Source: an optimization exercise on an open RTL-to-GDS flow (aim: small area and a short achievable clock period). Production flows keep margins and buffers that such runs may drop. RTL that was checked went through simulation tests only; none was proved equivalent to the original. Not every run is shown, and edits may drop behaviour that the tests do not exercise. Function not checked in runs 8 to 15 and 22 to 27: the RTL went through the layout flow alone.

$ cat flow/flow/run.sh
#!/bin/bash
# Own layout flow: the standard ORFS flow (standard.sh), with the input and
# output port buffers made of plain buf_2 cells (the default picks a delay cell).
set -euo pipefail
export BUFFER_PORTS_ARGS="-buffer_cell sky130_fd_sc_hd__buf_2"
export PRE_FLOORPLAN_TCL="$PWD/flow/pre_floorplan.tcl"
export SETUP_SLACK_MARGIN=9
bash standard.sh > standard.log 2>&1
$ cat flow/flow/pre_floorplan.tcl
# Synthesis (abc) maps each Booth selector to an a22oi_2; the _1 cell is the
# same function in less area and easily drives the single gate it feeds.
set swaps {sky130_fd_sc_hd__a22oi_2 sky130_fd_sc_hd__a22oi_1}
set n 0
foreach inst [[ord::get_db_block] getInsts] {
  set m [[$inst getMaster] getName]
  if { [dict exists $swaps $m] } {
    replace_cell [get_cells [$inst getName]] [dict get $swaps $m]
    incr n
  }
}
puts "pre_floorplan: resized $n cells"
$ cat flow/standard.sh
#!/bin/bash
# synth_recipe.tcl (not shown) runs the flow's synth.tcl, then flattens the netlist and writes it again
# the make line also repeats each setting of config.mk as NAME=value (left out here)
make -C /OpenROAD-flow-scripts/flow DESIGN_CONFIG=/design/flow/config.mk WORK_HOME=/design/flow/orfs CLKGATE_MAP_FILE= SYNTH_SCRIPT=/design/flow/synth_recipe.tcl "${@:-finish}"
$ cat flow/config.mk
export PLATFORM = sky130hd
export DESIGN_NAME = vedicmult_16bit
export DESIGN_NICKNAME = vedicmult_16bit
export VERILOG_FILES = /design/flow/design.v
export SDC_FILE = /design/flow/constraint.sdc
export NUM_CORES = 4
export LEC_CHECK = 0
export CAP_MARGIN = 20
export CORE_MARGIN = 2
export CORE_UTILIZATION = 40
export CTS_BUF_LIST = sky130_fd_sc_hd__clkbuf_4 sky130_fd_sc_hd__clkbuf_8
export SLEW_MARGIN = 20
export SYNTH_HIERARCHICAL = 1
export SYNTH_MINIMUM_KEEP_SIZE = 0
$ cat flow/constraint.sdc
create_clock -name core_clock -period 17.0 [get_ports {clk}]
set_input_delay 3.4000 -clock core_clock [delete_from_list [all_inputs] [get_ports {clk}]]
set_output_delay 3.4000 -clock core_clock [all_outputs]
set_load 0.01 [all_outputs]
$ cat flow/design.v
module vedicmult_16bit(input [15:0] a, b,
input clk, reset,
output reg [31:0] out);
wire pp0_0;
wire pp0_1;
wire pp0_2;
wire pp0_3;
wire pp0_4;
wire pp0_5;
wire pp0_6;
wire pp0_7;
wire pp0_8;
wire pp0_9;
wire pp0_10;
wire pp0_11;
wire pp0_12;
wire pp0_13;
wire pp0_14;
wire pp0_15;
wire pp1_0;
wire pp1_1;
wire pp1_2;
wire pp1_3;
wire pp1_4;
wire pp1_5;
wire pp1_6;
wire pp1_7;
wire pp1_8;
wire pp1_9;
wire pp1_10;
wire pp1_11;
wire pp1_12;
wire pp1_13;
wire pp1_14;
wire pp1_15;
wire pp2_0;
wire pp2_1;
wire pp2_2;
wire pp2_3;
wire pp2_4;
wire pp2_5;
wire pp2_6;
wire pp2_7;
wire pp2_8;
wire pp2_9;
wire pp2_10;
wire pp2_11;
wire pp2_12;
wire pp2_13;
wire pp2_14;
wire pp2_15;
wire pp3_0;
wire pp3_1;
wire pp3_2;
wire pp3_3;
wire pp3_4;
wire pp3_5;
wire pp3_6;
wire pp3_7;
wire pp3_8;
wire pp3_9;
wire pp3_10;
wire pp3_11;
wire pp3_12;
wire pp3_13;
wire pp3_14;
wire pp3_15;
wire pp4_0;
wire pp4_1;
wire pp4_2;
wire pp4_3;
wire pp4_4;
wire pp4_5;
wire pp4_6;
wire pp4_7;
wire pp4_8;
wire pp4_9;
wire pp4_10;
wire pp4_11;
wire pp4_12;
wire pp4_13;
wire pp4_14;
wire pp4_15;
wire pp5_0;
wire pp5_1;
wire pp5_2;
wire pp5_3;
wire pp5_4;
wire pp5_5;
wire pp5_6;
wire pp5_7;
wire pp5_8;
wire pp5_9;
wire pp5_10;
wire pp5_11;
wire pp5_12;
wire pp5_13;
wire pp5_14;
wire pp5_15;
wire pp6_0;
wire pp6_1;
wire pp6_2;
wire pp6_3;
wire pp6_4;
wire pp6_5;
wire pp6_6;
wire pp6_7;
wire pp6_8;
wire pp6_9;
wire pp6_10;
wire pp6_11;
wire pp6_12;
wire pp6_13;
wire pp6_14;
wire pp6_15;
wire pp7_0;
wire pp7_1;
wire pp7_2;
wire pp7_3;
wire pp7_4;
wire pp7_5;
wire pp7_6;
wire pp7_7;
wire pp7_8;
wire pp7_9;
wire pp7_10;
wire pp7_11;
wire pp7_12;
wire pp7_13;
wire pp7_14;
wire pp7_15;
wire pp8_0;
wire pp8_1;
wire pp8_2;
wire pp8_3;
wire pp8_4;
wire pp8_5;
wire pp8_6;
wire pp8_7;
wire pp8_8;
wire pp8_9;
wire pp8_10;
wire pp8_11;
wire pp8_12;
wire pp8_13;
wire pp8_14;
wire pp8_15;
wire pp9_0;
wire pp9_1;
wire pp9_2;
wire pp9_3;
wire pp9_4;
wire pp9_5;
wire pp9_6;
wire pp9_7;
wire pp9_8;
wire pp9_9;
wire pp9_10;
wire pp9_11;
wire pp9_12;
wire pp9_13;
wire pp9_14;
wire pp9_15;
wire pp10_0;
wire pp10_1;
wire pp10_2;
wire pp10_3;
wire pp10_4;
wire pp10_5;
wire pp10_6;
wire pp10_7;
wire pp10_8;
wire pp10_9;
wire pp10_10;
wire pp10_11;
wire pp10_12;
wire pp10_13;
wire pp10_14;
wire pp10_15;
wire pp11_0;
wire pp11_1;
wire pp11_2;
wire pp11_3;
wire pp11_4;
wire pp11_5;
wire pp11_6;
wire pp11_7;
wire pp11_8;
wire pp11_9;
wire pp11_10;
wire pp11_11;
wire pp11_12;
wire pp11_13;
wire pp11_14;
wire pp11_15;
wire pp12_0;
wire pp12_1;
wire pp12_2;
wire pp12_3;
wire pp12_4;
wire pp12_5;
wire pp12_6;
wire pp12_7;
wire pp12_8;
wire pp12_9;
wire pp12_10;
wire pp12_11;
wire pp12_12;
wire pp12_13;
wire pp12_14;
wire pp12_15;
wire pp13_0;
wire pp13_1;
wire pp13_2;
wire pp13_3;
wire pp13_4;
wire pp13_5;
wire pp13_6;
wire pp13_7;
wire pp13_8;
wire pp13_9;
wire pp13_10;
wire pp13_11;
wire pp13_12;
wire pp13_13;
wire pp13_14;
wire pp13_15;
wire pp14_0;
wire pp14_1;
wire pp14_2;
wire pp14_3;
wire pp14_4;
wire pp14_5;
wire pp14_6;
wire pp14_7;
wire pp14_8;
wire pp14_9;
wire pp14_10;
wire pp14_11;
wire pp14_12;
wire pp14_13;
wire pp14_14;
wire pp14_15;
wire pp15_0;
wire pp15_1;
wire pp15_2;
wire pp15_3;
wire pp15_4;
wire pp15_5;
wire pp15_6;
wire pp15_7;
wire pp15_8;
wire pp15_9;
wire pp15_10;
wire pp15_11;
wire pp15_12;
wire pp15_13;
wire pp15_14;
wire pp15_15;
wire s1;
wire c2;
wire s3;
wire c4;
wire s5;
wire c6;
wire s7;
wire c8;
wire s9;
wire c10;
wire s11;
wire c12;
wire s13;
wire c14;
wire s15;
wire c16;
wire s17;
wire c18;
wire s19;
wire c20;
wire s21;
wire c22;
wire s23;
wire c24;
wire s25;
wire c26;
wire s27;
wire c28;
wire s29;
wire c30;
wire s31;
wire c32;
wire s33;
wire c34;
wire s35;
wire c36;
wire s37;
wire c38;
wire s39;
wire c40;
wire s41;
wire c42;
wire s43;
wire c44;
wire s45;
wire c46;
wire s47;
wire c48;
wire s49;
wire c50;
wire s51;
wire c52;
wire s53;
wire c54;
wire s55;
wire c56;
wire s57;
wire c58;
wire s59;
wire c60;
wire s61;
wire c62;
wire s63;
wire c64;
wire s65;
wire c66;
wire s67;
wire c68;
wire s69;
wire c70;
wire s71;
wire c72;
wire s73;
wire c74;
wire s75;
wire c76;
wire s77;
wire c78;
wire s79;
wire c80;
wire s81;
wire c82;
wire s83;
wire c84;
wire s85;
wire c86;
wire s87;
wire c88;
wire s89;
wire c90;
wire s91;
wire c92;
wire s93;
wire c94;
wire s95;
wire c96;
wire s97;
wire c98;
wire s99;
wire c100;
wire s101;
wire c102;
wire s103;
wire c104;
wire s105;
wire c106;
wire s107;
wire c108;
wire s109;
wire c110;
wire s111;
wire c112;
wire s113;
wire c114;
wire s115;
wire c116;
wire s117;
wire c118;
wire s119;
wire c120;
wire s121;
wire c122;
wire s123;
wire c124;
wire s125;
wire c126;
wire s127;
wire c128;
wire s129;
wire c130;
wire s131;
wire c132;
wire s133;
wire c134;
wire s135;
wire c136;
wire s137;
wire c138;
wire s139;
wire c140;
wire s141;
wire c142;
wire s143;
wire c144;
wire s145;
wire c146;
wire s147;
wire c148;
wire s149;
wire c150;
wire s151;
wire c152;
wire s153;
wire c154;
wire s155;
wire c156;
wire s157;
wire c158;
wire s159;
wire c160;
wire s161;
wire c162;
wire s163;
wire c164;
wire s165;
wire c166;
wire s167;
wire c168;
wire s169;
wire c170;
wire s171;
wire c172;
wire s173;
wire c174;
wire s175;
wire c176;
wire s177;
wire c178;
wire s179;
wire c180;
wire s181;
wire c182;
wire s183;
wire c184;
wire s185;
wire c186;
wire s187;
wire c188;
wire s189;
wire c190;
wire s191;
wire c192;
wire s193;
wire c194;
wire s195;
wire c196;
wire s197;
wire c198;
wire s199;
wire c200;
wire s201;
wire c202;
wire s203;
wire c204;
wire s205;
wire c206;
wire s207;
wire c208;
wire s209;
wire c210;
wire s211;
wire c212;
wire s213;
wire c214;
wire s215;
wire c216;
wire s217;
wire c218;
wire s219;
wire c220;
wire s221;
wire c222;
wire s223;
wire c224;
wire s225;
wire c226;
wire s227;
wire c228;
wire s229;
wire c230;
wire s231;
wire c232;
wire s233;
wire c234;
wire s235;
wire c236;
wire s237;
wire c238;
wire s239;
wire c240;
wire s241;
wire c242;
wire s243;
wire c244;
wire s245;
wire c246;
wire s247;
wire c248;
wire s249;
wire c250;
wire s251;
wire c252;
wire s253;
wire c254;
wire s255;
wire c256;
wire s257;
wire c258;
wire s259;
wire c260;
wire s261;
wire c262;
wire s263;
wire c264;
wire s265;
wire c266;
wire s267;
wire c268;
wire s269;
wire c270;
wire s271;
wire c272;
wire s273;
wire c274;
wire s275;
wire c276;
wire s277;
wire c278;
wire s279;
wire c280;
wire s281;
wire c282;
wire s283;
wire c284;
wire s285;
wire c286;
wire s287;
wire c288;
wire s289;
wire c290;
wire s291;
wire c292;
wire s293;
wire c294;
wire s295;
wire c296;
wire s297;
wire c298;
wire s299;
wire c300;
wire s301;
wire c302;
wire s303;
wire c304;
wire s305;
wire c306;
wire s307;
wire c308;
wire s309;
wire c310;
wire s311;
wire c312;
wire s313;
wire c314;
wire s315;
wire c316;
wire s317;
wire c318;
wire s319;
wire c320;
wire s321;
wire c322;
wire s323;
wire c324;
wire s325;
wire c326;
wire s327;
wire c328;
wire s329;
wire c330;
wire s331;
wire c332;
wire s333;
wire c334;
wire s335;
wire c336;
wire s337;
wire c338;
wire s339;
wire c340;
wire s341;
wire c342;
wire s343;
wire c344;
wire s345;
wire c346;
wire s347;
wire c348;
wire s349;
wire c350;
wire s351;
wire c352;
wire s353;
wire c354;
wire s355;
wire c356;
wire s357;
wire c358;
wire s359;
wire c360;
wire s361;
wire c362;
wire s363;
wire c364;
wire s365;
wire c366;
wire s367;
wire c368;
wire s369;
wire c370;
wire s371;
wire c372;
wire s373;
wire c374;
wire s375;
wire c376;
wire s377;
wire c378;
wire s379;
wire c380;
wire s381;
wire c382;
wire s383;
wire c384;
wire s385;
wire c386;
wire s387;
wire c388;
wire s389;
wire c390;
wire s391;
wire c392;
wire s393;
wire c394;
wire s395;
wire c396;
wire s397;
wire c398;
wire s399;
wire c400;
wire s401;
wire c402;
wire s403;
wire c404;
wire s405;
wire c406;
wire s407;
wire c408;
wire s409;
wire c410;
wire s411;
wire c412;
wire s413;
wire c414;
wire s415;
wire c416;
wire s417;
wire c418;
wire s419;
wire c420;
wire s421;
wire c422;
wire s423;
wire c424;
wire s425;
wire c426;
wire ci427;
wire g428;
wire p429;
wire g430;
wire p431;
wire g432;
wire p433;
wire g434;
wire p435;
wire g436;
wire p437;
wire g438;
wire p439;
wire g440;
wire p441;
wire g442;
wire p443;
wire g444;
wire p445;
wire g446;
wire p447;
wire g448;
wire p449;
wire g450;
wire p451;
wire g452;
wire p453;
wire g454;
wire p455;
wire g456;
wire p457;
wire g458;
wire p459;
wire g460;
wire p461;
wire g462;
wire p463;
wire g464;
wire p465;
wire g466;
wire p467;
wire g468;
wire p469;
wire g470;
wire p471;
wire g472;
wire p473;
wire g474;
wire p475;
wire g476;
wire p477;
wire g478;
wire p479;
wire g480;
wire p481;
wire p482;
wire g483;
wire g484;
wire p485;
wire g486;
wire p487;
wire g488;
wire p489;
wire g490;
wire p491;
wire g492;
wire p493;
wire g494;
wire p495;
wire g496;
wire p497;
wire g498;
wire p499;
wire g500;
wire p501;
wire g502;
wire p503;
wire g504;
wire p505;
wire g506;
wire p507;
wire g508;
wire p509;
wire g510;
wire p511;
wire g512;
wire p513;
wire g514;
wire p515;
wire g516;
wire p517;
wire g518;
wire p519;
wire g520;
wire p521;
wire g522;
wire p523;
wire g524;
wire p525;
wire g526;
wire p527;
wire g528;
wire p529;
wire g530;
wire p531;
wire g532;
wire p533;
wire g534;
wire p535;
wire g536;
wire p537;
wire g538;
wire p539;
wire g540;
wire p541;
wire g542;
wire p543;
wire g544;
wire p545;
wire g546;
wire p547;
wire g548;
wire p549;
wire g550;
wire p551;
wire g552;
wire p553;
wire g554;
wire p555;
wire g556;
wire p557;
wire g558;
wire p559;
wire g560;
wire p561;
wire g562;
wire p563;
wire g564;
wire p565;
wire g566;
wire p567;
wire g568;
wire p569;
wire g570;
wire p571;
wire g572;
wire p573;
wire g574;
wire p575;
wire g576;
wire p577;
wire g578;
wire p579;
wire g580;
wire p581;
wire g582;
wire p583;
wire g584;
wire p585;
wire g586;
wire p587;
wire g588;
wire p589;
wire g590;
wire p591;
wire g592;
wire p593;
wire g594;
wire p595;
wire g596;
wire p597;
wire g598;
wire p599;
wire g600;
wire p601;
wire g602;
wire p603;
wire g604;
wire p605;
wire g606;
wire p607;
wire g608;
wire p609;
wire g610;
wire p611;
wire o612;
wire o613;
wire o614;
wire o615;
wire o616;
wire o617;
wire o618;
wire o619;
wire o620;
wire o621;
wire o622;
wire o623;
wire o624;
wire o625;
wire o626;
wire o627;
wire o628;
wire o629;
wire o630;
wire o631;
wire o632;
wire o633;
wire o634;
wire o635;
wire o636;
wire o637;
wire o638;
wire o639;
assign pp0_0 = ~(a[0] & b[0]);
assign pp0_1 = ~(a[1] & b[0]);
assign pp0_2 = ~(a[2] & b[0]);
assign pp0_3 = ~(a[3] & b[0]);
assign pp0_4 = ~(a[4] & b[0]);
assign pp0_5 = ~(a[5] & b[0]);
assign pp0_6 = ~(a[6] & b[0]);
assign pp0_7 = ~(a[7] & b[0]);
assign pp0_8 = ~(a[8] & b[0]);
assign pp0_9 = ~(a[9] & b[0]);
assign pp0_10 = ~(a[10] & b[0]);
assign pp0_11 = ~(a[11] & b[0]);
assign pp0_12 = ~(a[12] & b[0]);
assign pp0_13 = ~(a[13] & b[0]);
assign pp0_14 = ~(a[14] & b[0]);
assign pp0_15 = ~(a[15] & b[0]);
assign pp1_0 = ~(a[0] & b[1]);
assign pp1_1 = ~(a[1] & b[1]);
assign pp1_2 = ~(a[2] & b[1]);
assign pp1_3 = ~(a[3] & b[1]);
assign pp1_4 = ~(a[4] & b[1]);
assign pp1_5 = ~(a[5] & b[1]);
assign pp1_6 = ~(a[6] & b[1]);
assign pp1_7 = ~(a[7] & b[1]);
assign pp1_8 = ~(a[8] & b[1]);
assign pp1_9 = ~(a[9] & b[1]);
assign pp1_10 = ~(a[10] & b[1]);
assign pp1_11 = ~(a[11] & b[1]);
assign pp1_12 = ~(a[12] & b[1]);
assign pp1_13 = ~(a[13] & b[1]);
assign pp1_14 = ~(a[14] & b[1]);
assign pp1_15 = ~(a[15] & b[1]);
assign pp2_0 = ~(a[0] & b[2]);
assign pp2_1 = ~(a[1] & b[2]);
assign pp2_2 = ~(a[2] & b[2]);
assign pp2_3 = ~(a[3] & b[2]);
assign pp2_4 = ~(a[4] & b[2]);
assign pp2_5 = ~(a[5] & b[2]);
assign pp2_6 = ~(a[6] & b[2]);
assign pp2_7 = ~(a[7] & b[2]);
assign pp2_8 = ~(a[8] & b[2]);
assign pp2_9 = ~(a[9] & b[2]);
assign pp2_10 = ~(a[10] & b[2]);
assign pp2_11 = ~(a[11] & b[2]);
assign pp2_12 = ~(a[12] & b[2]);
assign pp2_13 = ~(a[13] & b[2]);
assign pp2_14 = ~(a[14] & b[2]);
assign pp2_15 = ~(a[15] & b[2]);
assign pp3_0 = ~(a[0] & b[3]);
assign pp3_1 = ~(a[1] & b[3]);
assign pp3_2 = ~(a[2] & b[3]);
assign pp3_3 = ~(a[3] & b[3]);
assign pp3_4 = ~(a[4] & b[3]);
assign pp3_5 = ~(a[5] & b[3]);
assign pp3_6 = ~(a[6] & b[3]);
assign pp3_7 = ~(a[7] & b[3]);
assign pp3_8 = ~(a[8] & b[3]);
assign pp3_9 = ~(a[9] & b[3]);
assign pp3_10 = ~(a[10] & b[3]);
assign pp3_11 = ~(a[11] & b[3]);
assign pp3_12 = ~(a[12] & b[3]);
assign pp3_13 = ~(a[13] & b[3]);
assign pp3_14 = ~(a[14] & b[3]);
assign pp3_15 = ~(a[15] & b[3]);
assign pp4_0 = ~(a[0] & b[4]);
assign pp4_1 = ~(a[1] & b[4]);
assign pp4_2 = ~(a[2] & b[4]);
assign pp4_3 = ~(a[3] & b[4]);
assign pp4_4 = ~(a[4] & b[4]);
assign pp4_5 = ~(a[5] & b[4]);
assign pp4_6 = ~(a[6] & b[4]);
assign pp4_7 = ~(a[7] & b[4]);
assign pp4_8 = ~(a[8] & b[4]);
assign pp4_9 = ~(a[9] & b[4]);
assign pp4_10 = ~(a[10] & b[4]);
assign pp4_11 = ~(a[11] & b[4]);
assign pp4_12 = ~(a[12] & b[4]);
assign pp4_13 = ~(a[13] & b[4]);
assign pp4_14 = ~(a[14] & b[4]);
assign pp4_15 = ~(a[15] & b[4]);
assign pp5_0 = ~(a[0] & b[5]);
assign pp5_1 = ~(a[1] & b[5]);
assign pp5_2 = ~(a[2] & b[5]);
assign pp5_3 = ~(a[3] & b[5]);
assign pp5_4 = ~(a[4] & b[5]);
assign pp5_5 = ~(a[5] & b[5]);
assign pp5_6 = ~(a[6] & b[5]);
assign pp5_7 = ~(a[7] & b[5]);
assign pp5_8 = ~(a[8] & b[5]);
assign pp5_9 = ~(a[9] & b[5]);
assign pp5_10 = ~(a[10] & b[5]);
assign pp5_11 = ~(a[11] & b[5]);
assign pp5_12 = ~(a[12] & b[5]);
assign pp5_13 = ~(a[13] & b[5]);
assign pp5_14 = ~(a[14] & b[5]);
assign pp5_15 = ~(a[15] & b[5]);
assign pp6_0 = ~(a[0] & b[6]);
assign pp6_1 = ~(a[1] & b[6]);
assign pp6_2 = ~(a[2] & b[6]);
assign pp6_3 = ~(a[3] & b[6]);
assign pp6_4 = ~(a[4] & b[6]);
assign pp6_5 = ~(a[5] & b[6]);
assign pp6_6 = ~(a[6] & b[6]);
assign pp6_7 = ~(a[7] & b[6]);
assign pp6_8 = ~(a[8] & b[6]);
assign pp6_9 = ~(a[9] & b[6]);
assign pp6_10 = ~(a[10] & b[6]);
assign pp6_11 = ~(a[11] & b[6]);
assign pp6_12 = ~(a[12] & b[6]);
assign pp6_13 = ~(a[13] & b[6]);
assign pp6_14 = ~(a[14] & b[6]);
assign pp6_15 = ~(a[15] & b[6]);
assign pp7_0 = ~(a[0] & b[7]);
assign pp7_1 = ~(a[1] & b[7]);
assign pp7_2 = ~(a[2] & b[7]);
assign pp7_3 = ~(a[3] & b[7]);
assign pp7_4 = ~(a[4] & b[7]);
assign pp7_5 = ~(a[5] & b[7]);
assign pp7_6 = ~(a[6] & b[7]);
assign pp7_7 = ~(a[7] & b[7]);
assign pp7_8 = ~(a[8] & b[7]);
assign pp7_9 = ~(a[9] & b[7]);
assign pp7_10 = ~(a[10] & b[7]);
assign pp7_11 = ~(a[11] & b[7]);
assign pp7_12 = ~(a[12] & b[7]);
assign pp7_13 = ~(a[13] & b[7]);
assign pp7_14 = ~(a[14] & b[7]);
assign pp7_15 = ~(a[15] & b[7]);
assign pp8_0 = ~(a[0] & b[8]);
assign pp8_1 = ~(a[1] & b[8]);
assign pp8_2 = ~(a[2] & b[8]);
assign pp8_3 = ~(a[3] & b[8]);
assign pp8_4 = ~(a[4] & b[8]);
assign pp8_5 = ~(a[5] & b[8]);
assign pp8_6 = ~(a[6] & b[8]);
assign pp8_7 = ~(a[7] & b[8]);
assign pp8_8 = ~(a[8] & b[8]);
assign pp8_9 = ~(a[9] & b[8]);
assign pp8_10 = ~(a[10] & b[8]);
assign pp8_11 = ~(a[11] & b[8]);
assign pp8_12 = ~(a[12] & b[8]);
assign pp8_13 = ~(a[13] & b[8]);
assign pp8_14 = ~(a[14] & b[8]);
assign pp8_15 = ~(a[15] & b[8]);
assign pp9_0 = ~(a[0] & b[9]);
assign pp9_1 = ~(a[1] & b[9]);
assign pp9_2 = ~(a[2] & b[9]);
assign pp9_3 = ~(a[3] & b[9]);
assign pp9_4 = ~(a[4] & b[9]);
assign pp9_5 = ~(a[5] & b[9]);
assign pp9_6 = ~(a[6] & b[9]);
assign pp9_7 = ~(a[7] & b[9]);
assign pp9_8 = ~(a[8] & b[9]);
assign pp9_9 = ~(a[9] & b[9]);
assign pp9_10 = ~(a[10] & b[9]);
assign pp9_11 = ~(a[11] & b[9]);
assign pp9_12 = ~(a[12] & b[9]);
assign pp9_13 = ~(a[13] & b[9]);
assign pp9_14 = ~(a[14] & b[9]);
assign pp9_15 = ~(a[15] & b[9]);
assign pp10_0 = ~(a[0] & b[10]);
assign pp10_1 = ~(a[1] & b[10]);
assign pp10_2 = ~(a[2] & b[10]);
assign pp10_3 = ~(a[3] & b[10]);
assign pp10_4 = ~(a[4] & b[10]);
assign pp10_5 = ~(a[5] & b[10]);
assign pp10_6 = ~(a[6] & b[10]);
assign pp10_7 = ~(a[7] & b[10]);
assign pp10_8 = ~(a[8] & b[10]);
assign pp10_9 = ~(a[9] & b[10]);
assign pp10_10 = ~(a[10] & b[10]);
assign pp10_11 = ~(a[11] & b[10]);
assign pp10_12 = ~(a[12] & b[10]);
assign pp10_13 = ~(a[13] & b[10]);
assign pp10_14 = ~(a[14] & b[10]);
assign pp10_15 = ~(a[15] & b[10]);
assign pp11_0 = ~(a[0] & b[11]);
assign pp11_1 = ~(a[1] & b[11]);
assign pp11_2 = ~(a[2] & b[11]);
assign pp11_3 = ~(a[3] & b[11]);
assign pp11_4 = ~(a[4] & b[11]);
assign pp11_5 = ~(a[5] & b[11]);
assign pp11_6 = ~(a[6] & b[11]);
assign pp11_7 = ~(a[7] & b[11]);
assign pp11_8 = ~(a[8] & b[11]);
assign pp11_9 = ~(a[9] & b[11]);
assign pp11_10 = ~(a[10] & b[11]);
assign pp11_11 = ~(a[11] & b[11]);
assign pp11_12 = ~(a[12] & b[11]);
assign pp11_13 = ~(a[13] & b[11]);
assign pp11_14 = ~(a[14] & b[11]);
assign pp11_15 = ~(a[15] & b[11]);
assign pp12_0 = ~(a[0] & b[12]);
assign pp12_1 = ~(a[1] & b[12]);
assign pp12_2 = ~(a[2] & b[12]);
assign pp12_3 = ~(a[3] & b[12]);
assign pp12_4 = ~(a[4] & b[12]);
assign pp12_5 = ~(a[5] & b[12]);
assign pp12_6 = ~(a[6] & b[12]);
assign pp12_7 = ~(a[7] & b[12]);
assign pp12_8 = ~(a[8] & b[12]);
assign pp12_9 = ~(a[9] & b[12]);
assign pp12_10 = ~(a[10] & b[12]);
assign pp12_11 = ~(a[11] & b[12]);
assign pp12_12 = ~(a[12] & b[12]);
assign pp12_13 = ~(a[13] & b[12]);
assign pp12_14 = ~(a[14] & b[12]);
assign pp12_15 = ~(a[15] & b[12]);
assign pp13_0 = ~(a[0] & b[13]);
assign pp13_1 = ~(a[1] & b[13]);
assign pp13_2 = ~(a[2] & b[13]);
assign pp13_3 = ~(a[3] & b[13]);
assign pp13_4 = ~(a[4] & b[13]);
assign pp13_5 = ~(a[5] & b[13]);
assign pp13_6 = ~(a[6] & b[13]);
assign pp13_7 = ~(a[7] & b[13]);
assign pp13_8 = ~(a[8] & b[13]);
assign pp13_9 = ~(a[9] & b[13]);
assign pp13_10 = ~(a[10] & b[13]);
assign pp13_11 = ~(a[11] & b[13]);
assign pp13_12 = ~(a[12] & b[13]);
assign pp13_13 = ~(a[13] & b[13]);
assign pp13_14 = ~(a[14] & b[13]);
assign pp13_15 = ~(a[15] & b[13]);
assign pp14_0 = ~(a[0] & b[14]);
assign pp14_1 = ~(a[1] & b[14]);
assign pp14_2 = ~(a[2] & b[14]);
assign pp14_3 = ~(a[3] & b[14]);
assign pp14_4 = ~(a[4] & b[14]);
assign pp14_5 = ~(a[5] & b[14]);
assign pp14_6 = ~(a[6] & b[14]);
assign pp14_7 = ~(a[7] & b[14]);
assign pp14_8 = ~(a[8] & b[14]);
assign pp14_9 = ~(a[9] & b[14]);
assign pp14_10 = ~(a[10] & b[14]);
assign pp14_11 = ~(a[11] & b[14]);
assign pp14_12 = ~(a[12] & b[14]);
assign pp14_13 = ~(a[13] & b[14]);
assign pp14_14 = ~(a[14] & b[14]);
assign pp14_15 = ~(a[15] & b[14]);
assign pp15_0 = ~(a[0] & b[15]);
assign pp15_1 = ~(a[1] & b[15]);
assign pp15_2 = ~(a[2] & b[15]);
assign pp15_3 = ~(a[3] & b[15]);
assign pp15_4 = ~(a[4] & b[15]);
assign pp15_5 = ~(a[5] & b[15]);
assign pp15_6 = ~(a[6] & b[15]);
assign pp15_7 = ~(a[7] & b[15]);
assign pp15_8 = ~(a[8] & b[15]);
assign pp15_9 = ~(a[9] & b[15]);
assign pp15_10 = ~(a[10] & b[15]);
assign pp15_11 = ~(a[11] & b[15]);
assign pp15_12 = ~(a[12] & b[15]);
assign pp15_13 = ~(a[13] & b[15]);
assign pp15_14 = ~(a[14] & b[15]);
assign pp15_15 = ~(a[15] & b[15]);
XN2 u_s1 (.x(pp0_13), .y(pp1_12), .o(s1));
OR2 u_c2 (.x(pp0_13), .y(pp1_12), .o(c2));
FA u_s3 (.x(pp0_14), .y(pp1_13), .z(pp2_12), .s(s3), .c(c4));
XN2 u_s5 (.x(pp3_11), .y(pp4_10), .o(s5));
OR2 u_c6 (.x(pp3_11), .y(pp4_10), .o(c6));
FA u_s7 (.x(pp0_15), .y(pp1_14), .z(pp2_13), .s(s7), .c(c8));
FA u_s9 (.x(pp3_12), .y(pp4_11), .z(pp5_10), .s(s9), .c(c10));
XN2 u_s11 (.x(pp6_9), .y(pp7_8), .o(s11));
OR2 u_c12 (.x(pp6_9), .y(pp7_8), .o(c12));
FA u_s13 (.x(pp1_15), .y(pp2_14), .z(pp3_13), .s(s13), .c(c14));
FA u_s15 (.x(pp4_12), .y(pp5_11), .z(pp6_10), .s(s15), .c(c16));
XN2 u_s17 (.x(pp7_9), .y(pp8_8), .o(s17));
OR2 u_c18 (.x(pp7_9), .y(pp8_8), .o(c18));
FA u_s19 (.x(pp2_15), .y(pp3_14), .z(pp4_13), .s(s19), .c(c20));
FA u_s21 (.x(pp5_12), .y(pp6_11), .z(pp7_10), .s(s21), .c(c22));
FA u_s23 (.x(pp3_15), .y(pp4_14), .z(pp5_13), .s(s23), .c(c24));
XN2 u_s25 (.x(pp0_9), .y(pp1_8), .o(s25));
OR2 u_c26 (.x(pp0_9), .y(pp1_8), .o(c26));
FA u_s27 (.x(pp0_10), .y(pp1_9), .z(pp2_8), .s(s27), .c(c28));
XN2 u_s29 (.x(pp3_7), .y(pp4_6), .o(s29));
OR2 u_c30 (.x(pp3_7), .y(pp4_6), .o(c30));
FA u_s31 (.x(pp0_11), .y(pp1_10), .z(pp2_9), .s(s31), .c(c32));
FA u_s33 (.x(pp3_8), .y(pp4_7), .z(pp5_6), .s(s33), .c(c34));
XN2 u_s35 (.x(pp6_5), .y(pp7_4), .o(s35));
OR2 u_c36 (.x(pp6_5), .y(pp7_4), .o(c36));
FA u_s37 (.x(pp0_12), .y(pp1_11), .z(pp2_10), .s(s37), .c(c38));
FA u_s39 (.x(pp3_9), .y(pp4_8), .z(pp5_7), .s(s39), .c(c40));
FA u_s41 (.x(pp6_6), .y(pp7_5), .z(pp8_4), .s(s41), .c(c42));
XN2 u_s43 (.x(pp9_3), .y(pp10_2), .o(s43));
OR2 u_c44 (.x(pp9_3), .y(pp10_2), .o(c44));
FA u_s45 (.x(pp2_11), .y(pp3_10), .z(pp4_9), .s(s45), .c(c46));
FA u_s47 (.x(pp5_8), .y(pp6_7), .z(pp7_6), .s(s47), .c(c48));
FA u_s49 (.x(pp8_5), .y(pp9_4), .z(pp10_3), .s(s49), .c(c50));
FA u_s51 (.x(pp11_2), .y(pp12_1), .z(pp13_0), .s(s51), .c(c52));
FA u_s53 (.x(pp5_9), .y(pp6_8), .z(pp7_7), .s(s53), .c(c54));
FA u_s55 (.x(pp8_6), .y(pp9_5), .z(pp10_4), .s(s55), .c(c56));
FA u_s57 (.x(pp11_3), .y(pp12_2), .z(pp13_1), .s(s57), .c(c58));
FA u_s59 (.x(pp14_0), .y(c2), .z(s5), .s(s59), .c(c60));
FA u_s61 (.x(pp8_7), .y(pp9_6), .z(pp10_5), .s(s61), .c(c62));
FA u_s63 (.x(pp11_4), .y(pp12_3), .z(pp13_2), .s(s63), .c(c64));
FA u_s65 (.x(pp14_1), .y(pp15_0), .z(c6), .s(s65), .c(c66));
FA u_s67 (.x(s11), .y(c4), .z(s7), .s(s67), .c(c68));
FA u_s69 (.x(pp9_7), .y(pp10_6), .z(pp11_5), .s(s69), .c(c70));
FA u_s71 (.x(pp12_4), .y(pp13_3), .z(pp14_2), .s(s71), .c(c72));
FA u_s73 (.x(pp15_1), .y(c12), .z(s17), .s(s73), .c(c74));
FA u_s75 (.x(c8), .y(c10), .z(s13), .s(s75), .c(c76));
FA u_s77 (.x(pp8_9), .y(pp9_8), .z(pp10_7), .s(s77), .c(c78));
FA u_s79 (.x(pp11_6), .y(pp12_5), .z(pp13_4), .s(s79), .c(c80));
FA u_s81 (.x(pp14_3), .y(pp15_2), .z(c18), .s(s81), .c(c82));
FA u_s83 (.x(c14), .y(c16), .z(s19), .s(s83), .c(c84));
FA u_s85 (.x(pp6_12), .y(pp7_11), .z(pp8_10), .s(s85), .c(c86));
FA u_s87 (.x(pp9_9), .y(pp10_8), .z(pp11_7), .s(s87), .c(c88));
FA u_s89 (.x(pp12_6), .y(pp13_5), .z(pp14_4), .s(s89), .c(c90));
FA u_s91 (.x(pp15_3), .y(c20), .z(c22), .s(s91), .c(c92));
FA u_s93 (.x(pp4_15), .y(pp5_14), .z(pp6_13), .s(s93), .c(c94));
FA u_s95 (.x(pp7_12), .y(pp8_11), .z(pp9_10), .s(s95), .c(c96));
FA u_s97 (.x(pp10_9), .y(pp11_8), .z(pp12_7), .s(s97), .c(c98));
FA u_s99 (.x(pp13_6), .y(pp14_5), .z(pp15_4), .s(s99), .c(c100));
FA u_s101 (.x(pp5_15), .y(pp6_14), .z(pp7_13), .s(s101), .c(c102));
FA u_s103 (.x(pp8_12), .y(pp9_11), .z(pp10_10), .s(s103), .c(c104));
FA u_s105 (.x(pp11_9), .y(pp12_8), .z(pp13_7), .s(s105), .c(c106));
FA u_s107 (.x(pp6_15), .y(pp7_14), .z(pp8_13), .s(s107), .c(c108));
FA u_s109 (.x(pp9_12), .y(pp10_11), .z(pp11_10), .s(s109), .c(c110));
FA u_s111 (.x(pp7_15), .y(pp8_14), .z(pp9_13), .s(s111), .c(c112));
XN2 u_s113 (.x(pp0_6), .y(pp1_5), .o(s113));
OR2 u_c114 (.x(pp0_6), .y(pp1_5), .o(c114));
FA u_s115 (.x(pp0_7), .y(pp1_6), .z(pp2_5), .s(s115), .c(c116));
XN2 u_s117 (.x(pp3_4), .y(pp4_3), .o(s117));
OR2 u_c118 (.x(pp3_4), .y(pp4_3), .o(c118));
FA u_s119 (.x(pp0_8), .y(pp1_7), .z(pp2_6), .s(s119), .c(c120));
FA u_s121 (.x(pp3_5), .y(pp4_4), .z(pp5_3), .s(s121), .c(c122));
XN2 u_s123 (.x(pp6_2), .y(pp7_1), .o(s123));
OR2 u_c124 (.x(pp6_2), .y(pp7_1), .o(c124));
FA u_s125 (.x(pp2_7), .y(pp3_6), .z(pp4_5), .s(s125), .c(c126));
FA u_s127 (.x(pp5_4), .y(pp6_3), .z(pp7_2), .s(s127), .c(c128));
FA u_s129 (.x(pp8_1), .y(pp9_0), .z(s25), .s(s129), .c(c130));
FA u_s131 (.x(pp5_5), .y(pp6_4), .z(pp7_3), .s(s131), .c(c132));
FA u_s133 (.x(pp8_2), .y(pp9_1), .z(pp10_0), .s(s133), .c(c134));
FA u_s135 (.x(c26), .y(s29), .z(s27), .s(s135), .c(c136));
FA u_s137 (.x(pp8_3), .y(pp9_2), .z(pp10_1), .s(s137), .c(c138));
FA u_s139 (.x(pp11_0), .y(c30), .z(s35), .s(s139), .c(c140));
FA u_s141 (.x(c28), .y(s31), .z(s33), .s(s141), .c(c142));
FA u_s143 (.x(pp11_1), .y(pp12_0), .z(c36), .s(s143), .c(c144));
FA u_s145 (.x(s43), .y(c32), .z(c34), .s(s145), .c(c146));
FA u_s147 (.x(s37), .y(s39), .z(s41), .s(s147), .c(c148));
FA u_s149 (.x(c44), .y(s1), .z(c38), .s(s149), .c(c150));
FA u_s151 (.x(c40), .y(c42), .z(s45), .s(s151), .c(c152));
FA u_s153 (.x(s47), .y(s49), .z(s51), .s(s153), .c(c154));
FA u_s155 (.x(c46), .y(c48), .z(c50), .s(s155), .c(c156));
FA u_s157 (.x(c52), .y(s3), .z(s53), .s(s157), .c(c158));
FA u_s159 (.x(s55), .y(s57), .z(s59), .s(s159), .c(c160));
FA u_s161 (.x(c54), .y(c56), .z(c58), .s(s161), .c(c162));
FA u_s163 (.x(s9), .y(s61), .z(s63), .s(s163), .c(c164));
FA u_s165 (.x(s65), .y(c60), .z(s67), .s(s165), .c(c166));
FA u_s167 (.x(c62), .y(c64), .z(s15), .s(s167), .c(c168));
FA u_s169 (.x(s69), .y(s71), .z(c66), .s(s169), .c(c170));
FA u_s171 (.x(s73), .y(c68), .z(s75), .s(s171), .c(c172));
FA u_s173 (.x(c70), .y(c72), .z(s21), .s(s173), .c(c174));
FA u_s175 (.x(s77), .y(s79), .z(s81), .s(s175), .c(c176));
FA u_s177 (.x(c74), .y(c76), .z(s83), .s(s177), .c(c178));
FA u_s179 (.x(c78), .y(c80), .z(s23), .s(s179), .c(c180));
FA u_s181 (.x(s85), .y(s87), .z(s89), .s(s181), .c(c182));
FA u_s183 (.x(c82), .y(c84), .z(s91), .s(s183), .c(c184));
FA u_s185 (.x(c24), .y(c86), .z(c88), .s(s185), .c(c186));
FA u_s187 (.x(c90), .y(s93), .z(s95), .s(s187), .c(c188));
FA u_s189 (.x(s97), .y(s99), .z(c92), .s(s189), .c(c190));
FA u_s191 (.x(pp14_6), .y(pp15_5), .z(c94), .s(s191), .c(c192));
FA u_s193 (.x(c96), .y(c98), .z(c100), .s(s193), .c(c194));
FA u_s195 (.x(s101), .y(s103), .z(s105), .s(s195), .c(c196));
FA u_s197 (.x(pp12_9), .y(pp13_8), .z(pp14_7), .s(s197), .c(c198));
FA u_s199 (.x(pp15_6), .y(c102), .z(c104), .s(s199), .c(c200));
FA u_s201 (.x(c106), .y(s107), .z(s109), .s(s201), .c(c202));
FA u_s203 (.x(pp10_12), .y(pp11_11), .z(pp12_10), .s(s203), .c(c204));
FA u_s205 (.x(pp13_9), .y(pp14_8), .z(pp15_7), .s(s205), .c(c206));
FA u_s207 (.x(c108), .y(c110), .z(s111), .s(s207), .c(c208));
FA u_s209 (.x(pp8_15), .y(pp9_14), .z(pp10_13), .s(s209), .c(c210));
FA u_s211 (.x(pp11_12), .y(pp12_11), .z(pp13_10), .s(s211), .c(c212));
FA u_s213 (.x(pp14_9), .y(pp15_8), .z(c112), .s(s213), .c(c214));
FA u_s215 (.x(pp9_15), .y(pp10_14), .z(pp11_13), .s(s215), .c(c216));
FA u_s217 (.x(pp12_12), .y(pp13_11), .z(pp14_10), .s(s217), .c(c218));
FA u_s219 (.x(pp10_15), .y(pp11_14), .z(pp12_13), .s(s219), .c(c220));
XN2 u_s221 (.x(pp0_4), .y(pp1_3), .o(s221));
OR2 u_c222 (.x(pp0_4), .y(pp1_3), .o(c222));
FA u_s223 (.x(pp0_5), .y(pp1_4), .z(pp2_3), .s(s223), .c(c224));
XN2 u_s225 (.x(pp3_2), .y(pp4_1), .o(s225));
OR2 u_c226 (.x(pp3_2), .y(pp4_1), .o(c226));
FA u_s227 (.x(pp2_4), .y(pp3_3), .z(pp4_2), .s(s227), .c(c228));
FA u_s229 (.x(pp5_1), .y(pp6_0), .z(s113), .s(s229), .c(c230));
FA u_s231 (.x(pp5_2), .y(pp6_1), .z(pp7_0), .s(s231), .c(c232));
FA u_s233 (.x(c114), .y(s117), .z(s115), .s(s233), .c(c234));
FA u_s235 (.x(pp8_0), .y(c118), .z(s123), .s(s235), .c(c236));
FA u_s237 (.x(c116), .y(s119), .z(s121), .s(s237), .c(c238));
FA u_s239 (.x(c124), .y(c120), .z(c122), .s(s239), .c(c240));
FA u_s241 (.x(s125), .y(s127), .z(s129), .s(s241), .c(c242));
FA u_s243 (.x(c126), .y(c128), .z(s131), .s(s243), .c(c244));
FA u_s245 (.x(s133), .y(c130), .z(s135), .s(s245), .c(c246));
FA u_s247 (.x(c132), .y(c134), .z(s137), .s(s247), .c(c248));
FA u_s249 (.x(s139), .y(c136), .z(s141), .s(s249), .c(c250));
FA u_s251 (.x(c138), .y(s143), .z(c140), .s(s251), .c(c252));
FA u_s253 (.x(s145), .y(c142), .z(s147), .s(s253), .c(c254));
FA u_s255 (.x(c144), .y(c146), .z(s149), .s(s255), .c(c256));
FA u_s257 (.x(c148), .y(s151), .z(s153), .s(s257), .c(c258));
FA u_s259 (.x(c150), .y(c152), .z(s155), .s(s259), .c(c260));
FA u_s261 (.x(c154), .y(s157), .z(s159), .s(s261), .c(c262));
FA u_s263 (.x(c156), .y(s161), .z(c158), .s(s263), .c(c264));
FA u_s265 (.x(s163), .y(c160), .z(s165), .s(s265), .c(c266));
FA u_s267 (.x(c162), .y(c164), .z(s167), .s(s267), .c(c268));
FA u_s269 (.x(s169), .y(c166), .z(s171), .s(s269), .c(c270));
FA u_s271 (.x(c168), .y(s173), .z(c170), .s(s271), .c(c272));
FA u_s273 (.x(s175), .y(c172), .z(s177), .s(s273), .c(c274));
FA u_s275 (.x(c174), .y(s179), .z(s181), .s(s275), .c(c276));
FA u_s277 (.x(c176), .y(c178), .z(s183), .s(s277), .c(c278));
FA u_s279 (.x(c180), .y(s185), .z(c182), .s(s279), .c(c280));
FA u_s281 (.x(s187), .y(s189), .z(c184), .s(s281), .c(c282));
FA u_s283 (.x(c186), .y(s191), .z(s193), .s(s283), .c(c284));
FA u_s285 (.x(c188), .y(s195), .z(c190), .s(s285), .c(c286));
FA u_s287 (.x(s197), .y(c192), .z(c194), .s(s287), .c(c288));
FA u_s289 (.x(s199), .y(c196), .z(s201), .s(s289), .c(c290));
FA u_s291 (.x(c198), .y(s203), .z(s205), .s(s291), .c(c292));
FA u_s293 (.x(c200), .y(c202), .z(s207), .s(s293), .c(c294));
FA u_s295 (.x(c204), .y(c206), .z(s209), .s(s295), .c(c296));
FA u_s297 (.x(s211), .y(s213), .z(c208), .s(s297), .c(c298));
FA u_s299 (.x(pp15_9), .y(c210), .z(c212), .s(s299), .c(c300));
FA u_s301 (.x(s215), .y(s217), .z(c214), .s(s301), .c(c302));
FA u_s303 (.x(pp13_12), .y(pp14_11), .z(pp15_10), .s(s303), .c(c304));
FA u_s305 (.x(c216), .y(c218), .z(s219), .s(s305), .c(c306));
FA u_s307 (.x(pp11_15), .y(pp12_14), .z(pp13_13), .s(s307), .c(c308));
FA u_s309 (.x(pp14_12), .y(pp15_11), .z(c220), .s(s309), .c(c310));
FA u_s311 (.x(pp12_15), .y(pp13_14), .z(pp14_13), .s(s311), .c(c312));
XN2 u_s313 (.x(pp0_3), .y(pp1_2), .o(s313));
OR2 u_c314 (.x(pp0_3), .y(pp1_2), .o(c314));
FA u_s315 (.x(pp2_2), .y(pp3_1), .z(pp4_0), .s(s315), .c(c316));
FA u_s317 (.x(pp5_0), .y(c222), .z(s225), .s(s317), .c(c318));
FA u_s319 (.x(c226), .y(c224), .z(s227), .s(s319), .c(c320));
FA u_s321 (.x(c228), .y(s231), .z(c230), .s(s321), .c(c322));
FA u_s323 (.x(c232), .y(s235), .z(c234), .s(s323), .c(c324));
FA u_s325 (.x(c236), .y(s239), .z(c238), .s(s325), .c(c326));
FA u_s327 (.x(c240), .y(s243), .z(c242), .s(s327), .c(c328));
FA u_s329 (.x(c244), .y(s247), .z(c246), .s(s329), .c(c330));
FA u_s331 (.x(c248), .y(s251), .z(c250), .s(s331), .c(c332));
FA u_s333 (.x(c252), .y(s255), .z(c254), .s(s333), .c(c334));
FA u_s335 (.x(c256), .y(c258), .z(s259), .s(s335), .c(c336));
FA u_s337 (.x(c260), .y(s263), .z(c262), .s(s337), .c(c338));
FA u_s339 (.x(c264), .y(s267), .z(c266), .s(s339), .c(c340));
FA u_s341 (.x(c268), .y(s271), .z(c270), .s(s341), .c(c342));
FA u_s343 (.x(c272), .y(s275), .z(c274), .s(s343), .c(c344));
FA u_s345 (.x(c276), .y(s279), .z(c278), .s(s345), .c(c346));
FA u_s347 (.x(c280), .y(s283), .z(s285), .s(s347), .c(c348));
FA u_s349 (.x(c284), .y(s287), .z(s289), .s(s349), .c(c350));
FA u_s351 (.x(s291), .y(c288), .z(c290), .s(s351), .c(c352));
FA u_s353 (.x(c292), .y(s295), .z(c294), .s(s353), .c(c354));
FA u_s355 (.x(c296), .y(s299), .z(s301), .s(s355), .c(c356));
FA u_s357 (.x(s303), .y(c300), .z(s305), .s(s357), .c(c358));
FA u_s359 (.x(c304), .y(s307), .z(s309), .s(s359), .c(c360));
FA u_s361 (.x(pp15_12), .y(c308), .z(s311), .s(s361), .c(c362));
FA u_s363 (.x(pp13_15), .y(pp14_14), .z(pp15_13), .s(s363), .c(c364));
XN2 u_s365 (.x(pp0_2), .y(pp1_1), .o(s365));
OR2 u_c366 (.x(pp0_2), .y(pp1_1), .o(c366));
FA u_s367 (.x(pp2_1), .y(pp3_0), .z(s313), .s(s367), .c(c368));
FA u_s369 (.x(c314), .y(s221), .z(s315), .s(s369), .c(c370));
FA u_s371 (.x(c316), .y(s223), .z(s317), .s(s371), .c(c372));
FA u_s373 (.x(c318), .y(s229), .z(s319), .s(s373), .c(c374));
FA u_s375 (.x(c320), .y(s233), .z(s321), .s(s375), .c(c376));
FA u_s377 (.x(s237), .y(c322), .z(s323), .s(s377), .c(c378));
FA u_s379 (.x(s241), .y(c324), .z(s325), .s(s379), .c(c380));
FA u_s381 (.x(c326), .y(s245), .z(s327), .s(s381), .c(c382));
FA u_s383 (.x(s249), .y(c328), .z(s329), .s(s383), .c(c384));
FA u_s385 (.x(s253), .y(c330), .z(s331), .s(s385), .c(c386));
FA u_s387 (.x(s257), .y(c332), .z(s333), .s(s387), .c(c388));
FA u_s389 (.x(s261), .y(c334), .z(s335), .s(s389), .c(c390));
FA u_s391 (.x(c336), .y(s265), .z(s337), .s(s391), .c(c392));
FA u_s393 (.x(s269), .y(c338), .z(s339), .s(s393), .c(c394));
FA u_s395 (.x(s273), .y(c340), .z(s341), .s(s395), .c(c396));
FA u_s397 (.x(s277), .y(c342), .z(s343), .s(s397), .c(c398));
FA u_s399 (.x(s281), .y(c344), .z(s345), .s(s399), .c(c400));
FA u_s401 (.x(c282), .y(s347), .z(c346), .s(s401), .c(c402));
FA u_s403 (.x(c286), .y(s349), .z(c348), .s(s403), .c(c404));
FA u_s405 (.x(s293), .y(s351), .z(c350), .s(s405), .c(c406));
FA u_s407 (.x(s297), .y(c352), .z(s353), .s(s407), .c(c408));
FA u_s409 (.x(c298), .y(s355), .z(c354), .s(s409), .c(c410));
FA u_s411 (.x(c302), .y(s357), .z(c356), .s(s411), .c(c412));
FA u_s413 (.x(c306), .y(s359), .z(c358), .s(s413), .c(c414));
FA u_s415 (.x(c310), .y(s361), .z(c360), .s(s415), .c(c416));
FA u_s417 (.x(c312), .y(s363), .z(c362), .s(s417), .c(c418));
FA u_s419 (.x(pp14_15), .y(pp15_14), .z(c364), .s(s419), .c(c420));
XN2 u_s421 (.x(pp0_1), .y(pp1_0), .o(s421));
OR2 u_c422 (.x(pp0_1), .y(pp1_0), .o(c422));
FA u_s423 (.x(pp2_0), .y(s365), .z(c422), .s(s423), .c(c424));
FA u_s425 (.x(s367), .y(c366), .z(c424), .s(s425), .c(c426));
assign ci427 = ~c426;
NR2 u_g428 (.x(s369), .y(c368), .o(g428));
X2 u_p429 (.x(s369), .y(c368), .o(p429));
NR2 u_g430 (.x(s371), .y(c370), .o(g430));
X2 u_p431 (.x(s371), .y(c370), .o(p431));
NR2 u_g432 (.x(s373), .y(c372), .o(g432));
X2 u_p433 (.x(s373), .y(c372), .o(p433));
NR2 u_g434 (.x(s375), .y(c374), .o(g434));
X2 u_p435 (.x(s375), .y(c374), .o(p435));
NR2 u_g436 (.x(s377), .y(c376), .o(g436));
X2 u_p437 (.x(s377), .y(c376), .o(p437));
NR2 u_g438 (.x(s379), .y(c378), .o(g438));
X2 u_p439 (.x(s379), .y(c378), .o(p439));
NR2 u_g440 (.x(s381), .y(c380), .o(g440));
X2 u_p441 (.x(s381), .y(c380), .o(p441));
NR2 u_g442 (.x(s383), .y(c382), .o(g442));
X2 u_p443 (.x(s383), .y(c382), .o(p443));
NR2 u_g444 (.x(s385), .y(c384), .o(g444));
X2 u_p445 (.x(s385), .y(c384), .o(p445));
NR2 u_g446 (.x(s387), .y(c386), .o(g446));
X2 u_p447 (.x(s387), .y(c386), .o(p447));
NR2 u_g448 (.x(s389), .y(c388), .o(g448));
X2 u_p449 (.x(s389), .y(c388), .o(p449));
NR2 u_g450 (.x(s391), .y(c390), .o(g450));
X2 u_p451 (.x(s391), .y(c390), .o(p451));
NR2 u_g452 (.x(s393), .y(c392), .o(g452));
X2 u_p453 (.x(s393), .y(c392), .o(p453));
NR2 u_g454 (.x(s395), .y(c394), .o(g454));
X2 u_p455 (.x(s395), .y(c394), .o(p455));
NR2 u_g456 (.x(s397), .y(c396), .o(g456));
X2 u_p457 (.x(s397), .y(c396), .o(p457));
NR2 u_g458 (.x(s399), .y(c398), .o(g458));
X2 u_p459 (.x(s399), .y(c398), .o(p459));
NR2 u_g460 (.x(s401), .y(c400), .o(g460));
X2 u_p461 (.x(s401), .y(c400), .o(p461));
NR2 u_g462 (.x(s403), .y(c402), .o(g462));
X2 u_p463 (.x(s403), .y(c402), .o(p463));
NR2 u_g464 (.x(s405), .y(c404), .o(g464));
X2 u_p465 (.x(s405), .y(c404), .o(p465));
NR2 u_g466 (.x(s407), .y(c406), .o(g466));
X2 u_p467 (.x(s407), .y(c406), .o(p467));
NR2 u_g468 (.x(s409), .y(c408), .o(g468));
X2 u_p469 (.x(s409), .y(c408), .o(p469));
NR2 u_g470 (.x(s411), .y(c410), .o(g470));
X2 u_p471 (.x(s411), .y(c410), .o(p471));
NR2 u_g472 (.x(s413), .y(c412), .o(g472));
X2 u_p473 (.x(s413), .y(c412), .o(p473));
NR2 u_g474 (.x(s415), .y(c414), .o(g474));
X2 u_p475 (.x(s415), .y(c414), .o(p475));
NR2 u_g476 (.x(s417), .y(c416), .o(g476));
X2 u_p477 (.x(s417), .y(c416), .o(p477));
NR2 u_g478 (.x(s419), .y(c418), .o(g478));
X2 u_p479 (.x(s419), .y(c418), .o(p479));
NR2 u_g480 (.x(pp15_15), .y(c420), .o(g480));
X2 u_p481 (.x(pp15_15), .y(c420), .o(p481));
assign p482 = 1'b0;
assign g483 = g428 | (p429 & ci427);
assign g484 = g430 | (p431 & g483);
assign p485 = p431 & p429;
assign g486 = g434 | (p435 & g432);
assign p487 = p435 & p433;
assign g488 = g438 | (p439 & g436);
assign p489 = p439 & p437;
assign g490 = g442 | (p443 & g440);
assign p491 = p443 & p441;
assign g492 = g446 | (p447 & g444);
assign p493 = p447 & p445;
assign g494 = g450 | (p451 & g448);
assign p495 = p451 & p449;
assign g496 = g454 | (p455 & g452);
assign p497 = p455 & p453;
assign g498 = g458 | (p459 & g456);
assign p499 = p459 & p457;
assign g500 = g462 | (p463 & g460);
assign p501 = p463 & p461;
assign g502 = g466 | (p467 & g464);
assign p503 = p467 & p465;
assign g504 = g470 | (p471 & g468);
assign p505 = p471 & p469;
assign g506 = g474 | (p475 & g472);
assign p507 = p475 & p473;
assign g508 = g478 | (p479 & g476);
assign p509 = p479 & p477;
assign g510 = 1'b0 | (p482 & g480);
assign p511 = p482 & p481;
assign g512 = g432 | (p433 & g484);
assign p513 = p433 & p485;
assign g514 = g486 | (p487 & g484);
assign p515 = p487 & p485;
assign g516 = g440 | (p441 & g488);
assign p517 = p441 & p489;
assign g518 = g490 | (p491 & g488);
assign p519 = p491 & p489;
assign g520 = g448 | (p449 & g492);
assign p521 = p449 & p493;
assign g522 = g494 | (p495 & g492);
assign p523 = p495 & p493;
assign g524 = g456 | (p457 & g496);
assign p525 = p457 & p497;
assign g526 = g498 | (p499 & g496);
assign p527 = p499 & p497;
assign g528 = g464 | (p465 & g500);
assign p529 = p465 & p501;
assign g530 = g502 | (p503 & g500);
assign p531 = p503 & p501;
assign g532 = g472 | (p473 & g504);
assign p533 = p473 & p505;
assign g534 = g506 | (p507 & g504);
assign p535 = p507 & p505;
assign g536 = g480 | (p481 & g508);
assign p537 = p481 & p509;
assign g538 = g510 | (p511 & g508);
assign p539 = p511 & p509;
assign g540 = g436 | (p437 & g514);
assign p541 = p437 & p515;
assign g542 = g488 | (p489 & g514);
assign p543 = p489 & p515;
assign g544 = g516 | (p517 & g514);
assign p545 = p517 & p515;
assign g546 = g518 | (p519 & g514);
assign p547 = p519 & p515;
assign g548 = g452 | (p453 & g522);
assign p549 = p453 & p523;
assign g550 = g496 | (p497 & g522);
assign p551 = p497 & p523;
assign g552 = g524 | (p525 & g522);
assign p553 = p525 & p523;
assign g554 = g526 | (p527 & g522);
assign p555 = p527 & p523;
assign g556 = g468 | (p469 & g530);
assign p557 = p469 & p531;
assign g558 = g504 | (p505 & g530);
assign p559 = p505 & p531;
assign g560 = g532 | (p533 & g530);
assign p561 = p533 & p531;
assign g562 = g534 | (p535 & g530);
assign p563 = p535 & p531;
assign g564 = g444 | (p445 & g546);
assign p565 = p445 & p547;
assign g566 = g492 | (p493 & g546);
assign p567 = p493 & p547;
assign g568 = g520 | (p521 & g546);
assign p569 = p521 & p547;
assign g570 = g522 | (p523 & g546);
assign p571 = p523 & p547;
assign g572 = g548 | (p549 & g546);
assign p573 = p549 & p547;
assign g574 = g550 | (p551 & g546);
assign p575 = p551 & p547;
assign g576 = g552 | (p553 & g546);
assign p577 = p553 & p547;
assign g578 = g554 | (p555 & g546);
assign p579 = p555 & p547;
assign g580 = g476 | (p477 & g562);
assign p581 = p477 & p563;
assign g582 = g508 | (p509 & g562);
assign p583 = p509 & p563;
assign g584 = g536 | (p537 & g562);
assign p585 = p537 & p563;
assign g586 = g538 | (p539 & g562);
assign p587 = p539 & p563;
assign g588 = g460 | (p461 & g578);
assign p589 = p461 & p579;
assign g590 = g500 | (p501 & g578);
assign p591 = p501 & p579;
assign g592 = g528 | (p529 & g578);
assign p593 = p529 & p579;
assign g594 = g530 | (p531 & g578);
assign p595 = p531 & p579;
assign g596 = g556 | (p557 & g578);
assign p597 = p557 & p579;
assign g598 = g558 | (p559 & g578);
assign p599 = p559 & p579;
assign g600 = g560 | (p561 & g578);
assign p601 = p561 & p579;
assign g602 = g562 | (p563 & g578);
assign p603 = p563 & p579;
assign g604 = g580 | (p581 & g578);
assign p605 = p581 & p579;
assign g606 = g582 | (p583 & g578);
assign p607 = p583 & p579;
assign g608 = g584 | (p585 & g578);
assign p609 = p585 & p579;
assign g610 = g586 | (p587 & g578);
assign p611 = p587 & p579;
XN2 u_o612 (.x(p429), .y(ci427), .o(o612));
XN2 u_o613 (.x(p431), .y(g483), .o(o613));
XN2 u_o614 (.x(p433), .y(g484), .o(o614));
XN2 u_o615 (.x(p435), .y(g512), .o(o615));
XN2 u_o616 (.x(p437), .y(g514), .o(o616));
XN2 u_o617 (.x(p439), .y(g540), .o(o617));
XN2 u_o618 (.x(p441), .y(g542), .o(o618));
XN2 u_o619 (.x(p443), .y(g544), .o(o619));
XN2 u_o620 (.x(p445), .y(g546), .o(o620));
XN2 u_o621 (.x(p447), .y(g564), .o(o621));
XN2 u_o622 (.x(p449), .y(g566), .o(o622));
XN2 u_o623 (.x(p451), .y(g568), .o(o623));
XN2 u_o624 (.x(p453), .y(g570), .o(o624));
XN2 u_o625 (.x(p455), .y(g572), .o(o625));
XN2 u_o626 (.x(p457), .y(g574), .o(o626));
XN2 u_o627 (.x(p459), .y(g576), .o(o627));
XN2 u_o628 (.x(p461), .y(g578), .o(o628));
XN2 u_o629 (.x(p463), .y(g588), .o(o629));
XN2 u_o630 (.x(p465), .y(g590), .o(o630));
XN2 u_o631 (.x(p467), .y(g592), .o(o631));
XN2 u_o632 (.x(p469), .y(g594), .o(o632));
XN2 u_o633 (.x(p471), .y(g596), .o(o633));
XN2 u_o634 (.x(p473), .y(g598), .o(o634));
XN2 u_o635 (.x(p475), .y(g600), .o(o635));
XN2 u_o636 (.x(p477), .y(g602), .o(o636));
XN2 u_o637 (.x(p479), .y(g604), .o(o637));
XN2 u_o638 (.x(p481), .y(g606), .o(o638));
XN2 u_o639 (.x(p482), .y(g608), .o(o639));
wire [31:0] prod = {~o639, ~o638, ~o637, ~o636, ~o635, ~o634, ~o633, ~o632, ~o631, ~o630, ~o629, ~o628, ~o627, ~o626, ~o625, ~o624, ~o623, ~o622, ~o621, ~o620, ~o619, ~o618, ~o617, ~o616, ~o615, ~o614, ~o613, ~o612, ~s425, ~s423, ~s421, ~pp0_0};
always @(posedge clk) begin
  if (reset) out <= prod;
  else out <= 32'd0;
end
endmodule
module FA(input x, y, z, output s, c);
assign s = x ^ y ^ z;
assign c = (x & y) | (x & z) | (y & z);
endmodule
module XN2(input x, y, output o);
assign o = ~(x ^ y);
endmodule
module OR2(input x, y, output o);
assign o = x | y;
endmodule
module X2(input x, y, output o);
assign o = x ^ y;
endmodule
module NR2(input x, y, output o);
assign o = ~(x | y);
endmodule
run_1/drive_strength.png
(6 px per µm)
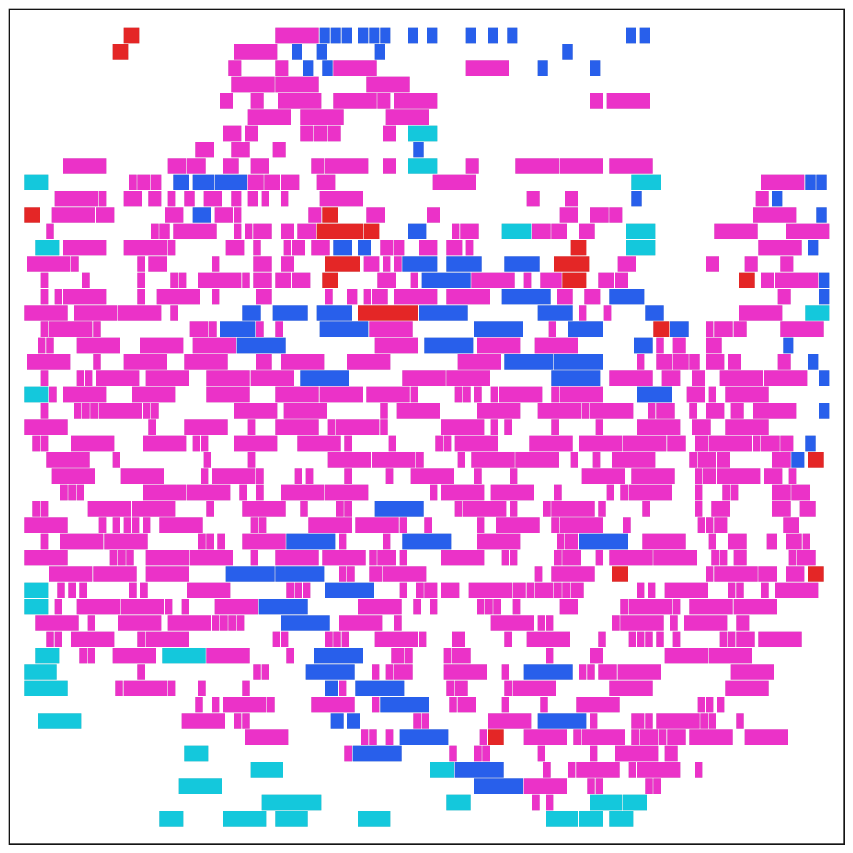
color	size	cells	share
cyan	drive 6 and up	32	4.1%
magenta	drive 1 or less	637	82%
red	drive 3 to 4	18	2.3%
blue	drive 2	90	12%
final non-filler cell area: 8250 µm²
signed area change from the synthesized netlist to the final layout: 13.3%
number of ordinary and repair buffers in the finished layout: 72

run_1/final_congestion.png
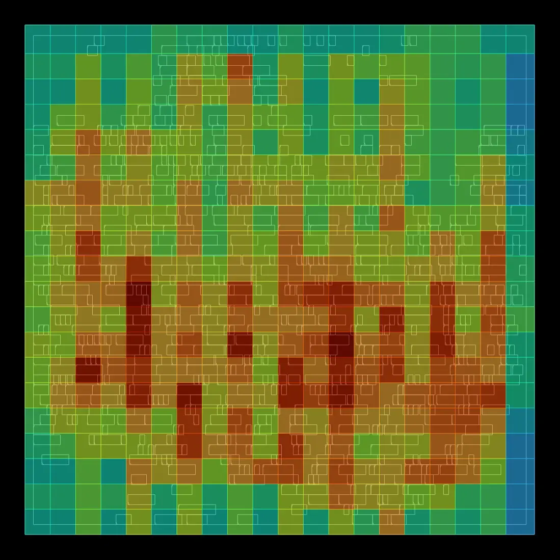
met1 Track Usage GR: 24.5%
fraction of met3 tracks used by global routing: 1.52%
combined global-route utilization of all metal layers: 20.7%
average routed wire per standard cell: 18.5 µm

run_1/density.png
(3 px per µm) 14 x 14 tiles, from black (low) to pale yellow (high), 0 to 100% covered.
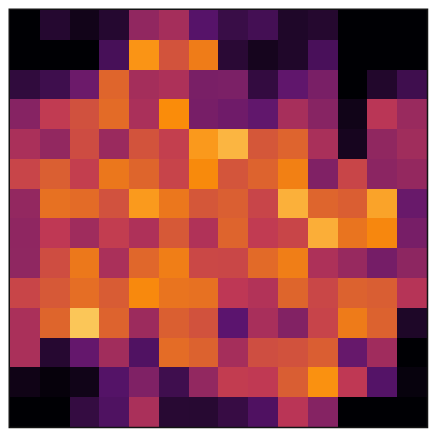
fullest tile	88%
densest ninth of the die	center
tiles over 75% full	4.6%
starting utilization of the core area: 40.7%
Final Core Density: 46.1%
Std-Cell Core Area: 17900 µm²

==> results.rst, run 1 <==
.. list-table::
   :header-rows: 1

   * - Metric
     - Value
   * - Mapped Nets
     - 993
   * - Top-level port count
     - 66
   * - Slowest cell on the critical path
     - fa_1
   * - Largest cells by area after synthesis
     - fa_1 (54%), nand2_1 (13%), dfxtp_1 (8.8%)
   * - Busiest metal layer after global routing
     - met2
   * - Unique cell type count in the Yosys netlist
     - 35
   * - Detailed-placement wirelength estimate
     - 14700 µm
   * - Clock sink count
     - 32
   * - Biggest registers after layout
     - out (32)
   * - Compound-cell area share of the yosys netlist
     - 4.49%
   * - Fraction of synthesized area in multiplexers
     - 0%
   * - Path type of the worst setup path
     - input port to register
   * - Buffer cell driving the clock tree root
     - clkbuf_8
   * - Dominant combinational cell family by area after synthesis
     - adder cells
   * - Number of I/O port buffers
     - 65
   * - Highest layer used for signal routing
     - met4
   * - Multi-input gate area
     - 6580 µm²
   * - Total overflow reported by the global router
     - 0
   * - Kind of end point of the critical path
     - register
   * - Buffers plus inverters on the worst setup path
     - 1
   * - Ys flop type
     - dfxtp_1
   * - Fraction of the mapped netlist area in simple logic gates
     - 20.4%
   * - Hold Path Origin
     - b[0]
   * - Tapcells
     - 229
   * - Commonest non-fill, non-tap cells in the layout
     - nand2_1 (258), fa_1 (167), xnor2_1 (44)
   * - Post-CTS Setup Repair Bufs
     - 0
   * - Number of logic stages on the critical path including buffering
     - 17
   * - Hold Path Class
     - input port to register
   * - Number of antenna violations at the first check in global routing
     - 0
   * - Post-route setup TNS
     - 0 ns
   * - Number of sequential cells
     - 32
   * - Count of antenna diodes in the layout
     - 0
   * - Run status
     - timing/DRC/antenna clean
   * - Post-synthesis cell type with the largest combined area
     - fa_1
   * - Buffer depth of the longest clock path
     - 2
   * - Post-Synth Adder-Cell Area
     - 54.2%
   * - Net count of the finished layout
     - 1007
   * - Startpoint kind of the worst setup timing path
     - input port
   * - Xor and xnor fraction of the mapped netlist area
     - 8.54%
   * - WL met3
     - 682 µm
   * - Tcrit/Tclk final
     - 46.2%
   * - Crit path capture
     - out[31]$_SDFF_PN0_
==> run 2, diff against run 1 <==
==> flow/flow/run.sh (replaced) <==
#!/bin/bash
# Own layout flow: the standard ORFS flow (standard.sh), with the input and
# output port buffers made of plain buf_2 cells (the default picks a delay cell);
# the output buffers are then cut down to buf_1 before detailed placement.
set -euo pipefail
export BUFFER_PORTS_ARGS="-buffer_cell sky130_fd_sc_hd__buf_2"
export PRE_FLOORPLAN_TCL="$PWD/flow/pre_floorplan.tcl"
export PRE_DETAIL_PLACE_TCL="$PWD/flow/pre_detail_place.tcl"
bash standard.sh > standard.log 2>&1
==> flow/flow/pre_detail_place.tcl (new file) <==
# Output ports drive only the 10 fF pin load and have ample slack: their port
# buffers can be the smallest buffer.
set n 0
foreach inst [[ord::get_db_block] getInsts] {
  set m [[$inst getMaster] getName]
  set name [$inst getName]
  if { $m eq "sky130_fd_sc_hd__buf_2" && [string match "output*" $name] } {
    replace_cell [get_cells $name] sky130_fd_sc_hd__buf_1
    incr n
  }
}
puts "pre_detail_place: resized $n output buffers"
run_2/density.png
(3 px per µm) 14 x 14 tiles, from black (low) to pale yellow (high), 0 to 100% covered.
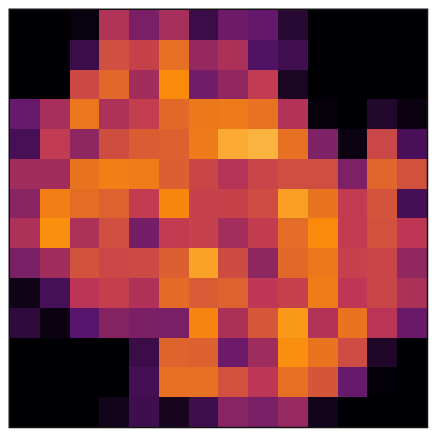
tiles over 75% full	3.6%
fullest tile	84%
emptiest ninth of the die	upper right
Final Core Density: 43.0%

run_2/drive_strength.png
(6 px per µm)
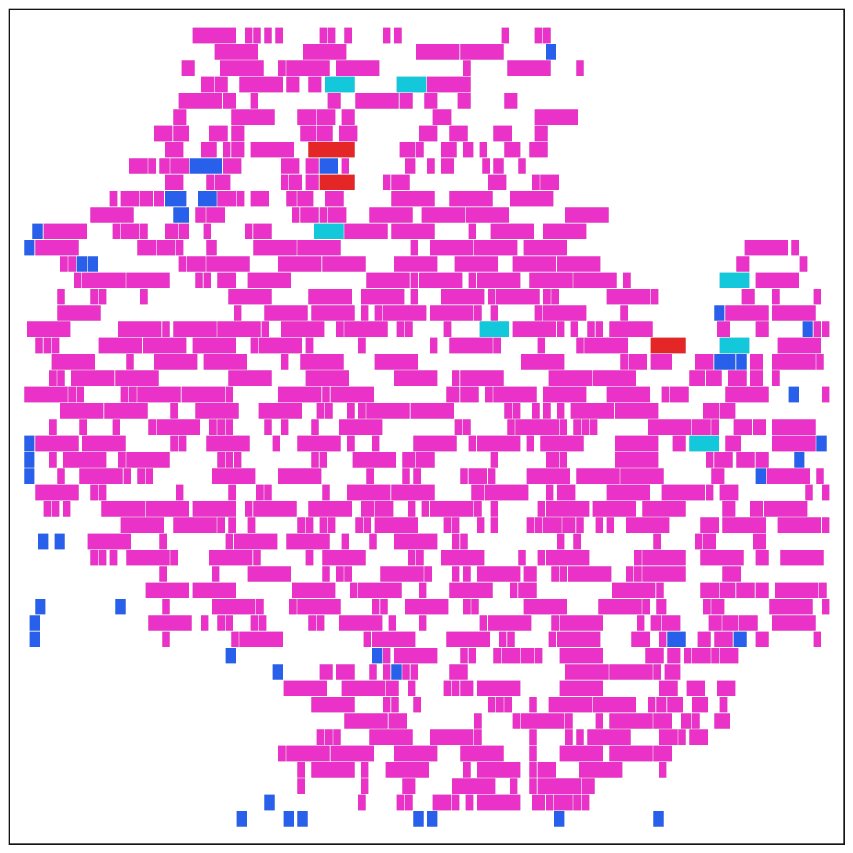
color	size	cells	share
magenta	drive 1 or less	718	93%
blue	drive 2	41	5.3%
cyan	drive 6 and up	7	0.91%
red	drive 3 to 4	3	0.39%
post-layout worst setup margin: 8.63 ns
final non-filler cell area: 7700 µm²
number of ordinary and repair buffers in the finished layout: 65
signed area change from the synthesized netlist to the final layout: 5.83%

==> results.rst, run 2 <==
.. list-table::
   :header-rows: 1

   * - Metric
     - Value
   * - Fraction of met3 tracks used by global routing
     - 3.14%
   * - Buffer depth of the longest clock path
     - 2
   * - Slowest cell on the critical path
     - fa_1
   * - Biggest registers after layout
     - out (32)
   * - Post-Synth Adder-Cell Area
     - 54.2%
   * - Dominant combinational cell family by area after synthesis
     - adder cells
   * - Number of I/O port buffers
     - 65
   * - Hold Path Origin
     - reset
   * - Commonest non-fill, non-tap cells in the layout
     - nand2_1 (261), fa_1 (197), xnor2_1 (44)
   * - Count of antenna diodes in the layout
     - 0
   * - Top-level port count
     - 66
   * - Post-route setup TNS
     - 0 ns
   * - WL met3
     - 1380 µm
   * - Compound-cell area share of the yosys netlist
     - 4.49%
   * - Post-synthesis cell type with the largest combined area
     - fa_1
   * - Ys flop type
     - dfxtp_1
   * - Buffers plus inverters on the worst setup path
     - 1
   * - Unique cell type count in the Yosys netlist
     - 35
   * - Run status
     - timing/DRC/antenna clean
   * - Met1 Track Usage GR
     - 27.1%
   * - Post-CTS Setup Repair Bufs
     - 0
   * - Largest cells by area after synthesis
     - fa_1 (54%), nand2_1 (13%), dfxtp_1 (8.8%)
   * - Starting utilization of the core area
     - 40.7%
   * - Xor and xnor fraction of the mapped netlist area
     - 8.54%
   * - Startpoint kind of the worst setup timing path
     - input port
   * - Kind of end point of the critical path
     - register
   * - Detailed-placement wirelength estimate
     - 14500 µm
   * - Tcrit/Tclk final
     - 49.2%
==> run 3, diff against run 2 <==
--- a/flow/flow/run.sh
+++ b/flow/flow/run.sh
@@ -8,2 +8,3 @@
 export PRE_DETAIL_PLACE_TCL="$PWD/flow/pre_detail_place.tcl"
+export SETUP_SLACK_MARGIN=8.8
 bash standard.sh > standard.log 2>&1
run_3/density.png
(3 px per µm) 14 x 14 tiles, from black (low) to pale yellow (high), 0 to 100% covered.
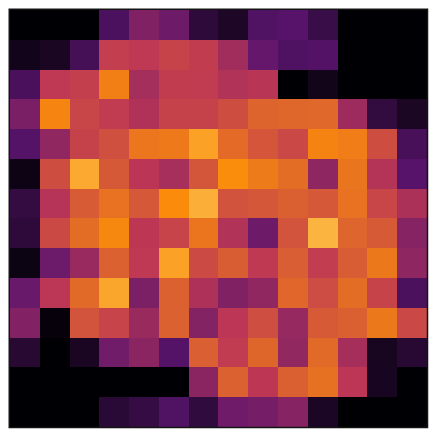
mean over tiles	40%
nearly empty tiles	14%
tiles over 75% full	3.6%
fullest tile	84%
densest ninth of the die	center
Final Core Density: 44.4%

run_3/final_congestion.png
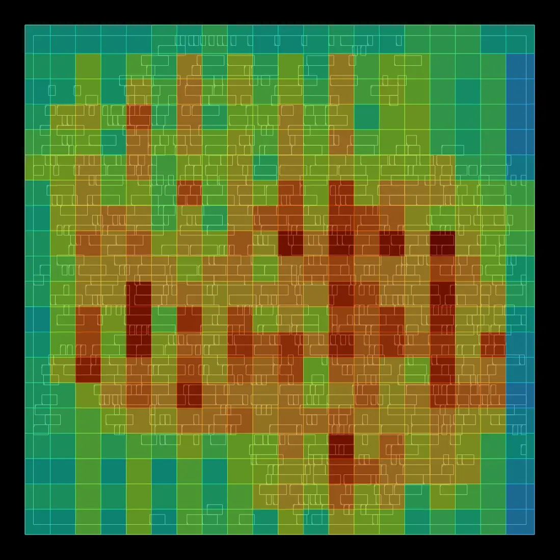
fraction of met2 tracks used by global routing: 38.3%
fraction of met3 tracks used by global routing: 2.94%
combined global-route utilization of all metal layers: 21.0%
average routed wire per standard cell: 19.0 µm

==> results.rst, run 3 <==
.. list-table::
   :header-rows: 1

   * - Metric
     - Value
   * - Starting utilization of the core area
     - 40.7%
   * - Startpoint kind of the worst setup timing path
     - input port
   * - Path type of the worst setup path
     - input port to register
   * - Mapped Nets
     - 993
   * - Post-layout worst setup margin
     - 9.00 ns
   * - Biggest registers after layout
     - out (32)
   * - Unique cell type count in the Yosys netlist
     - 35
   * - Number of logic stages on the critical path including buffering
     - 18
   * - Commonest non-fill, non-tap cells in the layout
     - nand2_1 (261), fa_1 (187), xnor2_1 (43)
   * - Ys flop type
     - dfxtp_1
   * - Detailed-placement wirelength estimate
     - 15000 µm
   * - Multi-input gate area
     - 6500 µm²
   * - Xor and xnor fraction of the mapped netlist area
     - 8.54%
   * - Clock sink count
     - 32
   * - Run status
     - timing/DRC/antenna clean
   * - Top-level port count
     - 66
   * - Number of I/O port buffers
     - 65
   * - Hold Path Origin
     - b[0]
   * - Fraction of synthesized area in multiplexers
     - 0%
   * - Dominant combinational cell family by area after synthesis
     - adder cells
   * - Compound-cell area share of the yosys netlist
     - 4.49%
   * - Post-Synth Adder-Cell Area
     - 54.2%
   * - Signed area change from the synthesized netlist to the final layout
     - 9.28%
   * - Minimum clock period
     - 8.00 ns
   * - Total overflow reported by the global router
     - 0
   * - Kind of end point of the critical path
     - register
   * - Hold Path Class
     - input port to register
   * - Met1 Track Usage GR
     - 26.1%
   * - Post-CTS Setup Repair Bufs
     - 0
   * - Count of antenna diodes in the layout
     - 0
   * - Final non-filler cell area
     - 7950 µm²
   * - Crit path capture
     - out[30]$_SDFF_PN0_
   * - Net count of the finished layout
     - 1001
   * - Largest cells by area after synthesis
     - fa_1 (54%), nand2_1 (13%), dfxtp_1 (8.8%)
   * - Number of sequential cells
     - 32
   * - Tcrit/Tclk final
     - 47.1%
   * - Tapcells
     - 229
   * - Post-synthesis cell type with the largest combined area
     - fa_1
   * - Buffer cell driving the clock tree root
     - clkbuf_8
   * - Number of DRC markers in iteration 0
     - 291
   * - Highest layer used for signal routing
     - met4
   * - Post-route setup TNS
     - 0 ns
   * - Buffers plus inverters on the worst setup path
     - 1
   * - Std-Cell Core Area
     - 17900 µm²
==> run 4, diff against run 3 <==
--- a/flow/flow/run.sh
+++ b/flow/flow/run.sh
@@ -8,3 +8,3 @@
 export PRE_DETAIL_PLACE_TCL="$PWD/flow/pre_detail_place.tcl"
-export SETUP_SLACK_MARGIN=8.8
+export SETUP_SLACK_MARGIN=9.3
 bash standard.sh > standard.log 2>&1
run_4/drive_strength.png
(6 px per µm)
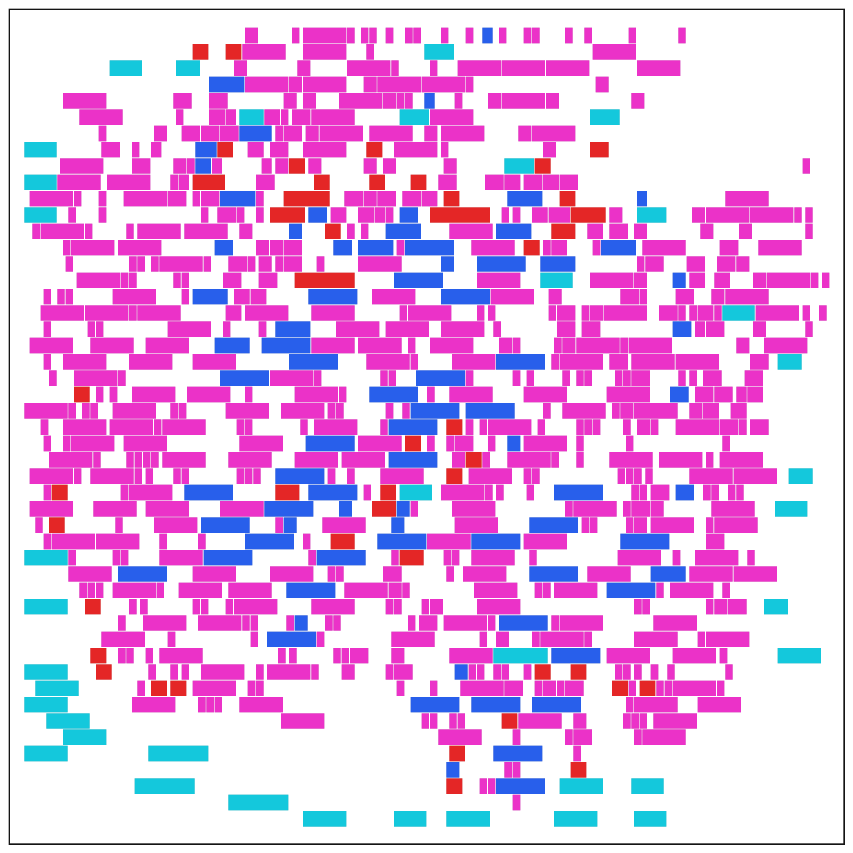
color	size	cells	share
blue	drive 2	77	9.6%
cyan	drive 6 and up	38	4.7%
red	drive 3 to 4	46	5.7%
magenta	drive 1 or less	644	80%
final non-filler cell area: 8690 µm²
signed area change from the synthesized netlist to the final layout: 19.4%
post-layout worst setup margin: 9.33 ns

run_4/met3.png
(3 px per µm)
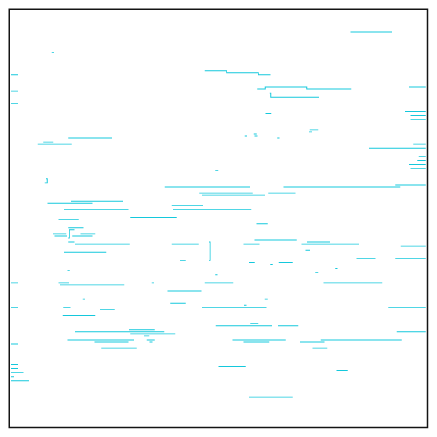
wire length on this layer	953 µm
share of all routed wire	4.8%
fraction of met3 tracks used by global routing: 2.69%
wirelength, routed: 20000 µm

==> results.rst, run 4 <==
.. list-table::
   :header-rows: 1

   * - Metric
     - Value
   * - Run status
     - timing/DRC/antenna clean
   * - Compound-cell area share of the yosys netlist
     - 4.49%
   * - Buffer cell driving the clock tree root
     - clkbuf_8
   * - Kind of end point of the critical path
     - register
   * - Hold Path Class
     - input port to register
   * - Highest layer used for signal routing
     - met4
   * - Xor and xnor fraction of the mapped netlist area
     - 8.54%
   * - Number of logic stages on the critical path including buffering
     - 16
   * - Post-route setup TNS
     - 0 ns
   * - Minimum clock period
     - 7.67 ns
   * - Mapped Nets
     - 993
   * - Met1 Track Usage GR
     - 26.2%
   * - Number of sequential cells
     - 32
   * - Number of antenna violations at the first check in global routing
     - 0
   * - Number of DRC markers in iteration 0
     - 329
   * - Startpoint kind of the worst setup timing path
     - input port
   * - Tapcells
     - 229
   * - Hold Path Origin
     - b[0]
   * - Post-Synth Adder-Cell Area
     - 54.2%
   * - Buffers plus inverters on the worst setup path
     - 1
   * - Busiest metal layer after global routing
     - met2
   * - Path type of the worst setup path
     - input port to register
   * - Post-CTS Setup Repair Bufs
     - 27
   * - Post-synthesis cell type with the largest combined area
     - fa_1
   * - Starting utilization of the core area
     - 40.7%
   * - Number of I/O port buffers
     - 65
   * - Tcrit/Tclk final
     - 45.1%
   * - Number of ordinary and repair buffers in the finished layout
     - 100
   * - Largest cells by area after synthesis
     - fa_1 (54%), nand2_1 (13%), dfxtp_1 (8.8%)
   * - Crit path capture
     - out[29]$_SDFF_PN0_
   * - Unique cell type count in the Yosys netlist
     - 35
==> run 5, diff against run 4 <==
--- a/flow/flow/run.sh
+++ b/flow/flow/run.sh
@@ -8,3 +8,2 @@
 export PRE_DETAIL_PLACE_TCL="$PWD/flow/pre_detail_place.tcl"
-export SETUP_SLACK_MARGIN=9.3
 bash standard.sh > standard.log 2>&1
--- a/flow/config.mk
+++ b/flow/config.mk
@@ -10,3 +10,4 @@
 export CORE_UTILIZATION = 40
-export CTS_BUF_LIST = sky130_fd_sc_hd__clkbuf_4 sky130_fd_sc_hd__clkbuf_8
+export CTS_BUF_LIST = sky130_fd_sc_hd__clkbuf_4
+export CTS_CLUSTER_SIZE = 8
 export SLEW_MARGIN = 20
run_5/drive_strength.png
(6 px per µm)
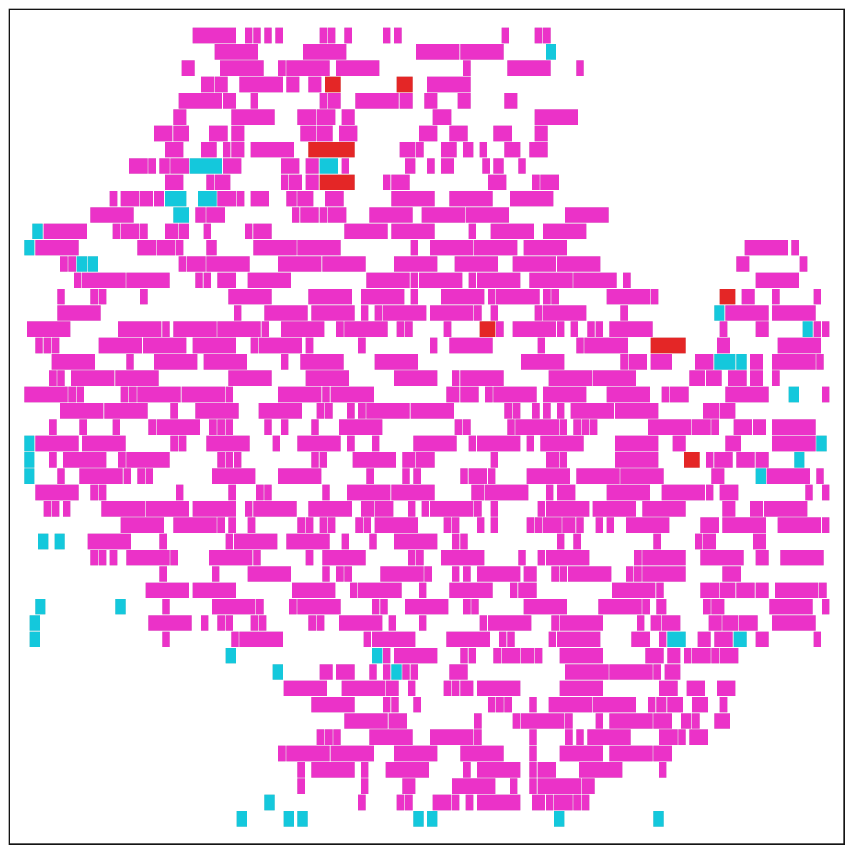
color	size	cells	share
red	drive 3 to 4	8	1.0%
cyan	drive 2	41	5.3%
magenta	drive 1 or less	720	94%
signed area change from the synthesized netlist to the final layout: 5.12%
final non-filler cell area: 7650 µm²
post-layout worst setup margin: 8.68 ns

run_5/density.png
(3 px per µm) 14 x 14 tiles, from black (low) to pale yellow (high), 0 to 100% covered.
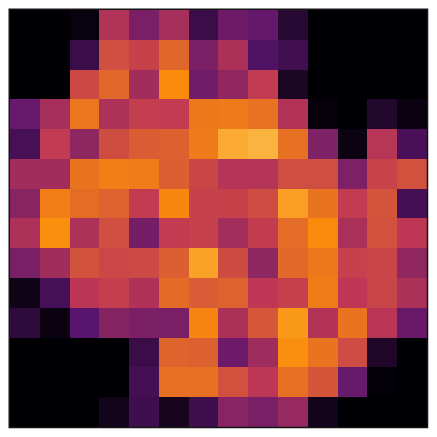
fullest tile	84%
tiles over 75% full	3.6%
nearly empty tiles	19%
emptiest ninth of the die	upper right
Final Core Density: 42.7%

==> results.rst, run 5 <==
.. list-table::
   :header-rows: 1

   * - Metric
     - Value
   * - Run status
     - timing/DRC/antenna clean
   * - Number of I/O port buffers
     - 65
   * - Compound-cell area share of the yosys netlist
     - 4.49%
   * - Multi-input gate area
     - 6380 µm²
   * - Post-Synth Adder-Cell Area
     - 54.2%
   * - Number of logic stages on the critical path including buffering
     - 18
   * - Busiest metal layer after global routing
     - met2
   * - Number of DRC markers in iteration 0
     - 248
   * - Highest layer used for signal routing
     - met4
   * - Slowest cell on the critical path
     - fa_1
   * - Path type of the worst setup path
     - input port to register
   * - Number of sequential cells
     - 32
   * - Fraction of met2 tracks used by global routing
     - 38.0%
   * - Std-Cell Core Area
     - 17900 µm²
   * - Post-route setup TNS
     - 0 ns
   * - Xor and xnor fraction of the mapped netlist area
     - 8.54%
   * - Wirelength, routed
     - 18700 µm
   * - Starting utilization of the core area
     - 40.7%
   * - Average routed wire per standard cell
     - 18.8 µm
   * - Combined global-route utilization of all metal layers
     - 21.1%
   * - Fraction of met3 tracks used by global routing
     - 3.14%
   * - Startpoint kind of the worst setup timing path
     - input port
   * - Tapcells
     - 229
   * - Number of antenna violations at the first check in global routing
     - 0
   * - Total overflow reported by the global router
     - 0
   * - Ys flop type
     - dfxtp_1
   * - Biggest registers after layout
     - out (32)
   * - Post-synthesis cell type with the largest combined area
     - fa_1
   * - Minimum clock period
     - 8.32 ns
   * - Fraction of synthesized area in multiplexers
     - 0%
   * - Net count of the finished layout
     - 1000
   * - Via count of the first global-routing pass
     - 6004
   * - Buffer depth of the longest clock path
     - 2
   * - Post-CTS Setup Repair Bufs
     - 0
   * - Dominant combinational cell family by area after synthesis
     - adder cells
   * - Number of ordinary and repair buffers in the finished layout
     - 65
   * - Mapped Nets
     - 993
   * - Kind of end point of the critical path
     - register
   * - Top cell family by delay on the critical path
     - adder cells
   * - Met1 Track Usage GR
     - 27.0%
   * - Buffers plus inverters on the worst setup path
     - 1
   * - Hold Path Stages
     - 2
   * - Largest cells by area after synthesis
     - fa_1 (54%), nand2_1 (13%), dfxtp_1 (8.8%)
   * - Hold Path Class
     - input port to register
   * - Top-level port count
     - 66
==> run 6, diff against run 5 <==
--- a/flow/flow/run.sh
+++ b/flow/flow/run.sh
@@ -8,2 +8,3 @@
 export PRE_DETAIL_PLACE_TCL="$PWD/flow/pre_detail_place.tcl"
+export SETUP_SLACK_MARGIN=8.8
 bash standard.sh > standard.log 2>&1
run_6/port_nets.png
(3 px per µm)
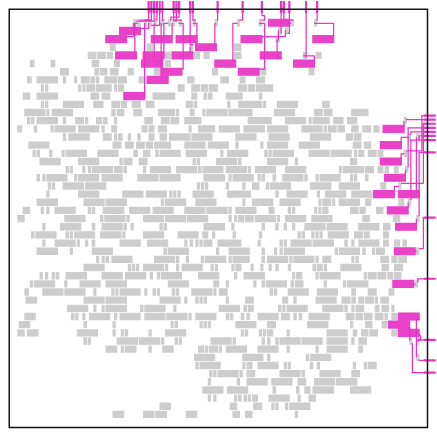
color	port	direction	end cells	buffers	wire
magenta	out	output	32	32	549 µm
number of I/O port buffers: 65
top-level port count: 66

run_6/density.png
(3 px per µm) 14 x 14 tiles, from black (low) to pale yellow (high), 0 to 100% covered.
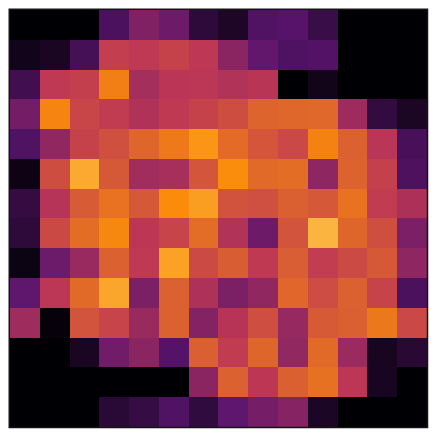
fullest tile	84%
tiles over 75% full	3.6%
mean over tiles	39%
nearly empty tiles	15%
densest ninth of the die	center
Final Core Density: 43.8%

==> results.rst, run 6 <==
.. list-table::
   :header-rows: 1

   * - Metric
     - Value
   * - Signed area change from the synthesized netlist to the final layout
     - 7.84%
   * - Unique cell type count in the Yosys netlist
     - 35
   * - Highest layer used for signal routing
     - met4
   * - Crit path capture
     - out[30]$_SDFF_PN0_
   * - Std-Cell Core Area
     - 17900 µm²
   * - Net count of the finished layout
     - 1001
   * - Hold Path Stages
     - 2
   * - Count of antenna diodes in the layout
     - 1
   * - Compound-cell area share of the yosys netlist
     - 4.49%
   * - Top cell family by delay on the critical path
     - adder cells
   * - Fraction of the mapped netlist area in simple logic gates
     - 20.4%
   * - Average routed wire per standard cell
     - 18.9 µm
   * - Buffer depth of the longest clock path
     - 2
   * - Largest cells by area after synthesis
     - fa_1 (54%), nand2_1 (13%), dfxtp_1 (8.8%)
   * - Via count of the first global-routing pass
     - 5974
   * - Slowest cell on the critical path
     - fa_1
   * - Tapcells
     - 229
   * - Ys flop type
     - dfxtp_1
   * - Starting utilization of the core area
     - 40.7%
   * - Number of sequential cells
     - 32
   * - Biggest registers after layout
     - out (32)
   * - Startpoint kind of the worst setup timing path
     - input port
   * - WL met3
     - 969 µm
   * - Post-layout worst setup margin
     - 8.98 ns
   * - Number of DRC markers in iteration 0
     - 233
   * - Final non-filler cell area
     - 7850 µm²
   * - Kind of end point of the critical path
     - register
   * - Hold Path Class
     - input port to register
   * - Post-synthesis cell type with the largest combined area
     - fa_1
   * - Run status
     - timing/DRC/antenna clean
==> run 7, diff against run 6 <==
--- a/flow/flow/run.sh
+++ b/flow/flow/run.sh
@@ -8,3 +8,2 @@
 export PRE_DETAIL_PLACE_TCL="$PWD/flow/pre_detail_place.tcl"
-export SETUP_SLACK_MARGIN=8.8
 bash standard.sh > standard.log 2>&1
--- a/flow/config.mk
+++ b/flow/config.mk
@@ -10,4 +10,5 @@
 export CORE_UTILIZATION = 40
-export CTS_BUF_LIST = sky130_fd_sc_hd__clkbuf_4
-export CTS_CLUSTER_SIZE = 8
+export CTS_BUF_LIST = sky130_fd_sc_hd__clkbuf_8 sky130_fd_sc_hd__clkbuf_16
+export CTS_CLUSTER_DIAMETER = 200
+export CTS_CLUSTER_SIZE = 32
 export SLEW_MARGIN = 20
run_7/met3.png
(3 px per µm)
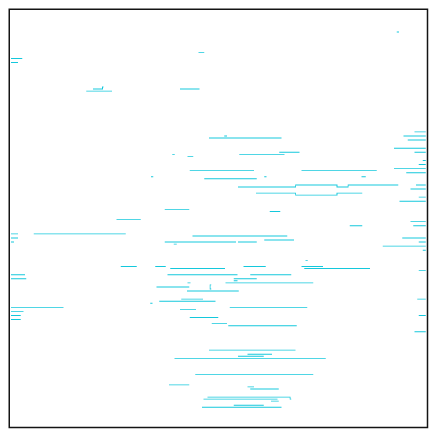
nets with wire on the layer	74
longest straight run	50.1 µm
routed via count: 5275
fraction of met3 tracks used by global routing: 3.04%
wirelength, routed: 18800 µm

run_7/density.png
(3 px per µm) 14 x 14 tiles, from black (low) to pale yellow (high), 0 to 100% covered.
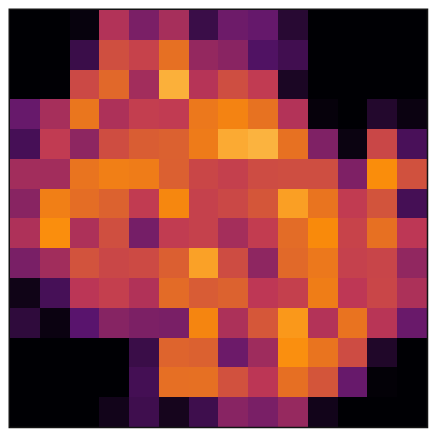
fullest tile	84%
mean over tiles	39%
tiles over 75% full	4.6%
emptiest ninth of the die	upper right
nearly empty tiles	19%
Final Core Density: 43.3%

==> results.rst, run 7 <==
.. list-table::
   :header-rows: 1

   * - Metric
     - Value
   * - Post-route setup TNS
     - 0 ns
   * - Dominant combinational cell family by area after synthesis
     - adder cells
   * - Commonest non-fill, non-tap cells in the layout
     - nand2_1 (261), fa_1 (197), xnor2_1 (44)
   * - Number of ordinary and repair buffers in the finished layout
     - 65
   * - Multi-input gate area
     - 6380 µm²
   * - WL met3
     - 1010 µm
   * - Number of DRC markers in iteration 0
     - 262
   * - Slowest cell on the critical path
     - fa_1
   * - Net count of the finished layout
     - 1000
   * - Crit path capture
     - out[31]$_SDFF_PN0_
   * - Number of logic stages on the critical path including buffering
     - 18
   * - Hold Path Class
     - input port to register
   * - Met1 Track Usage GR
     - 27.0%
   * - Run status
     - timing/DRC/antenna clean
   * - Clock sink count
     - 32
   * - Hold Path Origin
     - reset
   * - Busiest metal layer after global routing
     - met2
   * - Top cell family by delay on the critical path
     - adder cells
   * - Starting utilization of the core area
     - 40.7%
   * - Detailed-placement wirelength estimate
     - 14500 µm
   * - Total overflow reported by the global router
     - 0
   * - Biggest registers after layout
     - out (32)
   * - Width of the die
     - 139 µm
   * - Buffers plus inverters on the worst setup path
     - 1
   * - Hold Path Stages
     - 2
   * - Kind of end point of the critical path
     - register
   * - Highest layer used for signal routing
     - met4
   * - Largest cells by area after synthesis
     - fa_1 (54%), nand2_1 (13%), dfxtp_1 (8.8%)
   * - Ys flop type
     - dfxtp_1
   * - Combined global-route utilization of all metal layers
     - 21.2%
   * - Clk pin slew, worst setup/hold paths
     - 0.05 ns
   * - Count of antenna diodes in the layout
     - 0
   * - Buffer depth of the longest clock path
     - 2
   * - Fraction of area in registers
     - 8.26%
   * - Tapcells
     - 229
   * - Post-CTS Setup Repair Bufs
     - 0
   * - Via count of the first global-routing pass
     - 6012
   * - Post-Synth Adder-Cell Area
     - 54.2%
   * - Fraction of met2 tracks used by global routing
     - 38.2%
   * - Top-level port count
     - 66
   * - Final non-filler cell area
     - 7760 µm²
   * - Unique cell type count in the Yosys netlist
     - 35
   * - Post-synthesis cell type with the largest combined area
     - fa_1
   * - Path type of the worst setup path
     - input port to register
   * - Number of sequential cells
     - 32
   * - Fraction of the mapped netlist area in simple logic gates
     - 20.4%
   * - Average routed wire per standard cell
     - 18.8 µm
   * - Post-layout worst setup margin
     - 8.62 ns
   * - Buffer cell driving the clock tree root
     - clkbuf_16
   * - Signed area change from the synthesized netlist to the final layout
     - 6.60%
   * - DRC viols
     - 0
   * - Xor and xnor fraction of the mapped netlist area
     - 8.54%
==> run 8, diff against run 7 <==
--- a/flow/design.v
+++ b/flow/design.v
@@ -838,62 +838,30 @@
 wire p579;
-wire g580;
-wire p581;
-wire g582;
-wire p583;
-wire g584;
-wire p585;
-wire g586;
-wire p587;
-wire g588;
-wire p589;
-wire g590;
-wire p591;
-wire g592;
-wire p593;
-wire g594;
-wire p595;
-wire g596;
-wire p597;
-wire g598;
-wire p599;
-wire g600;
-wire p601;
-wire g602;
-wire p603;
-wire g604;
-wire p605;
-wire g606;
-wire p607;
-wire g608;
-wire p609;
-wire g610;
-wire p611;
-wire o612;
-wire o613;
-wire o614;
-wire o615;
-wire o616;
-wire o617;
-wire o618;
-wire o619;
-wire o620;
-wire o621;
-wire o622;
-wire o623;
-wire o624;
-wire o625;
-wire o626;
-wire o627;
-wire o628;
-wire o629;
-wire o630;
-wire o631;
-wire o632;
-wire o633;
-wire o634;
-wire o635;
-wire o636;
-wire o637;
-wire o638;
-wire o639;
+wire o580;
+wire o581;
+wire o582;
+wire o583;
+wire o584;
+wire o585;
+wire o586;
+wire o587;
+wire o588;
+wire o589;
+wire o590;
+wire o591;
+wire o592;
+wire o593;
+wire o594;
+wire o595;
+wire o596;
+wire o597;
+wire o598;
+wire o599;
+wire o600;
+wire o601;
+wire o602;
+wire o603;
+wire o604;
+wire o605;
+wire o606;
+wire o607;
 assign pp0_0 = ~(a[0] & b[0]);
@@ -1468,131 +1436,99 @@
 assign p511 = p482 & p481;
-assign g512 = g432 | (p433 & g484);
-assign p513 = p433 & p485;
-assign g514 = g486 | (p487 & g484);
-assign p515 = p487 & p485;
-assign g516 = g440 | (p441 & g488);
-assign p517 = p441 & p489;
-assign g518 = g490 | (p491 & g488);
-assign p519 = p491 & p489;
-assign g520 = g448 | (p449 & g492);
-assign p521 = p449 & p493;
-assign g522 = g494 | (p495 & g492);
-assign p523 = p495 & p493;
-assign g524 = g456 | (p457 & g496);
-assign p525 = p457 & p497;
-assign g526 = g498 | (p499 & g496);
-assign p527 = p499 & p497;
-assign g528 = g464 | (p465 & g500);
-assign p529 = p465 & p501;
-assign g530 = g502 | (p503 & g500);
-assign p531 = p503 & p501;
-assign g532 = g472 | (p473 & g504);
-assign p533 = p473 & p505;
-assign g534 = g506 | (p507 & g504);
-assign p535 = p507 & p505;
-assign g536 = g480 | (p481 & g508);
-assign p537 = p481 & p509;
-assign g538 = g510 | (p511 & g508);
-assign p539 = p511 & p509;
-assign g540 = g436 | (p437 & g514);
-assign p541 = p437 & p515;
-assign g542 = g488 | (p489 & g514);
-assign p543 = p489 & p515;
-assign g544 = g516 | (p517 & g514);
-assign p545 = p517 & p515;
-assign g546 = g518 | (p519 & g514);
-assign p547 = p519 & p515;
-assign g548 = g452 | (p453 & g522);
-assign p549 = p453 & p523;
-assign g550 = g496 | (p497 & g522);
-assign p551 = p497 & p523;
-assign g552 = g524 | (p525 & g522);
-assign p553 = p525 & p523;
-assign g554 = g526 | (p527 & g522);
-assign p555 = p527 & p523;
-assign g556 = g468 | (p469 & g530);
-assign p557 = p469 & p531;
-assign g558 = g504 | (p505 & g530);
-assign p559 = p505 & p531;
-assign g560 = g532 | (p533 & g530);
-assign p561 = p533 & p531;
-assign g562 = g534 | (p535 & g530);
-assign p563 = p535 & p531;
-assign g564 = g444 | (p445 & g546);
-assign p565 = p445 & p547;
-assign g566 = g492 | (p493 & g546);
-assign p567 = p493 & p547;
-assign g568 = g520 | (p521 & g546);
-assign p569 = p521 & p547;
-assign g570 = g522 | (p523 & g546);
-assign p571 = p523 & p547;
-assign g572 = g548 | (p549 & g546);
-assign p573 = p549 & p547;
-assign g574 = g550 | (p551 & g546);
-assign p575 = p551 & p547;
-assign g576 = g552 | (p553 & g546);
-assign p577 = p553 & p547;
-assign g578 = g554 | (p555 & g546);
-assign p579 = p555 & p547;
-assign g580 = g476 | (p477 & g562);
-assign p581 = p477 & p563;
-assign g582 = g508 | (p509 & g562);
-assign p583 = p509 & p563;
-assign g584 = g536 | (p537 & g562);
-assign p585 = p537 & p563;
-assign g586 = g538 | (p539 & g562);
-assign p587 = p539 & p563;
-assign g588 = g460 | (p461 & g578);
-assign p589 = p461 & p579;
-assign g590 = g500 | (p501 & g578);
-assign p591 = p501 & p579;
-assign g592 = g528 | (p529 & g578);
-assign p593 = p529 & p579;
-assign g594 = g530 | (p531 & g578);
-assign p595 = p531 & p579;
-assign g596 = g556 | (p557 & g578);
-assign p597 = p557 & p579;
-assign g598 = g558 | (p559 & g578);
-assign p599 = p559 & p579;
-assign g600 = g560 | (p561 & g578);
-assign p601 = p561 & p579;
-assign g602 = g562 | (p563 & g578);
-assign p603 = p563 & p579;
-assign g604 = g580 | (p581 & g578);
-assign p605 = p581 & p579;
-assign g606 = g582 | (p583 & g578);
-assign p607 = p583 & p579;
-assign g608 = g584 | (p585 & g578);
-assign p609 = p585 & p579;
-assign g610 = g586 | (p587 & g578);
-assign p611 = p587 & p579;
-XN2 u_o612 (.x(p429), .y(ci427), .o(o612));
-XN2 u_o613 (.x(p431), .y(g483), .o(o613));
-XN2 u_o614 (.x(p433), .y(g484), .o(o614));
-XN2 u_o615 (.x(p435), .y(g512), .o(o615));
-XN2 u_o616 (.x(p437), .y(g514), .o(o616));
-XN2 u_o617 (.x(p439), .y(g540), .o(o617));
-XN2 u_o618 (.x(p441), .y(g542), .o(o618));
-XN2 u_o619 (.x(p443), .y(g544), .o(o619));
-XN2 u_o620 (.x(p445), .y(g546), .o(o620));
-XN2 u_o621 (.x(p447), .y(g564), .o(o621));
-XN2 u_o622 (.x(p449), .y(g566), .o(o622));
-XN2 u_o623 (.x(p451), .y(g568), .o(o623));
-XN2 u_o624 (.x(p453), .y(g570), .o(o624));
-XN2 u_o625 (.x(p455), .y(g572), .o(o625));
-XN2 u_o626 (.x(p457), .y(g574), .o(o626));
-XN2 u_o627 (.x(p459), .y(g576), .o(o627));
-XN2 u_o628 (.x(p461), .y(g578), .o(o628));
-XN2 u_o629 (.x(p463), .y(g588), .o(o629));
-XN2 u_o630 (.x(p465), .y(g590), .o(o630));
-XN2 u_o631 (.x(p467), .y(g592), .o(o631));
-XN2 u_o632 (.x(p469), .y(g594), .o(o632));
-XN2 u_o633 (.x(p471), .y(g596), .o(o633));
-XN2 u_o634 (.x(p473), .y(g598), .o(o634));
-XN2 u_o635 (.x(p475), .y(g600), .o(o635));
-XN2 u_o636 (.x(p477), .y(g602), .o(o636));
-XN2 u_o637 (.x(p479), .y(g604), .o(o637));
-XN2 u_o638 (.x(p481), .y(g606), .o(o638));
-XN2 u_o639 (.x(p482), .y(g608), .o(o639));
-wire [31:0] prod = {~o639, ~o638, ~o637, ~o636, ~o635, ~o634, ~o633, ~o632, ~o631, ~o630, ~o629, ~o628, ~o627, ~o626, ~o625, ~o624, ~o623, ~o622, ~o621, ~o620, ~o619, ~o618, ~o617, ~o616, ~o615, ~o614, ~o613, ~o612, ~s425, ~s423, ~s421, ~pp0_0};
+assign g512 = g486 | (p487 & g484);
+assign p513 = p487 & p485;
+assign g514 = g490 | (p491 & g488);
+assign p515 = p491 & p489;
+assign g516 = g494 | (p495 & g492);
+assign p517 = p495 & p493;
+assign g518 = g498 | (p499 & g496);
+assign p519 = p499 & p497;
+assign g520 = g502 | (p503 & g500);
+assign p521 = p503 & p501;
+assign g522 = g506 | (p507 & g504);
+assign p523 = p507 & p505;
+assign g524 = g510 | (p511 & g508);
+assign p525 = p511 & p509;
+assign g526 = g514 | (p515 & g512);
+assign p527 = p515 & p513;
+assign g528 = g518 | (p519 & g516);
+assign p529 = p519 & p517;
+assign g530 = g522 | (p523 & g520);
+assign p531 = p523 & p521;
+assign g532 = g528 | (p529 & g526);
+assign p533 = p529 & p527;
+assign g534 = g530 | (p531 & g532);
+assign p535 = p531 & p533;
+assign g536 = g516 | (p517 & g526);
+assign p537 = p517 & p527;
+assign g538 = g520 | (p521 & g532);
+assign p539 = p521 & p533;
+assign g540 = g524 | (p525 & g534);
+assign p541 = p525 & p535;
+assign g542 = g488 | (p489 & g512);
+assign p543 = p489 & p513;
+assign g544 = g492 | (p493 & g526);
+assign p545 = p493 & p527;
+assign g546 = g496 | (p497 & g536);
+assign p547 = p497 & p537;
+assign g548 = g500 | (p501 & g532);
+assign p549 = p501 & p533;
+assign g550 = g504 | (p505 & g538);
+assign p551 = p505 & p539;
+assign g552 = g508 | (p509 & g534);
+assign p553 = p509 & p535;
+assign g554 = g432 | (p433 & g484);
+assign p555 = p433 & p485;
+assign g556 = g436 | (p437 & g512);
+assign p557 = p437 & p513;
+assign g558 = g440 | (p441 & g542);
+assign p559 = p441 & p543;
+assign g560 = g444 | (p445 & g526);
+assign p561 = p445 & p527;
+assign g562 = g448 | (p449 & g544);
+assign p563 = p449 & p545;
+assign g564 = g452 | (p453 & g536);
+assign p565 = p453 & p537;
+assign g566 = g456 | (p457 & g546);
+assign p567 = p457 & p547;
+assign g568 = g460 | (p461 & g532);
+assign p569 = p461 & p533;
+assign g570 = g464 | (p465 & g548);
+assign p571 = p465 & p549;
+assign g572 = g468 | (p469 & g538);
+assign p573 = p469 & p539;
+assign g574 = g472 | (p473 & g550);
+assign p575 = p473 & p551;
+assign g576 = g476 | (p477 & g534);
+assign p577 = p477 & p535;
+assign g578 = g480 | (p481 & g552);
+assign p579 = p481 & p553;
+XN2 u_o580 (.x(p429), .y(ci427), .o(o580));
+XN2 u_o581 (.x(p431), .y(g483), .o(o581));
+XN2 u_o582 (.x(p433), .y(g484), .o(o582));
+XN2 u_o583 (.x(p435), .y(g554), .o(o583));
+XN2 u_o584 (.x(p437), .y(g512), .o(o584));
+XN2 u_o585 (.x(p439), .y(g556), .o(o585));
+XN2 u_o586 (.x(p441), .y(g542), .o(o586));
+XN2 u_o587 (.x(p443), .y(g558), .o(o587));
+XN2 u_o588 (.x(p445), .y(g526), .o(o588));
+XN2 u_o589 (.x(p447), .y(g560), .o(o589));
+XN2 u_o590 (.x(p449), .y(g544), .o(o590));
+XN2 u_o591 (.x(p451), .y(g562), .o(o591));
+XN2 u_o592 (.x(p453), .y(g536), .o(o592));
+XN2 u_o593 (.x(p455), .y(g564), .o(o593));
+XN2 u_o594 (.x(p457), .y(g546), .o(o594));
+XN2 u_o595 (.x(p459), .y(g566), .o(o595));
+XN2 u_o596 (.x(p461), .y(g532), .o(o596));
+XN2 u_o597 (.x(p463), .y(g568), .o(o597));
+XN2 u_o598 (.x(p465), .y(g548), .o(o598));
+XN2 u_o599 (.x(p467), .y(g570), .o(o599));
+XN2 u_o600 (.x(p469), .y(g538), .o(o600));
+XN2 u_o601 (.x(p471), .y(g572), .o(o601));
+XN2 u_o602 (.x(p473), .y(g550), .o(o602));
+XN2 u_o603 (.x(p475), .y(g574), .o(o603));
+XN2 u_o604 (.x(p477), .y(g534), .o(o604));
+XN2 u_o605 (.x(p479), .y(g576), .o(o605));
+XN2 u_o606 (.x(p481), .y(g552), .o(o606));
+XN2 u_o607 (.x(p482), .y(g578), .o(o607));
+wire [31:0] prod = {~o607, ~o606, ~o605, ~o604, ~o603, ~o602, ~o601, ~o600, ~o599, ~o598, ~o597, ~o596, ~o595, ~o594, ~o593, ~o592, ~o591, ~o590, ~o589, ~o588, ~o587, ~o586, ~o585, ~o584, ~o583, ~o582, ~o581, ~o580, ~s425, ~s423, ~s421, ~pp0_0};
 always @(posedge clk) begin
==> flow/flow/run.sh (replaced) <==
#!/bin/bash
# Own layout flow: the standard ORFS flow (standard.sh), with the input and
# output port buffers made of plain buf_2 cells (the default picks a delay cell).
set -euo pipefail
export BUFFER_PORTS_ARGS="-buffer_cell sky130_fd_sc_hd__buf_2"
export PRE_FLOORPLAN_TCL="$PWD/flow/pre_floorplan.tcl"
bash standard.sh > standard.log 2>&1
--- a/flow/config.mk
+++ b/flow/config.mk
@@ -10,5 +10,3 @@
 export CORE_UTILIZATION = 40
-export CTS_BUF_LIST = sky130_fd_sc_hd__clkbuf_8 sky130_fd_sc_hd__clkbuf_16
-export CTS_CLUSTER_DIAMETER = 200
-export CTS_CLUSTER_SIZE = 32
+export CTS_BUF_LIST = sky130_fd_sc_hd__clkbuf_4 sky130_fd_sc_hd__clkbuf_8
 export SLEW_MARGIN = 20
removed: flow/flow/pre_detail_place.tcl
run_8/final_congestion.png
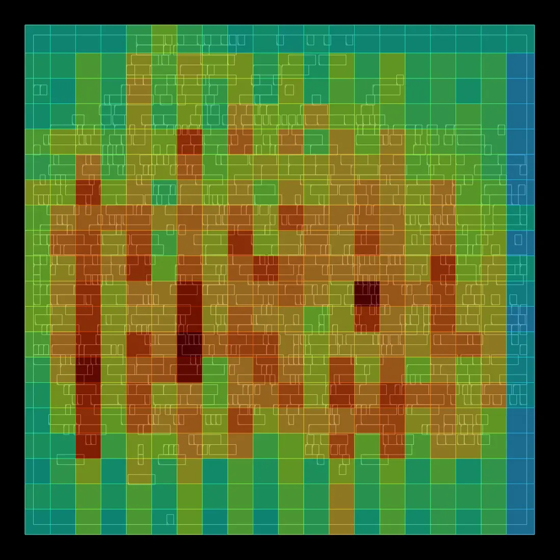
met1 Track Usage GR: 26.2%
fraction of met3 tracks used by global routing: 2.97%

run_8/met3.png
(3 px per µm)
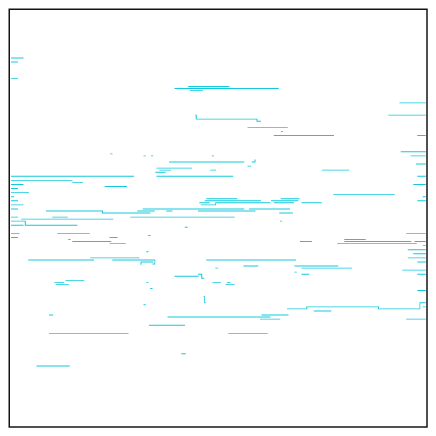
longest straight run	40.7 µm
nets with wire on the layer	91
share of all routed wire	6.1%
wire length on this layer	1130 µm
main direction	horizontal
routed via count: 5303
wirelength, routed: 18600 µm

==> results.rst, run 8 <==
.. list-table::
   :header-rows: 1

   * - Metric
     - Value
   * - Post-layout worst setup margin
     - 8.47 ns
   * - Number of logic stages on the critical path including buffering
     - 17
   * - Post-CTS Setup Repair Bufs
     - 0
   * - Count of antenna diodes in the layout
     - 1
   * - Mapped Nets
     - 999
   * - Top cell family by delay on the critical path
     - adder cells
   * - Starting utilization of the core area
     - 40.6%
   * - Number of sequential cells
     - 32
   * - Startpoint kind of the worst setup timing path
     - input port
   * - Hold Path Origin
     - reset
   * - Hold Path Stages
     - 2
   * - Fraction of area in registers
     - 8.29%
   * - Run status
     - timing/DRC/antenna clean
   * - Post-route setup TNS
     - 0 ns
   * - Detailed-placement wirelength estimate
     - 14600 µm
   * - Crit path capture
     - out[30]$_SDFF_PN0_
   * - Signed area change from the synthesized netlist to the final layout
     - 6.44%
   * - Slowest cell on the critical path
     - fa_1
   * - DRC viols
     - 0
   * - Std-Cell Core Area
     - 17900 µm²
   * - Clk pin slew, worst setup/hold paths
     - 0.07 ns
   * - Largest cells by area after synthesis
     - fa_1 (54%), nand2_1 (13%), dfxtp_1 (8.8%)
   * - Minimum clock period
     - 8.53 ns
   * - Tapcells
     - 229
   * - Number of I/O port buffers
     - 65
   * - Buffers plus inverters on the worst setup path
     - 1
   * - Dominant combinational cell family by area after synthesis
     - adder cells
   * - Biggest registers after layout
     - out (32)
   * - Highest layer used for signal routing
     - met5
   * - Unique cell type count in the Yosys netlist
     - 29
   * - Fraction of met2 tracks used by global routing
     - 36.5%
   * - Ys flop type
     - dfxtp_1
   * - Top-level port count
     - 66
   * - Post-Synth Adder-Cell Area
     - 54.3%
   * - Buffer depth of the longest clock path
     - 2
   * - Busiest metal layer after global routing
     - met2
   * - Net count of the finished layout
     - 1006
   * - Number of DRC markers in iteration 0
     - 305
   * - Total overflow reported by the global router
     - 0
   * - Multi-input gate area
     - 6360 µm²
   * - Number of antenna violations at the first check in global routing
     - 2
   * - Combined global-route utilization of all metal layers
     - 20.5%
   * - Width of the die
     - 139 µm
==> run 9, diff against run 8 <==
--- a/flow/design.v
+++ b/flow/design.v
@@ -681,7 +681,7 @@
 wire c422;
-wire s423;
-wire c424;
-wire s425;
-wire c426;
-wire ci427;
+wire ci423;
+wire g424;
+wire p425;
+wire g426;
+wire p427;
 wire g428;
@@ -838,30 +838,78 @@
 wire p579;
-wire o580;
-wire o581;
-wire o582;
-wire o583;
-wire o584;
-wire o585;
-wire o586;
-wire o587;
-wire o588;
-wire o589;
-wire o590;
-wire o591;
-wire o592;
-wire o593;
-wire o594;
-wire o595;
-wire o596;
-wire o597;
-wire o598;
-wire o599;
-wire o600;
-wire o601;
-wire o602;
-wire o603;
-wire o604;
-wire o605;
-wire o606;
-wire o607;
+wire g580;
+wire p581;
+wire g582;
+wire p583;
+wire g584;
+wire p585;
+wire g586;
+wire p587;
+wire g588;
+wire p589;
+wire g590;
+wire p591;
+wire g592;
+wire p593;
+wire g594;
+wire p595;
+wire g596;
+wire p597;
+wire g598;
+wire p599;
+wire g600;
+wire p601;
+wire g602;
+wire p603;
+wire g604;
+wire p605;
+wire g606;
+wire p607;
+wire g608;
+wire p609;
+wire g610;
+wire p611;
+wire g612;
+wire p613;
+wire g614;
+wire p615;
+wire g616;
+wire p617;
+wire g618;
+wire p619;
+wire g620;
+wire p621;
+wire g622;
+wire p623;
+wire g624;
+wire p625;
+wire o626;
+wire o627;
+wire o628;
+wire o629;
+wire o630;
+wire o631;
+wire o632;
+wire o633;
+wire o634;
+wire o635;
+wire o636;
+wire o637;
+wire o638;
+wire o639;
+wire o640;
+wire o641;
+wire o642;
+wire o643;
+wire o644;
+wire o645;
+wire o646;
+wire o647;
+wire o648;
+wire o649;
+wire o650;
+wire o651;
+wire o652;
+wire o653;
+wire o654;
+wire o655;
 assign pp0_0 = ~(a[0] & b[0]);
@@ -1349,5 +1397,7 @@
 OR2 u_c422 (.x(pp0_1), .y(pp1_0), .o(c422));
-FA u_s423 (.x(pp2_0), .y(s365), .z(c422), .s(s423), .c(c424));
-FA u_s425 (.x(s367), .y(c366), .z(c424), .s(s425), .c(c426));
-assign ci427 = ~c426;
+assign ci423 = ~c422;
+NR2 u_g424 (.x(pp2_0), .y(s365), .o(g424));
+X2 u_p425 (.x(pp2_0), .y(s365), .o(p425));
+NR2 u_g426 (.x(s367), .y(c366), .o(g426));
+X2 u_p427 (.x(s367), .y(c366), .o(p427));
 NR2 u_g428 (.x(s369), .y(c368), .o(g428));
@@ -1407,128 +1457,176 @@
 assign p482 = 1'b0;
-assign g483 = g428 | (p429 & ci427);
-assign g484 = g430 | (p431 & g483);
-assign p485 = p431 & p429;
-assign g486 = g434 | (p435 & g432);
-assign p487 = p435 & p433;
-assign g488 = g438 | (p439 & g436);
-assign p489 = p439 & p437;
-assign g490 = g442 | (p443 & g440);
-assign p491 = p443 & p441;
-assign g492 = g446 | (p447 & g444);
-assign p493 = p447 & p445;
-assign g494 = g450 | (p451 & g448);
-assign p495 = p451 & p449;
-assign g496 = g454 | (p455 & g452);
-assign p497 = p455 & p453;
-assign g498 = g458 | (p459 & g456);
-assign p499 = p459 & p457;
-assign g500 = g462 | (p463 & g460);
-assign p501 = p463 & p461;
-assign g502 = g466 | (p467 & g464);
-assign p503 = p467 & p465;
-assign g504 = g470 | (p471 & g468);
-assign p505 = p471 & p469;
-assign g506 = g474 | (p475 & g472);
-assign p507 = p475 & p473;
-assign g508 = g478 | (p479 & g476);
-assign p509 = p479 & p477;
-assign g510 = 1'b0 | (p482 & g480);
-assign p511 = p482 & p481;
-assign g512 = g486 | (p487 & g484);
-assign p513 = p487 & p485;
-assign g514 = g490 | (p491 & g488);
-assign p515 = p491 & p489;
-assign g516 = g494 | (p495 & g492);
-assign p517 = p495 & p493;
-assign g518 = g498 | (p499 & g496);
-assign p519 = p499 & p497;
-assign g520 = g502 | (p503 & g500);
-assign p521 = p503 & p501;
-assign g522 = g506 | (p507 & g504);
-assign p523 = p507 & p505;
-assign g524 = g510 | (p511 & g508);
-assign p525 = p511 & p509;
-assign g526 = g514 | (p515 & g512);
-assign p527 = p515 & p513;
-assign g528 = g518 | (p519 & g516);
-assign p529 = p519 & p517;
-assign g530 = g522 | (p523 & g520);
-assign p531 = p523 & p521;
-assign g532 = g528 | (p529 & g526);
-assign p533 = p529 & p527;
-assign g534 = g530 | (p531 & g532);
-assign p535 = p531 & p533;
-assign g536 = g516 | (p517 & g526);
-assign p537 = p517 & p527;
-assign g538 = g520 | (p521 & g532);
-assign p539 = p521 & p533;
-assign g540 = g524 | (p525 & g534);
-assign p541 = p525 & p535;
-assign g542 = g488 | (p489 & g512);
-assign p543 = p489 & p513;
-assign g544 = g492 | (p493 & g526);
-assign p545 = p493 & p527;
-assign g546 = g496 | (p497 & g536);
-assign p547 = p497 & p537;
-assign g548 = g500 | (p501 & g532);
-assign p549 = p501 & p533;
-assign g550 = g504 | (p505 & g538);
-assign p551 = p505 & p539;
-assign g552 = g508 | (p509 & g534);
-assign p553 = p509 & p535;
-assign g554 = g432 | (p433 & g484);
-assign p555 = p433 & p485;
-assign g556 = g436 | (p437 & g512);
-assign p557 = p437 & p513;
-assign g558 = g440 | (p441 & g542);
-assign p559 = p441 & p543;
-assign g560 = g444 | (p445 & g526);
-assign p561 = p445 & p527;
-assign g562 = g448 | (p449 & g544);
-assign p563 = p449 & p545;
-assign g564 = g452 | (p453 & g536);
-assign p565 = p453 & p537;
-assign g566 = g456 | (p457 & g546);
-assign p567 = p457 & p547;
-assign g568 = g460 | (p461 & g532);
-assign p569 = p461 & p533;
-assign g570 = g464 | (p465 & g548);
-assign p571 = p465 & p549;
-assign g572 = g468 | (p469 & g538);
-assign p573 = p469 & p539;
-assign g574 = g472 | (p473 & g550);
-assign p575 = p473 & p551;
-assign g576 = g476 | (p477 & g534);
-assign p577 = p477 & p535;
-assign g578 = g480 | (p481 & g552);
-assign p579 = p481 & p553;
-XN2 u_o580 (.x(p429), .y(ci427), .o(o580));
-XN2 u_o581 (.x(p431), .y(g483), .o(o581));
-XN2 u_o582 (.x(p433), .y(g484), .o(o582));
-XN2 u_o583 (.x(p435), .y(g554), .o(o583));
-XN2 u_o584 (.x(p437), .y(g512), .o(o584));
-XN2 u_o585 (.x(p439), .y(g556), .o(o585));
-XN2 u_o586 (.x(p441), .y(g542), .o(o586));
-XN2 u_o587 (.x(p443), .y(g558), .o(o587));
-XN2 u_o588 (.x(p445), .y(g526), .o(o588));
-XN2 u_o589 (.x(p447), .y(g560), .o(o589));
-XN2 u_o590 (.x(p449), .y(g544), .o(o590));
-XN2 u_o591 (.x(p451), .y(g562), .o(o591));
-XN2 u_o592 (.x(p453), .y(g536), .o(o592));
-XN2 u_o593 (.x(p455), .y(g564), .o(o593));
-XN2 u_o594 (.x(p457), .y(g546), .o(o594));
-XN2 u_o595 (.x(p459), .y(g566), .o(o595));
-XN2 u_o596 (.x(p461), .y(g532), .o(o596));
-XN2 u_o597 (.x(p463), .y(g568), .o(o597));
-XN2 u_o598 (.x(p465), .y(g548), .o(o598));
-XN2 u_o599 (.x(p467), .y(g570), .o(o599));
-XN2 u_o600 (.x(p469), .y(g538), .o(o600));
-XN2 u_o601 (.x(p471), .y(g572), .o(o601));
-XN2 u_o602 (.x(p473), .y(g550), .o(o602));
-XN2 u_o603 (.x(p475), .y(g574), .o(o603));
-XN2 u_o604 (.x(p477), .y(g534), .o(o604));
-XN2 u_o605 (.x(p479), .y(g576), .o(o605));
-XN2 u_o606 (.x(p481), .y(g552), .o(o606));
-XN2 u_o607 (.x(p482), .y(g578), .o(o607));
-wire [31:0] prod = {~o607, ~o606, ~o605, ~o604, ~o603, ~o602, ~o601, ~o600, ~o599, ~o598, ~o597, ~o596, ~o595, ~o594, ~o593, ~o592, ~o591, ~o590, ~o589, ~o588, ~o587, ~o586, ~o585, ~o584, ~o583, ~o582, ~o581, ~o580, ~s425, ~s423, ~s421, ~pp0_0};
+assign g483 = g424 | (p425 & ci423);
+assign g484 = g426 | (p427 & g483);
+assign p485 = p427 & p425;
+assign g486 = g430 | (p431 & g428);
+assign p487 = p431 & p429;
+assign g488 = g434 | (p435 & g432);
+assign p489 = p435 & p433;
+assign g490 = g438 | (p439 & g436);
+assign p491 = p439 & p437;
+assign g492 = g442 | (p443 & g440);
+assign p493 = p443 & p441;
+assign g494 = g446 | (p447 & g444);
+assign p495 = p447 & p445;
+assign g496 = g450 | (p451 & g448);
+assign p497 = p451 & p449;
+assign g498 = g454 | (p455 & g452);
+assign p499 = p455 & p453;
+assign g500 = g458 | (p459 & g456);
+assign p501 = p459 & p457;
+assign g502 = g462 | (p463 & g460);
+assign p503 = p463 & p461;
+assign g504 = g466 | (p467 & g464);
+assign p505 = p467 & p465;
+assign g506 = g470 | (p471 & g468);
+assign p507 = p471 & p469;
+assign g508 = g474 | (p475 & g472);
+assign p509 = p475 & p473;
+assign g510 = g478 | (p479 & g476);
+assign p511 = p479 & p477;
+assign g512 = 1'b0 | (p482 & g480);
+assign p513 = p482 & p481;
+assign g514 = g428 | (p429 & g484);
+assign p515 = p429 & p485;
+assign g516 = g486 | (p487 & g484);
+assign p517 = p487 & p485;
+assign g518 = g436 | (p437 & g488);
+assign p519 = p437 & p489;
+assign g520 = g490 | (p491 & g488);
+assign p521 = p491 & p489;
+assign g522 = g444 | (p445 & g492);
+assign p523 = p445 & p493;
+assign g524 = g494 | (p495 & g492);
+assign p525 = p495 & p493;
+assign g526 = g452 | (p453 & g496);
+assign p527 = p453 & p497;
+assign g528 = g498 | (p499 & g496);
+assign p529 = p499 & p497;
+assign g530 = g460 | (p461 & g500);
+assign p531 = p461 & p501;
+assign g532 = g502 | (p503 & g500);
+assign p533 = p503 & p501;
+assign g534 = g468 | (p469 & g504);
+assign p535 = p469 & p505;
+assign g536 = g506 | (p507 & g504);
+assign p537 = p507 & p505;
+assign g538 = g476 | (p477 & g508);
+assign p539 = p477 & p509;
+assign g540 = g510 | (p511 & g508);
+assign p541 = p511 & p509;
+assign g542 = g432 | (p433 & g516);
+assign p543 = p433 & p517;
+assign g544 = g488 | (p489 & g516);
+assign p545 = p489 & p517;
+assign g546 = g518 | (p519 & g516);
+assign p547 = p519 & p517;
+assign g548 = g520 | (p521 & g516);
+assign p549 = p521 & p517;
+assign g550 = g448 | (p449 & g524);
+assign p551 = p449 & p525;
+assign g552 = g496 | (p497 & g524);
+assign p553 = p497 & p525;
+assign g554 = g526 | (p527 & g524);
+assign p555 = p527 & p525;
+assign g556 = g528 | (p529 & g524);
+assign p557 = p529 & p525;
+assign g558 = g464 | (p465 & g532);
+assign p559 = p465 & p533;
+assign g560 = g504 | (p505 & g532);
+assign p561 = p505 & p533;
+assign g562 = g534 | (p535 & g532);
+assign p563 = p535 & p533;
+assign g564 = g536 | (p537 & g532);
+assign p565 = p537 & p533;
+assign g566 = g480 | (p481 & g540);
+assign p567 = p481 & p541;
+assign g568 = g512 | (p513 & g540);
+assign p569 = p513 & p541;
+assign g570 = g440 | (p441 & g548);
+assign p571 = p441 & p549;
+assign g572 = g492 | (p493 & g548);
+assign p573 = p493 & p549;
+assign g574 = g522 | (p523 & g548);
+assign p575 = p523 & p549;
+assign g576 = g524 | (p525 & g548);
+assign p577 = p525 & p549;
+assign g578 = g550 | (p551 & g548);
+assign p579 = p551 & p549;
+assign g580 = g552 | (p553 & g548);
+assign p581 = p553 & p549;
+assign g582 = g554 | (p555 & g548);
+assign p583 = p555 & p549;
+assign g584 = g556 | (p557 & g548);
+assign p585 = p557 & p549;
+assign g586 = g472 | (p473 & g564);
+assign p587 = p473 & p565;
+assign g588 = g508 | (p509 & g564);
+assign p589 = p509 & p565;
+assign g590 = g538 | (p539 & g564);
+assign p591 = p539 & p565;
+assign g592 = g540 | (p541 & g564);
+assign p593 = p541 & p565;
+assign g594 = g566 | (p567 & g564);
+assign p595 = p567 & p565;
+assign g596 = g568 | (p569 & g564);
+assign p597 = p569 & p565;
+assign g598 = g456 | (p457 & g584);
+assign p599 = p457 & p585;
+assign g600 = g500 | (p501 & g584);
+assign p601 = p501 & p585;
+assign g602 = g530 | (p531 & g584);
+assign p603 = p531 & p585;
+assign g604 = g532 | (p533 & g584);
+assign p605 = p533 & p585;
+assign g606 = g558 | (p559 & g584);
+assign p607 = p559 & p585;
+assign g608 = g560 | (p561 & g584);
+assign p609 = p561 & p585;
+assign g610 = g562 | (p563 & g584);
+assign p611 = p563 & p585;
+assign g612 = g564 | (p565 & g584);
+assign p613 = p565 & p585;
+assign g614 = g586 | (p587 & g584);
+assign p615 = p587 & p585;
+assign g616 = g588 | (p589 & g584);
+assign p617 = p589 & p585;
+assign g618 = g590 | (p591 & g584);
+assign p619 = p591 & p585;
+assign g620 = g592 | (p593 & g584);
+assign p621 = p593 & p585;
+assign g622 = g594 | (p595 & g584);
+assign p623 = p595 & p585;
+assign g624 = g596 | (p597 & g584);
+assign p625 = p597 & p585;
+XN2 u_o626 (.x(p425), .y(ci423), .o(o626));
+XN2 u_o627 (.x(p427), .y(g483), .o(o627));
+XN2 u_o628 (.x(p429), .y(g484), .o(o628));
+XN2 u_o629 (.x(p431), .y(g514), .o(o629));
+XN2 u_o630 (.x(p433), .y(g516), .o(o630));
+XN2 u_o631 (.x(p435), .y(g542), .o(o631));
+XN2 u_o632 (.x(p437), .y(g544), .o(o632));
+XN2 u_o633 (.x(p439), .y(g546), .o(o633));
+XN2 u_o634 (.x(p441), .y(g548), .o(o634));
+XN2 u_o635 (.x(p443), .y(g570), .o(o635));
+XN2 u_o636 (.x(p445), .y(g572), .o(o636));
+XN2 u_o637 (.x(p447), .y(g574), .o(o637));
+XN2 u_o638 (.x(p449), .y(g576), .o(o638));
+XN2 u_o639 (.x(p451), .y(g578), .o(o639));
+XN2 u_o640 (.x(p453), .y(g580), .o(o640));
+XN2 u_o641 (.x(p455), .y(g582), .o(o641));
+XN2 u_o642 (.x(p457), .y(g584), .o(o642));
+XN2 u_o643 (.x(p459), .y(g598), .o(o643));
+XN2 u_o644 (.x(p461), .y(g600), .o(o644));
+XN2 u_o645 (.x(p463), .y(g602), .o(o645));
+XN2 u_o646 (.x(p465), .y(g604), .o(o646));
+XN2 u_o647 (.x(p467), .y(g606), .o(o647));
+XN2 u_o648 (.x(p469), .y(g608), .o(o648));
+XN2 u_o649 (.x(p471), .y(g610), .o(o649));
+XN2 u_o650 (.x(p473), .y(g612), .o(o650));
+XN2 u_o651 (.x(p475), .y(g614), .o(o651));
+XN2 u_o652 (.x(p477), .y(g616), .o(o652));
+XN2 u_o653 (.x(p479), .y(g618), .o(o653));
+XN2 u_o654 (.x(p481), .y(g620), .o(o654));
+XN2 u_o655 (.x(p482), .y(g622), .o(o655));
+wire [31:0] prod = {~o655, ~o654, ~o653, ~o652, ~o651, ~o650, ~o649, ~o648, ~o647, ~o646, ~o645, ~o644, ~o643, ~o642, ~o641, ~o640, ~o639, ~o638, ~o637, ~o636, ~o635, ~o634, ~o633, ~o632, ~o631, ~o630, ~o629, ~o628, ~o627, ~o626, ~s421, ~pp0_0};
 always @(posedge clk) begin
run_9/met3.png
(3 px per µm)
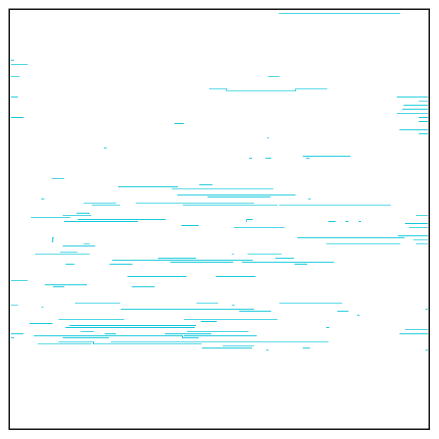
main direction	horizontal
wire length on this layer	1450 µm
longest straight run	72.2 µm
fraction of met3 tracks used by global routing: 3.75%
wirelength, routed: 19600 µm
routed via count: 5402

run_9/drive_strength.png
(6 px per µm)
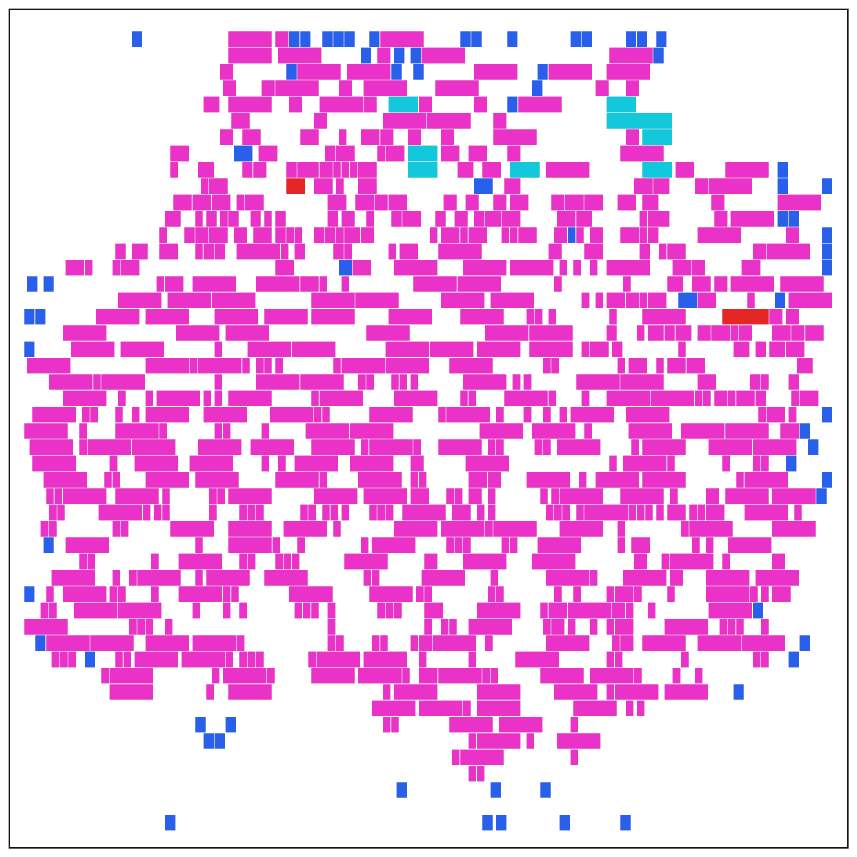
color	size	cells	share
magenta	drive 1 or less	716	90%
cyan	drive 6 and up	8	1.0%
red	drive 3 to 4	2	0.25%
blue	drive 2	70	8.8%
post-layout worst setup margin: 8.54 ns
signed area change from the synthesized netlist to the final layout: 6.73%

==> results.rst, run 9 <==
.. list-table::
   :header-rows: 1

   * - Metric
     - Value
   * - Run status
     - timing/DRC/antenna clean
   * - Highest layer used for signal routing
     - met4
   * - Final non-filler cell area
     - 7840 µm²
   * - Kind of end point of the critical path
     - register
   * - Fraction of met2 tracks used by global routing
     - 39.5%
   * - Multi-input gate area
     - 6440 µm²
   * - Tcrit/Tclk final
     - 49.7%
   * - Fraction of the mapped netlist area in simple logic gates
     - 21.1%
   * - Post-route setup TNS
     - 0 ns
   * - Hold Path Class
     - input port to register
   * - Buffers plus inverters on the worst setup path
     - 1
   * - Top cell family by delay on the critical path
     - adder cells
   * - Met1 Track Usage GR
     - 26.6%
   * - Total overflow reported by the global router
     - 0
   * - Top-level port count
     - 66
   * - Post-CTS Setup Repair Bufs
     - 0
   * - Ys flop type
     - dfxtp_1
   * - Path type of the worst setup path
     - input port to register
   * - Fraction of synthesized area in multiplexers
     - 0%
   * - Compound-cell area share of the yosys netlist
     - 4.51%
   * - Clk pin slew, worst setup/hold paths
     - 0.07 ns
   * - Std-Cell Core Area
     - 18000 µm²
   * - Largest cells by area after synthesis
     - fa_1 (53%), nand2_1 (13%), dfxtp_1 (8.7%)
   * - Post-synthesis cell type with the largest combined area
     - fa_1
   * - Number of DRC markers in iteration 0
     - 323
   * - Number of ordinary and repair buffers in the finished layout
     - 65
   * - Unique cell type count in the Yosys netlist
     - 33
   * - Dominant combinational cell family by area after synthesis
     - adder cells
   * - Final Core Density
     - 43.6%
   * - Via count of the first global-routing pass
     - 6171
   * - Hold Path Stages
     - 2
   * - Minimum clock period
     - 8.46 ns
   * - WL met3
     - 1450 µm
   * - Average routed wire per standard cell
     - 19.1 µm
   * - Starting utilization of the core area
     - 40.9%
   * - Clock sink count
     - 32
   * - Combined global-route utilization of all metal layers
     - 21.7%
   * - Number of antenna violations at the first check in global routing
     - 0
   * - Buffer depth of the longest clock path
     - 2
==> run 10, diff against run 9 <==
--- a/flow/design.v
+++ b/flow/design.v
@@ -681,7 +681,7 @@
 wire c422;
-wire ci423;
-wire g424;
-wire p425;
-wire g426;
-wire p427;
+wire s423;
+wire c424;
+wire s425;
+wire c426;
+wire ci427;
 wire g428;
@@ -884,32 +884,106 @@
 wire p625;
-wire o626;
-wire o627;
-wire o628;
-wire o629;
-wire o630;
-wire o631;
-wire o632;
-wire o633;
-wire o634;
-wire o635;
-wire o636;
-wire o637;
-wire o638;
-wire o639;
-wire o640;
-wire o641;
-wire o642;
-wire o643;
-wire o644;
-wire o645;
-wire o646;
-wire o647;
-wire o648;
-wire o649;
-wire o650;
-wire o651;
-wire o652;
-wire o653;
-wire o654;
-wire o655;
+wire g626;
+wire p627;
+wire g628;
+wire p629;
+wire g630;
+wire p631;
+wire g632;
+wire p633;
+wire g634;
+wire p635;
+wire g636;
+wire p637;
+wire g638;
+wire p639;
+wire g640;
+wire p641;
+wire g642;
+wire p643;
+wire g644;
+wire p645;
+wire g646;
+wire p647;
+wire g648;
+wire p649;
+wire g650;
+wire p651;
+wire g652;
+wire p653;
+wire g654;
+wire p655;
+wire g656;
+wire p657;
+wire g658;
+wire p659;
+wire g660;
+wire p661;
+wire g662;
+wire p663;
+wire g664;
+wire p665;
+wire g666;
+wire p667;
+wire g668;
+wire p669;
+wire g670;
+wire p671;
+wire g672;
+wire p673;
+wire g674;
+wire p675;
+wire g676;
+wire p677;
+wire g678;
+wire p679;
+wire g680;
+wire p681;
+wire g682;
+wire p683;
+wire g684;
+wire p685;
+wire g686;
+wire p687;
+wire g688;
+wire p689;
+wire g690;
+wire p691;
+wire g692;
+wire p693;
+wire g694;
+wire p695;
+wire g696;
+wire p697;
+wire g698;
+wire p699;
+wire g700;
+wire p701;
+wire o702;
+wire o703;
+wire o704;
+wire o705;
+wire o706;
+wire o707;
+wire o708;
+wire o709;
+wire o710;
+wire o711;
+wire o712;
+wire o713;
+wire o714;
+wire o715;
+wire o716;
+wire o717;
+wire o718;
+wire o719;
+wire o720;
+wire o721;
+wire o722;
+wire o723;
+wire o724;
+wire o725;
+wire o726;
+wire o727;
+wire o728;
+wire o729;
 assign pp0_0 = ~(a[0] & b[0]);
@@ -1397,7 +1471,5 @@
 OR2 u_c422 (.x(pp0_1), .y(pp1_0), .o(c422));
-assign ci423 = ~c422;
-NR2 u_g424 (.x(pp2_0), .y(s365), .o(g424));
-X2 u_p425 (.x(pp2_0), .y(s365), .o(p425));
-NR2 u_g426 (.x(s367), .y(c366), .o(g426));
-X2 u_p427 (.x(s367), .y(c366), .o(p427));
+FA u_s423 (.x(pp2_0), .y(s365), .z(c422), .s(s423), .c(c424));
+FA u_s425 (.x(s367), .y(c366), .z(c424), .s(s425), .c(c426));
+assign ci427 = ~c426;
 NR2 u_g428 (.x(s369), .y(c368), .o(g428));
@@ -1457,176 +1529,250 @@
 assign p482 = 1'b0;
-assign g483 = g424 | (p425 & ci423);
-assign g484 = g426 | (p427 & g483);
-assign p485 = p427 & p425;
-assign g486 = g430 | (p431 & g428);
-assign p487 = p431 & p429;
+assign g483 = g428 | (p429 & ci427);
+assign g484 = g430 | (p431 & g483);
+assign p485 = p431 & p429;
+assign g486 = g432 | (p433 & g430);
+assign p487 = p433 & p431;
 assign g488 = g434 | (p435 & g432);
 assign p489 = p435 & p433;
-assign g490 = g438 | (p439 & g436);
-assign p491 = p439 & p437;
-assign g492 = g442 | (p443 & g440);
-assign p493 = p443 & p441;
-assign g494 = g446 | (p447 & g444);
-assign p495 = p447 & p445;
-assign g496 = g450 | (p451 & g448);
-assign p497 = p451 & p449;
-assign g498 = g454 | (p455 & g452);
-assign p499 = p455 & p453;
-assign g500 = g458 | (p459 & g456);
-assign p501 = p459 & p457;
-assign g502 = g462 | (p463 & g460);
-assign p503 = p463 & p461;
-assign g504 = g466 | (p467 & g464);
-assign p505 = p467 & p465;
-assign g506 = g470 | (p471 & g468);
-assign p507 = p471 & p469;
-assign g508 = g474 | (p475 & g472);
-assign p509 = p475 & p473;
-assign g510 = g478 | (p479 & g476);
-assign p511 = p479 & p477;
-assign g512 = 1'b0 | (p482 & g480);
-assign p513 = p482 & p481;
-assign g514 = g428 | (p429 & g484);
-assign p515 = p429 & p485;
-assign g516 = g486 | (p487 & g484);
-assign p517 = p487 & p485;
-assign g518 = g436 | (p437 & g488);
-assign p519 = p437 & p489;
-assign g520 = g490 | (p491 & g488);
-assign p521 = p491 & p489;
-assign g522 = g444 | (p445 & g492);
-assign p523 = p445 & p493;
-assign g524 = g494 | (p495 & g492);
-assign p525 = p495 & p493;
-assign g526 = g452 | (p453 & g496);
-assign p527 = p453 & p497;
-assign g528 = g498 | (p499 & g496);
-assign p529 = p499 & p497;
-assign g530 = g460 | (p461 & g500);
-assign p531 = p461 & p501;
-assign g532 = g502 | (p503 & g500);
-assign p533 = p503 & p501;
-assign g534 = g468 | (p469 & g504);
-assign p535 = p469 & p505;
-assign g536 = g506 | (p507 & g504);
-assign p537 = p507 & p505;
-assign g538 = g476 | (p477 & g508);
-assign p539 = p477 & p509;
-assign g540 = g510 | (p511 & g508);
-assign p541 = p511 & p509;
-assign g542 = g432 | (p433 & g516);
-assign p543 = p433 & p517;
-assign g544 = g488 | (p489 & g516);
-assign p545 = p489 & p517;
-assign g546 = g518 | (p519 & g516);
-assign p547 = p519 & p517;
-assign g548 = g520 | (p521 & g516);
-assign p549 = p521 & p517;
-assign g550 = g448 | (p449 & g524);
-assign p551 = p449 & p525;
-assign g552 = g496 | (p497 & g524);
-assign p553 = p497 & p525;
-assign g554 = g526 | (p527 & g524);
-assign p555 = p527 & p525;
-assign g556 = g528 | (p529 & g524);
-assign p557 = p529 & p525;
-assign g558 = g464 | (p465 & g532);
-assign p559 = p465 & p533;
-assign g560 = g504 | (p505 & g532);
-assign p561 = p505 & p533;
-assign g562 = g534 | (p535 & g532);
-assign p563 = p535 & p533;
-assign g564 = g536 | (p537 & g532);
-assign p565 = p537 & p533;
-assign g566 = g480 | (p481 & g540);
-assign p567 = p481 & p541;
-assign g568 = g512 | (p513 & g540);
-assign p569 = p513 & p541;
-assign g570 = g440 | (p441 & g548);
-assign p571 = p441 & p549;
-assign g572 = g492 | (p493 & g548);
-assign p573 = p493 & p549;
-assign g574 = g522 | (p523 & g548);
-assign p575 = p523 & p549;
-assign g576 = g524 | (p525 & g548);
-assign p577 = p525 & p549;
-assign g578 = g550 | (p551 & g548);
-assign p579 = p551 & p549;
-assign g580 = g552 | (p553 & g548);
-assign p581 = p553 & p549;
-assign g582 = g554 | (p555 & g548);
-assign p583 = p555 & p549;
-assign g584 = g556 | (p557 & g548);
-assign p585 = p557 & p549;
-assign g586 = g472 | (p473 & g564);
-assign p587 = p473 & p565;
-assign g588 = g508 | (p509 & g564);
-assign p589 = p509 & p565;
-assign g590 = g538 | (p539 & g564);
-assign p591 = p539 & p565;
-assign g592 = g540 | (p541 & g564);
-assign p593 = p541 & p565;
-assign g594 = g566 | (p567 & g564);
-assign p595 = p567 & p565;
-assign g596 = g568 | (p569 & g564);
-assign p597 = p569 & p565;
-assign g598 = g456 | (p457 & g584);
-assign p599 = p457 & p585;
-assign g600 = g500 | (p501 & g584);
-assign p601 = p501 & p585;
-assign g602 = g530 | (p531 & g584);
-assign p603 = p531 & p585;
-assign g604 = g532 | (p533 & g584);
-assign p605 = p533 & p585;
-assign g606 = g558 | (p559 & g584);
-assign p607 = p559 & p585;
-assign g608 = g560 | (p561 & g584);
-assign p609 = p561 & p585;
-assign g610 = g562 | (p563 & g584);
-assign p611 = p563 & p585;
-assign g612 = g564 | (p565 & g584);
-assign p613 = p565 & p585;
-assign g614 = g586 | (p587 & g584);
-assign p615 = p587 & p585;
-assign g616 = g588 | (p589 & g584);
-assign p617 = p589 & p585;
-assign g618 = g590 | (p591 & g584);
-assign p619 = p591 & p585;
-assign g620 = g592 | (p593 & g584);
-assign p621 = p593 & p585;
-assign g622 = g594 | (p595 & g584);
-assign p623 = p595 & p585;
-assign g624 = g596 | (p597 & g584);
-assign p625 = p597 & p585;
-XN2 u_o626 (.x(p425), .y(ci423), .o(o626));
-XN2 u_o627 (.x(p427), .y(g483), .o(o627));
-XN2 u_o628 (.x(p429), .y(g484), .o(o628));
-XN2 u_o629 (.x(p431), .y(g514), .o(o629));
-XN2 u_o630 (.x(p433), .y(g516), .o(o630));
-XN2 u_o631 (.x(p435), .y(g542), .o(o631));
-XN2 u_o632 (.x(p437), .y(g544), .o(o632));
-XN2 u_o633 (.x(p439), .y(g546), .o(o633));
-XN2 u_o634 (.x(p441), .y(g548), .o(o634));
-XN2 u_o635 (.x(p443), .y(g570), .o(o635));
-XN2 u_o636 (.x(p445), .y(g572), .o(o636));
-XN2 u_o637 (.x(p447), .y(g574), .o(o637));
-XN2 u_o638 (.x(p449), .y(g576), .o(o638));
-XN2 u_o639 (.x(p451), .y(g578), .o(o639));
-XN2 u_o640 (.x(p453), .y(g580), .o(o640));
-XN2 u_o641 (.x(p455), .y(g582), .o(o641));
-XN2 u_o642 (.x(p457), .y(g584), .o(o642));
-XN2 u_o643 (.x(p459), .y(g598), .o(o643));
-XN2 u_o644 (.x(p461), .y(g600), .o(o644));
-XN2 u_o645 (.x(p463), .y(g602), .o(o645));
-XN2 u_o646 (.x(p465), .y(g604), .o(o646));
-XN2 u_o647 (.x(p467), .y(g606), .o(o647));
-XN2 u_o648 (.x(p469), .y(g608), .o(o648));
-XN2 u_o649 (.x(p471), .y(g610), .o(o649));
-XN2 u_o650 (.x(p473), .y(g612), .o(o650));
-XN2 u_o651 (.x(p475), .y(g614), .o(o651));
-XN2 u_o652 (.x(p477), .y(g616), .o(o652));
-XN2 u_o653 (.x(p479), .y(g618), .o(o653));
-XN2 u_o654 (.x(p481), .y(g620), .o(o654));
-XN2 u_o655 (.x(p482), .y(g622), .o(o655));
-wire [31:0] prod = {~o655, ~o654, ~o653, ~o652, ~o651, ~o650, ~o649, ~o648, ~o647, ~o646, ~o645, ~o644, ~o643, ~o642, ~o641, ~o640, ~o639, ~o638, ~o637, ~o636, ~o635, ~o634, ~o633, ~o632, ~o631, ~o630, ~o629, ~o628, ~o627, ~o626, ~s421, ~pp0_0};
+assign g490 = g436 | (p437 & g434);
+assign p491 = p437 & p435;
+assign g492 = g438 | (p439 & g436);
+assign p493 = p439 & p437;
+assign g494 = g440 | (p441 & g438);
+assign p495 = p441 & p439;
+assign g496 = g442 | (p443 & g440);
+assign p497 = p443 & p441;
+assign g498 = g444 | (p445 & g442);
+assign p499 = p445 & p443;
+assign g500 = g446 | (p447 & g444);
+assign p501 = p447 & p445;
+assign g502 = g448 | (p449 & g446);
+assign p503 = p449 & p447;
+assign g504 = g450 | (p451 & g448);
+assign p505 = p451 & p449;
+assign g506 = g452 | (p453 & g450);
+assign p507 = p453 & p451;
+assign g508 = g454 | (p455 & g452);
+assign p509 = p455 & p453;
+assign g510 = g456 | (p457 & g454);
+assign p511 = p457 & p455;
+assign g512 = g458 | (p459 & g456);
+assign p513 = p459 & p457;
+assign g514 = g460 | (p461 & g458);
+assign p515 = p461 & p459;
+assign g516 = g462 | (p463 & g460);
+assign p517 = p463 & p461;
+assign g518 = g464 | (p465 & g462);
+assign p519 = p465 & p463;
+assign g520 = g466 | (p467 & g464);
+assign p521 = p467 & p465;
+assign g522 = g468 | (p469 & g466);
+assign p523 = p469 & p467;
+assign g524 = g470 | (p471 & g468);
+assign p525 = p471 & p469;
+assign g526 = g472 | (p473 & g470);
+assign p527 = p473 & p471;
+assign g528 = g474 | (p475 & g472);
+assign p529 = p475 & p473;
+assign g530 = g476 | (p477 & g474);
+assign p531 = p477 & p475;
+assign g532 = g478 | (p479 & g476);
+assign p533 = p479 & p477;
+assign g534 = g480 | (p481 & g478);
+assign p535 = p481 & p479;
+assign g536 = 1'b0 | (p482 & g480);
+assign p537 = p482 & p481;
+assign g538 = g486 | (p487 & g483);
+assign p539 = p487 & p429;
+assign g540 = g488 | (p489 & g484);
+assign p541 = p489 & p485;
+assign g542 = g490 | (p491 & g486);
+assign p543 = p491 & p487;
+assign g544 = g492 | (p493 & g488);
+assign p545 = p493 & p489;
+assign g546 = g494 | (p495 & g490);
+assign p547 = p495 & p491;
+assign g548 = g496 | (p497 & g492);
+assign p549 = p497 & p493;
+assign g550 = g498 | (p499 & g494);
+assign p551 = p499 & p495;
+assign g552 = g500 | (p501 & g496);
+assign p553 = p501 & p497;
+assign g554 = g502 | (p503 & g498);
+assign p555 = p503 & p499;
+assign g556 = g504 | (p505 & g500);
+assign p557 = p505 & p501;
+assign g558 = g506 | (p507 & g502);
+assign p559 = p507 & p503;
+assign g560 = g508 | (p509 & g504);
+assign p561 = p509 & p505;
+assign g562 = g510 | (p511 & g506);
+assign p563 = p511 & p507;
+assign g564 = g512 | (p513 & g508);
+assign p565 = p513 & p509;
+assign g566 = g514 | (p515 & g510);
+assign p567 = p515 & p511;
+assign g568 = g516 | (p517 & g512);
+assign p569 = p517 & p513;
+assign g570 = g518 | (p519 & g514);
+assign p571 = p519 & p515;
+assign g572 = g520 | (p521 & g516);
+assign p573 = p521 & p517;
+assign g574 = g522 | (p523 & g518);
+assign p575 = p523 & p519;
+assign g576 = g524 | (p525 & g520);
+assign p577 = p525 & p521;
+assign g578 = g526 | (p527 & g522);
+assign p579 = p527 & p523;
+assign g580 = g528 | (p529 & g524);
+assign p581 = p529 & p525;
+assign g582 = g530 | (p531 & g526);
+assign p583 = p531 & p527;
+assign g584 = g532 | (p533 & g528);
+assign p585 = p533 & p529;
+assign g586 = g534 | (p535 & g530);
+assign p587 = p535 & p531;
+assign g588 = g536 | (p537 & g532);
+assign p589 = p537 & p533;
+assign g590 = g542 | (p543 & g483);
+assign p591 = p543 & p429;
+assign g592 = g544 | (p545 & g484);
+assign p593 = p545 & p485;
+assign g594 = g546 | (p547 & g538);
+assign p595 = p547 & p539;
+assign g596 = g548 | (p549 & g540);
+assign p597 = p549 & p541;
+assign g598 = g550 | (p551 & g542);
+assign p599 = p551 & p543;
+assign g600 = g552 | (p553 & g544);
+assign p601 = p553 & p545;
+assign g602 = g554 | (p555 & g546);
+assign p603 = p555 & p547;
+assign g604 = g556 | (p557 & g548);
+assign p605 = p557 & p549;
+assign g606 = g558 | (p559 & g550);
+assign p607 = p559 & p551;
+assign g608 = g560 | (p561 & g552);
+assign p609 = p561 & p553;
+assign g610 = g562 | (p563 & g554);
+assign p611 = p563 & p555;
+assign g612 = g564 | (p565 & g556);
+assign p613 = p565 & p557;
+assign g614 = g566 | (p567 & g558);
+assign p615 = p567 & p559;
+assign g616 = g568 | (p569 & g560);
+assign p617 = p569 & p561;
+assign g618 = g570 | (p571 & g562);
+assign p619 = p571 & p563;
+assign g620 = g572 | (p573 & g564);
+assign p621 = p573 & p565;
+assign g622 = g574 | (p575 & g566);
+assign p623 = p575 & p567;
+assign g624 = g576 | (p577 & g568);
+assign p625 = p577 & p569;
+assign g626 = g578 | (p579 & g570);
+assign p627 = p579 & p571;
+assign g628 = g580 | (p581 & g572);
+assign p629 = p581 & p573;
+assign g630 = g582 | (p583 & g574);
+assign p631 = p583 & p575;
+assign g632 = g584 | (p585 & g576);
+assign p633 = p585 & p577;
+assign g634 = g586 | (p587 & g578);
+assign p635 = p587 & p579;
+assign g636 = g588 | (p589 & g580);
+assign p637 = p589 & p581;
+assign g638 = g598 | (p599 & g483);
+assign p639 = p599 & p429;
+assign g640 = g600 | (p601 & g484);
+assign p641 = p601 & p485;
+assign g642 = g602 | (p603 & g538);
+assign p643 = p603 & p539;
+assign g644 = g604 | (p605 & g540);
+assign p645 = p605 & p541;
+assign g646 = g606 | (p607 & g590);
+assign p647 = p607 & p591;
+assign g648 = g608 | (p609 & g592);
+assign p649 = p609 & p593;
+assign g650 = g610 | (p611 & g594);
+assign p651 = p611 & p595;
+assign g652 = g612 | (p613 & g596);
+assign p653 = p613 & p597;
+assign g654 = g614 | (p615 & g598);
+assign p655 = p615 & p599;
+assign g656 = g616 | (p617 & g600);
+assign p657 = p617 & p601;
+assign g658 = g618 | (p619 & g602);
+assign p659 = p619 & p603;
+assign g660 = g620 | (p621 & g604);
+assign p661 = p621 & p605;
+assign g662 = g622 | (p623 & g606);
+assign p663 = p623 & p607;
+assign g664 = g624 | (p625 & g608);
+assign p665 = p625 & p609;
+assign g666 = g626 | (p627 & g610);
+assign p667 = p627 & p611;
+assign g668 = g628 | (p629 & g612);
+assign p669 = p629 & p613;
+assign g670 = g630 | (p631 & g614);
+assign p671 = p631 & p615;
+assign g672 = g632 | (p633 & g616);
+assign p673 = p633 & p617;
+assign g674 = g634 | (p635 & g618);
+assign p675 = p635 & p619;
+assign g676 = g636 | (p637 & g620);
+assign p677 = p637 & p621;
+assign g678 = g654 | (p655 & g483);
+assign p679 = p655 & p429;
+assign g680 = g656 | (p657 & g484);
+assign p681 = p657 & p485;
+assign g682 = g658 | (p659 & g538);
+assign p683 = p659 & p539;
+assign g684 = g660 | (p661 & g540);
+assign p685 = p661 & p541;
+assign g686 = g662 | (p663 & g590);
+assign p687 = p663 & p591;
+assign g688 = g664 | (p665 & g592);
+assign p689 = p665 & p593;
+assign g690 = g666 | (p667 & g594);
+assign p691 = p667 & p595;
+assign g692 = g668 | (p669 & g596);
+assign p693 = p669 & p597;
+assign g694 = g670 | (p671 & g638);
+assign p695 = p671 & p639;
+assign g696 = g672 | (p673 & g640);
+assign p697 = p673 & p641;
+assign g698 = g674 | (p675 & g642);
+assign p699 = p675 & p643;
+assign g700 = g676 | (p677 & g644);
+assign p701 = p677 & p645;
+XN2 u_o702 (.x(p429), .y(ci427), .o(o702));
+XN2 u_o703 (.x(p431), .y(g483), .o(o703));
+XN2 u_o704 (.x(p433), .y(g484), .o(o704));
+XN2 u_o705 (.x(p435), .y(g538), .o(o705));
+XN2 u_o706 (.x(p437), .y(g540), .o(o706));
+XN2 u_o707 (.x(p439), .y(g590), .o(o707));
+XN2 u_o708 (.x(p441), .y(g592), .o(o708));
+XN2 u_o709 (.x(p443), .y(g594), .o(o709));
+XN2 u_o710 (.x(p445), .y(g596), .o(o710));
+XN2 u_o711 (.x(p447), .y(g638), .o(o711));
+XN2 u_o712 (.x(p449), .y(g640), .o(o712));
+XN2 u_o713 (.x(p451), .y(g642), .o(o713));
+XN2 u_o714 (.x(p453), .y(g644), .o(o714));
+XN2 u_o715 (.x(p455), .y(g646), .o(o715));
+XN2 u_o716 (.x(p457), .y(g648), .o(o716));
+XN2 u_o717 (.x(p459), .y(g650), .o(o717));
+XN2 u_o718 (.x(p461), .y(g652), .o(o718));
+XN2 u_o719 (.x(p463), .y(g678), .o(o719));
+XN2 u_o720 (.x(p465), .y(g680), .o(o720));
+XN2 u_o721 (.x(p467), .y(g682), .o(o721));
+XN2 u_o722 (.x(p469), .y(g684), .o(o722));
+XN2 u_o723 (.x(p471), .y(g686), .o(o723));
+XN2 u_o724 (.x(p473), .y(g688), .o(o724));
+XN2 u_o725 (.x(p475), .y(g690), .o(o725));
+XN2 u_o726 (.x(p477), .y(g692), .o(o726));
+XN2 u_o727 (.x(p479), .y(g694), .o(o727));
+XN2 u_o728 (.x(p481), .y(g696), .o(o728));
+XN2 u_o729 (.x(p482), .y(g698), .o(o729));
+wire [31:0] prod = {~o729, ~o728, ~o727, ~o726, ~o725, ~o724, ~o723, ~o722, ~o721, ~o720, ~o719, ~o718, ~o717, ~o716, ~o715, ~o714, ~o713, ~o712, ~o711, ~o710, ~o709, ~o708, ~o707, ~o706, ~o705, ~o704, ~o703, ~o702, ~s425, ~s423, ~s421, ~pp0_0};
 always @(posedge clk) begin
run_10/density.png
(3 px per µm) 14 x 14 tiles, from black (low) to pale yellow (high), 0 to 100% covered.
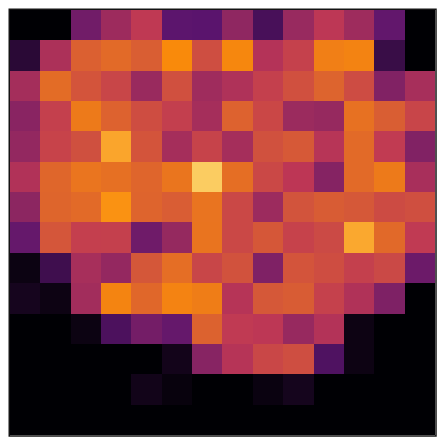
emptiest ninth of the die	lower left
tiles over 75% full	2.0%
mean over tiles	39%
Final Core Density: 43.3%
Std-Cell Core Area: 18600 µm²
starting utilization of the core area: 40.7%

run_10/port_nets.png
(3 px per µm)
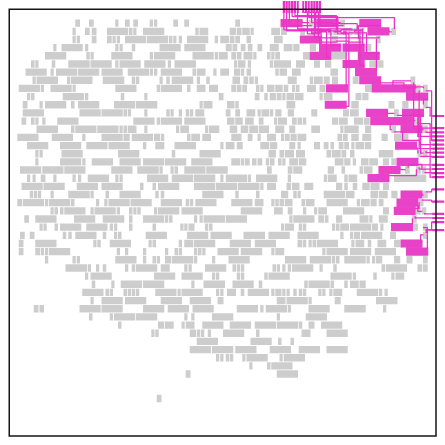
color	port	direction	end cells	buffers	wire
magenta	out	output	32	32	705 µm

==> results.rst, run 10 <==
.. list-table::
   :header-rows: 1

   * - Metric
     - Value
   * - Run status
     - timing/DRC/antenna clean
   * - Met1 Track Usage GR
     - 31.1%
   * - Fraction of met3 tracks used by global routing
     - 4.22%
   * - Ys flop type
     - dfxtp_1
   * - Mapped Nets
     - 1064
   * - Buffers plus inverters on the worst setup path
     - 1
   * - Average routed wire per standard cell
     - 19.7 µm
   * - Total overflow reported by the global router
     - 0
   * - Clock sink count
     - 32
   * - Hold Path Class
     - input port to register
   * - Number of antenna violations at the first check in global routing
     - 0
   * - Top cell family by delay on the critical path
     - adder cells
   * - Net count of the finished layout
     - 1070
   * - Unique cell type count in the Yosys netlist
     - 42
   * - Tapcells
     - 234
   * - Detailed-placement wirelength estimate
     - 16400 µm
   * - Number of logic stages on the critical path including buffering
     - 17
   * - Number of DRC markers in iteration 0
     - 337
   * - Post-Synth Adder-Cell Area
     - 52.0%
   * - Wirelength, routed
     - 21200 µm
   * - Top-level port count
     - 66
   * - Multi-input gate area
     - 6670 µm²
   * - Routed via count
     - 5783
   * - Hold Path Origin
     - b[0]
   * - Tcrit/Tclk final
     - 50.2%
   * - Width of the die
     - 142 µm
   * - Buffer depth of the longest clock path
     - 2
   * - Crit path capture
     - out[25]$_SDFF_PN0_
   * - Buffer cell driving the clock tree root
     - clkbuf_8
   * - Via count of the first global-routing pass
     - 6313
   * - Fraction of area in registers
     - 7.94%
   * - Fraction of met2 tracks used by global routing
     - 36.1%
   * - Number of sequential cells
     - 32
   * - Hold Path Stages
     - 2
==> run 11, diff against run 10 <==
--- a/flow/design.v
+++ b/flow/design.v
@@ -742,26 +742,26 @@
 wire g483;
-wire g484;
-wire p485;
+wire o484;
+wire o485;
 wire g486;
-wire p487;
-wire g488;
-wire p489;
-wire g490;
-wire p491;
-wire g492;
-wire p493;
-wire g494;
-wire p495;
-wire g496;
-wire p497;
-wire g498;
-wire p499;
+wire o487;
+wire i488;
+wire g489;
+wire o490;
+wire g491;
+wire p492;
+wire g493;
+wire o494;
+wire g495;
+wire o496;
+wire g497;
+wire p498;
+wire i499;
 wire g500;
-wire p501;
-wire g502;
-wire p503;
-wire g504;
+wire o501;
+wire i502;
+wire g503;
+wire i504;
 wire p505;
 wire g506;
-wire p507;
+wire o507;
 wire g508;
@@ -771,63 +771,63 @@
 wire g512;
-wire p513;
-wire g514;
-wire p515;
-wire g516;
-wire p517;
-wire g518;
-wire p519;
-wire g520;
-wire p521;
+wire o513;
+wire i514;
+wire g515;
+wire o516;
+wire g517;
+wire p518;
+wire g519;
+wire o520;
+wire i521;
 wire g522;
-wire p523;
-wire g524;
-wire p525;
-wire g526;
-wire p527;
-wire g528;
-wire p529;
-wire g530;
-wire p531;
-wire g532;
-wire p533;
-wire g534;
-wire p535;
-wire g536;
-wire p537;
-wire g538;
-wire p539;
+wire i523;
+wire p524;
+wire g525;
+wire o526;
+wire g527;
+wire p528;
+wire g529;
+wire p530;
+wire g531;
+wire o532;
+wire g533;
+wire p534;
+wire g535;
+wire o536;
+wire g537;
+wire p538;
+wire i539;
 wire g540;
-wire p541;
-wire g542;
-wire p543;
-wire g544;
-wire p545;
+wire i541;
+wire p542;
+wire g543;
+wire o544;
+wire i545;
 wire g546;
-wire p547;
-wire g548;
-wire p549;
-wire g550;
-wire p551;
-wire g552;
-wire p553;
-wire g554;
-wire p555;
-wire g556;
-wire p557;
-wire g558;
-wire p559;
-wire g560;
-wire p561;
-wire g562;
-wire p563;
-wire g564;
-wire p565;
+wire i547;
+wire p548;
+wire g549;
+wire p550;
+wire g551;
+wire o552;
+wire g553;
+wire p554;
+wire g555;
+wire p556;
+wire g557;
+wire p558;
+wire g559;
+wire o560;
+wire g561;
+wire o562;
+wire g563;
+wire p564;
+wire i565;
 wire g566;
-wire p567;
-wire g568;
-wire p569;
-wire g570;
+wire o567;
+wire i568;
+wire g569;
+wire i570;
 wire p571;
 wire g572;
-wire p573;
+wire o573;
 wire g574;
@@ -837,3 +837,3 @@
 wire g578;
-wire p579;
+wire o579;
 wire g580;
@@ -841,14 +841,14 @@
 wire g582;
-wire p583;
+wire o583;
 wire g584;
 wire p585;
-wire g586;
-wire p587;
-wire g588;
+wire i586;
+wire g587;
+wire i588;
 wire p589;
 wire g590;
-wire p591;
-wire g592;
-wire p593;
-wire g594;
+wire o591;
+wire i592;
+wire g593;
+wire i594;
 wire p595;
@@ -857,3 +857,3 @@
 wire g598;
-wire p599;
+wire o599;
 wire g600;
@@ -865,9 +865,9 @@
 wire g606;
-wire p607;
-wire g608;
-wire p609;
-wire g610;
+wire o607;
+wire i608;
+wire g609;
+wire i610;
 wire p611;
 wire g612;
-wire p613;
+wire o613;
 wire g614;
@@ -877,6 +877,6 @@
 wire g618;
-wire p619;
-wire g620;
-wire p621;
-wire g622;
+wire o619;
+wire i620;
+wire g621;
+wire i622;
 wire p623;
@@ -885,105 +885,3 @@
 wire g626;
-wire p627;
-wire g628;
-wire p629;
-wire g630;
-wire p631;
-wire g632;
-wire p633;
-wire g634;
-wire p635;
-wire g636;
-wire p637;
-wire g638;
-wire p639;
-wire g640;
-wire p641;
-wire g642;
-wire p643;
-wire g644;
-wire p645;
-wire g646;
-wire p647;
-wire g648;
-wire p649;
-wire g650;
-wire p651;
-wire g652;
-wire p653;
-wire g654;
-wire p655;
-wire g656;
-wire p657;
-wire g658;
-wire p659;
-wire g660;
-wire p661;
-wire g662;
-wire p663;
-wire g664;
-wire p665;
-wire g666;
-wire p667;
-wire g668;
-wire p669;
-wire g670;
-wire p671;
-wire g672;
-wire p673;
-wire g674;
-wire p675;
-wire g676;
-wire p677;
-wire g678;
-wire p679;
-wire g680;
-wire p681;
-wire g682;
-wire p683;
-wire g684;
-wire p685;
-wire g686;
-wire p687;
-wire g688;
-wire p689;
-wire g690;
-wire p691;
-wire g692;
-wire p693;
-wire g694;
-wire p695;
-wire g696;
-wire p697;
-wire g698;
-wire p699;
-wire g700;
-wire p701;
-wire o702;
-wire o703;
-wire o704;
-wire o705;
-wire o706;
-wire o707;
-wire o708;
-wire o709;
-wire o710;
-wire o711;
-wire o712;
-wire o713;
-wire o714;
-wire o715;
-wire o716;
-wire o717;
-wire o718;
-wire o719;
-wire o720;
-wire o721;
-wire o722;
-wire o723;
-wire o724;
-wire o725;
-wire o726;
-wire o727;
-wire o728;
-wire o729;
+wire o627;
 assign pp0_0 = ~(a[0] & b[0]);
@@ -1530,249 +1428,147 @@
 assign g483 = g428 | (p429 & ci427);
-assign g484 = g430 | (p431 & g483);
-assign p485 = p431 & p429;
-assign g486 = g432 | (p433 & g430);
-assign p487 = p433 & p431;
-assign g488 = g434 | (p435 & g432);
-assign p489 = p435 & p433;
-assign g490 = g436 | (p437 & g434);
-assign p491 = p437 & p435;
-assign g492 = g438 | (p439 & g436);
-assign p493 = p439 & p437;
-assign g494 = g440 | (p441 & g438);
-assign p495 = p441 & p439;
-assign g496 = g442 | (p443 & g440);
-assign p497 = p443 & p441;
-assign g498 = g444 | (p445 & g442);
-assign p499 = p445 & p443;
-assign g500 = g446 | (p447 & g444);
-assign p501 = p447 & p445;
-assign g502 = g448 | (p449 & g446);
-assign p503 = p449 & p447;
-assign g504 = g450 | (p451 & g448);
-assign p505 = p451 & p449;
-assign g506 = g452 | (p453 & g450);
-assign p507 = p453 & p451;
-assign g508 = g454 | (p455 & g452);
-assign p509 = p455 & p453;
-assign g510 = g456 | (p457 & g454);
-assign p511 = p457 & p455;
-assign g512 = g458 | (p459 & g456);
-assign p513 = p459 & p457;
-assign g514 = g460 | (p461 & g458);
-assign p515 = p461 & p459;
-assign g516 = g462 | (p463 & g460);
-assign p517 = p463 & p461;
-assign g518 = g464 | (p465 & g462);
-assign p519 = p465 & p463;
-assign g520 = g466 | (p467 & g464);
-assign p521 = p467 & p465;
-assign g522 = g468 | (p469 & g466);
-assign p523 = p469 & p467;
-assign g524 = g470 | (p471 & g468);
-assign p525 = p471 & p469;
-assign g526 = g472 | (p473 & g470);
-assign p527 = p473 & p471;
-assign g528 = g474 | (p475 & g472);
-assign p529 = p475 & p473;
-assign g530 = g476 | (p477 & g474);
-assign p531 = p477 & p475;
-assign g532 = g478 | (p479 & g476);
-assign p533 = p479 & p477;
-assign g534 = g480 | (p481 & g478);
-assign p535 = p481 & p479;
-assign g536 = 1'b0 | (p482 & g480);
-assign p537 = p482 & p481;
-assign g538 = g486 | (p487 & g483);
-assign p539 = p487 & p429;
-assign g540 = g488 | (p489 & g484);
-assign p541 = p489 & p485;
-assign g542 = g490 | (p491 & g486);
-assign p543 = p491 & p487;
-assign g544 = g492 | (p493 & g488);
-assign p545 = p493 & p489;
-assign g546 = g494 | (p495 & g490);
-assign p547 = p495 & p491;
-assign g548 = g496 | (p497 & g492);
-assign p549 = p497 & p493;
-assign g550 = g498 | (p499 & g494);
-assign p551 = p499 & p495;
-assign g552 = g500 | (p501 & g496);
-assign p553 = p501 & p497;
-assign g554 = g502 | (p503 & g498);
-assign p555 = p503 & p499;
-assign g556 = g504 | (p505 & g500);
-assign p557 = p505 & p501;
-assign g558 = g506 | (p507 & g502);
-assign p559 = p507 & p503;
-assign g560 = g508 | (p509 & g504);
-assign p561 = p509 & p505;
-assign g562 = g510 | (p511 & g506);
-assign p563 = p511 & p507;
-assign g564 = g512 | (p513 & g508);
-assign p565 = p513 & p509;
-assign g566 = g514 | (p515 & g510);
-assign p567 = p515 & p511;
-assign g568 = g516 | (p517 & g512);
-assign p569 = p517 & p513;
-assign g570 = g518 | (p519 & g514);
-assign p571 = p519 & p515;
-assign g572 = g520 | (p521 & g516);
-assign p573 = p521 & p517;
-assign g574 = g522 | (p523 & g518);
-assign p575 = p523 & p519;
-assign g576 = g524 | (p525 & g520);
-assign p577 = p525 & p521;
-assign g578 = g526 | (p527 & g522);
-assign p579 = p527 & p523;
-assign g580 = g528 | (p529 & g524);
-assign p581 = p529 & p525;
-assign g582 = g530 | (p531 & g526);
-assign p583 = p531 & p527;
-assign g584 = g532 | (p533 & g528);
-assign p585 = p533 & p529;
-assign g586 = g534 | (p535 & g530);
-assign p587 = p535 & p531;
-assign g588 = g536 | (p537 & g532);
-assign p589 = p537 & p533;
-assign g590 = g542 | (p543 & g483);
-assign p591 = p543 & p429;
-assign g592 = g544 | (p545 & g484);
-assign p593 = p545 & p485;
-assign g594 = g546 | (p547 & g538);
-assign p595 = p547 & p539;
-assign g596 = g548 | (p549 & g540);
-assign p597 = p549 & p541;
-assign g598 = g550 | (p551 & g542);
-assign p599 = p551 & p543;
-assign g600 = g552 | (p553 & g544);
-assign p601 = p553 & p545;
-assign g602 = g554 | (p555 & g546);
-assign p603 = p555 & p547;
-assign g604 = g556 | (p557 & g548);
-assign p605 = p557 & p549;
-assign g606 = g558 | (p559 & g550);
-assign p607 = p559 & p551;
-assign g608 = g560 | (p561 & g552);
-assign p609 = p561 & p553;
-assign g610 = g562 | (p563 & g554);
-assign p611 = p563 & p555;
-assign g612 = g564 | (p565 & g556);
-assign p613 = p565 & p557;
-assign g614 = g566 | (p567 & g558);
-assign p615 = p567 & p559;
-assign g616 = g568 | (p569 & g560);
-assign p617 = p569 & p561;
-assign g618 = g570 | (p571 & g562);
-assign p619 = p571 & p563;
-assign g620 = g572 | (p573 & g564);
-assign p621 = p573 & p565;
-assign g622 = g574 | (p575 & g566);
-assign p623 = p575 & p567;
-assign g624 = g576 | (p577 & g568);
-assign p625 = p577 & p569;
-assign g626 = g578 | (p579 & g570);
-assign p627 = p579 & p571;
-assign g628 = g580 | (p581 & g572);
-assign p629 = p581 & p573;
-assign g630 = g582 | (p583 & g574);
-assign p631 = p583 & p575;
-assign g632 = g584 | (p585 & g576);
-assign p633 = p585 & p577;
-assign g634 = g586 | (p587 & g578);
-assign p635 = p587 & p579;
-assign g636 = g588 | (p589 & g580);
-assign p637 = p589 & p581;
-assign g638 = g598 | (p599 & g483);
-assign p639 = p599 & p429;
-assign g640 = g600 | (p601 & g484);
-assign p641 = p601 & p485;
-assign g642 = g602 | (p603 & g538);
-assign p643 = p603 & p539;
-assign g644 = g604 | (p605 & g540);
-assign p645 = p605 & p541;
-assign g646 = g606 | (p607 & g590);
-assign p647 = p607 & p591;
-assign g648 = g608 | (p609 & g592);
-assign p649 = p609 & p593;
-assign g650 = g610 | (p611 & g594);
-assign p651 = p611 & p595;
-assign g652 = g612 | (p613 & g596);
-assign p653 = p613 & p597;
-assign g654 = g614 | (p615 & g598);
-assign p655 = p615 & p599;
-assign g656 = g616 | (p617 & g600);
-assign p657 = p617 & p601;
-assign g658 = g618 | (p619 & g602);
-assign p659 = p619 & p603;
-assign g660 = g620 | (p621 & g604);
-assign p661 = p621 & p605;
-assign g662 = g622 | (p623 & g606);
-assign p663 = p623 & p607;
-assign g664 = g624 | (p625 & g608);
-assign p665 = p625 & p609;
-assign g666 = g626 | (p627 & g610);
-assign p667 = p627 & p611;
-assign g668 = g628 | (p629 & g612);
-assign p669 = p629 & p613;
-assign g670 = g630 | (p631 & g614);
-assign p671 = p631 & p615;
-assign g672 = g632 | (p633 & g616);
-assign p673 = p633 & p617;
-assign g674 = g634 | (p635 & g618);
-assign p675 = p635 & p619;
-assign g676 = g636 | (p637 & g620);
-assign p677 = p637 & p621;
-assign g678 = g654 | (p655 & g483);
-assign p679 = p655 & p429;
-assign g680 = g656 | (p657 & g484);
-assign p681 = p657 & p485;
-assign g682 = g658 | (p659 & g538);
-assign p683 = p659 & p539;
-assign g684 = g660 | (p661 & g540);
-assign p685 = p661 & p541;
-assign g686 = g662 | (p663 & g590);
-assign p687 = p663 & p591;
-assign g688 = g664 | (p665 & g592);
-assign p689 = p665 & p593;
-assign g690 = g666 | (p667 & g594);
-assign p691 = p667 & p595;
-assign g692 = g668 | (p669 & g596);
-assign p693 = p669 & p597;
-assign g694 = g670 | (p671 & g638);
-assign p695 = p671 & p639;
-assign g696 = g672 | (p673 & g640);
-assign p697 = p673 & p641;
-assign g698 = g674 | (p675 & g642);
-assign p699 = p675 & p643;
-assign g700 = g676 | (p677 & g644);
-assign p701 = p677 & p645;
-XN2 u_o702 (.x(p429), .y(ci427), .o(o702));
-XN2 u_o703 (.x(p431), .y(g483), .o(o703));
-XN2 u_o704 (.x(p433), .y(g484), .o(o704));
-XN2 u_o705 (.x(p435), .y(g538), .o(o705));
-XN2 u_o706 (.x(p437), .y(g540), .o(o706));
-XN2 u_o707 (.x(p439), .y(g590), .o(o707));
-XN2 u_o708 (.x(p441), .y(g592), .o(o708));
-XN2 u_o709 (.x(p443), .y(g594), .o(o709));
-XN2 u_o710 (.x(p445), .y(g596), .o(o710));
-XN2 u_o711 (.x(p447), .y(g638), .o(o711));
-XN2 u_o712 (.x(p449), .y(g640), .o(o712));
-XN2 u_o713 (.x(p451), .y(g642), .o(o713));
-XN2 u_o714 (.x(p453), .y(g644), .o(o714));
-XN2 u_o715 (.x(p455), .y(g646), .o(o715));
-XN2 u_o716 (.x(p457), .y(g648), .o(o716));
-XN2 u_o717 (.x(p459), .y(g650), .o(o717));
-XN2 u_o718 (.x(p461), .y(g652), .o(o718));
-XN2 u_o719 (.x(p463), .y(g678), .o(o719));
-XN2 u_o720 (.x(p465), .y(g680), .o(o720));
-XN2 u_o721 (.x(p467), .y(g682), .o(o721));
-XN2 u_o722 (.x(p469), .y(g684), .o(o722));
-XN2 u_o723 (.x(p471), .y(g686), .o(o723));
-XN2 u_o724 (.x(p473), .y(g688), .o(o724));
-XN2 u_o725 (.x(p475), .y(g690), .o(o725));
-XN2 u_o726 (.x(p477), .y(g692), .o(o726));
-XN2 u_o727 (.x(p479), .y(g694), .o(o727));
-XN2 u_o728 (.x(p481), .y(g696), .o(o728));
-XN2 u_o729 (.x(p482), .y(g698), .o(o729));
-wire [31:0] prod = {~o729, ~o728, ~o727, ~o726, ~o725, ~o724, ~o723, ~o722, ~o721, ~o720, ~o719, ~o718, ~o717, ~o716, ~o715, ~o714, ~o713, ~o712, ~o711, ~o710, ~o709, ~o708, ~o707, ~o706, ~o705, ~o704, ~o703, ~o702, ~s425, ~s423, ~s421, ~pp0_0};
+XN2 u_o484 (.x(p429), .y(ci427), .o(o484));
+XN2 u_o485 (.x(p431), .y(g483), .o(o485));
+AOI21 u_g486 (.a1(p431), .a2(g483), .b(g430), .o(g486));
+X2 u_o487 (.x(p433), .y(g486), .o(o487));
+INV1 u_i488 (.x(g486), .o(i488));
+AOI21 u_g489 (.a1(p433), .a2(i488), .b(g432), .o(g489));
+X2 u_o490 (.x(p435), .y(g489), .o(o490));
+AOI21 u_g491 (.a1(p435), .a2(g432), .b(g434), .o(g491));
+NAND2M u_p492 (.x(p435), .y(p433), .o(p492));
+OAI21 u_g493 (.a1(p492), .a2(g486), .b(g491), .o(g493));
+XN2 u_o494 (.x(p437), .y(g493), .o(o494));
+AOI21 u_g495 (.a1(p437), .a2(g493), .b(g436), .o(g495));
+X2 u_o496 (.x(p439), .y(g495), .o(o496));
+AOI21 u_g497 (.a1(p439), .a2(g436), .b(g438), .o(g497));
+NAND2M u_p498 (.x(p439), .y(p437), .o(p498));
+INV1 u_i499 (.x(g493), .o(i499));
+OAI21 u_g500 (.a1(p498), .a2(i499), .b(g497), .o(g500));
+XN2 u_o501 (.x(p441), .y(g500), .o(o501));
+INV1 u_i502 (.x(g497), .o(i502));
+AOI21 u_g503 (.a1(p441), .a2(i502), .b(g440), .o(g503));
+INV1 u_i504 (.x(p498), .o(i504));
+NAND2M u_p505 (.x(p441), .y(i504), .o(p505));
+OAI21 u_g506 (.a1(p505), .a2(i499), .b(g503), .o(g506));
+XN2 u_o507 (.x(p443), .y(g506), .o(o507));
+AOI21 u_g508 (.a1(p443), .a2(g440), .b(g442), .o(g508));
+NAND2M u_p509 (.x(p443), .y(p441), .o(p509));
+OAI21 u_g510 (.a1(p509), .a2(g497), .b(g508), .o(g510));
+NOR2M u_p511 (.x(p509), .y(p498), .o(p511));
+AOI21 u_g512 (.a1(p511), .a2(g493), .b(g510), .o(g512));
+X2 u_o513 (.x(p445), .y(g512), .o(o513));
+INV1 u_i514 (.x(g512), .o(i514));
+AOI21 u_g515 (.a1(p445), .a2(i514), .b(g444), .o(g515));
+X2 u_o516 (.x(p447), .y(g515), .o(o516));
+AOI21 u_g517 (.a1(p447), .a2(g444), .b(g446), .o(g517));
+NAND2M u_p518 (.x(p447), .y(p445), .o(p518));
+OAI21 u_g519 (.a1(p518), .a2(g512), .b(g517), .o(g519));
+XN2 u_o520 (.x(p449), .y(g519), .o(o520));
+INV1 u_i521 (.x(g517), .o(i521));
+AOI21 u_g522 (.a1(p449), .a2(i521), .b(g448), .o(g522));
+INV1 u_i523 (.x(p518), .o(i523));
+NAND2M u_p524 (.x(p449), .y(i523), .o(p524));
+OAI21 u_g525 (.a1(p524), .a2(g512), .b(g522), .o(g525));
+XN2 u_o526 (.x(p451), .y(g525), .o(o526));
+AOI21 u_g527 (.a1(p451), .a2(g448), .b(g450), .o(g527));
+NAND2M u_p528 (.x(p451), .y(p449), .o(p528));
+OAI21 u_g529 (.a1(p528), .a2(g517), .b(g527), .o(g529));
+NOR2M u_p530 (.x(p528), .y(p518), .o(p530));
+AOI21 u_g531 (.a1(p530), .a2(i514), .b(g529), .o(g531));
+X2 u_o532 (.x(p453), .y(g531), .o(o532));
+AOI21 u_g533 (.a1(p453), .a2(g529), .b(g452), .o(g533));
+NAND2M u_p534 (.x(p453), .y(p530), .o(p534));
+OAI21 u_g535 (.a1(p534), .a2(g512), .b(g533), .o(g535));
+XN2 u_o536 (.x(p455), .y(g535), .o(o536));
+AOI21 u_g537 (.a1(p455), .a2(g452), .b(g454), .o(g537));
+NAND2M u_p538 (.x(p455), .y(p453), .o(p538));
+INV1 u_i539 (.x(g529), .o(i539));
+OAI21 u_g540 (.a1(p538), .a2(i539), .b(g537), .o(g540));
+INV1 u_i541 (.x(p530), .o(i541));
+NOR2M u_p542 (.x(p538), .y(i541), .o(p542));
+AOI21 u_g543 (.a1(p542), .a2(i514), .b(g540), .o(g543));
+X2 u_o544 (.x(p457), .y(g543), .o(o544));
+INV1 u_i545 (.x(g537), .o(i545));
+AOI21 u_g546 (.a1(p457), .a2(i545), .b(g456), .o(g546));
+INV1 u_i547 (.x(p538), .o(i547));
+NAND2M u_p548 (.x(p457), .y(i547), .o(p548));
+OAI21 u_g549 (.a1(p548), .a2(i539), .b(g546), .o(g549));
+NOR2M u_p550 (.x(p548), .y(i541), .o(p550));
+AOI21 u_g551 (.a1(p550), .a2(i514), .b(g549), .o(g551));
+X2 u_o552 (.x(p459), .y(g551), .o(o552));
+AOI21 u_g553 (.a1(p459), .a2(g456), .b(g458), .o(g553));
+NAND2M u_p554 (.x(p459), .y(p457), .o(p554));
+OAI21 u_g555 (.a1(p554), .a2(g537), .b(g553), .o(g555));
+NOR2M u_p556 (.x(p554), .y(p538), .o(p556));
+AOI21 u_g557 (.a1(p556), .a2(g529), .b(g555), .o(g557));
+NAND2M u_p558 (.x(p556), .y(p530), .o(p558));
+OAI21 u_g559 (.a1(p558), .a2(g512), .b(g557), .o(g559));
+XN2 u_o560 (.x(p461), .y(g559), .o(o560));
+AOI21 u_g561 (.a1(p461), .a2(g559), .b(g460), .o(g561));
+X2 u_o562 (.x(p463), .y(g561), .o(o562));
+AOI21 u_g563 (.a1(p463), .a2(g460), .b(g462), .o(g563));
+NAND2M u_p564 (.x(p463), .y(p461), .o(p564));
+INV1 u_i565 (.x(g559), .o(i565));
+OAI21 u_g566 (.a1(p564), .a2(i565), .b(g563), .o(g566));
+XN2 u_o567 (.x(p465), .y(g566), .o(o567));
+INV1 u_i568 (.x(g563), .o(i568));
+AOI21 u_g569 (.a1(p465), .a2(i568), .b(g464), .o(g569));
+INV1 u_i570 (.x(p564), .o(i570));
+NAND2M u_p571 (.x(p465), .y(i570), .o(p571));
+OAI21 u_g572 (.a1(p571), .a2(i565), .b(g569), .o(g572));
+XN2 u_o573 (.x(p467), .y(g572), .o(o573));
+AOI21 u_g574 (.a1(p467), .a2(g464), .b(g466), .o(g574));
+NAND2M u_p575 (.x(p467), .y(p465), .o(p575));
+OAI21 u_g576 (.a1(p575), .a2(g563), .b(g574), .o(g576));
+NOR2M u_p577 (.x(p575), .y(p564), .o(p577));
+AOI21 u_g578 (.a1(p577), .a2(g559), .b(g576), .o(g578));
+X2 u_o579 (.x(p469), .y(g578), .o(o579));
+AOI21 u_g580 (.a1(p469), .a2(g576), .b(g468), .o(g580));
+NAND2M u_p581 (.x(p469), .y(p577), .o(p581));
+OAI21 u_g582 (.a1(p581), .a2(i565), .b(g580), .o(g582));
+XN2 u_o583 (.x(p471), .y(g582), .o(o583));
+AOI21 u_g584 (.a1(p471), .a2(g468), .b(g470), .o(g584));
+NAND2M u_p585 (.x(p471), .y(p469), .o(p585));
+INV1 u_i586 (.x(g576), .o(i586));
+OAI21 u_g587 (.a1(p585), .a2(i586), .b(g584), .o(g587));
+INV1 u_i588 (.x(p577), .o(i588));
+NOR2M u_p589 (.x(p585), .y(i588), .o(p589));
+AOI21 u_g590 (.a1(p589), .a2(g559), .b(g587), .o(g590));
+X2 u_o591 (.x(p473), .y(g590), .o(o591));
+INV1 u_i592 (.x(g584), .o(i592));
+AOI21 u_g593 (.a1(p473), .a2(i592), .b(g472), .o(g593));
+INV1 u_i594 (.x(p585), .o(i594));
+NAND2M u_p595 (.x(p473), .y(i594), .o(p595));
+OAI21 u_g596 (.a1(p595), .a2(i586), .b(g593), .o(g596));
+NOR2M u_p597 (.x(p595), .y(i588), .o(p597));
+AOI21 u_g598 (.a1(p597), .a2(g559), .b(g596), .o(g598));
+X2 u_o599 (.x(p475), .y(g598), .o(o599));
+AOI21 u_g600 (.a1(p475), .a2(g472), .b(g474), .o(g600));
+NAND2M u_p601 (.x(p475), .y(p473), .o(p601));
+OAI21 u_g602 (.a1(p601), .a2(g584), .b(g600), .o(g602));
+NOR2M u_p603 (.x(p601), .y(p585), .o(p603));
+AOI21 u_g604 (.a1(p603), .a2(g576), .b(g602), .o(g604));
+NAND2M u_p605 (.x(p603), .y(p577), .o(p605));
+OAI21 u_g606 (.a1(p605), .a2(i565), .b(g604), .o(g606));
+XN2 u_o607 (.x(p477), .y(g606), .o(o607));
+INV1 u_i608 (.x(g604), .o(i608));
+AOI21 u_g609 (.a1(p477), .a2(i608), .b(g476), .o(g609));
+INV1 u_i610 (.x(p605), .o(i610));
+NAND2M u_p611 (.x(p477), .y(i610), .o(p611));
+OAI21 u_g612 (.a1(p611), .a2(i565), .b(g609), .o(g612));
+XN2 u_o613 (.x(p479), .y(g612), .o(o613));
+AOI21 u_g614 (.a1(p479), .a2(g476), .b(g478), .o(g614));
+NAND2M u_p615 (.x(p479), .y(p477), .o(p615));
+OAI21 u_g616 (.a1(p615), .a2(g604), .b(g614), .o(g616));
+NOR2M u_p617 (.x(p615), .y(p605), .o(p617));
+AOI21 u_g618 (.a1(p617), .a2(g559), .b(g616), .o(g618));
+X2 u_o619 (.x(p481), .y(g618), .o(o619));
+INV1 u_i620 (.x(g614), .o(i620));
+AOI21 u_g621 (.a1(p481), .a2(i620), .b(g480), .o(g621));
+INV1 u_i622 (.x(p615), .o(i622));
+NAND2M u_p623 (.x(p481), .y(i622), .o(p623));
+OAI21 u_g624 (.a1(p623), .a2(g604), .b(g621), .o(g624));
+NOR2M u_p625 (.x(p623), .y(p605), .o(p625));
+AOI21 u_g626 (.a1(p625), .a2(g559), .b(g624), .o(g626));
+X2 u_o627 (.x(p482), .y(g626), .o(o627));
+wire [31:0] prod = {~o627, ~o619, ~o613, ~o607, ~o599, ~o591, ~o583, ~o579, ~o573, ~o567, ~o562, ~o560, ~o552, ~o544, ~o536, ~o532, ~o526, ~o520, ~o516, ~o513, ~o507, ~o501, ~o496, ~o494, ~o490, ~o487, ~o485, ~o484, ~s425, ~s423, ~s421, ~pp0_0};
 always @(posedge clk) begin
@@ -1798 +1594,16 @@
 endmodule
+module AOI21(input a1, a2, b, output o);
+assign o = ~(b | (a1 & a2));
+endmodule
+module OAI21(input a1, a2, b, output o);
+assign o = ~(b & (a1 | a2));
+endmodule
+module NAND2M(input x, y, output o);
+assign o = ~(x & y);
+endmodule
+module NOR2M(input x, y, output o);
+assign o = ~(x | y);
+endmodule
+module INV1(input x, output o);
+assign o = ~x;
+endmodule
==> flow/flow/run.sh (replaced) <==
#!/bin/bash
# Own layout flow: the standard ORFS flow (standard.sh), with the input and
# output port buffers made of plain buf_2 cells (the default picks a delay cell);
# the output buffers are then cut down to buf_1 before detailed placement.
set -euo pipefail
export BUFFER_PORTS_ARGS="-buffer_cell sky130_fd_sc_hd__buf_2"
export PRE_FLOORPLAN_TCL="$PWD/flow/pre_floorplan.tcl"
export PRE_DETAIL_PLACE_TCL="$PWD/flow/pre_detail_place.tcl"
export SETUP_SLACK_MARGIN=8.8
bash standard.sh > standard.log 2>&1
==> flow/flow/pre_detail_place.tcl (new file) <==
# Output ports drive only the 10 fF pin load and have ample slack: their port
# buffers can be the smallest buffer.
set n 0
foreach inst [[ord::get_db_block] getInsts] {
  set m [[$inst getMaster] getName]
  set name [$inst getName]
  if { $m eq "sky130_fd_sc_hd__buf_2" && [string match "output*" $name] } {
    replace_cell [get_cells $name] sky130_fd_sc_hd__buf_1
    incr n
  }
}
puts "pre_detail_place: resized $n output buffers"
--- a/flow/config.mk
+++ b/flow/config.mk
@@ -10,3 +10,4 @@
 export CORE_UTILIZATION = 40
-export CTS_BUF_LIST = sky130_fd_sc_hd__clkbuf_4 sky130_fd_sc_hd__clkbuf_8
+export CTS_BUF_LIST = sky130_fd_sc_hd__clkbuf_4
+export CTS_CLUSTER_SIZE = 8
 export SLEW_MARGIN = 20
run_11/port_nets.png
(3 px per µm)
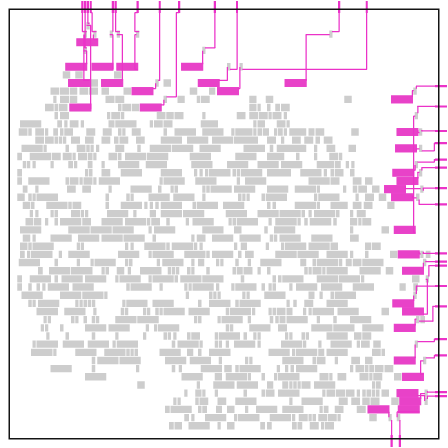
color	port	direction	end cells	buffers	wire
magenta	out	output	32	32	593 µm

run_11/final_congestion.png
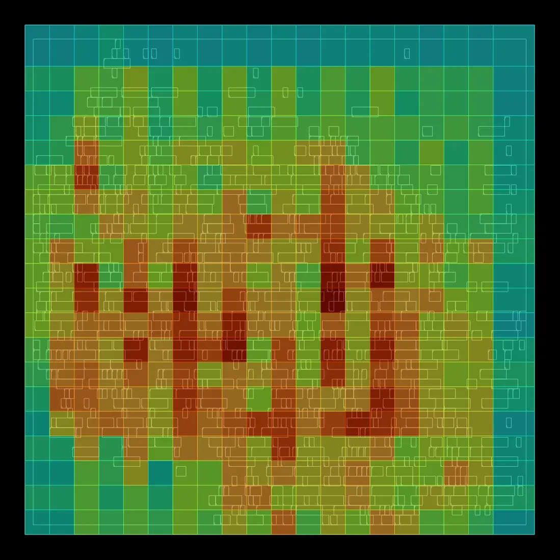
Final Core Density: 43.0%
average routed wire per standard cell: 17.8 µm
busiest metal layer after global routing: met2
fraction of met3 tracks used by global routing: 3.92%

==> results.rst, run 11 <==
.. list-table::
   :header-rows: 1

   * - Metric
     - Value
   * - Top-level port count
     - 66
   * - Post-Synth Adder-Cell Area
     - 51.3%
   * - Dominant combinational cell family by area after synthesis
     - adder cells
   * - Detailed-placement wirelength estimate
     - 14700 µm
   * - Starting utilization of the core area
     - 41.0%
   * - Compound-cell area share of the yosys netlist
     - 5.81%
   * - Number of ordinary and repair buffers in the finished layout
     - 69
   * - Count of antenna diodes in the layout
     - 1
   * - Routed via count
     - 5451
   * - Combined global-route utilization of all metal layers
     - 20.4%
   * - WL met3
     - 1150 µm
   * - Number of DRC markers in iteration 0
     - 261
   * - Met1 Track Usage GR
     - 25.8%
   * - Run status
     - timing/DRC/antenna clean
   * - Number of sequential cells
     - 32
   * - Wirelength, routed
     - 18900 µm
   * - Post-synthesis cell type with the largest combined area
     - fa_1
   * - Buffers plus inverters on the worst setup path
     - 2
   * - Std-Cell Core Area
     - 18800 µm²
   * - Clock sink count
     - 32
   * - Hold Path Stages
     - 2
   * - Via count of the first global-routing pass
     - 6136
   * - Clk pin slew, worst setup/hold paths
     - 0.10 ns
   * - Total overflow reported by the global router
     - 0
   * - Post-route setup TNS
     - 0 ns
   * - Fraction of met2 tracks used by global routing
     - 36.2%
   * - Startpoint kind of the worst setup timing path
     - input port
   * - Biggest registers after layout
     - out (32)
   * - Path type of the worst setup path
     - input port to register
   * - Buffer cell driving the clock tree root
     - clkbuf_4
   * - Fraction of synthesized area in multiplexers
     - 0%
   * - Ys flop type
     - dfxtp_1
   * - Mapped Nets
     - 1045
   * - Commonest non-fill, non-tap cells in the layout
     - nand2_1 (277), fa_1 (195), a21oi_2 (37)
   * - Tapcells
     - 234
   * - DRC viols
     - 0
   * - Hold Path Origin
     - a[0]
   * - Signed area change from the synthesized netlist to the final layout
     - 4.99%
   * - Post-layout worst setup margin
     - 9.02 ns
   * - Xor and xnor fraction of the mapped netlist area
     - 8.09%
   * - Number of I/O port buffers
     - 65
==> run 12, diff against run 11 <==
--- a/flow/flow/run.sh
+++ b/flow/flow/run.sh
@@ -8,3 +8,2 @@
 export PRE_DETAIL_PLACE_TCL="$PWD/flow/pre_detail_place.tcl"
-export SETUP_SLACK_MARGIN=8.8
 bash standard.sh > standard.log 2>&1
run_12/port_nets.png
(3 px per µm)
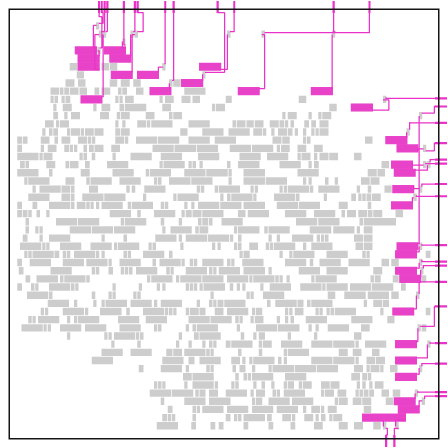
color	port	direction	end cells	buffers	wire
magenta	out	output	32	32	563 µm

run_12/met3.png
(3 px per µm)
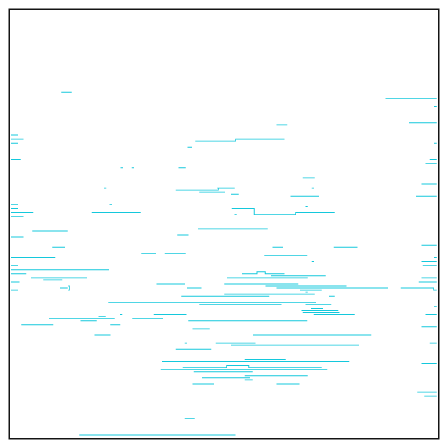
share of all routed wire	7.2%
main direction	horizontal
wirelength, routed: 18500 µm
fraction of met3 tracks used by global routing: 4.83%
routed via count: 5496

==> results.rst, run 12 <==
.. list-table::
   :header-rows: 1

   * - Metric
     - Value
   * - Xor and xnor fraction of the mapped netlist area
     - 8.09%
   * - Fraction of met2 tracks used by global routing
     - 34.2%
   * - Hold Path Stages
     - 2
   * - Unique cell type count in the Yosys netlist
     - 19
   * - Hold Path Origin
     - a[0]
   * - Number of ordinary and repair buffers in the finished layout
     - 66
   * - Signed area change from the synthesized netlist to the final layout
     - 3.11%
   * - Post-CTS Setup Repair Bufs
     - 0
   * - Post-layout worst setup margin
     - 8.61 ns
   * - Starting utilization of the core area
     - 41.0%
   * - Hold Path Class
     - input port to register
   * - Clk pin slew, worst setup/hold paths
     - 0.10 ns
   * - Combined global-route utilization of all metal layers
     - 20.1%
   * - Number of antenna violations at the first check in global routing
     - 1
   * - Biggest registers after layout
     - out (32)
   * - Fraction of the mapped netlist area in simple logic gates
     - 19.8%
   * - Width of the die
     - 143 µm
   * - Slowest cell on the critical path
     - fa_1
   * - Clock sink count
     - 32
   * - Run status
     - timing/DRC/antenna clean
   * - Tapcells
     - 234
   * - Final non-filler cell area
     - 7930 µm²
   * - Post-Synth Adder-Cell Area
     - 51.3%
   * - Number of I/O port buffers
     - 65
   * - Detailed-placement wirelength estimate
     - 14700 µm
   * - Met1 Track Usage GR
     - 25.3%
## Run 13: large edit since run 12, in outline
flow/design.v: 1609 -> 1675 lines; modules unchanged: 6
  vedicmult_16bit: edited, 1578 -> 1656 lines
  removed: AOI21, OAI21, NOR2M, INV1
--- a/flow/flow/run.sh
+++ b/flow/flow/run.sh
@@ -7,3 +7,4 @@
 export PRE_FLOORPLAN_TCL="$PWD/flow/pre_floorplan.tcl"
 export PRE_DETAIL_PLACE_TCL="$PWD/flow/pre_detail_place.tcl"
+export SETUP_SLACK_MARGIN=8.8
 bash standard.sh > standard.log 2>&1
--- a/flow/config.mk
+++ b/flow/config.mk
@@ -9,5 +9,5 @@
 export CORE_MARGIN = 2
 export CORE_UTILIZATION = 40
-export CTS_BUF_LIST = sky130_fd_sc_hd__clkbuf_4
+export CTS_BUF_LIST = sky130_fd_sc_hd__clkbuf_8
 export CTS_CLUSTER_SIZE = 8
 export SLEW_MARGIN = 20
run_13/met3.png
(3 px per µm)
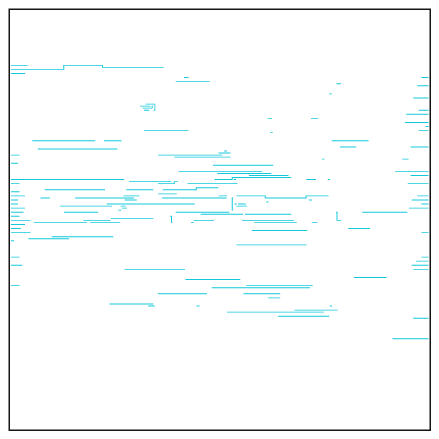
share of all routed wire	6.6%
wire length on this layer	1240 µm
routed via count: 5442
fraction of met3 tracks used by global routing: 3.79%

run_13/final_congestion.png
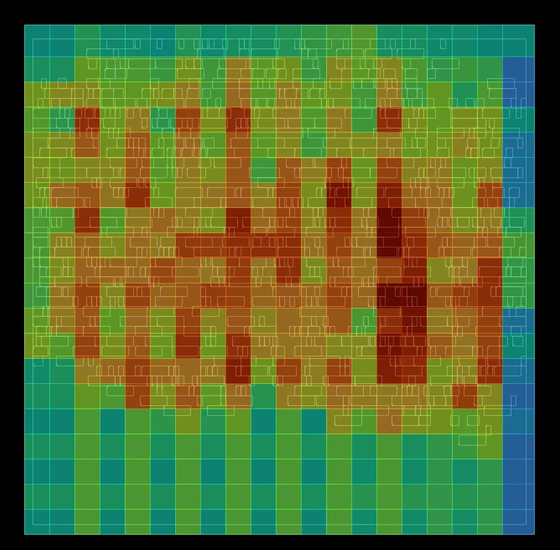
average routed wire per standard cell: 18.2 µm
fraction of met2 tracks used by global routing: 36.3%
combined global-route utilization of all metal layers: 20.5%
met1 Track Usage GR: 25.7%

==> results.rst, run 13 <==
.. list-table::
   :header-rows: 1

   * - Metric
     - Value
   * - Highest layer used for signal routing
     - met4
   * - Minimum clock period
     - 7.99 ns
   * - Signed area change from the synthesized netlist to the final layout
     - 7.97%
   * - Commonest non-fill, non-tap cells in the layout
     - nand2_1 (288), fa_1 (194), xnor2_1 (43)
   * - Final Core Density
     - 44.2%
   * - Wirelength, routed
     - 18700 µm
   * - Std-Cell Core Area
     - 18000 µm²
   * - Starting utilization of the core area
     - 40.9%
   * - DRC viols
     - 0
   * - Xor and xnor fraction of the mapped netlist area
     - 8.43%
   * - Hold Path Origin
     - b[0]
   * - Number of logic stages on the critical path including buffering
     - 16
   * - Run status
     - timing/DRC/antenna clean
   * - Unique cell type count in the Yosys netlist
     - 35
   * - Kind of end point of the critical path
     - register
   * - Compound-cell area share of the yosys netlist
     - 4.43%
   * - Post-Synth Adder-Cell Area
     - 53.4%
   * - Clk pin slew, worst setup/hold paths
     - 0.07 ns
   * - Slowest cell on the critical path
     - fa_1
   * - Count of antenna diodes in the layout
     - 0
   * - Width of the die
     - 140 µm
   * - Total overflow reported by the global router
     - 0
   * - Largest cells by area after synthesis
     - fa_1 (53%), nand2_1 (15%), dfxtp_1 (8.7%)
   * - Mapped Nets
     - 1020
   * - Tapcells
     - 229
   * - Hold Path Stages
     - 2
--- run 14: outline of the changes from run 13 ---
flow/design.v: 1675 -> 1618 lines; modules unchanged: 5
  vedicmult_16bit: edited, 1656 -> 1602 lines
  removed: NAND2M
==> flow/flow/run.sh (replaced) <==
#!/bin/bash
# Own layout flow: the standard ORFS flow (standard.sh), with the input and
# output port buffers made of plain buf_2 cells (the default picks a delay cell).
set -euo pipefail
export BUFFER_PORTS_ARGS="-buffer_cell sky130_fd_sc_hd__buf_2"
export PRE_FLOORPLAN_TCL="$PWD/flow/pre_floorplan.tcl"
bash standard.sh > standard.log 2>&1
--- a/flow/config.mk
+++ b/flow/config.mk
@@ -9,6 +9,5 @@
 export CORE_MARGIN = 2
 export CORE_UTILIZATION = 40
-export CTS_BUF_LIST = sky130_fd_sc_hd__clkbuf_8
-export CTS_CLUSTER_SIZE = 8
+export CTS_BUF_LIST = sky130_fd_sc_hd__clkbuf_4 sky130_fd_sc_hd__clkbuf_8
 export SLEW_MARGIN = 20
 export SYNTH_HIERARCHICAL = 1
removed: flow/flow/pre_detail_place.tcl
run_14/final_congestion.png
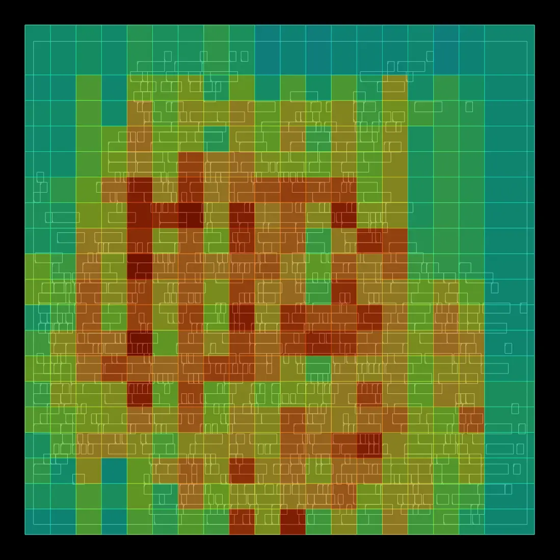
fraction of met2 tracks used by global routing: 34.1%
fraction of met3 tracks used by global routing: 4.82%
average routed wire per standard cell: 18.1 µm
Final Core Density: 43.8%

run_14/met3.png
(3 px per µm)
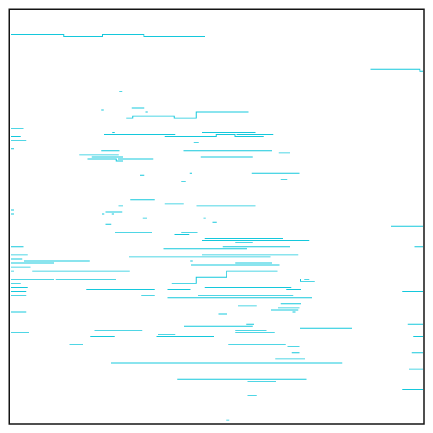
wire length on this layer	1360 µm
main direction	horizontal
routed via count: 5201
wirelength, routed: 17800 µm

==> results.rst, run 14 <==
.. list-table::
   :header-rows: 1

   * - Metric
     - Value
   * - Clock sink count
     - 32
   * - Final non-filler cell area
     - 7620 µm²
   * - Unique cell type count in the Yosys netlist
     - 34
   * - Commonest non-fill, non-tap cells in the layout
     - nand2_1 (263), fa_1 (197), buf_2 (65)
   * - Top cell family by delay on the critical path
     - adder cells
   * - Detailed-placement wirelength estimate
     - 13900 µm
   * - Largest cells by area after synthesis
     - fa_1 (55%), nand2_1 (14%), dfxtp_1 (9.0%)
   * - Number of antenna violations at the first check in global routing
     - 0
   * - Number of ordinary and repair buffers in the finished layout
     - 66
   * - Fraction of the mapped netlist area in simple logic gates
     - 19.2%
   * - Multi-input gate area
     - 6240 µm²
   * - Total overflow reported by the global router
     - 0
   * - Run status
     - timing/DRC/antenna clean
   * - Fraction of synthesized area in multiplexers
     - 0%
   * - Met1 Track Usage GR
     - 27.7%
   * - Number of DRC markers in iteration 0
     - 409
   * - Highest layer used for signal routing
     - met4
   * - Hold Path Origin
     - a[0]
   * - Post-synthesis cell type with the largest combined area
     - fa_1
   * - Ys flop type
     - dfxtp_1
   * - Std-Cell Core Area
     - 17400 µm²
   * - Number of sequential cells
     - 32
   * - Buffers plus inverters on the worst setup path
     - 1
   * - Tapcells
     - 225
   * - Number of logic stages on the critical path including buffering
     - 16
   * - Combined global-route utilization of all metal layers
     - 20.9%
   * - Mapped Nets
     - 983
   * - Clk pin slew, worst setup/hold paths
     - 0.09 ns
   * - Dominant combinational cell family by area after synthesis
     - adder cells
   * - DRC viols
     - 0
   * - Crit path capture
     - out[31]$_DFF_P_
   * - Path type of the worst setup path
     - input port to register
==> run 15, diff against run 14 <==
--- a/flow/flow/run.sh
+++ b/flow/flow/run.sh
@@ -6,2 +6,3 @@
 export PRE_FLOORPLAN_TCL="$PWD/flow/pre_floorplan.tcl"
+export SETUP_SLACK_MARGIN=9
 bash standard.sh > standard.log 2>&1
run_15/met3.png
(3 px per µm)
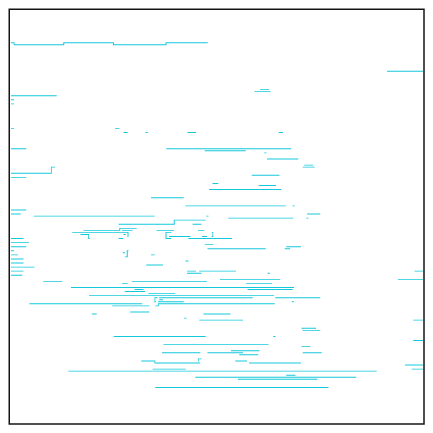
main direction	horizontal
wire length on this layer	1430 µm
nets with wire on the layer	95
fraction of met3 tracks used by global routing: 4.89%
routed via count: 5473
wirelength, routed: 19400 µm

run_15/drive_strength.png
(6 px per µm)
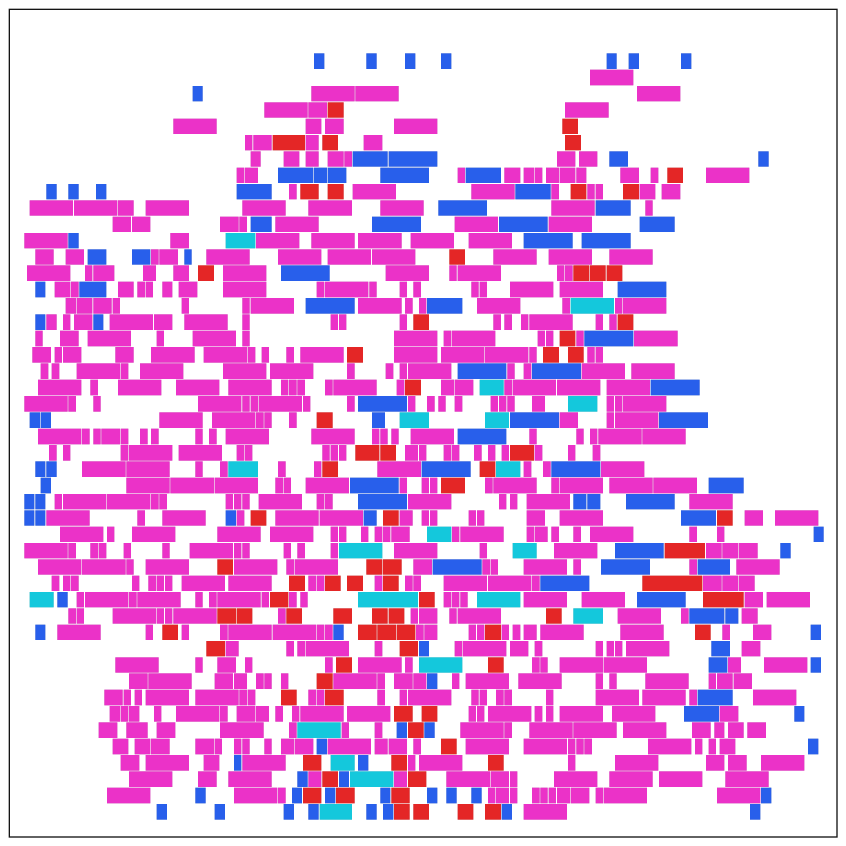
color	size	cells	share
blue	drive 2	117	14%
cyan	drive 6 and up	20	2.4%
magenta	drive 1 or less	606	74%
red	drive 3 to 4	80	9.7%
number of ordinary and repair buffers in the finished layout: 128
post-layout worst setup margin: 9.02 ns

==> results.rst, run 15 <==
.. list-table::
   :header-rows: 1

   * - Metric
     - Value
   * - Top cell family by delay on the critical path
     - adder cells
   * - Minimum clock period
     - 7.98 ns
   * - Fraction of met2 tracks used by global routing
     - 38.6%
   * - Buffer cell driving the clock tree root
     - clkbuf_8
   * - Hold Path Stages
     - 2
   * - Buffers plus inverters on the worst setup path
     - 2
   * - Width of the die
     - 138 µm
   * - Largest cells by area after synthesis
     - fa_1 (55%), nand2_1 (14%), dfxtp_1 (9.0%)
   * - Buffer depth of the longest clock path
     - 2
   * - Compound-cell area share of the yosys netlist
     - 4.18%
   * - Starting utilization of the core area
     - 41.1%
   * - Net count of the finished layout
     - 1054
   * - Final Core Density
     - 49.1%
   * - Clk pin slew, worst setup/hold paths
     - 0.09 ns
   * - Biggest registers after layout
     - out (32)
   * - Signed area change from the synthesized netlist to the final layout
     - 19.6%
   * - Crit path capture
     - out[31]$_DFF_P_
   * - WL met3
     - 1430 µm
   * - Slowest cell on the critical path
     - fa_2
   * - Detailed-placement wirelength estimate
     - 14000 µm
   * - Std-Cell Core Area
     - 17400 µm²
   * - Clock sink count
     - 32
   * - Kind of end point of the critical path
     - register
   * - Number of logic stages on the critical path including buffering
     - 17
   * - Tcrit/Tclk final
     - 47.0%
   * - Commonest non-fill, non-tap cells in the layout
     - nand2_1 (255), fa_1 (169), buf_2 (58)
   * - Count of antenna diodes in the layout
     - 0
   * - Startpoint kind of the worst setup timing path
     - input port
   * - Multi-input gate area
     - 6570 µm²
   * - Via count of the first global-routing pass
     - 6025
   * - Final non-filler cell area
     - 8550 µm²
   * - Top-level port count
     - 66
   * - DRC viols
     - 0
   * - Post-route setup TNS
     - 0 ns
   * - Fraction of synthesized area in multiplexers
     - 0%
   * - Fraction of the mapped netlist area in simple logic gates
     - 19.2%
   * - Xor and xnor fraction of the mapped netlist area
     - 8.69%
   * - Number of sequential cells
     - 32
   * - Ys flop type
     - dfxtp_1
   * - Busiest metal layer after global routing
     - met2
   * - Number of I/O port buffers
     - 65
   * - Post-CTS Setup Repair Bufs
     - 49
   * - Run status
     - timing/DRC/antenna clean
==> run 16: too many edits to list; what changed since run 15 <==
flow/design.v: 1618 -> 1618 lines; modules unchanged: 5
  vedicmult_16bit: edited, 1602 -> 1602 lines
==> flow/flow/run.sh (replaced) <==
#!/bin/bash
# Own layout flow: the standard ORFS flow (standard.sh) with these changes:
# - input and output port buffers are plain buf_2 cells (the default picks a
#   delay cell); the output ones are cut to buf_1 before detailed placement
#   (flow/pre_detail_place.tcl), as they drive only the pin load;
# - abc's a22oi_2 cells, if any, become a22oi_1 (flow/pre_floorplan.tcl);
# - the timing repair aims at 8.8 ns of setup slack, so that it speeds up the
#   critical path beyond what the 17 ns clock alone asks for.
# The clock period and all constraints are the design's.
set -euo pipefail
export BUFFER_PORTS_ARGS="-buffer_cell sky130_fd_sc_hd__buf_2"
export PRE_FLOORPLAN_TCL="$PWD/flow/pre_floorplan.tcl"
export PRE_DETAIL_PLACE_TCL="$PWD/flow/pre_detail_place.tcl"
export SETUP_SLACK_MARGIN=8.8
bash standard.sh > standard.log 2>&1
==> flow/flow/pre_detail_place.tcl (new file) <==
# Output ports drive only the 10 fF pin load and have ample slack: their port
# buffers can be the smallest buffer.
set n 0
foreach inst [[ord::get_db_block] getInsts] {
  set m [[$inst getMaster] getName]
  set name [$inst getName]
  if { $m eq "sky130_fd_sc_hd__buf_2" && [string match "output*" $name] } {
    replace_cell [get_cells $name] sky130_fd_sc_hd__buf_1
    incr n
  }
}
puts "pre_detail_place: resized $n output buffers"
--- a/flow/config.mk
+++ b/flow/config.mk
@@ -9,5 +9,6 @@
 export CORE_MARGIN = 2
 export CORE_UTILIZATION = 40
-export CTS_BUF_LIST = sky130_fd_sc_hd__clkbuf_4 sky130_fd_sc_hd__clkbuf_8
+export CTS_BUF_LIST = sky130_fd_sc_hd__clkbuf_4
+export CTS_CLUSTER_SIZE = 8
 export SLEW_MARGIN = 20
 export SYNTH_HIERARCHICAL = 1
run_16/met3.png
(3 px per µm)
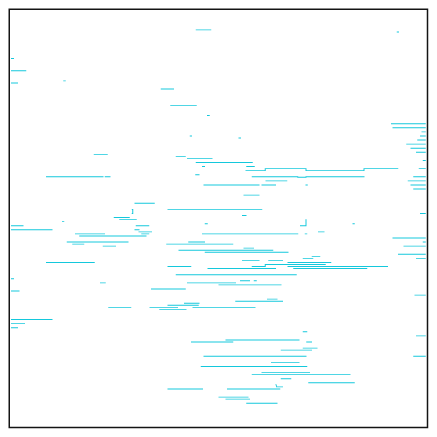
longest straight run	40.0 µm
nets with wire on the layer	91
share of all routed wire	6.2%
wire length on this layer	1200 µm
main direction	horizontal
routed via count: 5332
wirelength, routed: 19300 µm

run_16/drive_strength.png
(6 px per µm)
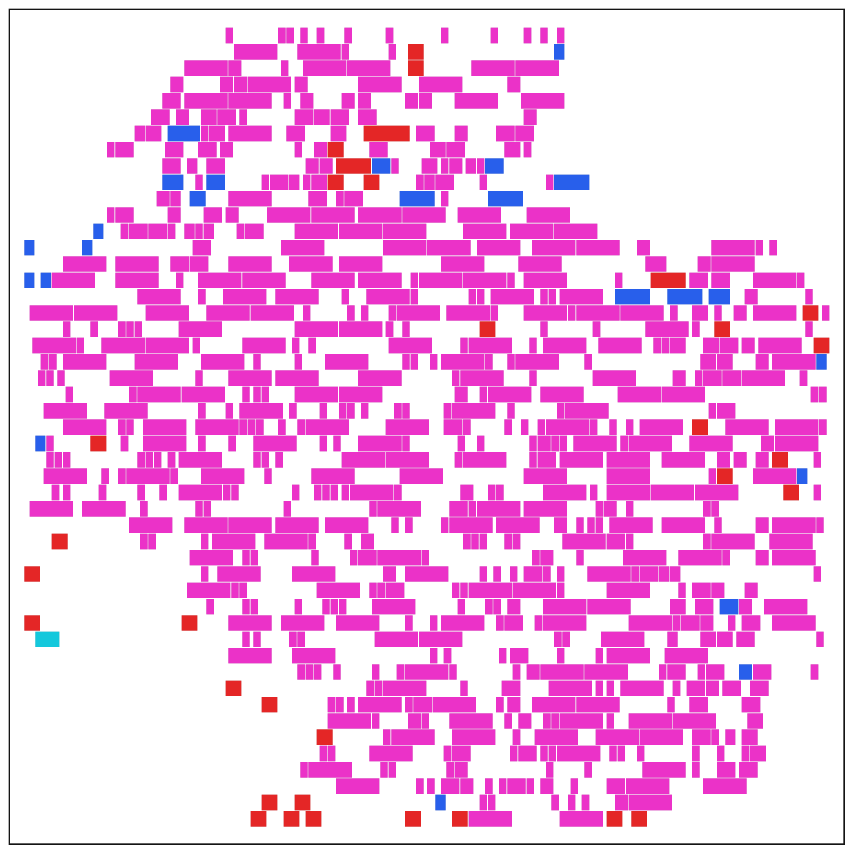
color	size	cells	share
red	drive 3 to 4	33	4.3%
magenta	drive 1 or less	713	92%
blue	drive 2	24	3.1%
cyan	drive 6 and up	1	0.13%
post-layout worst setup margin: 9.01 ns
number of ordinary and repair buffers in the finished layout: 66
final non-filler cell area: 7780 µm²

==> results.rst, run 16 <==
.. list-table::
   :header-rows: 1

   * - Metric
     - Value
   * - Width of the die
     - 139 µm
   * - Top-level port count
     - 66
   * - Number of antenna violations at the first check in global routing
     - 0
   * - Unique cell type count in the Yosys netlist
     - 35
   * - Net count of the finished layout
     - 1001
   * - Path type of the worst setup path
     - input port to register
   * - Hold Path Stages
     - 2
   * - Post-Synth Adder-Cell Area
     - 54.2%
   * - Top cell family by delay on the critical path
     - adder cells
   * - Run status
     - timing/DRC/antenna clean
   * - Met1 Track Usage GR
     - 27.1%
   * - Number of logic stages on the critical path including buffering
     - 17
   * - Minimum clock period
     - 7.99 ns
   * - Slowest cell on the critical path
     - fa_1
   * - Kind of end point of the critical path
     - register
   * - Startpoint kind of the worst setup timing path
     - input port
   * - Biggest registers after layout
     - out (32)
   * - Multi-input gate area
     - 6420 µm²
   * - Count of antenna diodes in the layout
     - 2
   * - Mapped Nets
     - 993
   * - Compound-cell area share of the yosys netlist
     - 4.49%
   * - Post-route setup TNS
     - 0 ns
   * - Hold Path Class
     - input port to register
   * - Total overflow reported by the global router
     - 0
   * - Post-synthesis cell type with the largest combined area
     - fa_1
   * - Std-Cell Core Area
     - 17900 µm²
   * - WL met3
     - 1200 µm
   * - Xor and xnor fraction of the mapped netlist area
     - 8.54%
   * - Fraction of the mapped netlist area in simple logic gates
     - 20.4%
   * - Via count of the first global-routing pass
     - 5894
==> run 17, diff against run 16 <==
--- a/flow/flow/run.sh
+++ b/flow/flow/run.sh
@@ -5,5 +5,3 @@
 #   (flow/pre_detail_place.tcl), as they drive only the pin load;
-# - abc's a22oi_2 cells, if any, become a22oi_1 (flow/pre_floorplan.tcl);
-# - the timing repair aims at 8.8 ns of setup slack, so that it speeds up the
-#   critical path beyond what the 17 ns clock alone asks for.
+# - abc's a22oi_2 cells, if any, become a22oi_1 (flow/pre_floorplan.tcl).
 # The clock period and all constraints are the design's.
@@ -13,3 +11,2 @@
 export PRE_DETAIL_PLACE_TCL="$PWD/flow/pre_detail_place.tcl"
-export SETUP_SLACK_MARGIN=8.8
 bash standard.sh > standard.log 2>&1
run_17/port_nets.png
(3 px per µm)
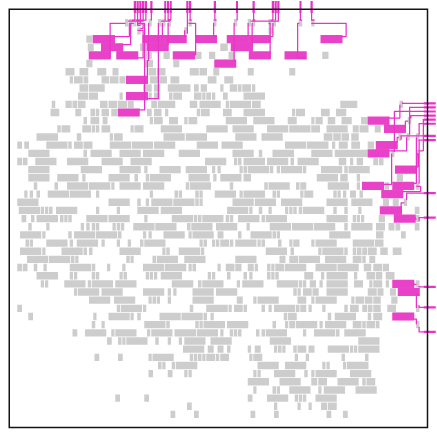
color	port	direction	end cells	buffers	wire
magenta	out	output	32	32	533 µm

run_17/drive_strength.png
(6 px per µm)
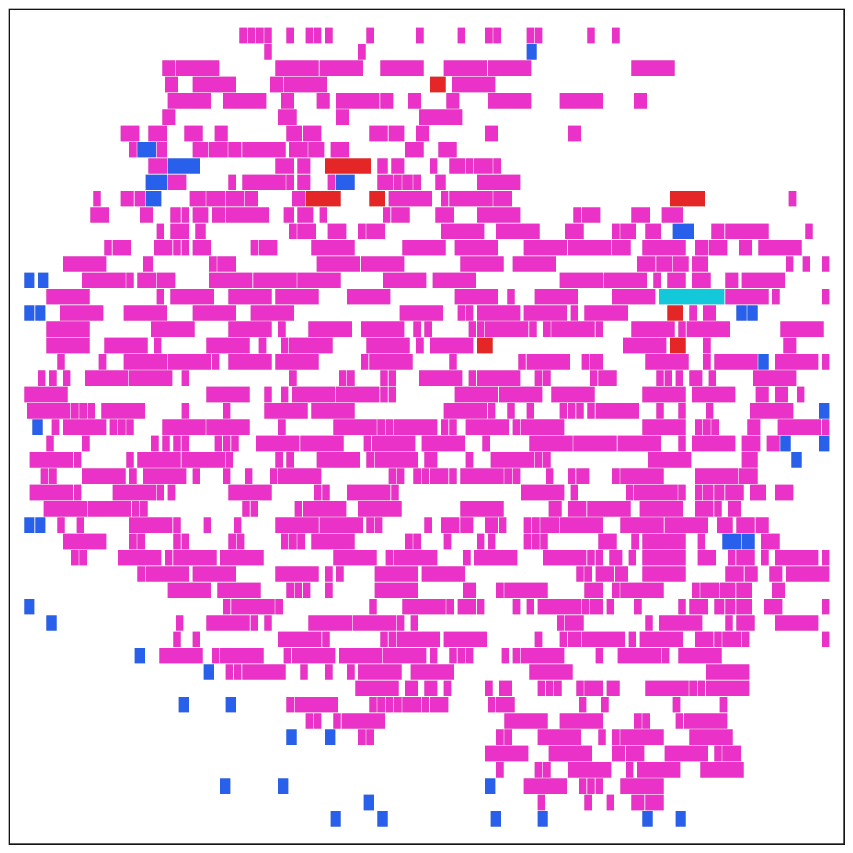
color	size	cells	share
red	drive 3 to 4	8	1.0%
magenta	drive 1 or less	720	94%
blue	drive 2	41	5.3%
cyan	drive 6 and up	1	0.13%
final non-filler cell area: 7680 µm²
post-layout worst setup margin: 8.82 ns
signed area change from the synthesized netlist to the final layout: 5.57%

==> results.rst, run 17 <==
.. list-table::
   :header-rows: 1

   * - Metric
     - Value
   * - Run status
     - timing/DRC/antenna clean
   * - Via count of the first global-routing pass
     - 5864
   * - Width of the die
     - 139 µm
   * - Startpoint kind of the worst setup timing path
     - input port
   * - Mapped Nets
     - 993
   * - Starting utilization of the core area
     - 40.7%
   * - Clock sink count
     - 32
   * - Number of antenna violations at the first check in global routing
     - 1
   * - Post-Synth Adder-Cell Area
     - 54.2%
   * - Largest cells by area after synthesis
     - fa_1 (54%), nand2_1 (13%), dfxtp_1 (8.8%)
   * - Multi-input gate area
     - 6380 µm²
   * - Xor and xnor fraction of the mapped netlist area
     - 8.54%
   * - DRC viols
     - 0
   * - Highest layer used for signal routing
     - met4
   * - Post-CTS Setup Repair Bufs
     - 0
   * - Fraction of synthesized area in multiplexers
     - 0%
   * - Number of sequential cells
     - 32
   * - Final Core Density
     - 42.9%
   * - Crit path capture
     - out[31]$_SDFF_PN0_
   * - Hold Path Stages
     - 2
   * - Unique cell type count in the Yosys netlist
     - 35
   * - Number of ordinary and repair buffers in the finished layout
     - 65
   * - Wirelength, routed
     - 18800 µm
   * - Count of antenna diodes in the layout
     - 1
   * - Fraction of the mapped netlist area in simple logic gates
     - 20.4%
   * - Buffer cell driving the clock tree root
     - clkbuf_4
   * - Minimum clock period
     - 8.18 ns
   * - Detailed-placement wirelength estimate
     - 14800 µm
   * - Clk pin slew, worst setup/hold paths
     - 0.10 ns
   * - Average routed wire per standard cell
     - 18.8 µm
   * - Path type of the worst setup path
     - input port to register
   * - Number of logic stages on the critical path including buffering
     - 18
   * - Top cell family by delay on the critical path
     - adder cells
   * - Fraction of area in registers
     - 8.34%
   * - Hold Path Class
     - input port to register
   * - Post-synthesis cell type with the largest combined area
     - fa_1
   * - Std-Cell Core Area
     - 17900 µm²
   * - Combined global-route utilization of all metal layers
     - 21.0%
   * - Buffers plus inverters on the worst setup path
     - 1
   * - Met1 Track Usage GR
     - 25.3%
   * - Routed via count
     - 5223
   * - Tcrit/Tclk final
     - 48.1%
   * - Slowest cell on the critical path
     - fa_1
   * - Fraction of met2 tracks used by global routing
     - 37.8%
   * - Number of I/O port buffers
     - 65
   * - Tapcells
     - 229
   * - Kind of end point of the critical path
     - register
   * - Top-level port count
     - 66
   * - Dominant combinational cell family by area after synthesis
     - adder cells
   * - Busiest metal layer after global routing
     - met2
   * - Buffer depth of the longest clock path
     - 2
   * - Net count of the finished layout
     - 1000
==> run 18, diff against run 17 <==
==> flow/flow/run.sh (replaced) <==
#!/bin/bash
# Own layout flow: the standard ORFS flow (standard.sh), with the input and
# output port buffers made of plain buf_2 cells (the default picks a delay cell);
# the output buffers are then cut down to buf_1 before detailed placement.
set -euo pipefail
export BUFFER_PORTS_ARGS="-buffer_cell sky130_fd_sc_hd__buf_2"
export PRE_FLOORPLAN_TCL="$PWD/flow/pre_floorplan.tcl"
export PRE_DETAIL_PLACE_TCL="$PWD/flow/pre_detail_place.tcl"
bash standard.sh > standard.log 2>&1
run_18/final_congestion.png
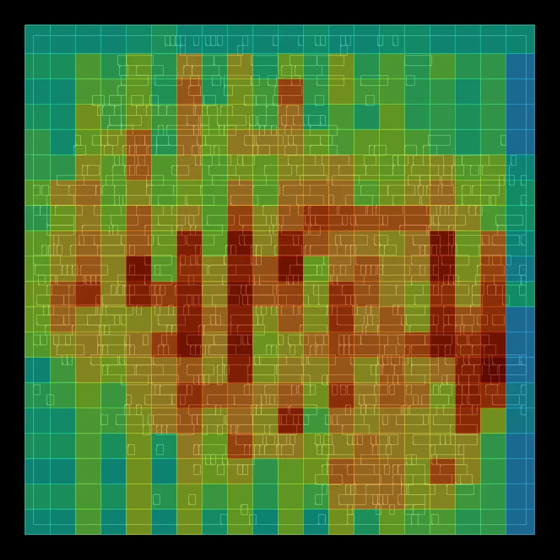
met1 Track Usage GR: 25.3%
fraction of met2 tracks used by global routing: 37.8%
average routed wire per standard cell: 18.8 µm
Final Core Density: 42.9%
combined global-route utilization of all metal layers: 21.0%

run_18/density.png
(3 px per µm) 14 x 14 tiles, from black (low) to pale yellow (high), 0 to 100% covered.
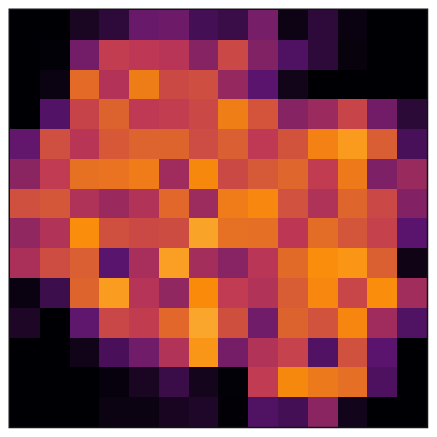
mean over tiles	38%
fullest tile	80%
emptiest ninth of the die	lower left
densest ninth of the die	center
nearly empty tiles	16%
tiles over 75% full	5.1%
Std-Cell Core Area: 17900 µm²
starting utilization of the core area: 40.7%

==> results.rst, run 18 <==
.. list-table::
   :header-rows: 1

   * - Metric
     - Value
   * - DRC viols
     - 0
   * - Hold Path Origin
     - b[0]
   * - Number of ordinary and repair buffers in the finished layout
     - 65
   * - Post-layout worst setup margin
     - 8.82 ns
   * - Busiest metal layer after global routing
     - met2
   * - Dominant combinational cell family by area after synthesis
     - adder cells
   * - Multi-input gate area
     - 6380 µm²
   * - Final non-filler cell area
     - 7680 µm²
   * - Path type of the worst setup path
     - input port to register
   * - Highest layer used for signal routing
     - met4
   * - Unique cell type count in the Yosys netlist
     - 35
   * - Post-Synth Adder-Cell Area
     - 54.2%
   * - Clk pin slew, worst setup/hold paths
     - 0.10 ns
   * - Kind of end point of the critical path
     - register
   * - Post-synthesis cell type with the largest combined area
     - fa_1
   * - Tcrit/Tclk final
     - 48.1%
   * - Biggest registers after layout
     - out (32)
   * - Compound-cell area share of the yosys netlist
     - 4.49%
   * - Buffer depth of the longest clock path
     - 2
   * - Xor and xnor fraction of the mapped netlist area
     - 8.54%
   * - Buffer cell driving the clock tree root
     - clkbuf_4
   * - Buffers plus inverters on the worst setup path
     - 1
   * - Post-route setup TNS
     - 0 ns
   * - Hold Path Class
     - input port to register
   * - Startpoint kind of the worst setup timing path
     - input port
   * - Largest cells by area after synthesis
     - fa_1 (54%), nand2_1 (13%), dfxtp_1 (8.8%)
   * - Number of logic stages on the critical path including buffering
     - 18
   * - Top cell family by delay on the critical path
     - adder cells
   * - Fraction of area in registers
     - 8.34%
   * - Width of the die
     - 139 µm
   * - Count of antenna diodes in the layout
     - 1
   * - Crit path capture
     - out[31]$_SDFF_PN0_
   * - Number of DRC markers in iteration 0
     - 300
   * - Run status
     - timing/DRC/antenna clean
   * - Signed area change from the synthesized netlist to the final layout
     - 5.57%
   * - Minimum clock period
     - 8.18 ns
==> run 19, diff against run 18 <==
--- a/flow/flow/run.sh
+++ b/flow/flow/run.sh
@@ -8,2 +8,3 @@
 export PRE_DETAIL_PLACE_TCL="$PWD/flow/pre_detail_place.tcl"
+export SETUP_SLACK_MARGIN=8.8
 bash standard.sh > standard.log 2>&1
run_19/port_nets.png
(3 px per µm)
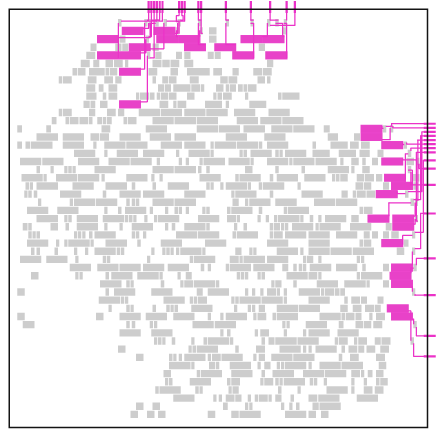
color	port	direction	end cells	buffers	wire
magenta	out	output	32	32	571 µm

run_19/density.png
(3 px per µm) 14 x 14 tiles, from black (low) to pale yellow (high), 0 to 100% covered.
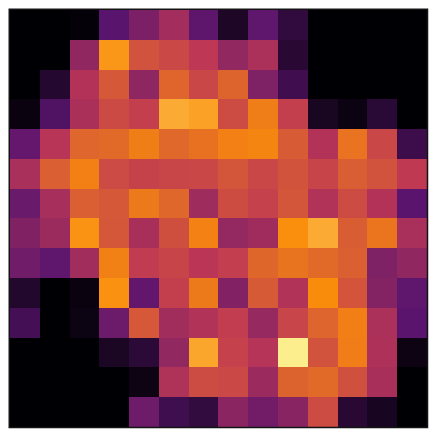
nearly empty tiles	17%
emptiest ninth of the die	lower left
tiles over 75% full	5.1%
fullest tile	96%
Final Core Density: 43.4%

==> results.rst, run 19 <==
.. list-table::
   :header-rows: 1

   * - Metric
     - Value
   * - Number of sequential cells
     - 32
   * - Highest layer used for signal routing
     - met4
   * - Hold Path Stages
     - 2
   * - Detailed-placement wirelength estimate
     - 15100 µm
   * - Wirelength, routed
     - 19300 µm
   * - Std-Cell Core Area
     - 17900 µm²
   * - Tcrit/Tclk final
     - 47.0%
   * - Busiest metal layer after global routing
     - met2
   * - Post-synthesis cell type with the largest combined area
     - fa_1
   * - Met1 Track Usage GR
     - 27.1%
   * - Dominant combinational cell family by area after synthesis
     - adder cells
   * - Fraction of met3 tracks used by global routing
     - 3.38%
   * - Buffer depth of the longest clock path
     - 2
   * - Post-layout worst setup margin
     - 9.01 ns
   * - Total overflow reported by the global router
     - 0
   * - Top-level port count
     - 66
   * - Buffer cell driving the clock tree root
     - clkbuf_4
   * - Fraction of synthesized area in multiplexers
     - 0%
   * - Fraction of area in registers
     - 8.24%
   * - Crit path capture
     - out[31]$_SDFF_PN0_
   * - Minimum clock period
     - 7.99 ns
   * - WL met3
     - 1200 µm
   * - Top cell family by delay on the critical path
     - adder cells
   * - Signed area change from the synthesized netlist to the final layout
     - 6.86%
   * - Run status
     - timing/DRC/antenna clean
   * - Number of I/O port buffers
     - 65
   * - Number of antenna violations at the first check in global routing
     - 0
   * - Width of the die
     - 139 µm
   * - Number of DRC markers in iteration 0
     - 375
==> run 20, diff against run 19 <==
--- a/flow/flow/run.sh
+++ b/flow/flow/run.sh
@@ -8,3 +8,3 @@
 export PRE_DETAIL_PLACE_TCL="$PWD/flow/pre_detail_place.tcl"
-export SETUP_SLACK_MARGIN=8.8
+export SETUP_SLACK_MARGIN=9.1
 bash standard.sh > standard.log 2>&1
run_20/drive_strength.png
(6 px per µm)
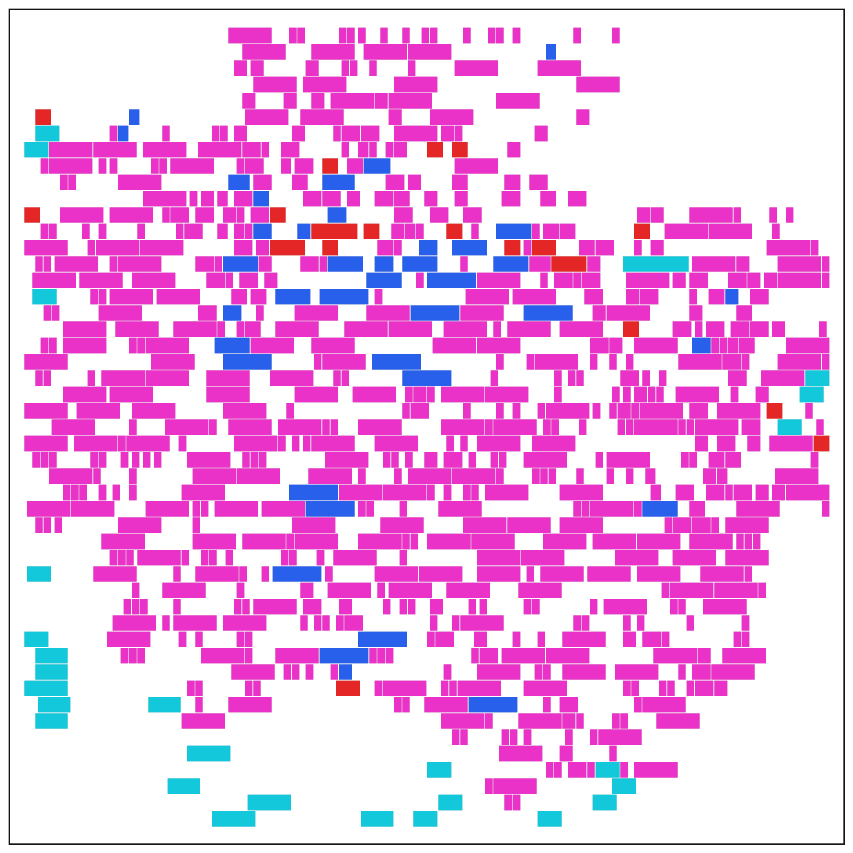
color	size	cells	share
red	drive 3 to 4	19	2.5%
blue	drive 2	39	5.0%
magenta	drive 1 or less	690	89%
cyan	drive 6 and up	27	3.5%
final non-filler cell area: 8090 µm²
post-layout worst setup margin: 9.21 ns

run_20/port_nets.png
(3 px per µm)
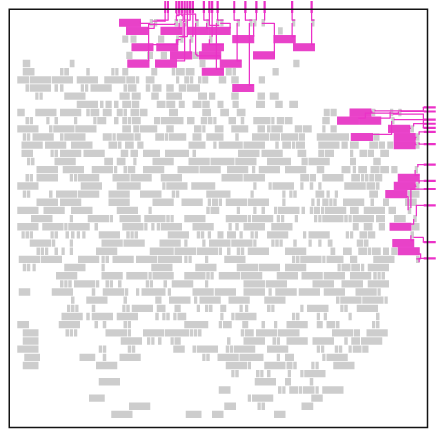
color	port	direction	end cells	buffers	wire
magenta	out	output	32	32	453 µm

==> results.rst, run 20 <==
.. list-table::
   :header-rows: 1

   * - Metric
     - Value
   * - Number of logic stages on the critical path including buffering
     - 16
   * - Wirelength, routed
     - 18600 µm
   * - Dominant combinational cell family by area after synthesis
     - adder cells
   * - Busiest metal layer after global routing
     - met2
   * - Signed area change from the synthesized netlist to the final layout
     - 11.2%
   * - Xor and xnor fraction of the mapped netlist area
     - 8.54%
   * - Met1 Track Usage GR
     - 26.0%
   * - Mapped Nets
     - 993
   * - Fraction of met3 tracks used by global routing
     - 2.42%
   * - Fraction of synthesized area in multiplexers
     - 0%
   * - Post-route setup TNS
     - 0 ns
   * - Fraction of met2 tracks used by global routing
     - 36.6%
   * - Top cell family by delay on the critical path
     - adder cells
   * - Number of sequential cells
     - 32
   * - Via count of the first global-routing pass
     - 6008
   * - Count of antenna diodes in the layout
     - 0
   * - Number of antenna violations at the first check in global routing
     - 0
   * - Run status
     - timing/DRC/antenna clean
   * - Net count of the finished layout
     - 1005
   * - Compound-cell area share of the yosys netlist
     - 4.49%
   * - Width of the die
     - 139 µm
   * - Tcrit/Tclk final
     - 45.8%
   * - Starting utilization of the core area
     - 40.7%
   * - WL met3
     - 918 µm
   * - Fraction of the mapped netlist area in simple logic gates
     - 20.4%
   * - DRC viols
     - 0
   * - Post-synthesis cell type with the largest combined area
     - fa_1
   * - Multi-input gate area
     - 6520 µm²
   * - Combined global-route utilization of all metal layers
     - 20.5%
   * - Unique cell type count in the Yosys netlist
     - 35
   * - Startpoint kind of the worst setup timing path
     - input port
   * - Crit path capture
     - out[22]$_SDFF_PN0_
==> run 21, diff against run 20 <==
--- a/flow/flow/run.sh
+++ b/flow/flow/run.sh
@@ -8,3 +8,3 @@
 export PRE_DETAIL_PLACE_TCL="$PWD/flow/pre_detail_place.tcl"
-export SETUP_SLACK_MARGIN=9.1
+export SETUP_SLACK_MARGIN=8.95
 bash standard.sh > standard.log 2>&1
run_21/met3.png
(3 px per µm)
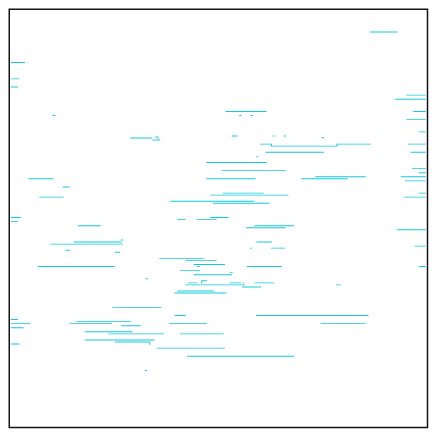
share of all routed wire	4.9%
nets with wire on the layer	72
fraction of met3 tracks used by global routing: 2.42%
wirelength, routed: 18900 µm

run_21/final_congestion.png
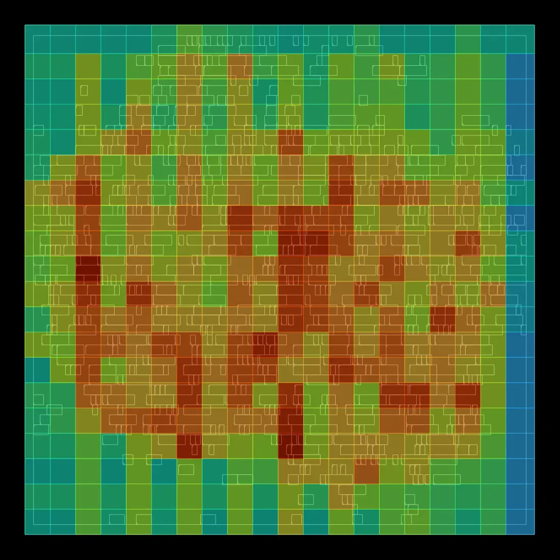
fraction of met2 tracks used by global routing: 38.0%
combined global-route utilization of all metal layers: 21.0%
met1 Track Usage GR: 26.6%
Final Core Density: 44.2%
average routed wire per standard cell: 18.9 µm

==> results.rst, run 21 <==
.. list-table::
   :header-rows: 1

   * - Metric
     - Value
   * - Run status
     - timing/DRC/antenna clean
   * - Fraction of synthesized area in multiplexers
     - 0%
   * - WL met3
     - 923 µm
   * - Hold Path Stages
     - 2
   * - Number of ordinary and repair buffers in the finished layout
     - 70
   * - Number of DRC markers in iteration 0
     - 287
   * - Fraction of area in registers
     - 8.09%
   * - Hold Path Class
     - input port to register
   * - Mapped Nets
     - 993
   * - Buffers plus inverters on the worst setup path
     - 1
   * - Clock sink count
     - 32
   * - Routed via count
     - 5284
   * - Ys flop type
     - dfxtp_1
   * - Tapcells
     - 229
   * - Slowest cell on the critical path
     - fa_1
   * - Number of antenna violations at the first check in global routing
     - 0
   * - Count of antenna diodes in the layout
     - 0
   * - Starting utilization of the core area
     - 40.7%
   * - Net count of the finished layout
     - 1005
   * - Xor and xnor fraction of the mapped netlist area
     - 8.54%
   * - Top cell family by delay on the critical path
     - adder cells
   * - Buffer cell driving the clock tree root
     - clkbuf_4
   * - Width of the die
     - 139 µm
   * - Detailed-placement wirelength estimate
     - 14100 µm
   * - Tcrit/Tclk final
     - 46.4%
   * - Path type of the worst setup path
     - input port to register
   * - Number of sequential cells
     - 32
   * - Busiest metal layer after global routing
     - met2
   * - Post-CTS Setup Repair Bufs
     - 0
   * - Number of logic stages on the critical path including buffering
     - 17
   * - Post-layout worst setup margin
     - 9.11 ns
   * - DRC viols
     - 0
   * - Via count of the first global-routing pass
     - 6034
   * - Startpoint kind of the worst setup timing path
     - input port
   * - Clk pin slew, worst setup/hold paths
     - 0.11 ns
   * - Dominant combinational cell family by area after synthesis
     - adder cells
   * - Buffer depth of the longest clock path
     - 2
   * - Multi-input gate area
     - 6470 µm²
   * - Number of I/O port buffers
     - 65
   * - Minimum clock period
     - 7.89 ns
   * - Fraction of the mapped netlist area in simple logic gates
     - 20.4%
   * - Post-route setup TNS
     - 0 ns
   * - Post-synthesis cell type with the largest combined area
     - fa_1
   * - Kind of end point of the critical path
     - register
   * - Post-Synth Adder-Cell Area
     - 54.2%
==> run 22, diff against run 21 <==
--- a/flow/design.v
+++ b/flow/design.v
@@ -1596,6 +1596,71 @@
 XN2 u_o639 (.x(p482), .y(g608), .o(o639));
-wire [31:0] prod = {~o639, ~o638, ~o637, ~o636, ~o635, ~o634, ~o633, ~o632, ~o631, ~o630, ~o629, ~o628, ~o627, ~o626, ~o625, ~o624, ~o623, ~o622, ~o621, ~o620, ~o619, ~o618, ~o617, ~o616, ~o615, ~o614, ~o613, ~o612, ~s425, ~s423, ~s421, ~pp0_0};
+wire rn640;
+wire d641;
+wire d642;
+wire d643;
+wire d644;
+wire d645;
+wire d646;
+wire d647;
+wire d648;
+wire d649;
+wire d650;
+wire d651;
+wire d652;
+wire d653;
+wire d654;
+wire d655;
+wire d656;
+wire d657;
+wire d658;
+wire d659;
+wire d660;
+wire d661;
+wire d662;
+wire d663;
+wire d664;
+wire d665;
+wire d666;
+wire d667;
+wire d668;
+wire d669;
+wire d670;
+wire d671;
+wire d672;
+INV1 u_rn640 (.x(reset), .o(rn640));
+NOR2M u_d641 (.x(pp0_0), .y(rn640), .o(d641));
+NOR2M u_d642 (.x(s421), .y(rn640), .o(d642));
+NOR2M u_d643 (.x(s423), .y(rn640), .o(d643));
+NOR2M u_d644 (.x(s425), .y(rn640), .o(d644));
+NOR2M u_d645 (.x(o612), .y(rn640), .o(d645));
+NOR2M u_d646 (.x(o613), .y(rn640), .o(d646));
+NOR2M u_d647 (.x(o614), .y(rn640), .o(d647));
+NOR2M u_d648 (.x(o615), .y(rn640), .o(d648));
+NOR2M u_d649 (.x(o616), .y(rn640), .o(d649));
+NOR2M u_d650 (.x(o617), .y(rn640), .o(d650));
+NOR2M u_d651 (.x(o618), .y(rn640), .o(d651));
+NOR2M u_d652 (.x(o619), .y(rn640), .o(d652));
+NOR2M u_d653 (.x(o620), .y(rn640), .o(d653));
+NOR2M u_d654 (.x(o621), .y(rn640), .o(d654));
+NOR2M u_d655 (.x(o622), .y(rn640), .o(d655));
+NOR2M u_d656 (.x(o623), .y(rn640), .o(d656));
+NOR2M u_d657 (.x(o624), .y(rn640), .o(d657));
+NOR2M u_d658 (.x(o625), .y(rn640), .o(d658));
+NOR2M u_d659 (.x(o626), .y(rn640), .o(d659));
+NOR2M u_d660 (.x(o627), .y(rn640), .o(d660));
+NOR2M u_d661 (.x(o628), .y(rn640), .o(d661));
+NOR2M u_d662 (.x(o629), .y(rn640), .o(d662));
+NOR2M u_d663 (.x(o630), .y(rn640), .o(d663));
+NOR2M u_d664 (.x(o631), .y(rn640), .o(d664));
+NOR2M u_d665 (.x(o632), .y(rn640), .o(d665));
+NOR2M u_d666 (.x(o633), .y(rn640), .o(d666));
+NOR2M u_d667 (.x(o634), .y(rn640), .o(d667));
+NOR2M u_d668 (.x(o635), .y(rn640), .o(d668));
+NOR2M u_d669 (.x(o636), .y(rn640), .o(d669));
+NOR2M u_d670 (.x(o637), .y(rn640), .o(d670));
+NOR2M u_d671 (.x(o638), .y(rn640), .o(d671));
+NOR2M u_d672 (.x(o639), .y(rn640), .o(d672));
+wire [31:0] prod = {d672, d671, d670, d669, d668, d667, d666, d665, d664, d663, d662, d661, d660, d659, d658, d657, d656, d655, d654, d653, d652, d651, d650, d649, d648, d647, d646, d645, d644, d643, d642, d641};
 always @(posedge clk) begin
-  if (reset) out <= prod;
-  else out <= 32'd0;
+  out <= prod;
 end
@@ -1618 +1683,7 @@
 endmodule
+module NOR2M(input x, y, output o);
+assign o = ~(x | y);
+endmodule
+module INV1(input x, output o);
+assign o = ~x;
+endmodule
--- a/flow/flow/run.sh
+++ b/flow/flow/run.sh
@@ -8,3 +8,3 @@
 export PRE_DETAIL_PLACE_TCL="$PWD/flow/pre_detail_place.tcl"
-export SETUP_SLACK_MARGIN=8.95
+export SETUP_SLACK_MARGIN=8.8
 bash standard.sh > standard.log 2>&1
run_22/port_nets.png
(3 px per µm)
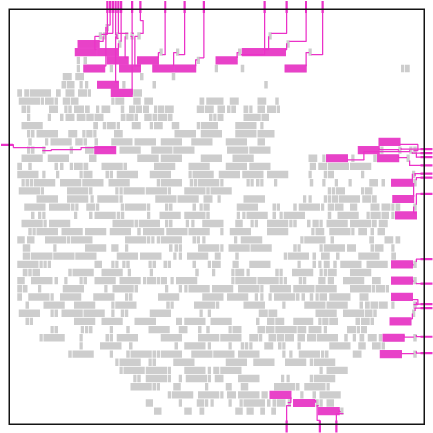
color	port	direction	end cells	buffers	wire
magenta	out	output	32	32	481 µm

run_22/density.png
(3 px per µm) 14 x 14 tiles, from black (low) to pale yellow (high), 0 to 100% covered.
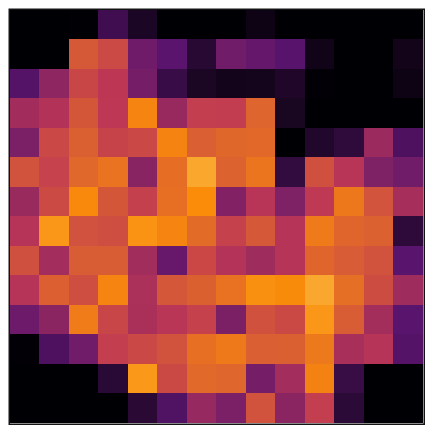
tiles over 75% full	3.6%
nearly empty tiles	18%
emptiest ninth of the die	upper right
fullest tile	81%
mean over tiles	39%
starting utilization of the core area: 41.1%
Std-Cell Core Area: 17400 µm²
Final Core Density: 43.8%

==> results.rst, run 22 <==
.. list-table::
   :header-rows: 1

   * - Metric
     - Value
   * - Run status
     - timing/DRC/antenna clean
   * - Fraction of met3 tracks used by global routing
     - 4.12%
   * - Hold Path Origin
     - b[0]
   * - Path type of the worst setup path
     - input port to register
   * - Fraction of met2 tracks used by global routing
     - 36.3%
   * - Net count of the finished layout
     - 1005
   * - Buffer cell driving the clock tree root
     - clkbuf_4
   * - Number of ordinary and repair buffers in the finished layout
     - 65
   * - Multi-input gate area
     - 6300 µm²
   * - Clock sink count
     - 32
   * - Number of DRC markers in iteration 0
     - 310
   * - Buffer depth of the longest clock path
     - 2
   * - Minimum clock period
     - 7.99 ns
   * - Buffers plus inverters on the worst setup path
     - 1
   * - Fraction of area in registers
     - 8.39%
   * - Number of I/O port buffers
     - 65
   * - Wirelength, routed
     - 18400 µm
   * - Highest layer used for signal routing
     - met4
   * - Post-Synth Adder-Cell Area
     - 55.1%
   * - Busiest metal layer after global routing
     - met2
   * - Compound-cell area share of the yosys netlist
     - 4.18%
   * - Tcrit/Tclk final
     - 47.0%
   * - Hold Path Class
     - input port to register
   * - WL met3
     - 1140 µm
   * - Mapped Nets
     - 997
   * - Total overflow reported by the global router
     - 0
   * - Ys flop type
     - dfxtp_1
   * - Post-route setup TNS
     - 0 ns
   * - Met1 Track Usage GR
     - 28.2%
   * - Top-level port count
     - 66
==> run 23, diff against run 22 <==
--- a/flow/config.mk
+++ b/flow/config.mk
@@ -11,3 +11,3 @@
 export CTS_BUF_LIST = sky130_fd_sc_hd__clkbuf_4
-export CTS_CLUSTER_SIZE = 8
+export CTS_CLUSTER_SIZE = 6
 export SLEW_MARGIN = 20
run_23/final_congestion.png
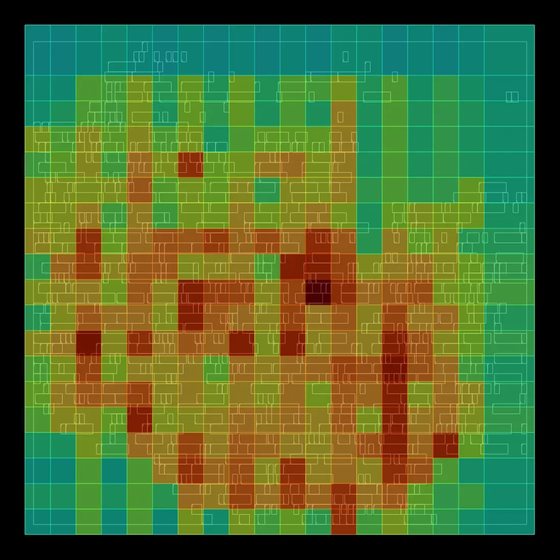
average routed wire per standard cell: 18.4 µm
met1 Track Usage GR: 28.2%

run_23/drive_strength.png
(6 px per µm)
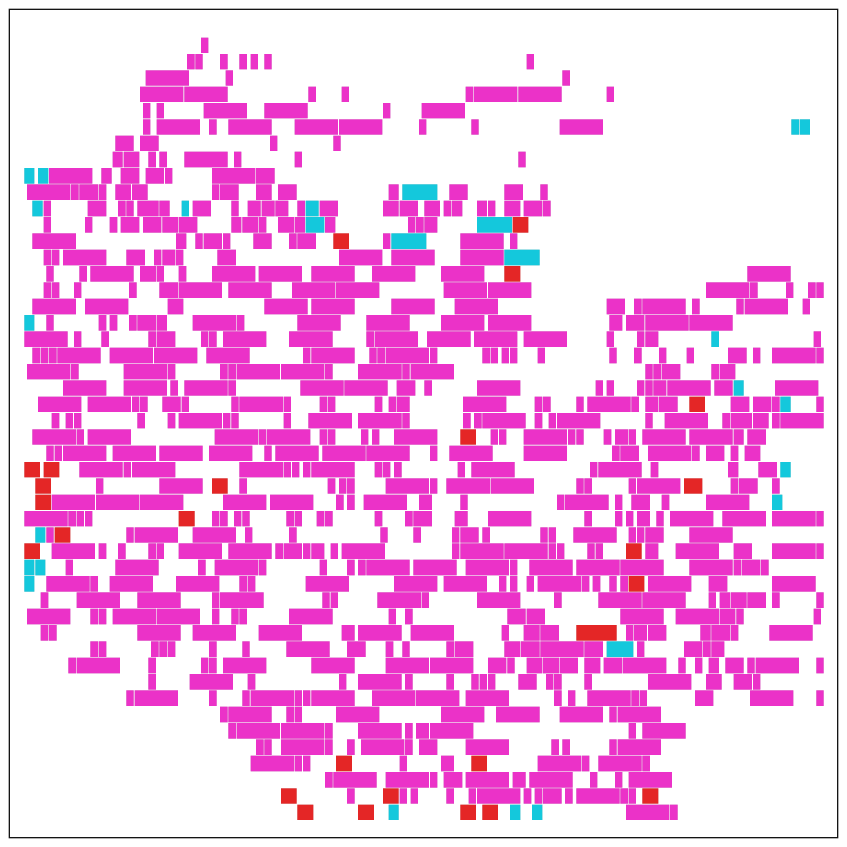
color	size	cells	share
red	drive 3 to 4	26	3.4%
magenta	drive 1 or less	723	93%
cyan	drive 2	26	3.4%
final non-filler cell area: 7640 µm²
number of ordinary and repair buffers in the finished layout: 65
post-layout worst setup margin: 9.01 ns

==> results.rst, run 23 <==
.. list-table::
   :header-rows: 1

   * - Metric
     - Value
   * - Hold Path Origin
     - b[0]
   * - Number of I/O port buffers
     - 65
   * - Tapcells
     - 225
   * - Fraction of the mapped netlist area in simple logic gates
     - 19.4%
   * - Starting utilization of the core area
     - 41.1%
   * - Hold Path Class
     - input port to register
   * - Wirelength, routed
     - 18400 µm
   * - Routed via count
     - 5265
   * - Combined global-route utilization of all metal layers
     - 21.4%
   * - Hold Path Stages
     - 3
   * - Path type of the worst setup path
     - input port to register
   * - Run status
     - timing/DRC/antenna clean
   * - Largest cells by area after synthesis
     - fa_1 (55%), nand2_1 (14%), dfxtp_1 (8.9%)
   * - Highest layer used for signal routing
     - met4
   * - DRC viols
     - 0
   * - Count of antenna diodes in the layout
     - 0
   * - Number of antenna violations at the first check in global routing
     - 0
   * - Clock sink count
     - 32
   * - Busiest metal layer after global routing
     - met2
   * - Net count of the finished layout
     - 1005
   * - Ys flop type
     - dfxtp_1
   * - Kind of end point of the critical path
     - register
==> run 24, diff against run 23 <==
--- a/flow/config.mk
+++ b/flow/config.mk
@@ -11,3 +11,4 @@
 export CTS_BUF_LIST = sky130_fd_sc_hd__clkbuf_4
-export CTS_CLUSTER_SIZE = 6
+export CTS_CLUSTER_DIAMETER = 60
+export CTS_CLUSTER_SIZE = 8
 export SLEW_MARGIN = 20
run_24/met3.png
(3 px per µm)
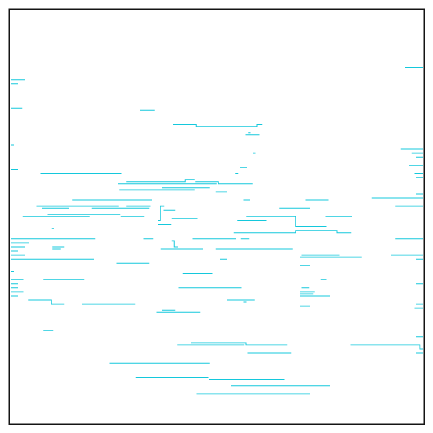
share of all routed wire	6.2%
wire length on this layer	1140 µm
nets with wire on the layer	74
longest straight run	37.5 µm
routed via count: 5265
wirelength, routed: 18400 µm

==> results.rst, run 24 <==
.. list-table::
   :header-rows: 1

   * - Metric
     - Value
   * - Final non-filler cell area
     - 7640 µm²
   * - Crit path capture
     - out[31]$_DFF_P_
   * - Clk pin slew, worst setup/hold paths
     - 0.12 ns
   * - Std-Cell Core Area
     - 17400 µm²
   * - Buffer cell driving the clock tree root
     - clkbuf_4
   * - Tcrit/Tclk final
     - 47.0%
   * - Number of antenna violations at the first check in global routing
     - 0
   * - Path type of the worst setup path
     - input port to register
   * - Combined global-route utilization of all metal layers
     - 21.4%
   * - Met1 Track Usage GR
     - 28.2%
   * - Run status
     - timing/DRC/antenna clean
   * - Total overflow reported by the global router
     - 0
   * - Mapped Nets
     - 997
   * - Number of sequential cells
     - 32
   * - Post-layout worst setup margin
     - 9.01 ns
   * - Tapcells
     - 225
   * - Number of I/O port buffers
     - 65
   * - Multi-input gate area
     - 6300 µm²
   * - Fraction of met3 tracks used by global routing
     - 4.12%
   * - Top-level port count
     - 66
   * - Dominant combinational cell family by area after synthesis
     - adder cells
   * - Unique cell type count in the Yosys netlist
     - 32
   * - Startpoint kind of the worst setup timing path
     - input port
   * - Post-synthesis cell type with the largest combined area
     - fa_1
   * - Largest cells by area after synthesis
     - fa_1 (55%), nand2_1 (14%), dfxtp_1 (8.9%)
   * - Hold Path Stages
     - 3
   * - Post-CTS Setup Repair Bufs
     - 0
   * - Compound-cell area share of the yosys netlist
     - 4.18%
   * - Width of the die
     - 138 µm
   * - Commonest non-fill, non-tap cells in the layout
     - nand2_1 (264), fa_1 (197), nor2_1 (61)
   * - Count of antenna diodes in the layout
     - 0
   * - Top cell family by delay on the critical path
     - adder cells
   * - Signed area change from the synthesized netlist to the final layout
     - 6.62%
   * - Minimum clock period
     - 7.99 ns
   * - Busiest metal layer after global routing
     - met2
   * - Fraction of met2 tracks used by global routing
     - 36.3%
   * - Hold Path Origin
     - b[0]
   * - Number of ordinary and repair buffers in the finished layout
     - 65
   * - Net count of the finished layout
     - 1005
   * - Clock sink count
     - 32
   * - Starting utilization of the core area
     - 41.1%
   * - Buffer depth of the longest clock path
     - 2
   * - Number of logic stages on the critical path including buffering
     - 16
   * - Detailed-placement wirelength estimate
     - 13900 µm
   * - Xor and xnor fraction of the mapped netlist area
     - 8.68%
   * - Via count of the first global-routing pass
     - 5702
   * - Post-Synth Adder-Cell Area
     - 55.1%
==> run 25, diff against run 24 <==
--- a/flow/config.mk
+++ b/flow/config.mk
@@ -11,3 +11,3 @@
 export CTS_BUF_LIST = sky130_fd_sc_hd__clkbuf_4
-export CTS_CLUSTER_DIAMETER = 60
+export CTS_CLUSTER_DIAMETER = 40
 export CTS_CLUSTER_SIZE = 8
==> results.rst, run 25 <==
.. list-table::
   :header-rows: 1

   * - Metric
     - Value
   * - Unique cell type count in the Yosys netlist
     - 32
   * - Top cell family by delay on the critical path
     - adder cells
   * - Mapped Nets
     - 997
   * - Minimum clock period
     - 7.99 ns
   * - Clock sink count
     - 32
   * - Largest cells by area after synthesis
     - fa_1 (55%), nand2_1 (14%), dfxtp_1 (8.9%)
   * - Xor and xnor fraction of the mapped netlist area
     - 8.68%
   * - Buffer cell driving the clock tree root
     - clkbuf_4
   * - Hold Path Stages
     - 3
   * - Hold Path Origin
     - b[0]
   * - Startpoint kind of the worst setup timing path
     - input port
   * - Highest layer used for signal routing
     - met4
   * - Compound-cell area share of the yosys netlist
     - 4.18%
   * - Final non-filler cell area
     - 7640 µm²
   * - Via count of the first global-routing pass
     - 5702
   * - Number of I/O port buffers
     - 65
   * - Post-synthesis cell type with the largest combined area
     - fa_1
   * - Met1 Track Usage GR
     - 28.2%
   * - Slowest cell on the critical path
     - fa_1
   * - Count of antenna diodes in the layout
     - 0
   * - Run status
     - timing/DRC/antenna clean
   * - Fraction of synthesized area in multiplexers
     - 0%
   * - Number of DRC markers in iteration 0
     - 310
   * - Commonest non-fill, non-tap cells in the layout
     - nand2_1 (264), fa_1 (197), nor2_1 (61)
   * - Top-level port count
     - 66
   * - Path type of the worst setup path
     - input port to register
   * - Net count of the finished layout
     - 1005
   * - Post-route setup TNS
     - 0 ns
   * - Signed area change from the synthesized netlist to the final layout
     - 6.62%
   * - Fraction of met3 tracks used by global routing
     - 4.12%
   * - Combined global-route utilization of all metal layers
     - 21.4%
   * - Number of ordinary and repair buffers in the finished layout
     - 65
   * - Final Core Density
     - 43.8%
   * - Std-Cell Core Area
     - 17400 µm²
   * - Buffers plus inverters on the worst setup path
     - 1
   * - Hold Path Class
     - input port to register
==> run 26, diff against run 25 <==
--- a/flow/config.mk
+++ b/flow/config.mk
@@ -10,4 +10,3 @@
 export CORE_UTILIZATION = 40
-export CTS_BUF_LIST = sky130_fd_sc_hd__clkbuf_4
-export CTS_CLUSTER_DIAMETER = 40
+export CTS_BUF_LIST = sky130_fd_sc_hd__clkbuf_8
 export CTS_CLUSTER_SIZE = 8
run_26/drive_strength.png
(6 px per µm)
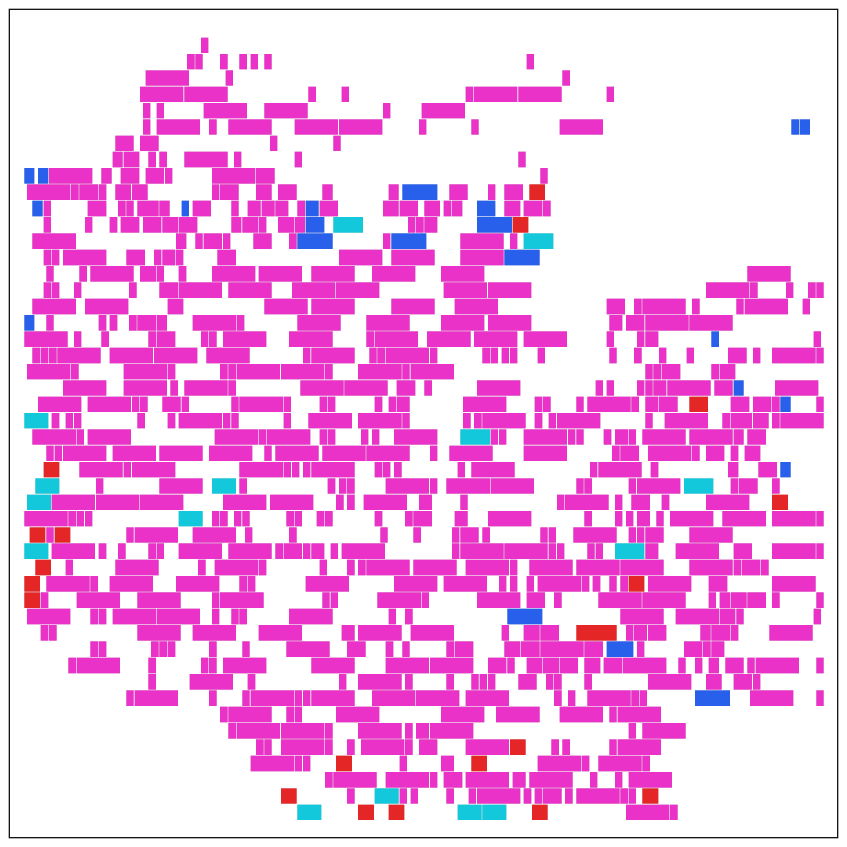
color	size	cells	share
cyan	drive 6 and up	15	1.9%
red	drive 3 to 4	20	2.6%
magenta	drive 1 or less	719	93%
blue	drive 2	22	2.8%
post-layout worst setup margin: 8.98 ns
final non-filler cell area: 7760 µm²

run_26/density.png
(3 px per µm) 14 x 14 tiles, from black (low) to pale yellow (high), 0 to 100% covered.
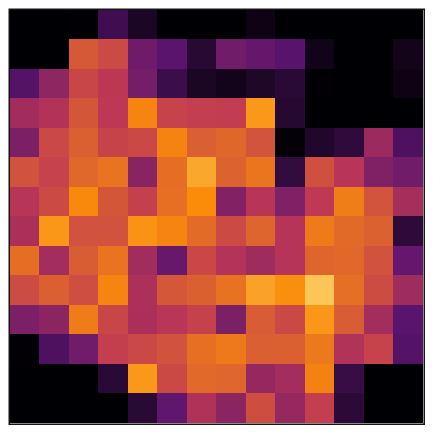
mean over tiles	39%
nearly empty tiles	18%
fullest tile	87%
tiles over 75% full	4.6%
Final Core Density: 44.5%

==> results.rst, run 26 <==
.. list-table::
   :header-rows: 1

   * - Metric
     - Value
   * - Number of DRC markers in iteration 0
     - 282
   * - Fraction of met2 tracks used by global routing
     - 36.5%
   * - Mapped Nets
     - 997
   * - Slowest cell on the critical path
     - fa_1
   * - Signed area change from the synthesized netlist to the final layout
     - 8.33%
   * - Number of logic stages on the critical path including buffering
     - 16
   * - Fraction of synthesized area in multiplexers
     - 0%
   * - Detailed-placement wirelength estimate
     - 13900 µm
   * - Via count of the first global-routing pass
     - 5686
   * - Tcrit/Tclk final
     - 47.2%
   * - WL met3
     - 1230 µm
   * - Run status
     - timing/DRC/antenna clean
   * - Minimum clock period
     - 8.02 ns
   * - DRC viols
     - 0
   * - Met1 Track Usage GR
     - 28.2%
   * - Buffers plus inverters on the worst setup path
     - 1
   * - Count of antenna diodes in the layout
     - 0
   * - Biggest registers after layout
     - out (32)
   * - Kind of end point of the critical path
     - register
   * - Clk pin slew, worst setup/hold paths
     - 0.08 ns
   * - Total overflow reported by the global router
     - 0
   * - Unique cell type count in the Yosys netlist
     - 32
   * - Net count of the finished layout
     - 1006
   * - Commonest non-fill, non-tap cells in the layout
     - nand2_1 (264), fa_1 (197), nor2_1 (61)
   * - Fraction of the mapped netlist area in simple logic gates
     - 19.4%
==> run 27, diff against run 26 <==
--- a/flow/flow/run.sh
+++ b/flow/flow/run.sh
@@ -8,3 +8,3 @@
 export PRE_DETAIL_PLACE_TCL="$PWD/flow/pre_detail_place.tcl"
-export SETUP_SLACK_MARGIN=8.8
+export SETUP_SLACK_MARGIN=8.7
 bash standard.sh > standard.log 2>&1
run_27/port_nets.png
(3 px per µm)
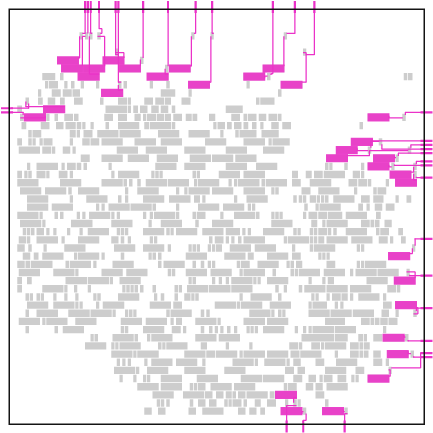
color	port	direction	end cells	buffers	wire
magenta	out	output	32	32	503 µm

run_27/drive_strength.png
(6 px per µm)
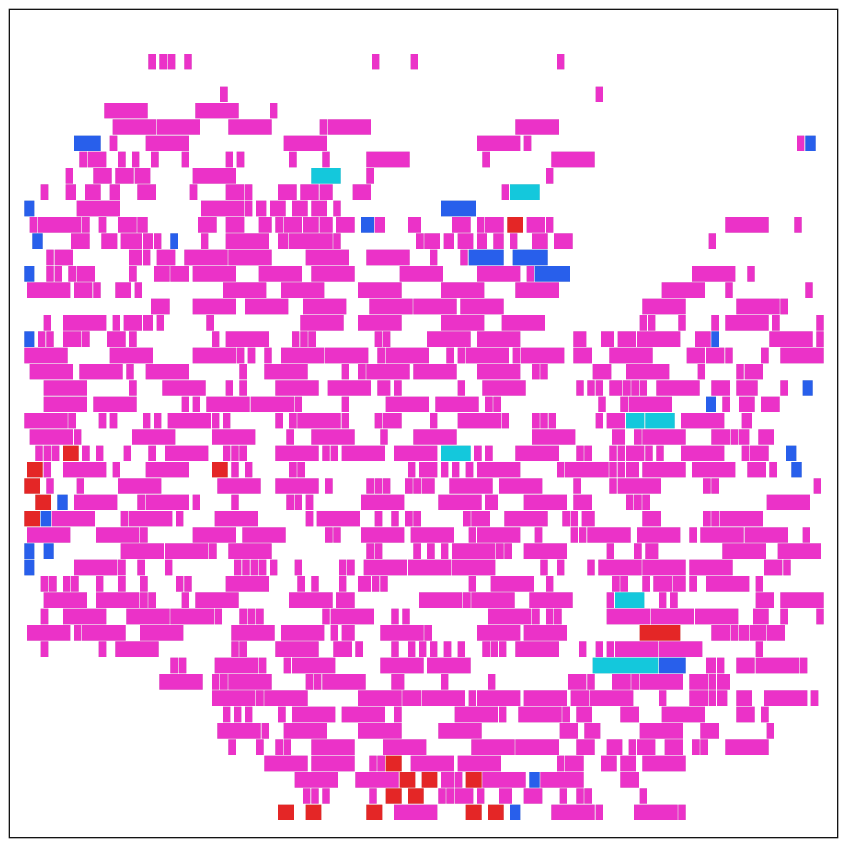
color	size	cells	share
magenta	drive 1 or less	724	93%
red	drive 3 to 4	19	2.5%
cyan	drive 6 and up	7	0.90%
blue	drive 2	25	3.2%
final non-filler cell area: 7690 µm²
post-layout worst setup margin: 8.91 ns
signed area change from the synthesized netlist to the final layout: 7.42%

==> results.rst, run 27 <==
.. list-table::
   :header-rows: 1

   * - Metric
     - Value
   * - Number of ordinary and repair buffers in the finished layout
     - 65
   * - Total overflow reported by the global router
     - 0
   * - Mapped Nets
     - 997
   * - Fraction of met2 tracks used by global routing
     - 36.9%
   * - Multi-input gate area
     - 6310 µm²
   * - Fraction of met3 tracks used by global routing
     - 3.68%
   * - Post-Synth Adder-Cell Area
     - 55.1%
   * - Wirelength, routed
     - 18200 µm
   * - Largest cells by area after synthesis
     - fa_1 (55%), nand2_1 (14%), dfxtp_1 (8.9%)
   * - WL met3
     - 1340 µm
   * - Crit path capture
     - out[30]$_DFF_P_
   * - Starting utilization of the core area
     - 41.1%
   * - Tcrit/Tclk final
     - 47.6%
   * - Fraction of synthesized area in multiplexers
     - 0%
   * - Biggest registers after layout
     - out (32)
   * - Hold Path Stages
     - 3
   * - Met1 Track Usage GR
     - 27.9%
   * - Buffer cell driving the clock tree root
     - clkbuf_8
   * - Hold Path Class
     - input port to register
   * - Final Core Density
     - 44.2%
   * - Busiest metal layer after global routing
     - met2
   * - Fraction of the mapped netlist area in simple logic gates
     - 19.4%
   * - Buffer depth of the longest clock path
     - 2
   * - Clock sink count
     - 32
   * - Via count of the first global-routing pass
     - 5706
   * - Count of antenna diodes in the layout
     - 0
   * - Post-synthesis cell type with the largest combined area
     - fa_1
   * - Detailed-placement wirelength estimate
     - 13900 µm
   * - Number of DRC markers in iteration 0
     - 262
   * - Run status
     - timing/DRC/antenna clean
   * - Buffers plus inverters on the worst setup path
     - 1
   * - Slowest cell on the critical path
     - fa_1
   * - Combined global-route utilization of all metal layers
     - 21.3%

separate check: timing with driven ports:
Ports are ideal in the flow. The routed layouts listed here were re-timed in OpenROAD.
Step 1 assumes that a clkbuf_16 drives the clock port and a buf_2 every other input.
Step 2 also shifts input and output timing later by t, the mid clock arrival at the registers, as if the neighbouring blocks saw the same clock.
Three values: ideal ports, drivers, drivers and shift; two values: the first two.
run	t (ns)	setup slack, ns	hold WS [ns]	worst setup path after step 2	pins driven straight from the clock port
run 1	0.303	9.139 / 9.125 / 8.822	3.460 / 3.468 / 3.771	input to register	1
run 2	0.325	8.628 / 8.641 / 8.317	3.571 / 3.556 / 3.801	input to register	1
run 3	0.332	9.001 / 8.996 / 8.665	3.500 / 3.499 / 3.805	input to register	1
run 4	0.306	9.327 / 9.247 / 8.941	3.484 / 3.503 / 3.807	input to register	1
run 5	0.377	8.682 / 8.690 / 8.313	3.511 / 3.499 / 3.812	input to register	1
run 6	0.391	8.977 / 8.984 / 8.594	3.437 / 3.438 / 3.814	input to register	1
run 7	0.319	8.620 / 8.636 / 8.317	3.585 / 3.565 / 3.797	input to register	1
run 8	0.319	8.467 / 8.468 / 8.150	3.573 / 3.551 / 3.812	input to register	1
run 9	0.301	8.544 / 8.550 / 8.249	3.601 / 3.594 / 3.814	input to register	1
run 10	0.296	8.469 / 8.471 / 8.175	3.587 / 3.582 / 3.810	input to register	1
run 11	0.385	9.020 / 9.033 / 8.648	3.494 / 3.478 / 3.808	input to register	1
run 12	0.399	8.614 / 8.628 / 8.229	3.498 / 3.479 / 3.808	input to register	1
run 13	0.345	9.012 / 9.017 / 8.673	3.425 / 3.419 / 3.763	input to register	1
run 14	0.347	7.939 / 7.954 / 7.608	3.315 / 3.298 / 3.645	input to register	1
run 15	0.350	9.018 / 8.887 / 8.537	3.335 / 3.321 / 3.671	input to register	1
run 16	0.392	9.009 / 9.012 / 8.620	3.484 / 3.466 / 3.807	input to register	1
run 17	0.375	8.818 / 8.829 / 8.454	3.553 / 3.536 / 3.816	input to register	1
run 18	0.375	8.818 / 8.829 / 8.454	3.553 / 3.536 / 3.816	input to register	1
run 19	0.392	9.009 / 9.012 / 8.620	3.484 / 3.466 / 3.807	input to register	1
run 20	0.354	9.213 / 9.208 / 8.854	3.424 / 3.435 / 3.789	input to register	1
run 21	0.356	9.112 / 9.106 / 8.750	3.433 / 3.437 / 3.793	input to register	1
run 22	0.406	9.007 / 8.999 / 8.592	3.374 / 3.361 / 3.768	input to register	1
run 23	0.406	9.007 / 8.999 / 8.592	3.374 / 3.361 / 3.768	input to register	1
run 24	0.406	9.007 / 8.999 / 8.592	3.374 / 3.361 / 3.768	input to register	1
run 25	0.406	9.007 / 8.999 / 8.592	3.374 / 3.361 / 3.768	input to register	1
run 26	0.340	8.980 / 8.993 / 8.653	3.403 / 3.398 / 3.738	input to register	1
run 27	0.348	8.908 / 8.922 / 8.574	3.490 / 3.479 / 3.810	input to register	1
After both steps every run listed still meets setup and hold. For run 15, which loses most, drivers alone change the setup slack by -0.131 ns; drivers and shift together by -0.481 ns.
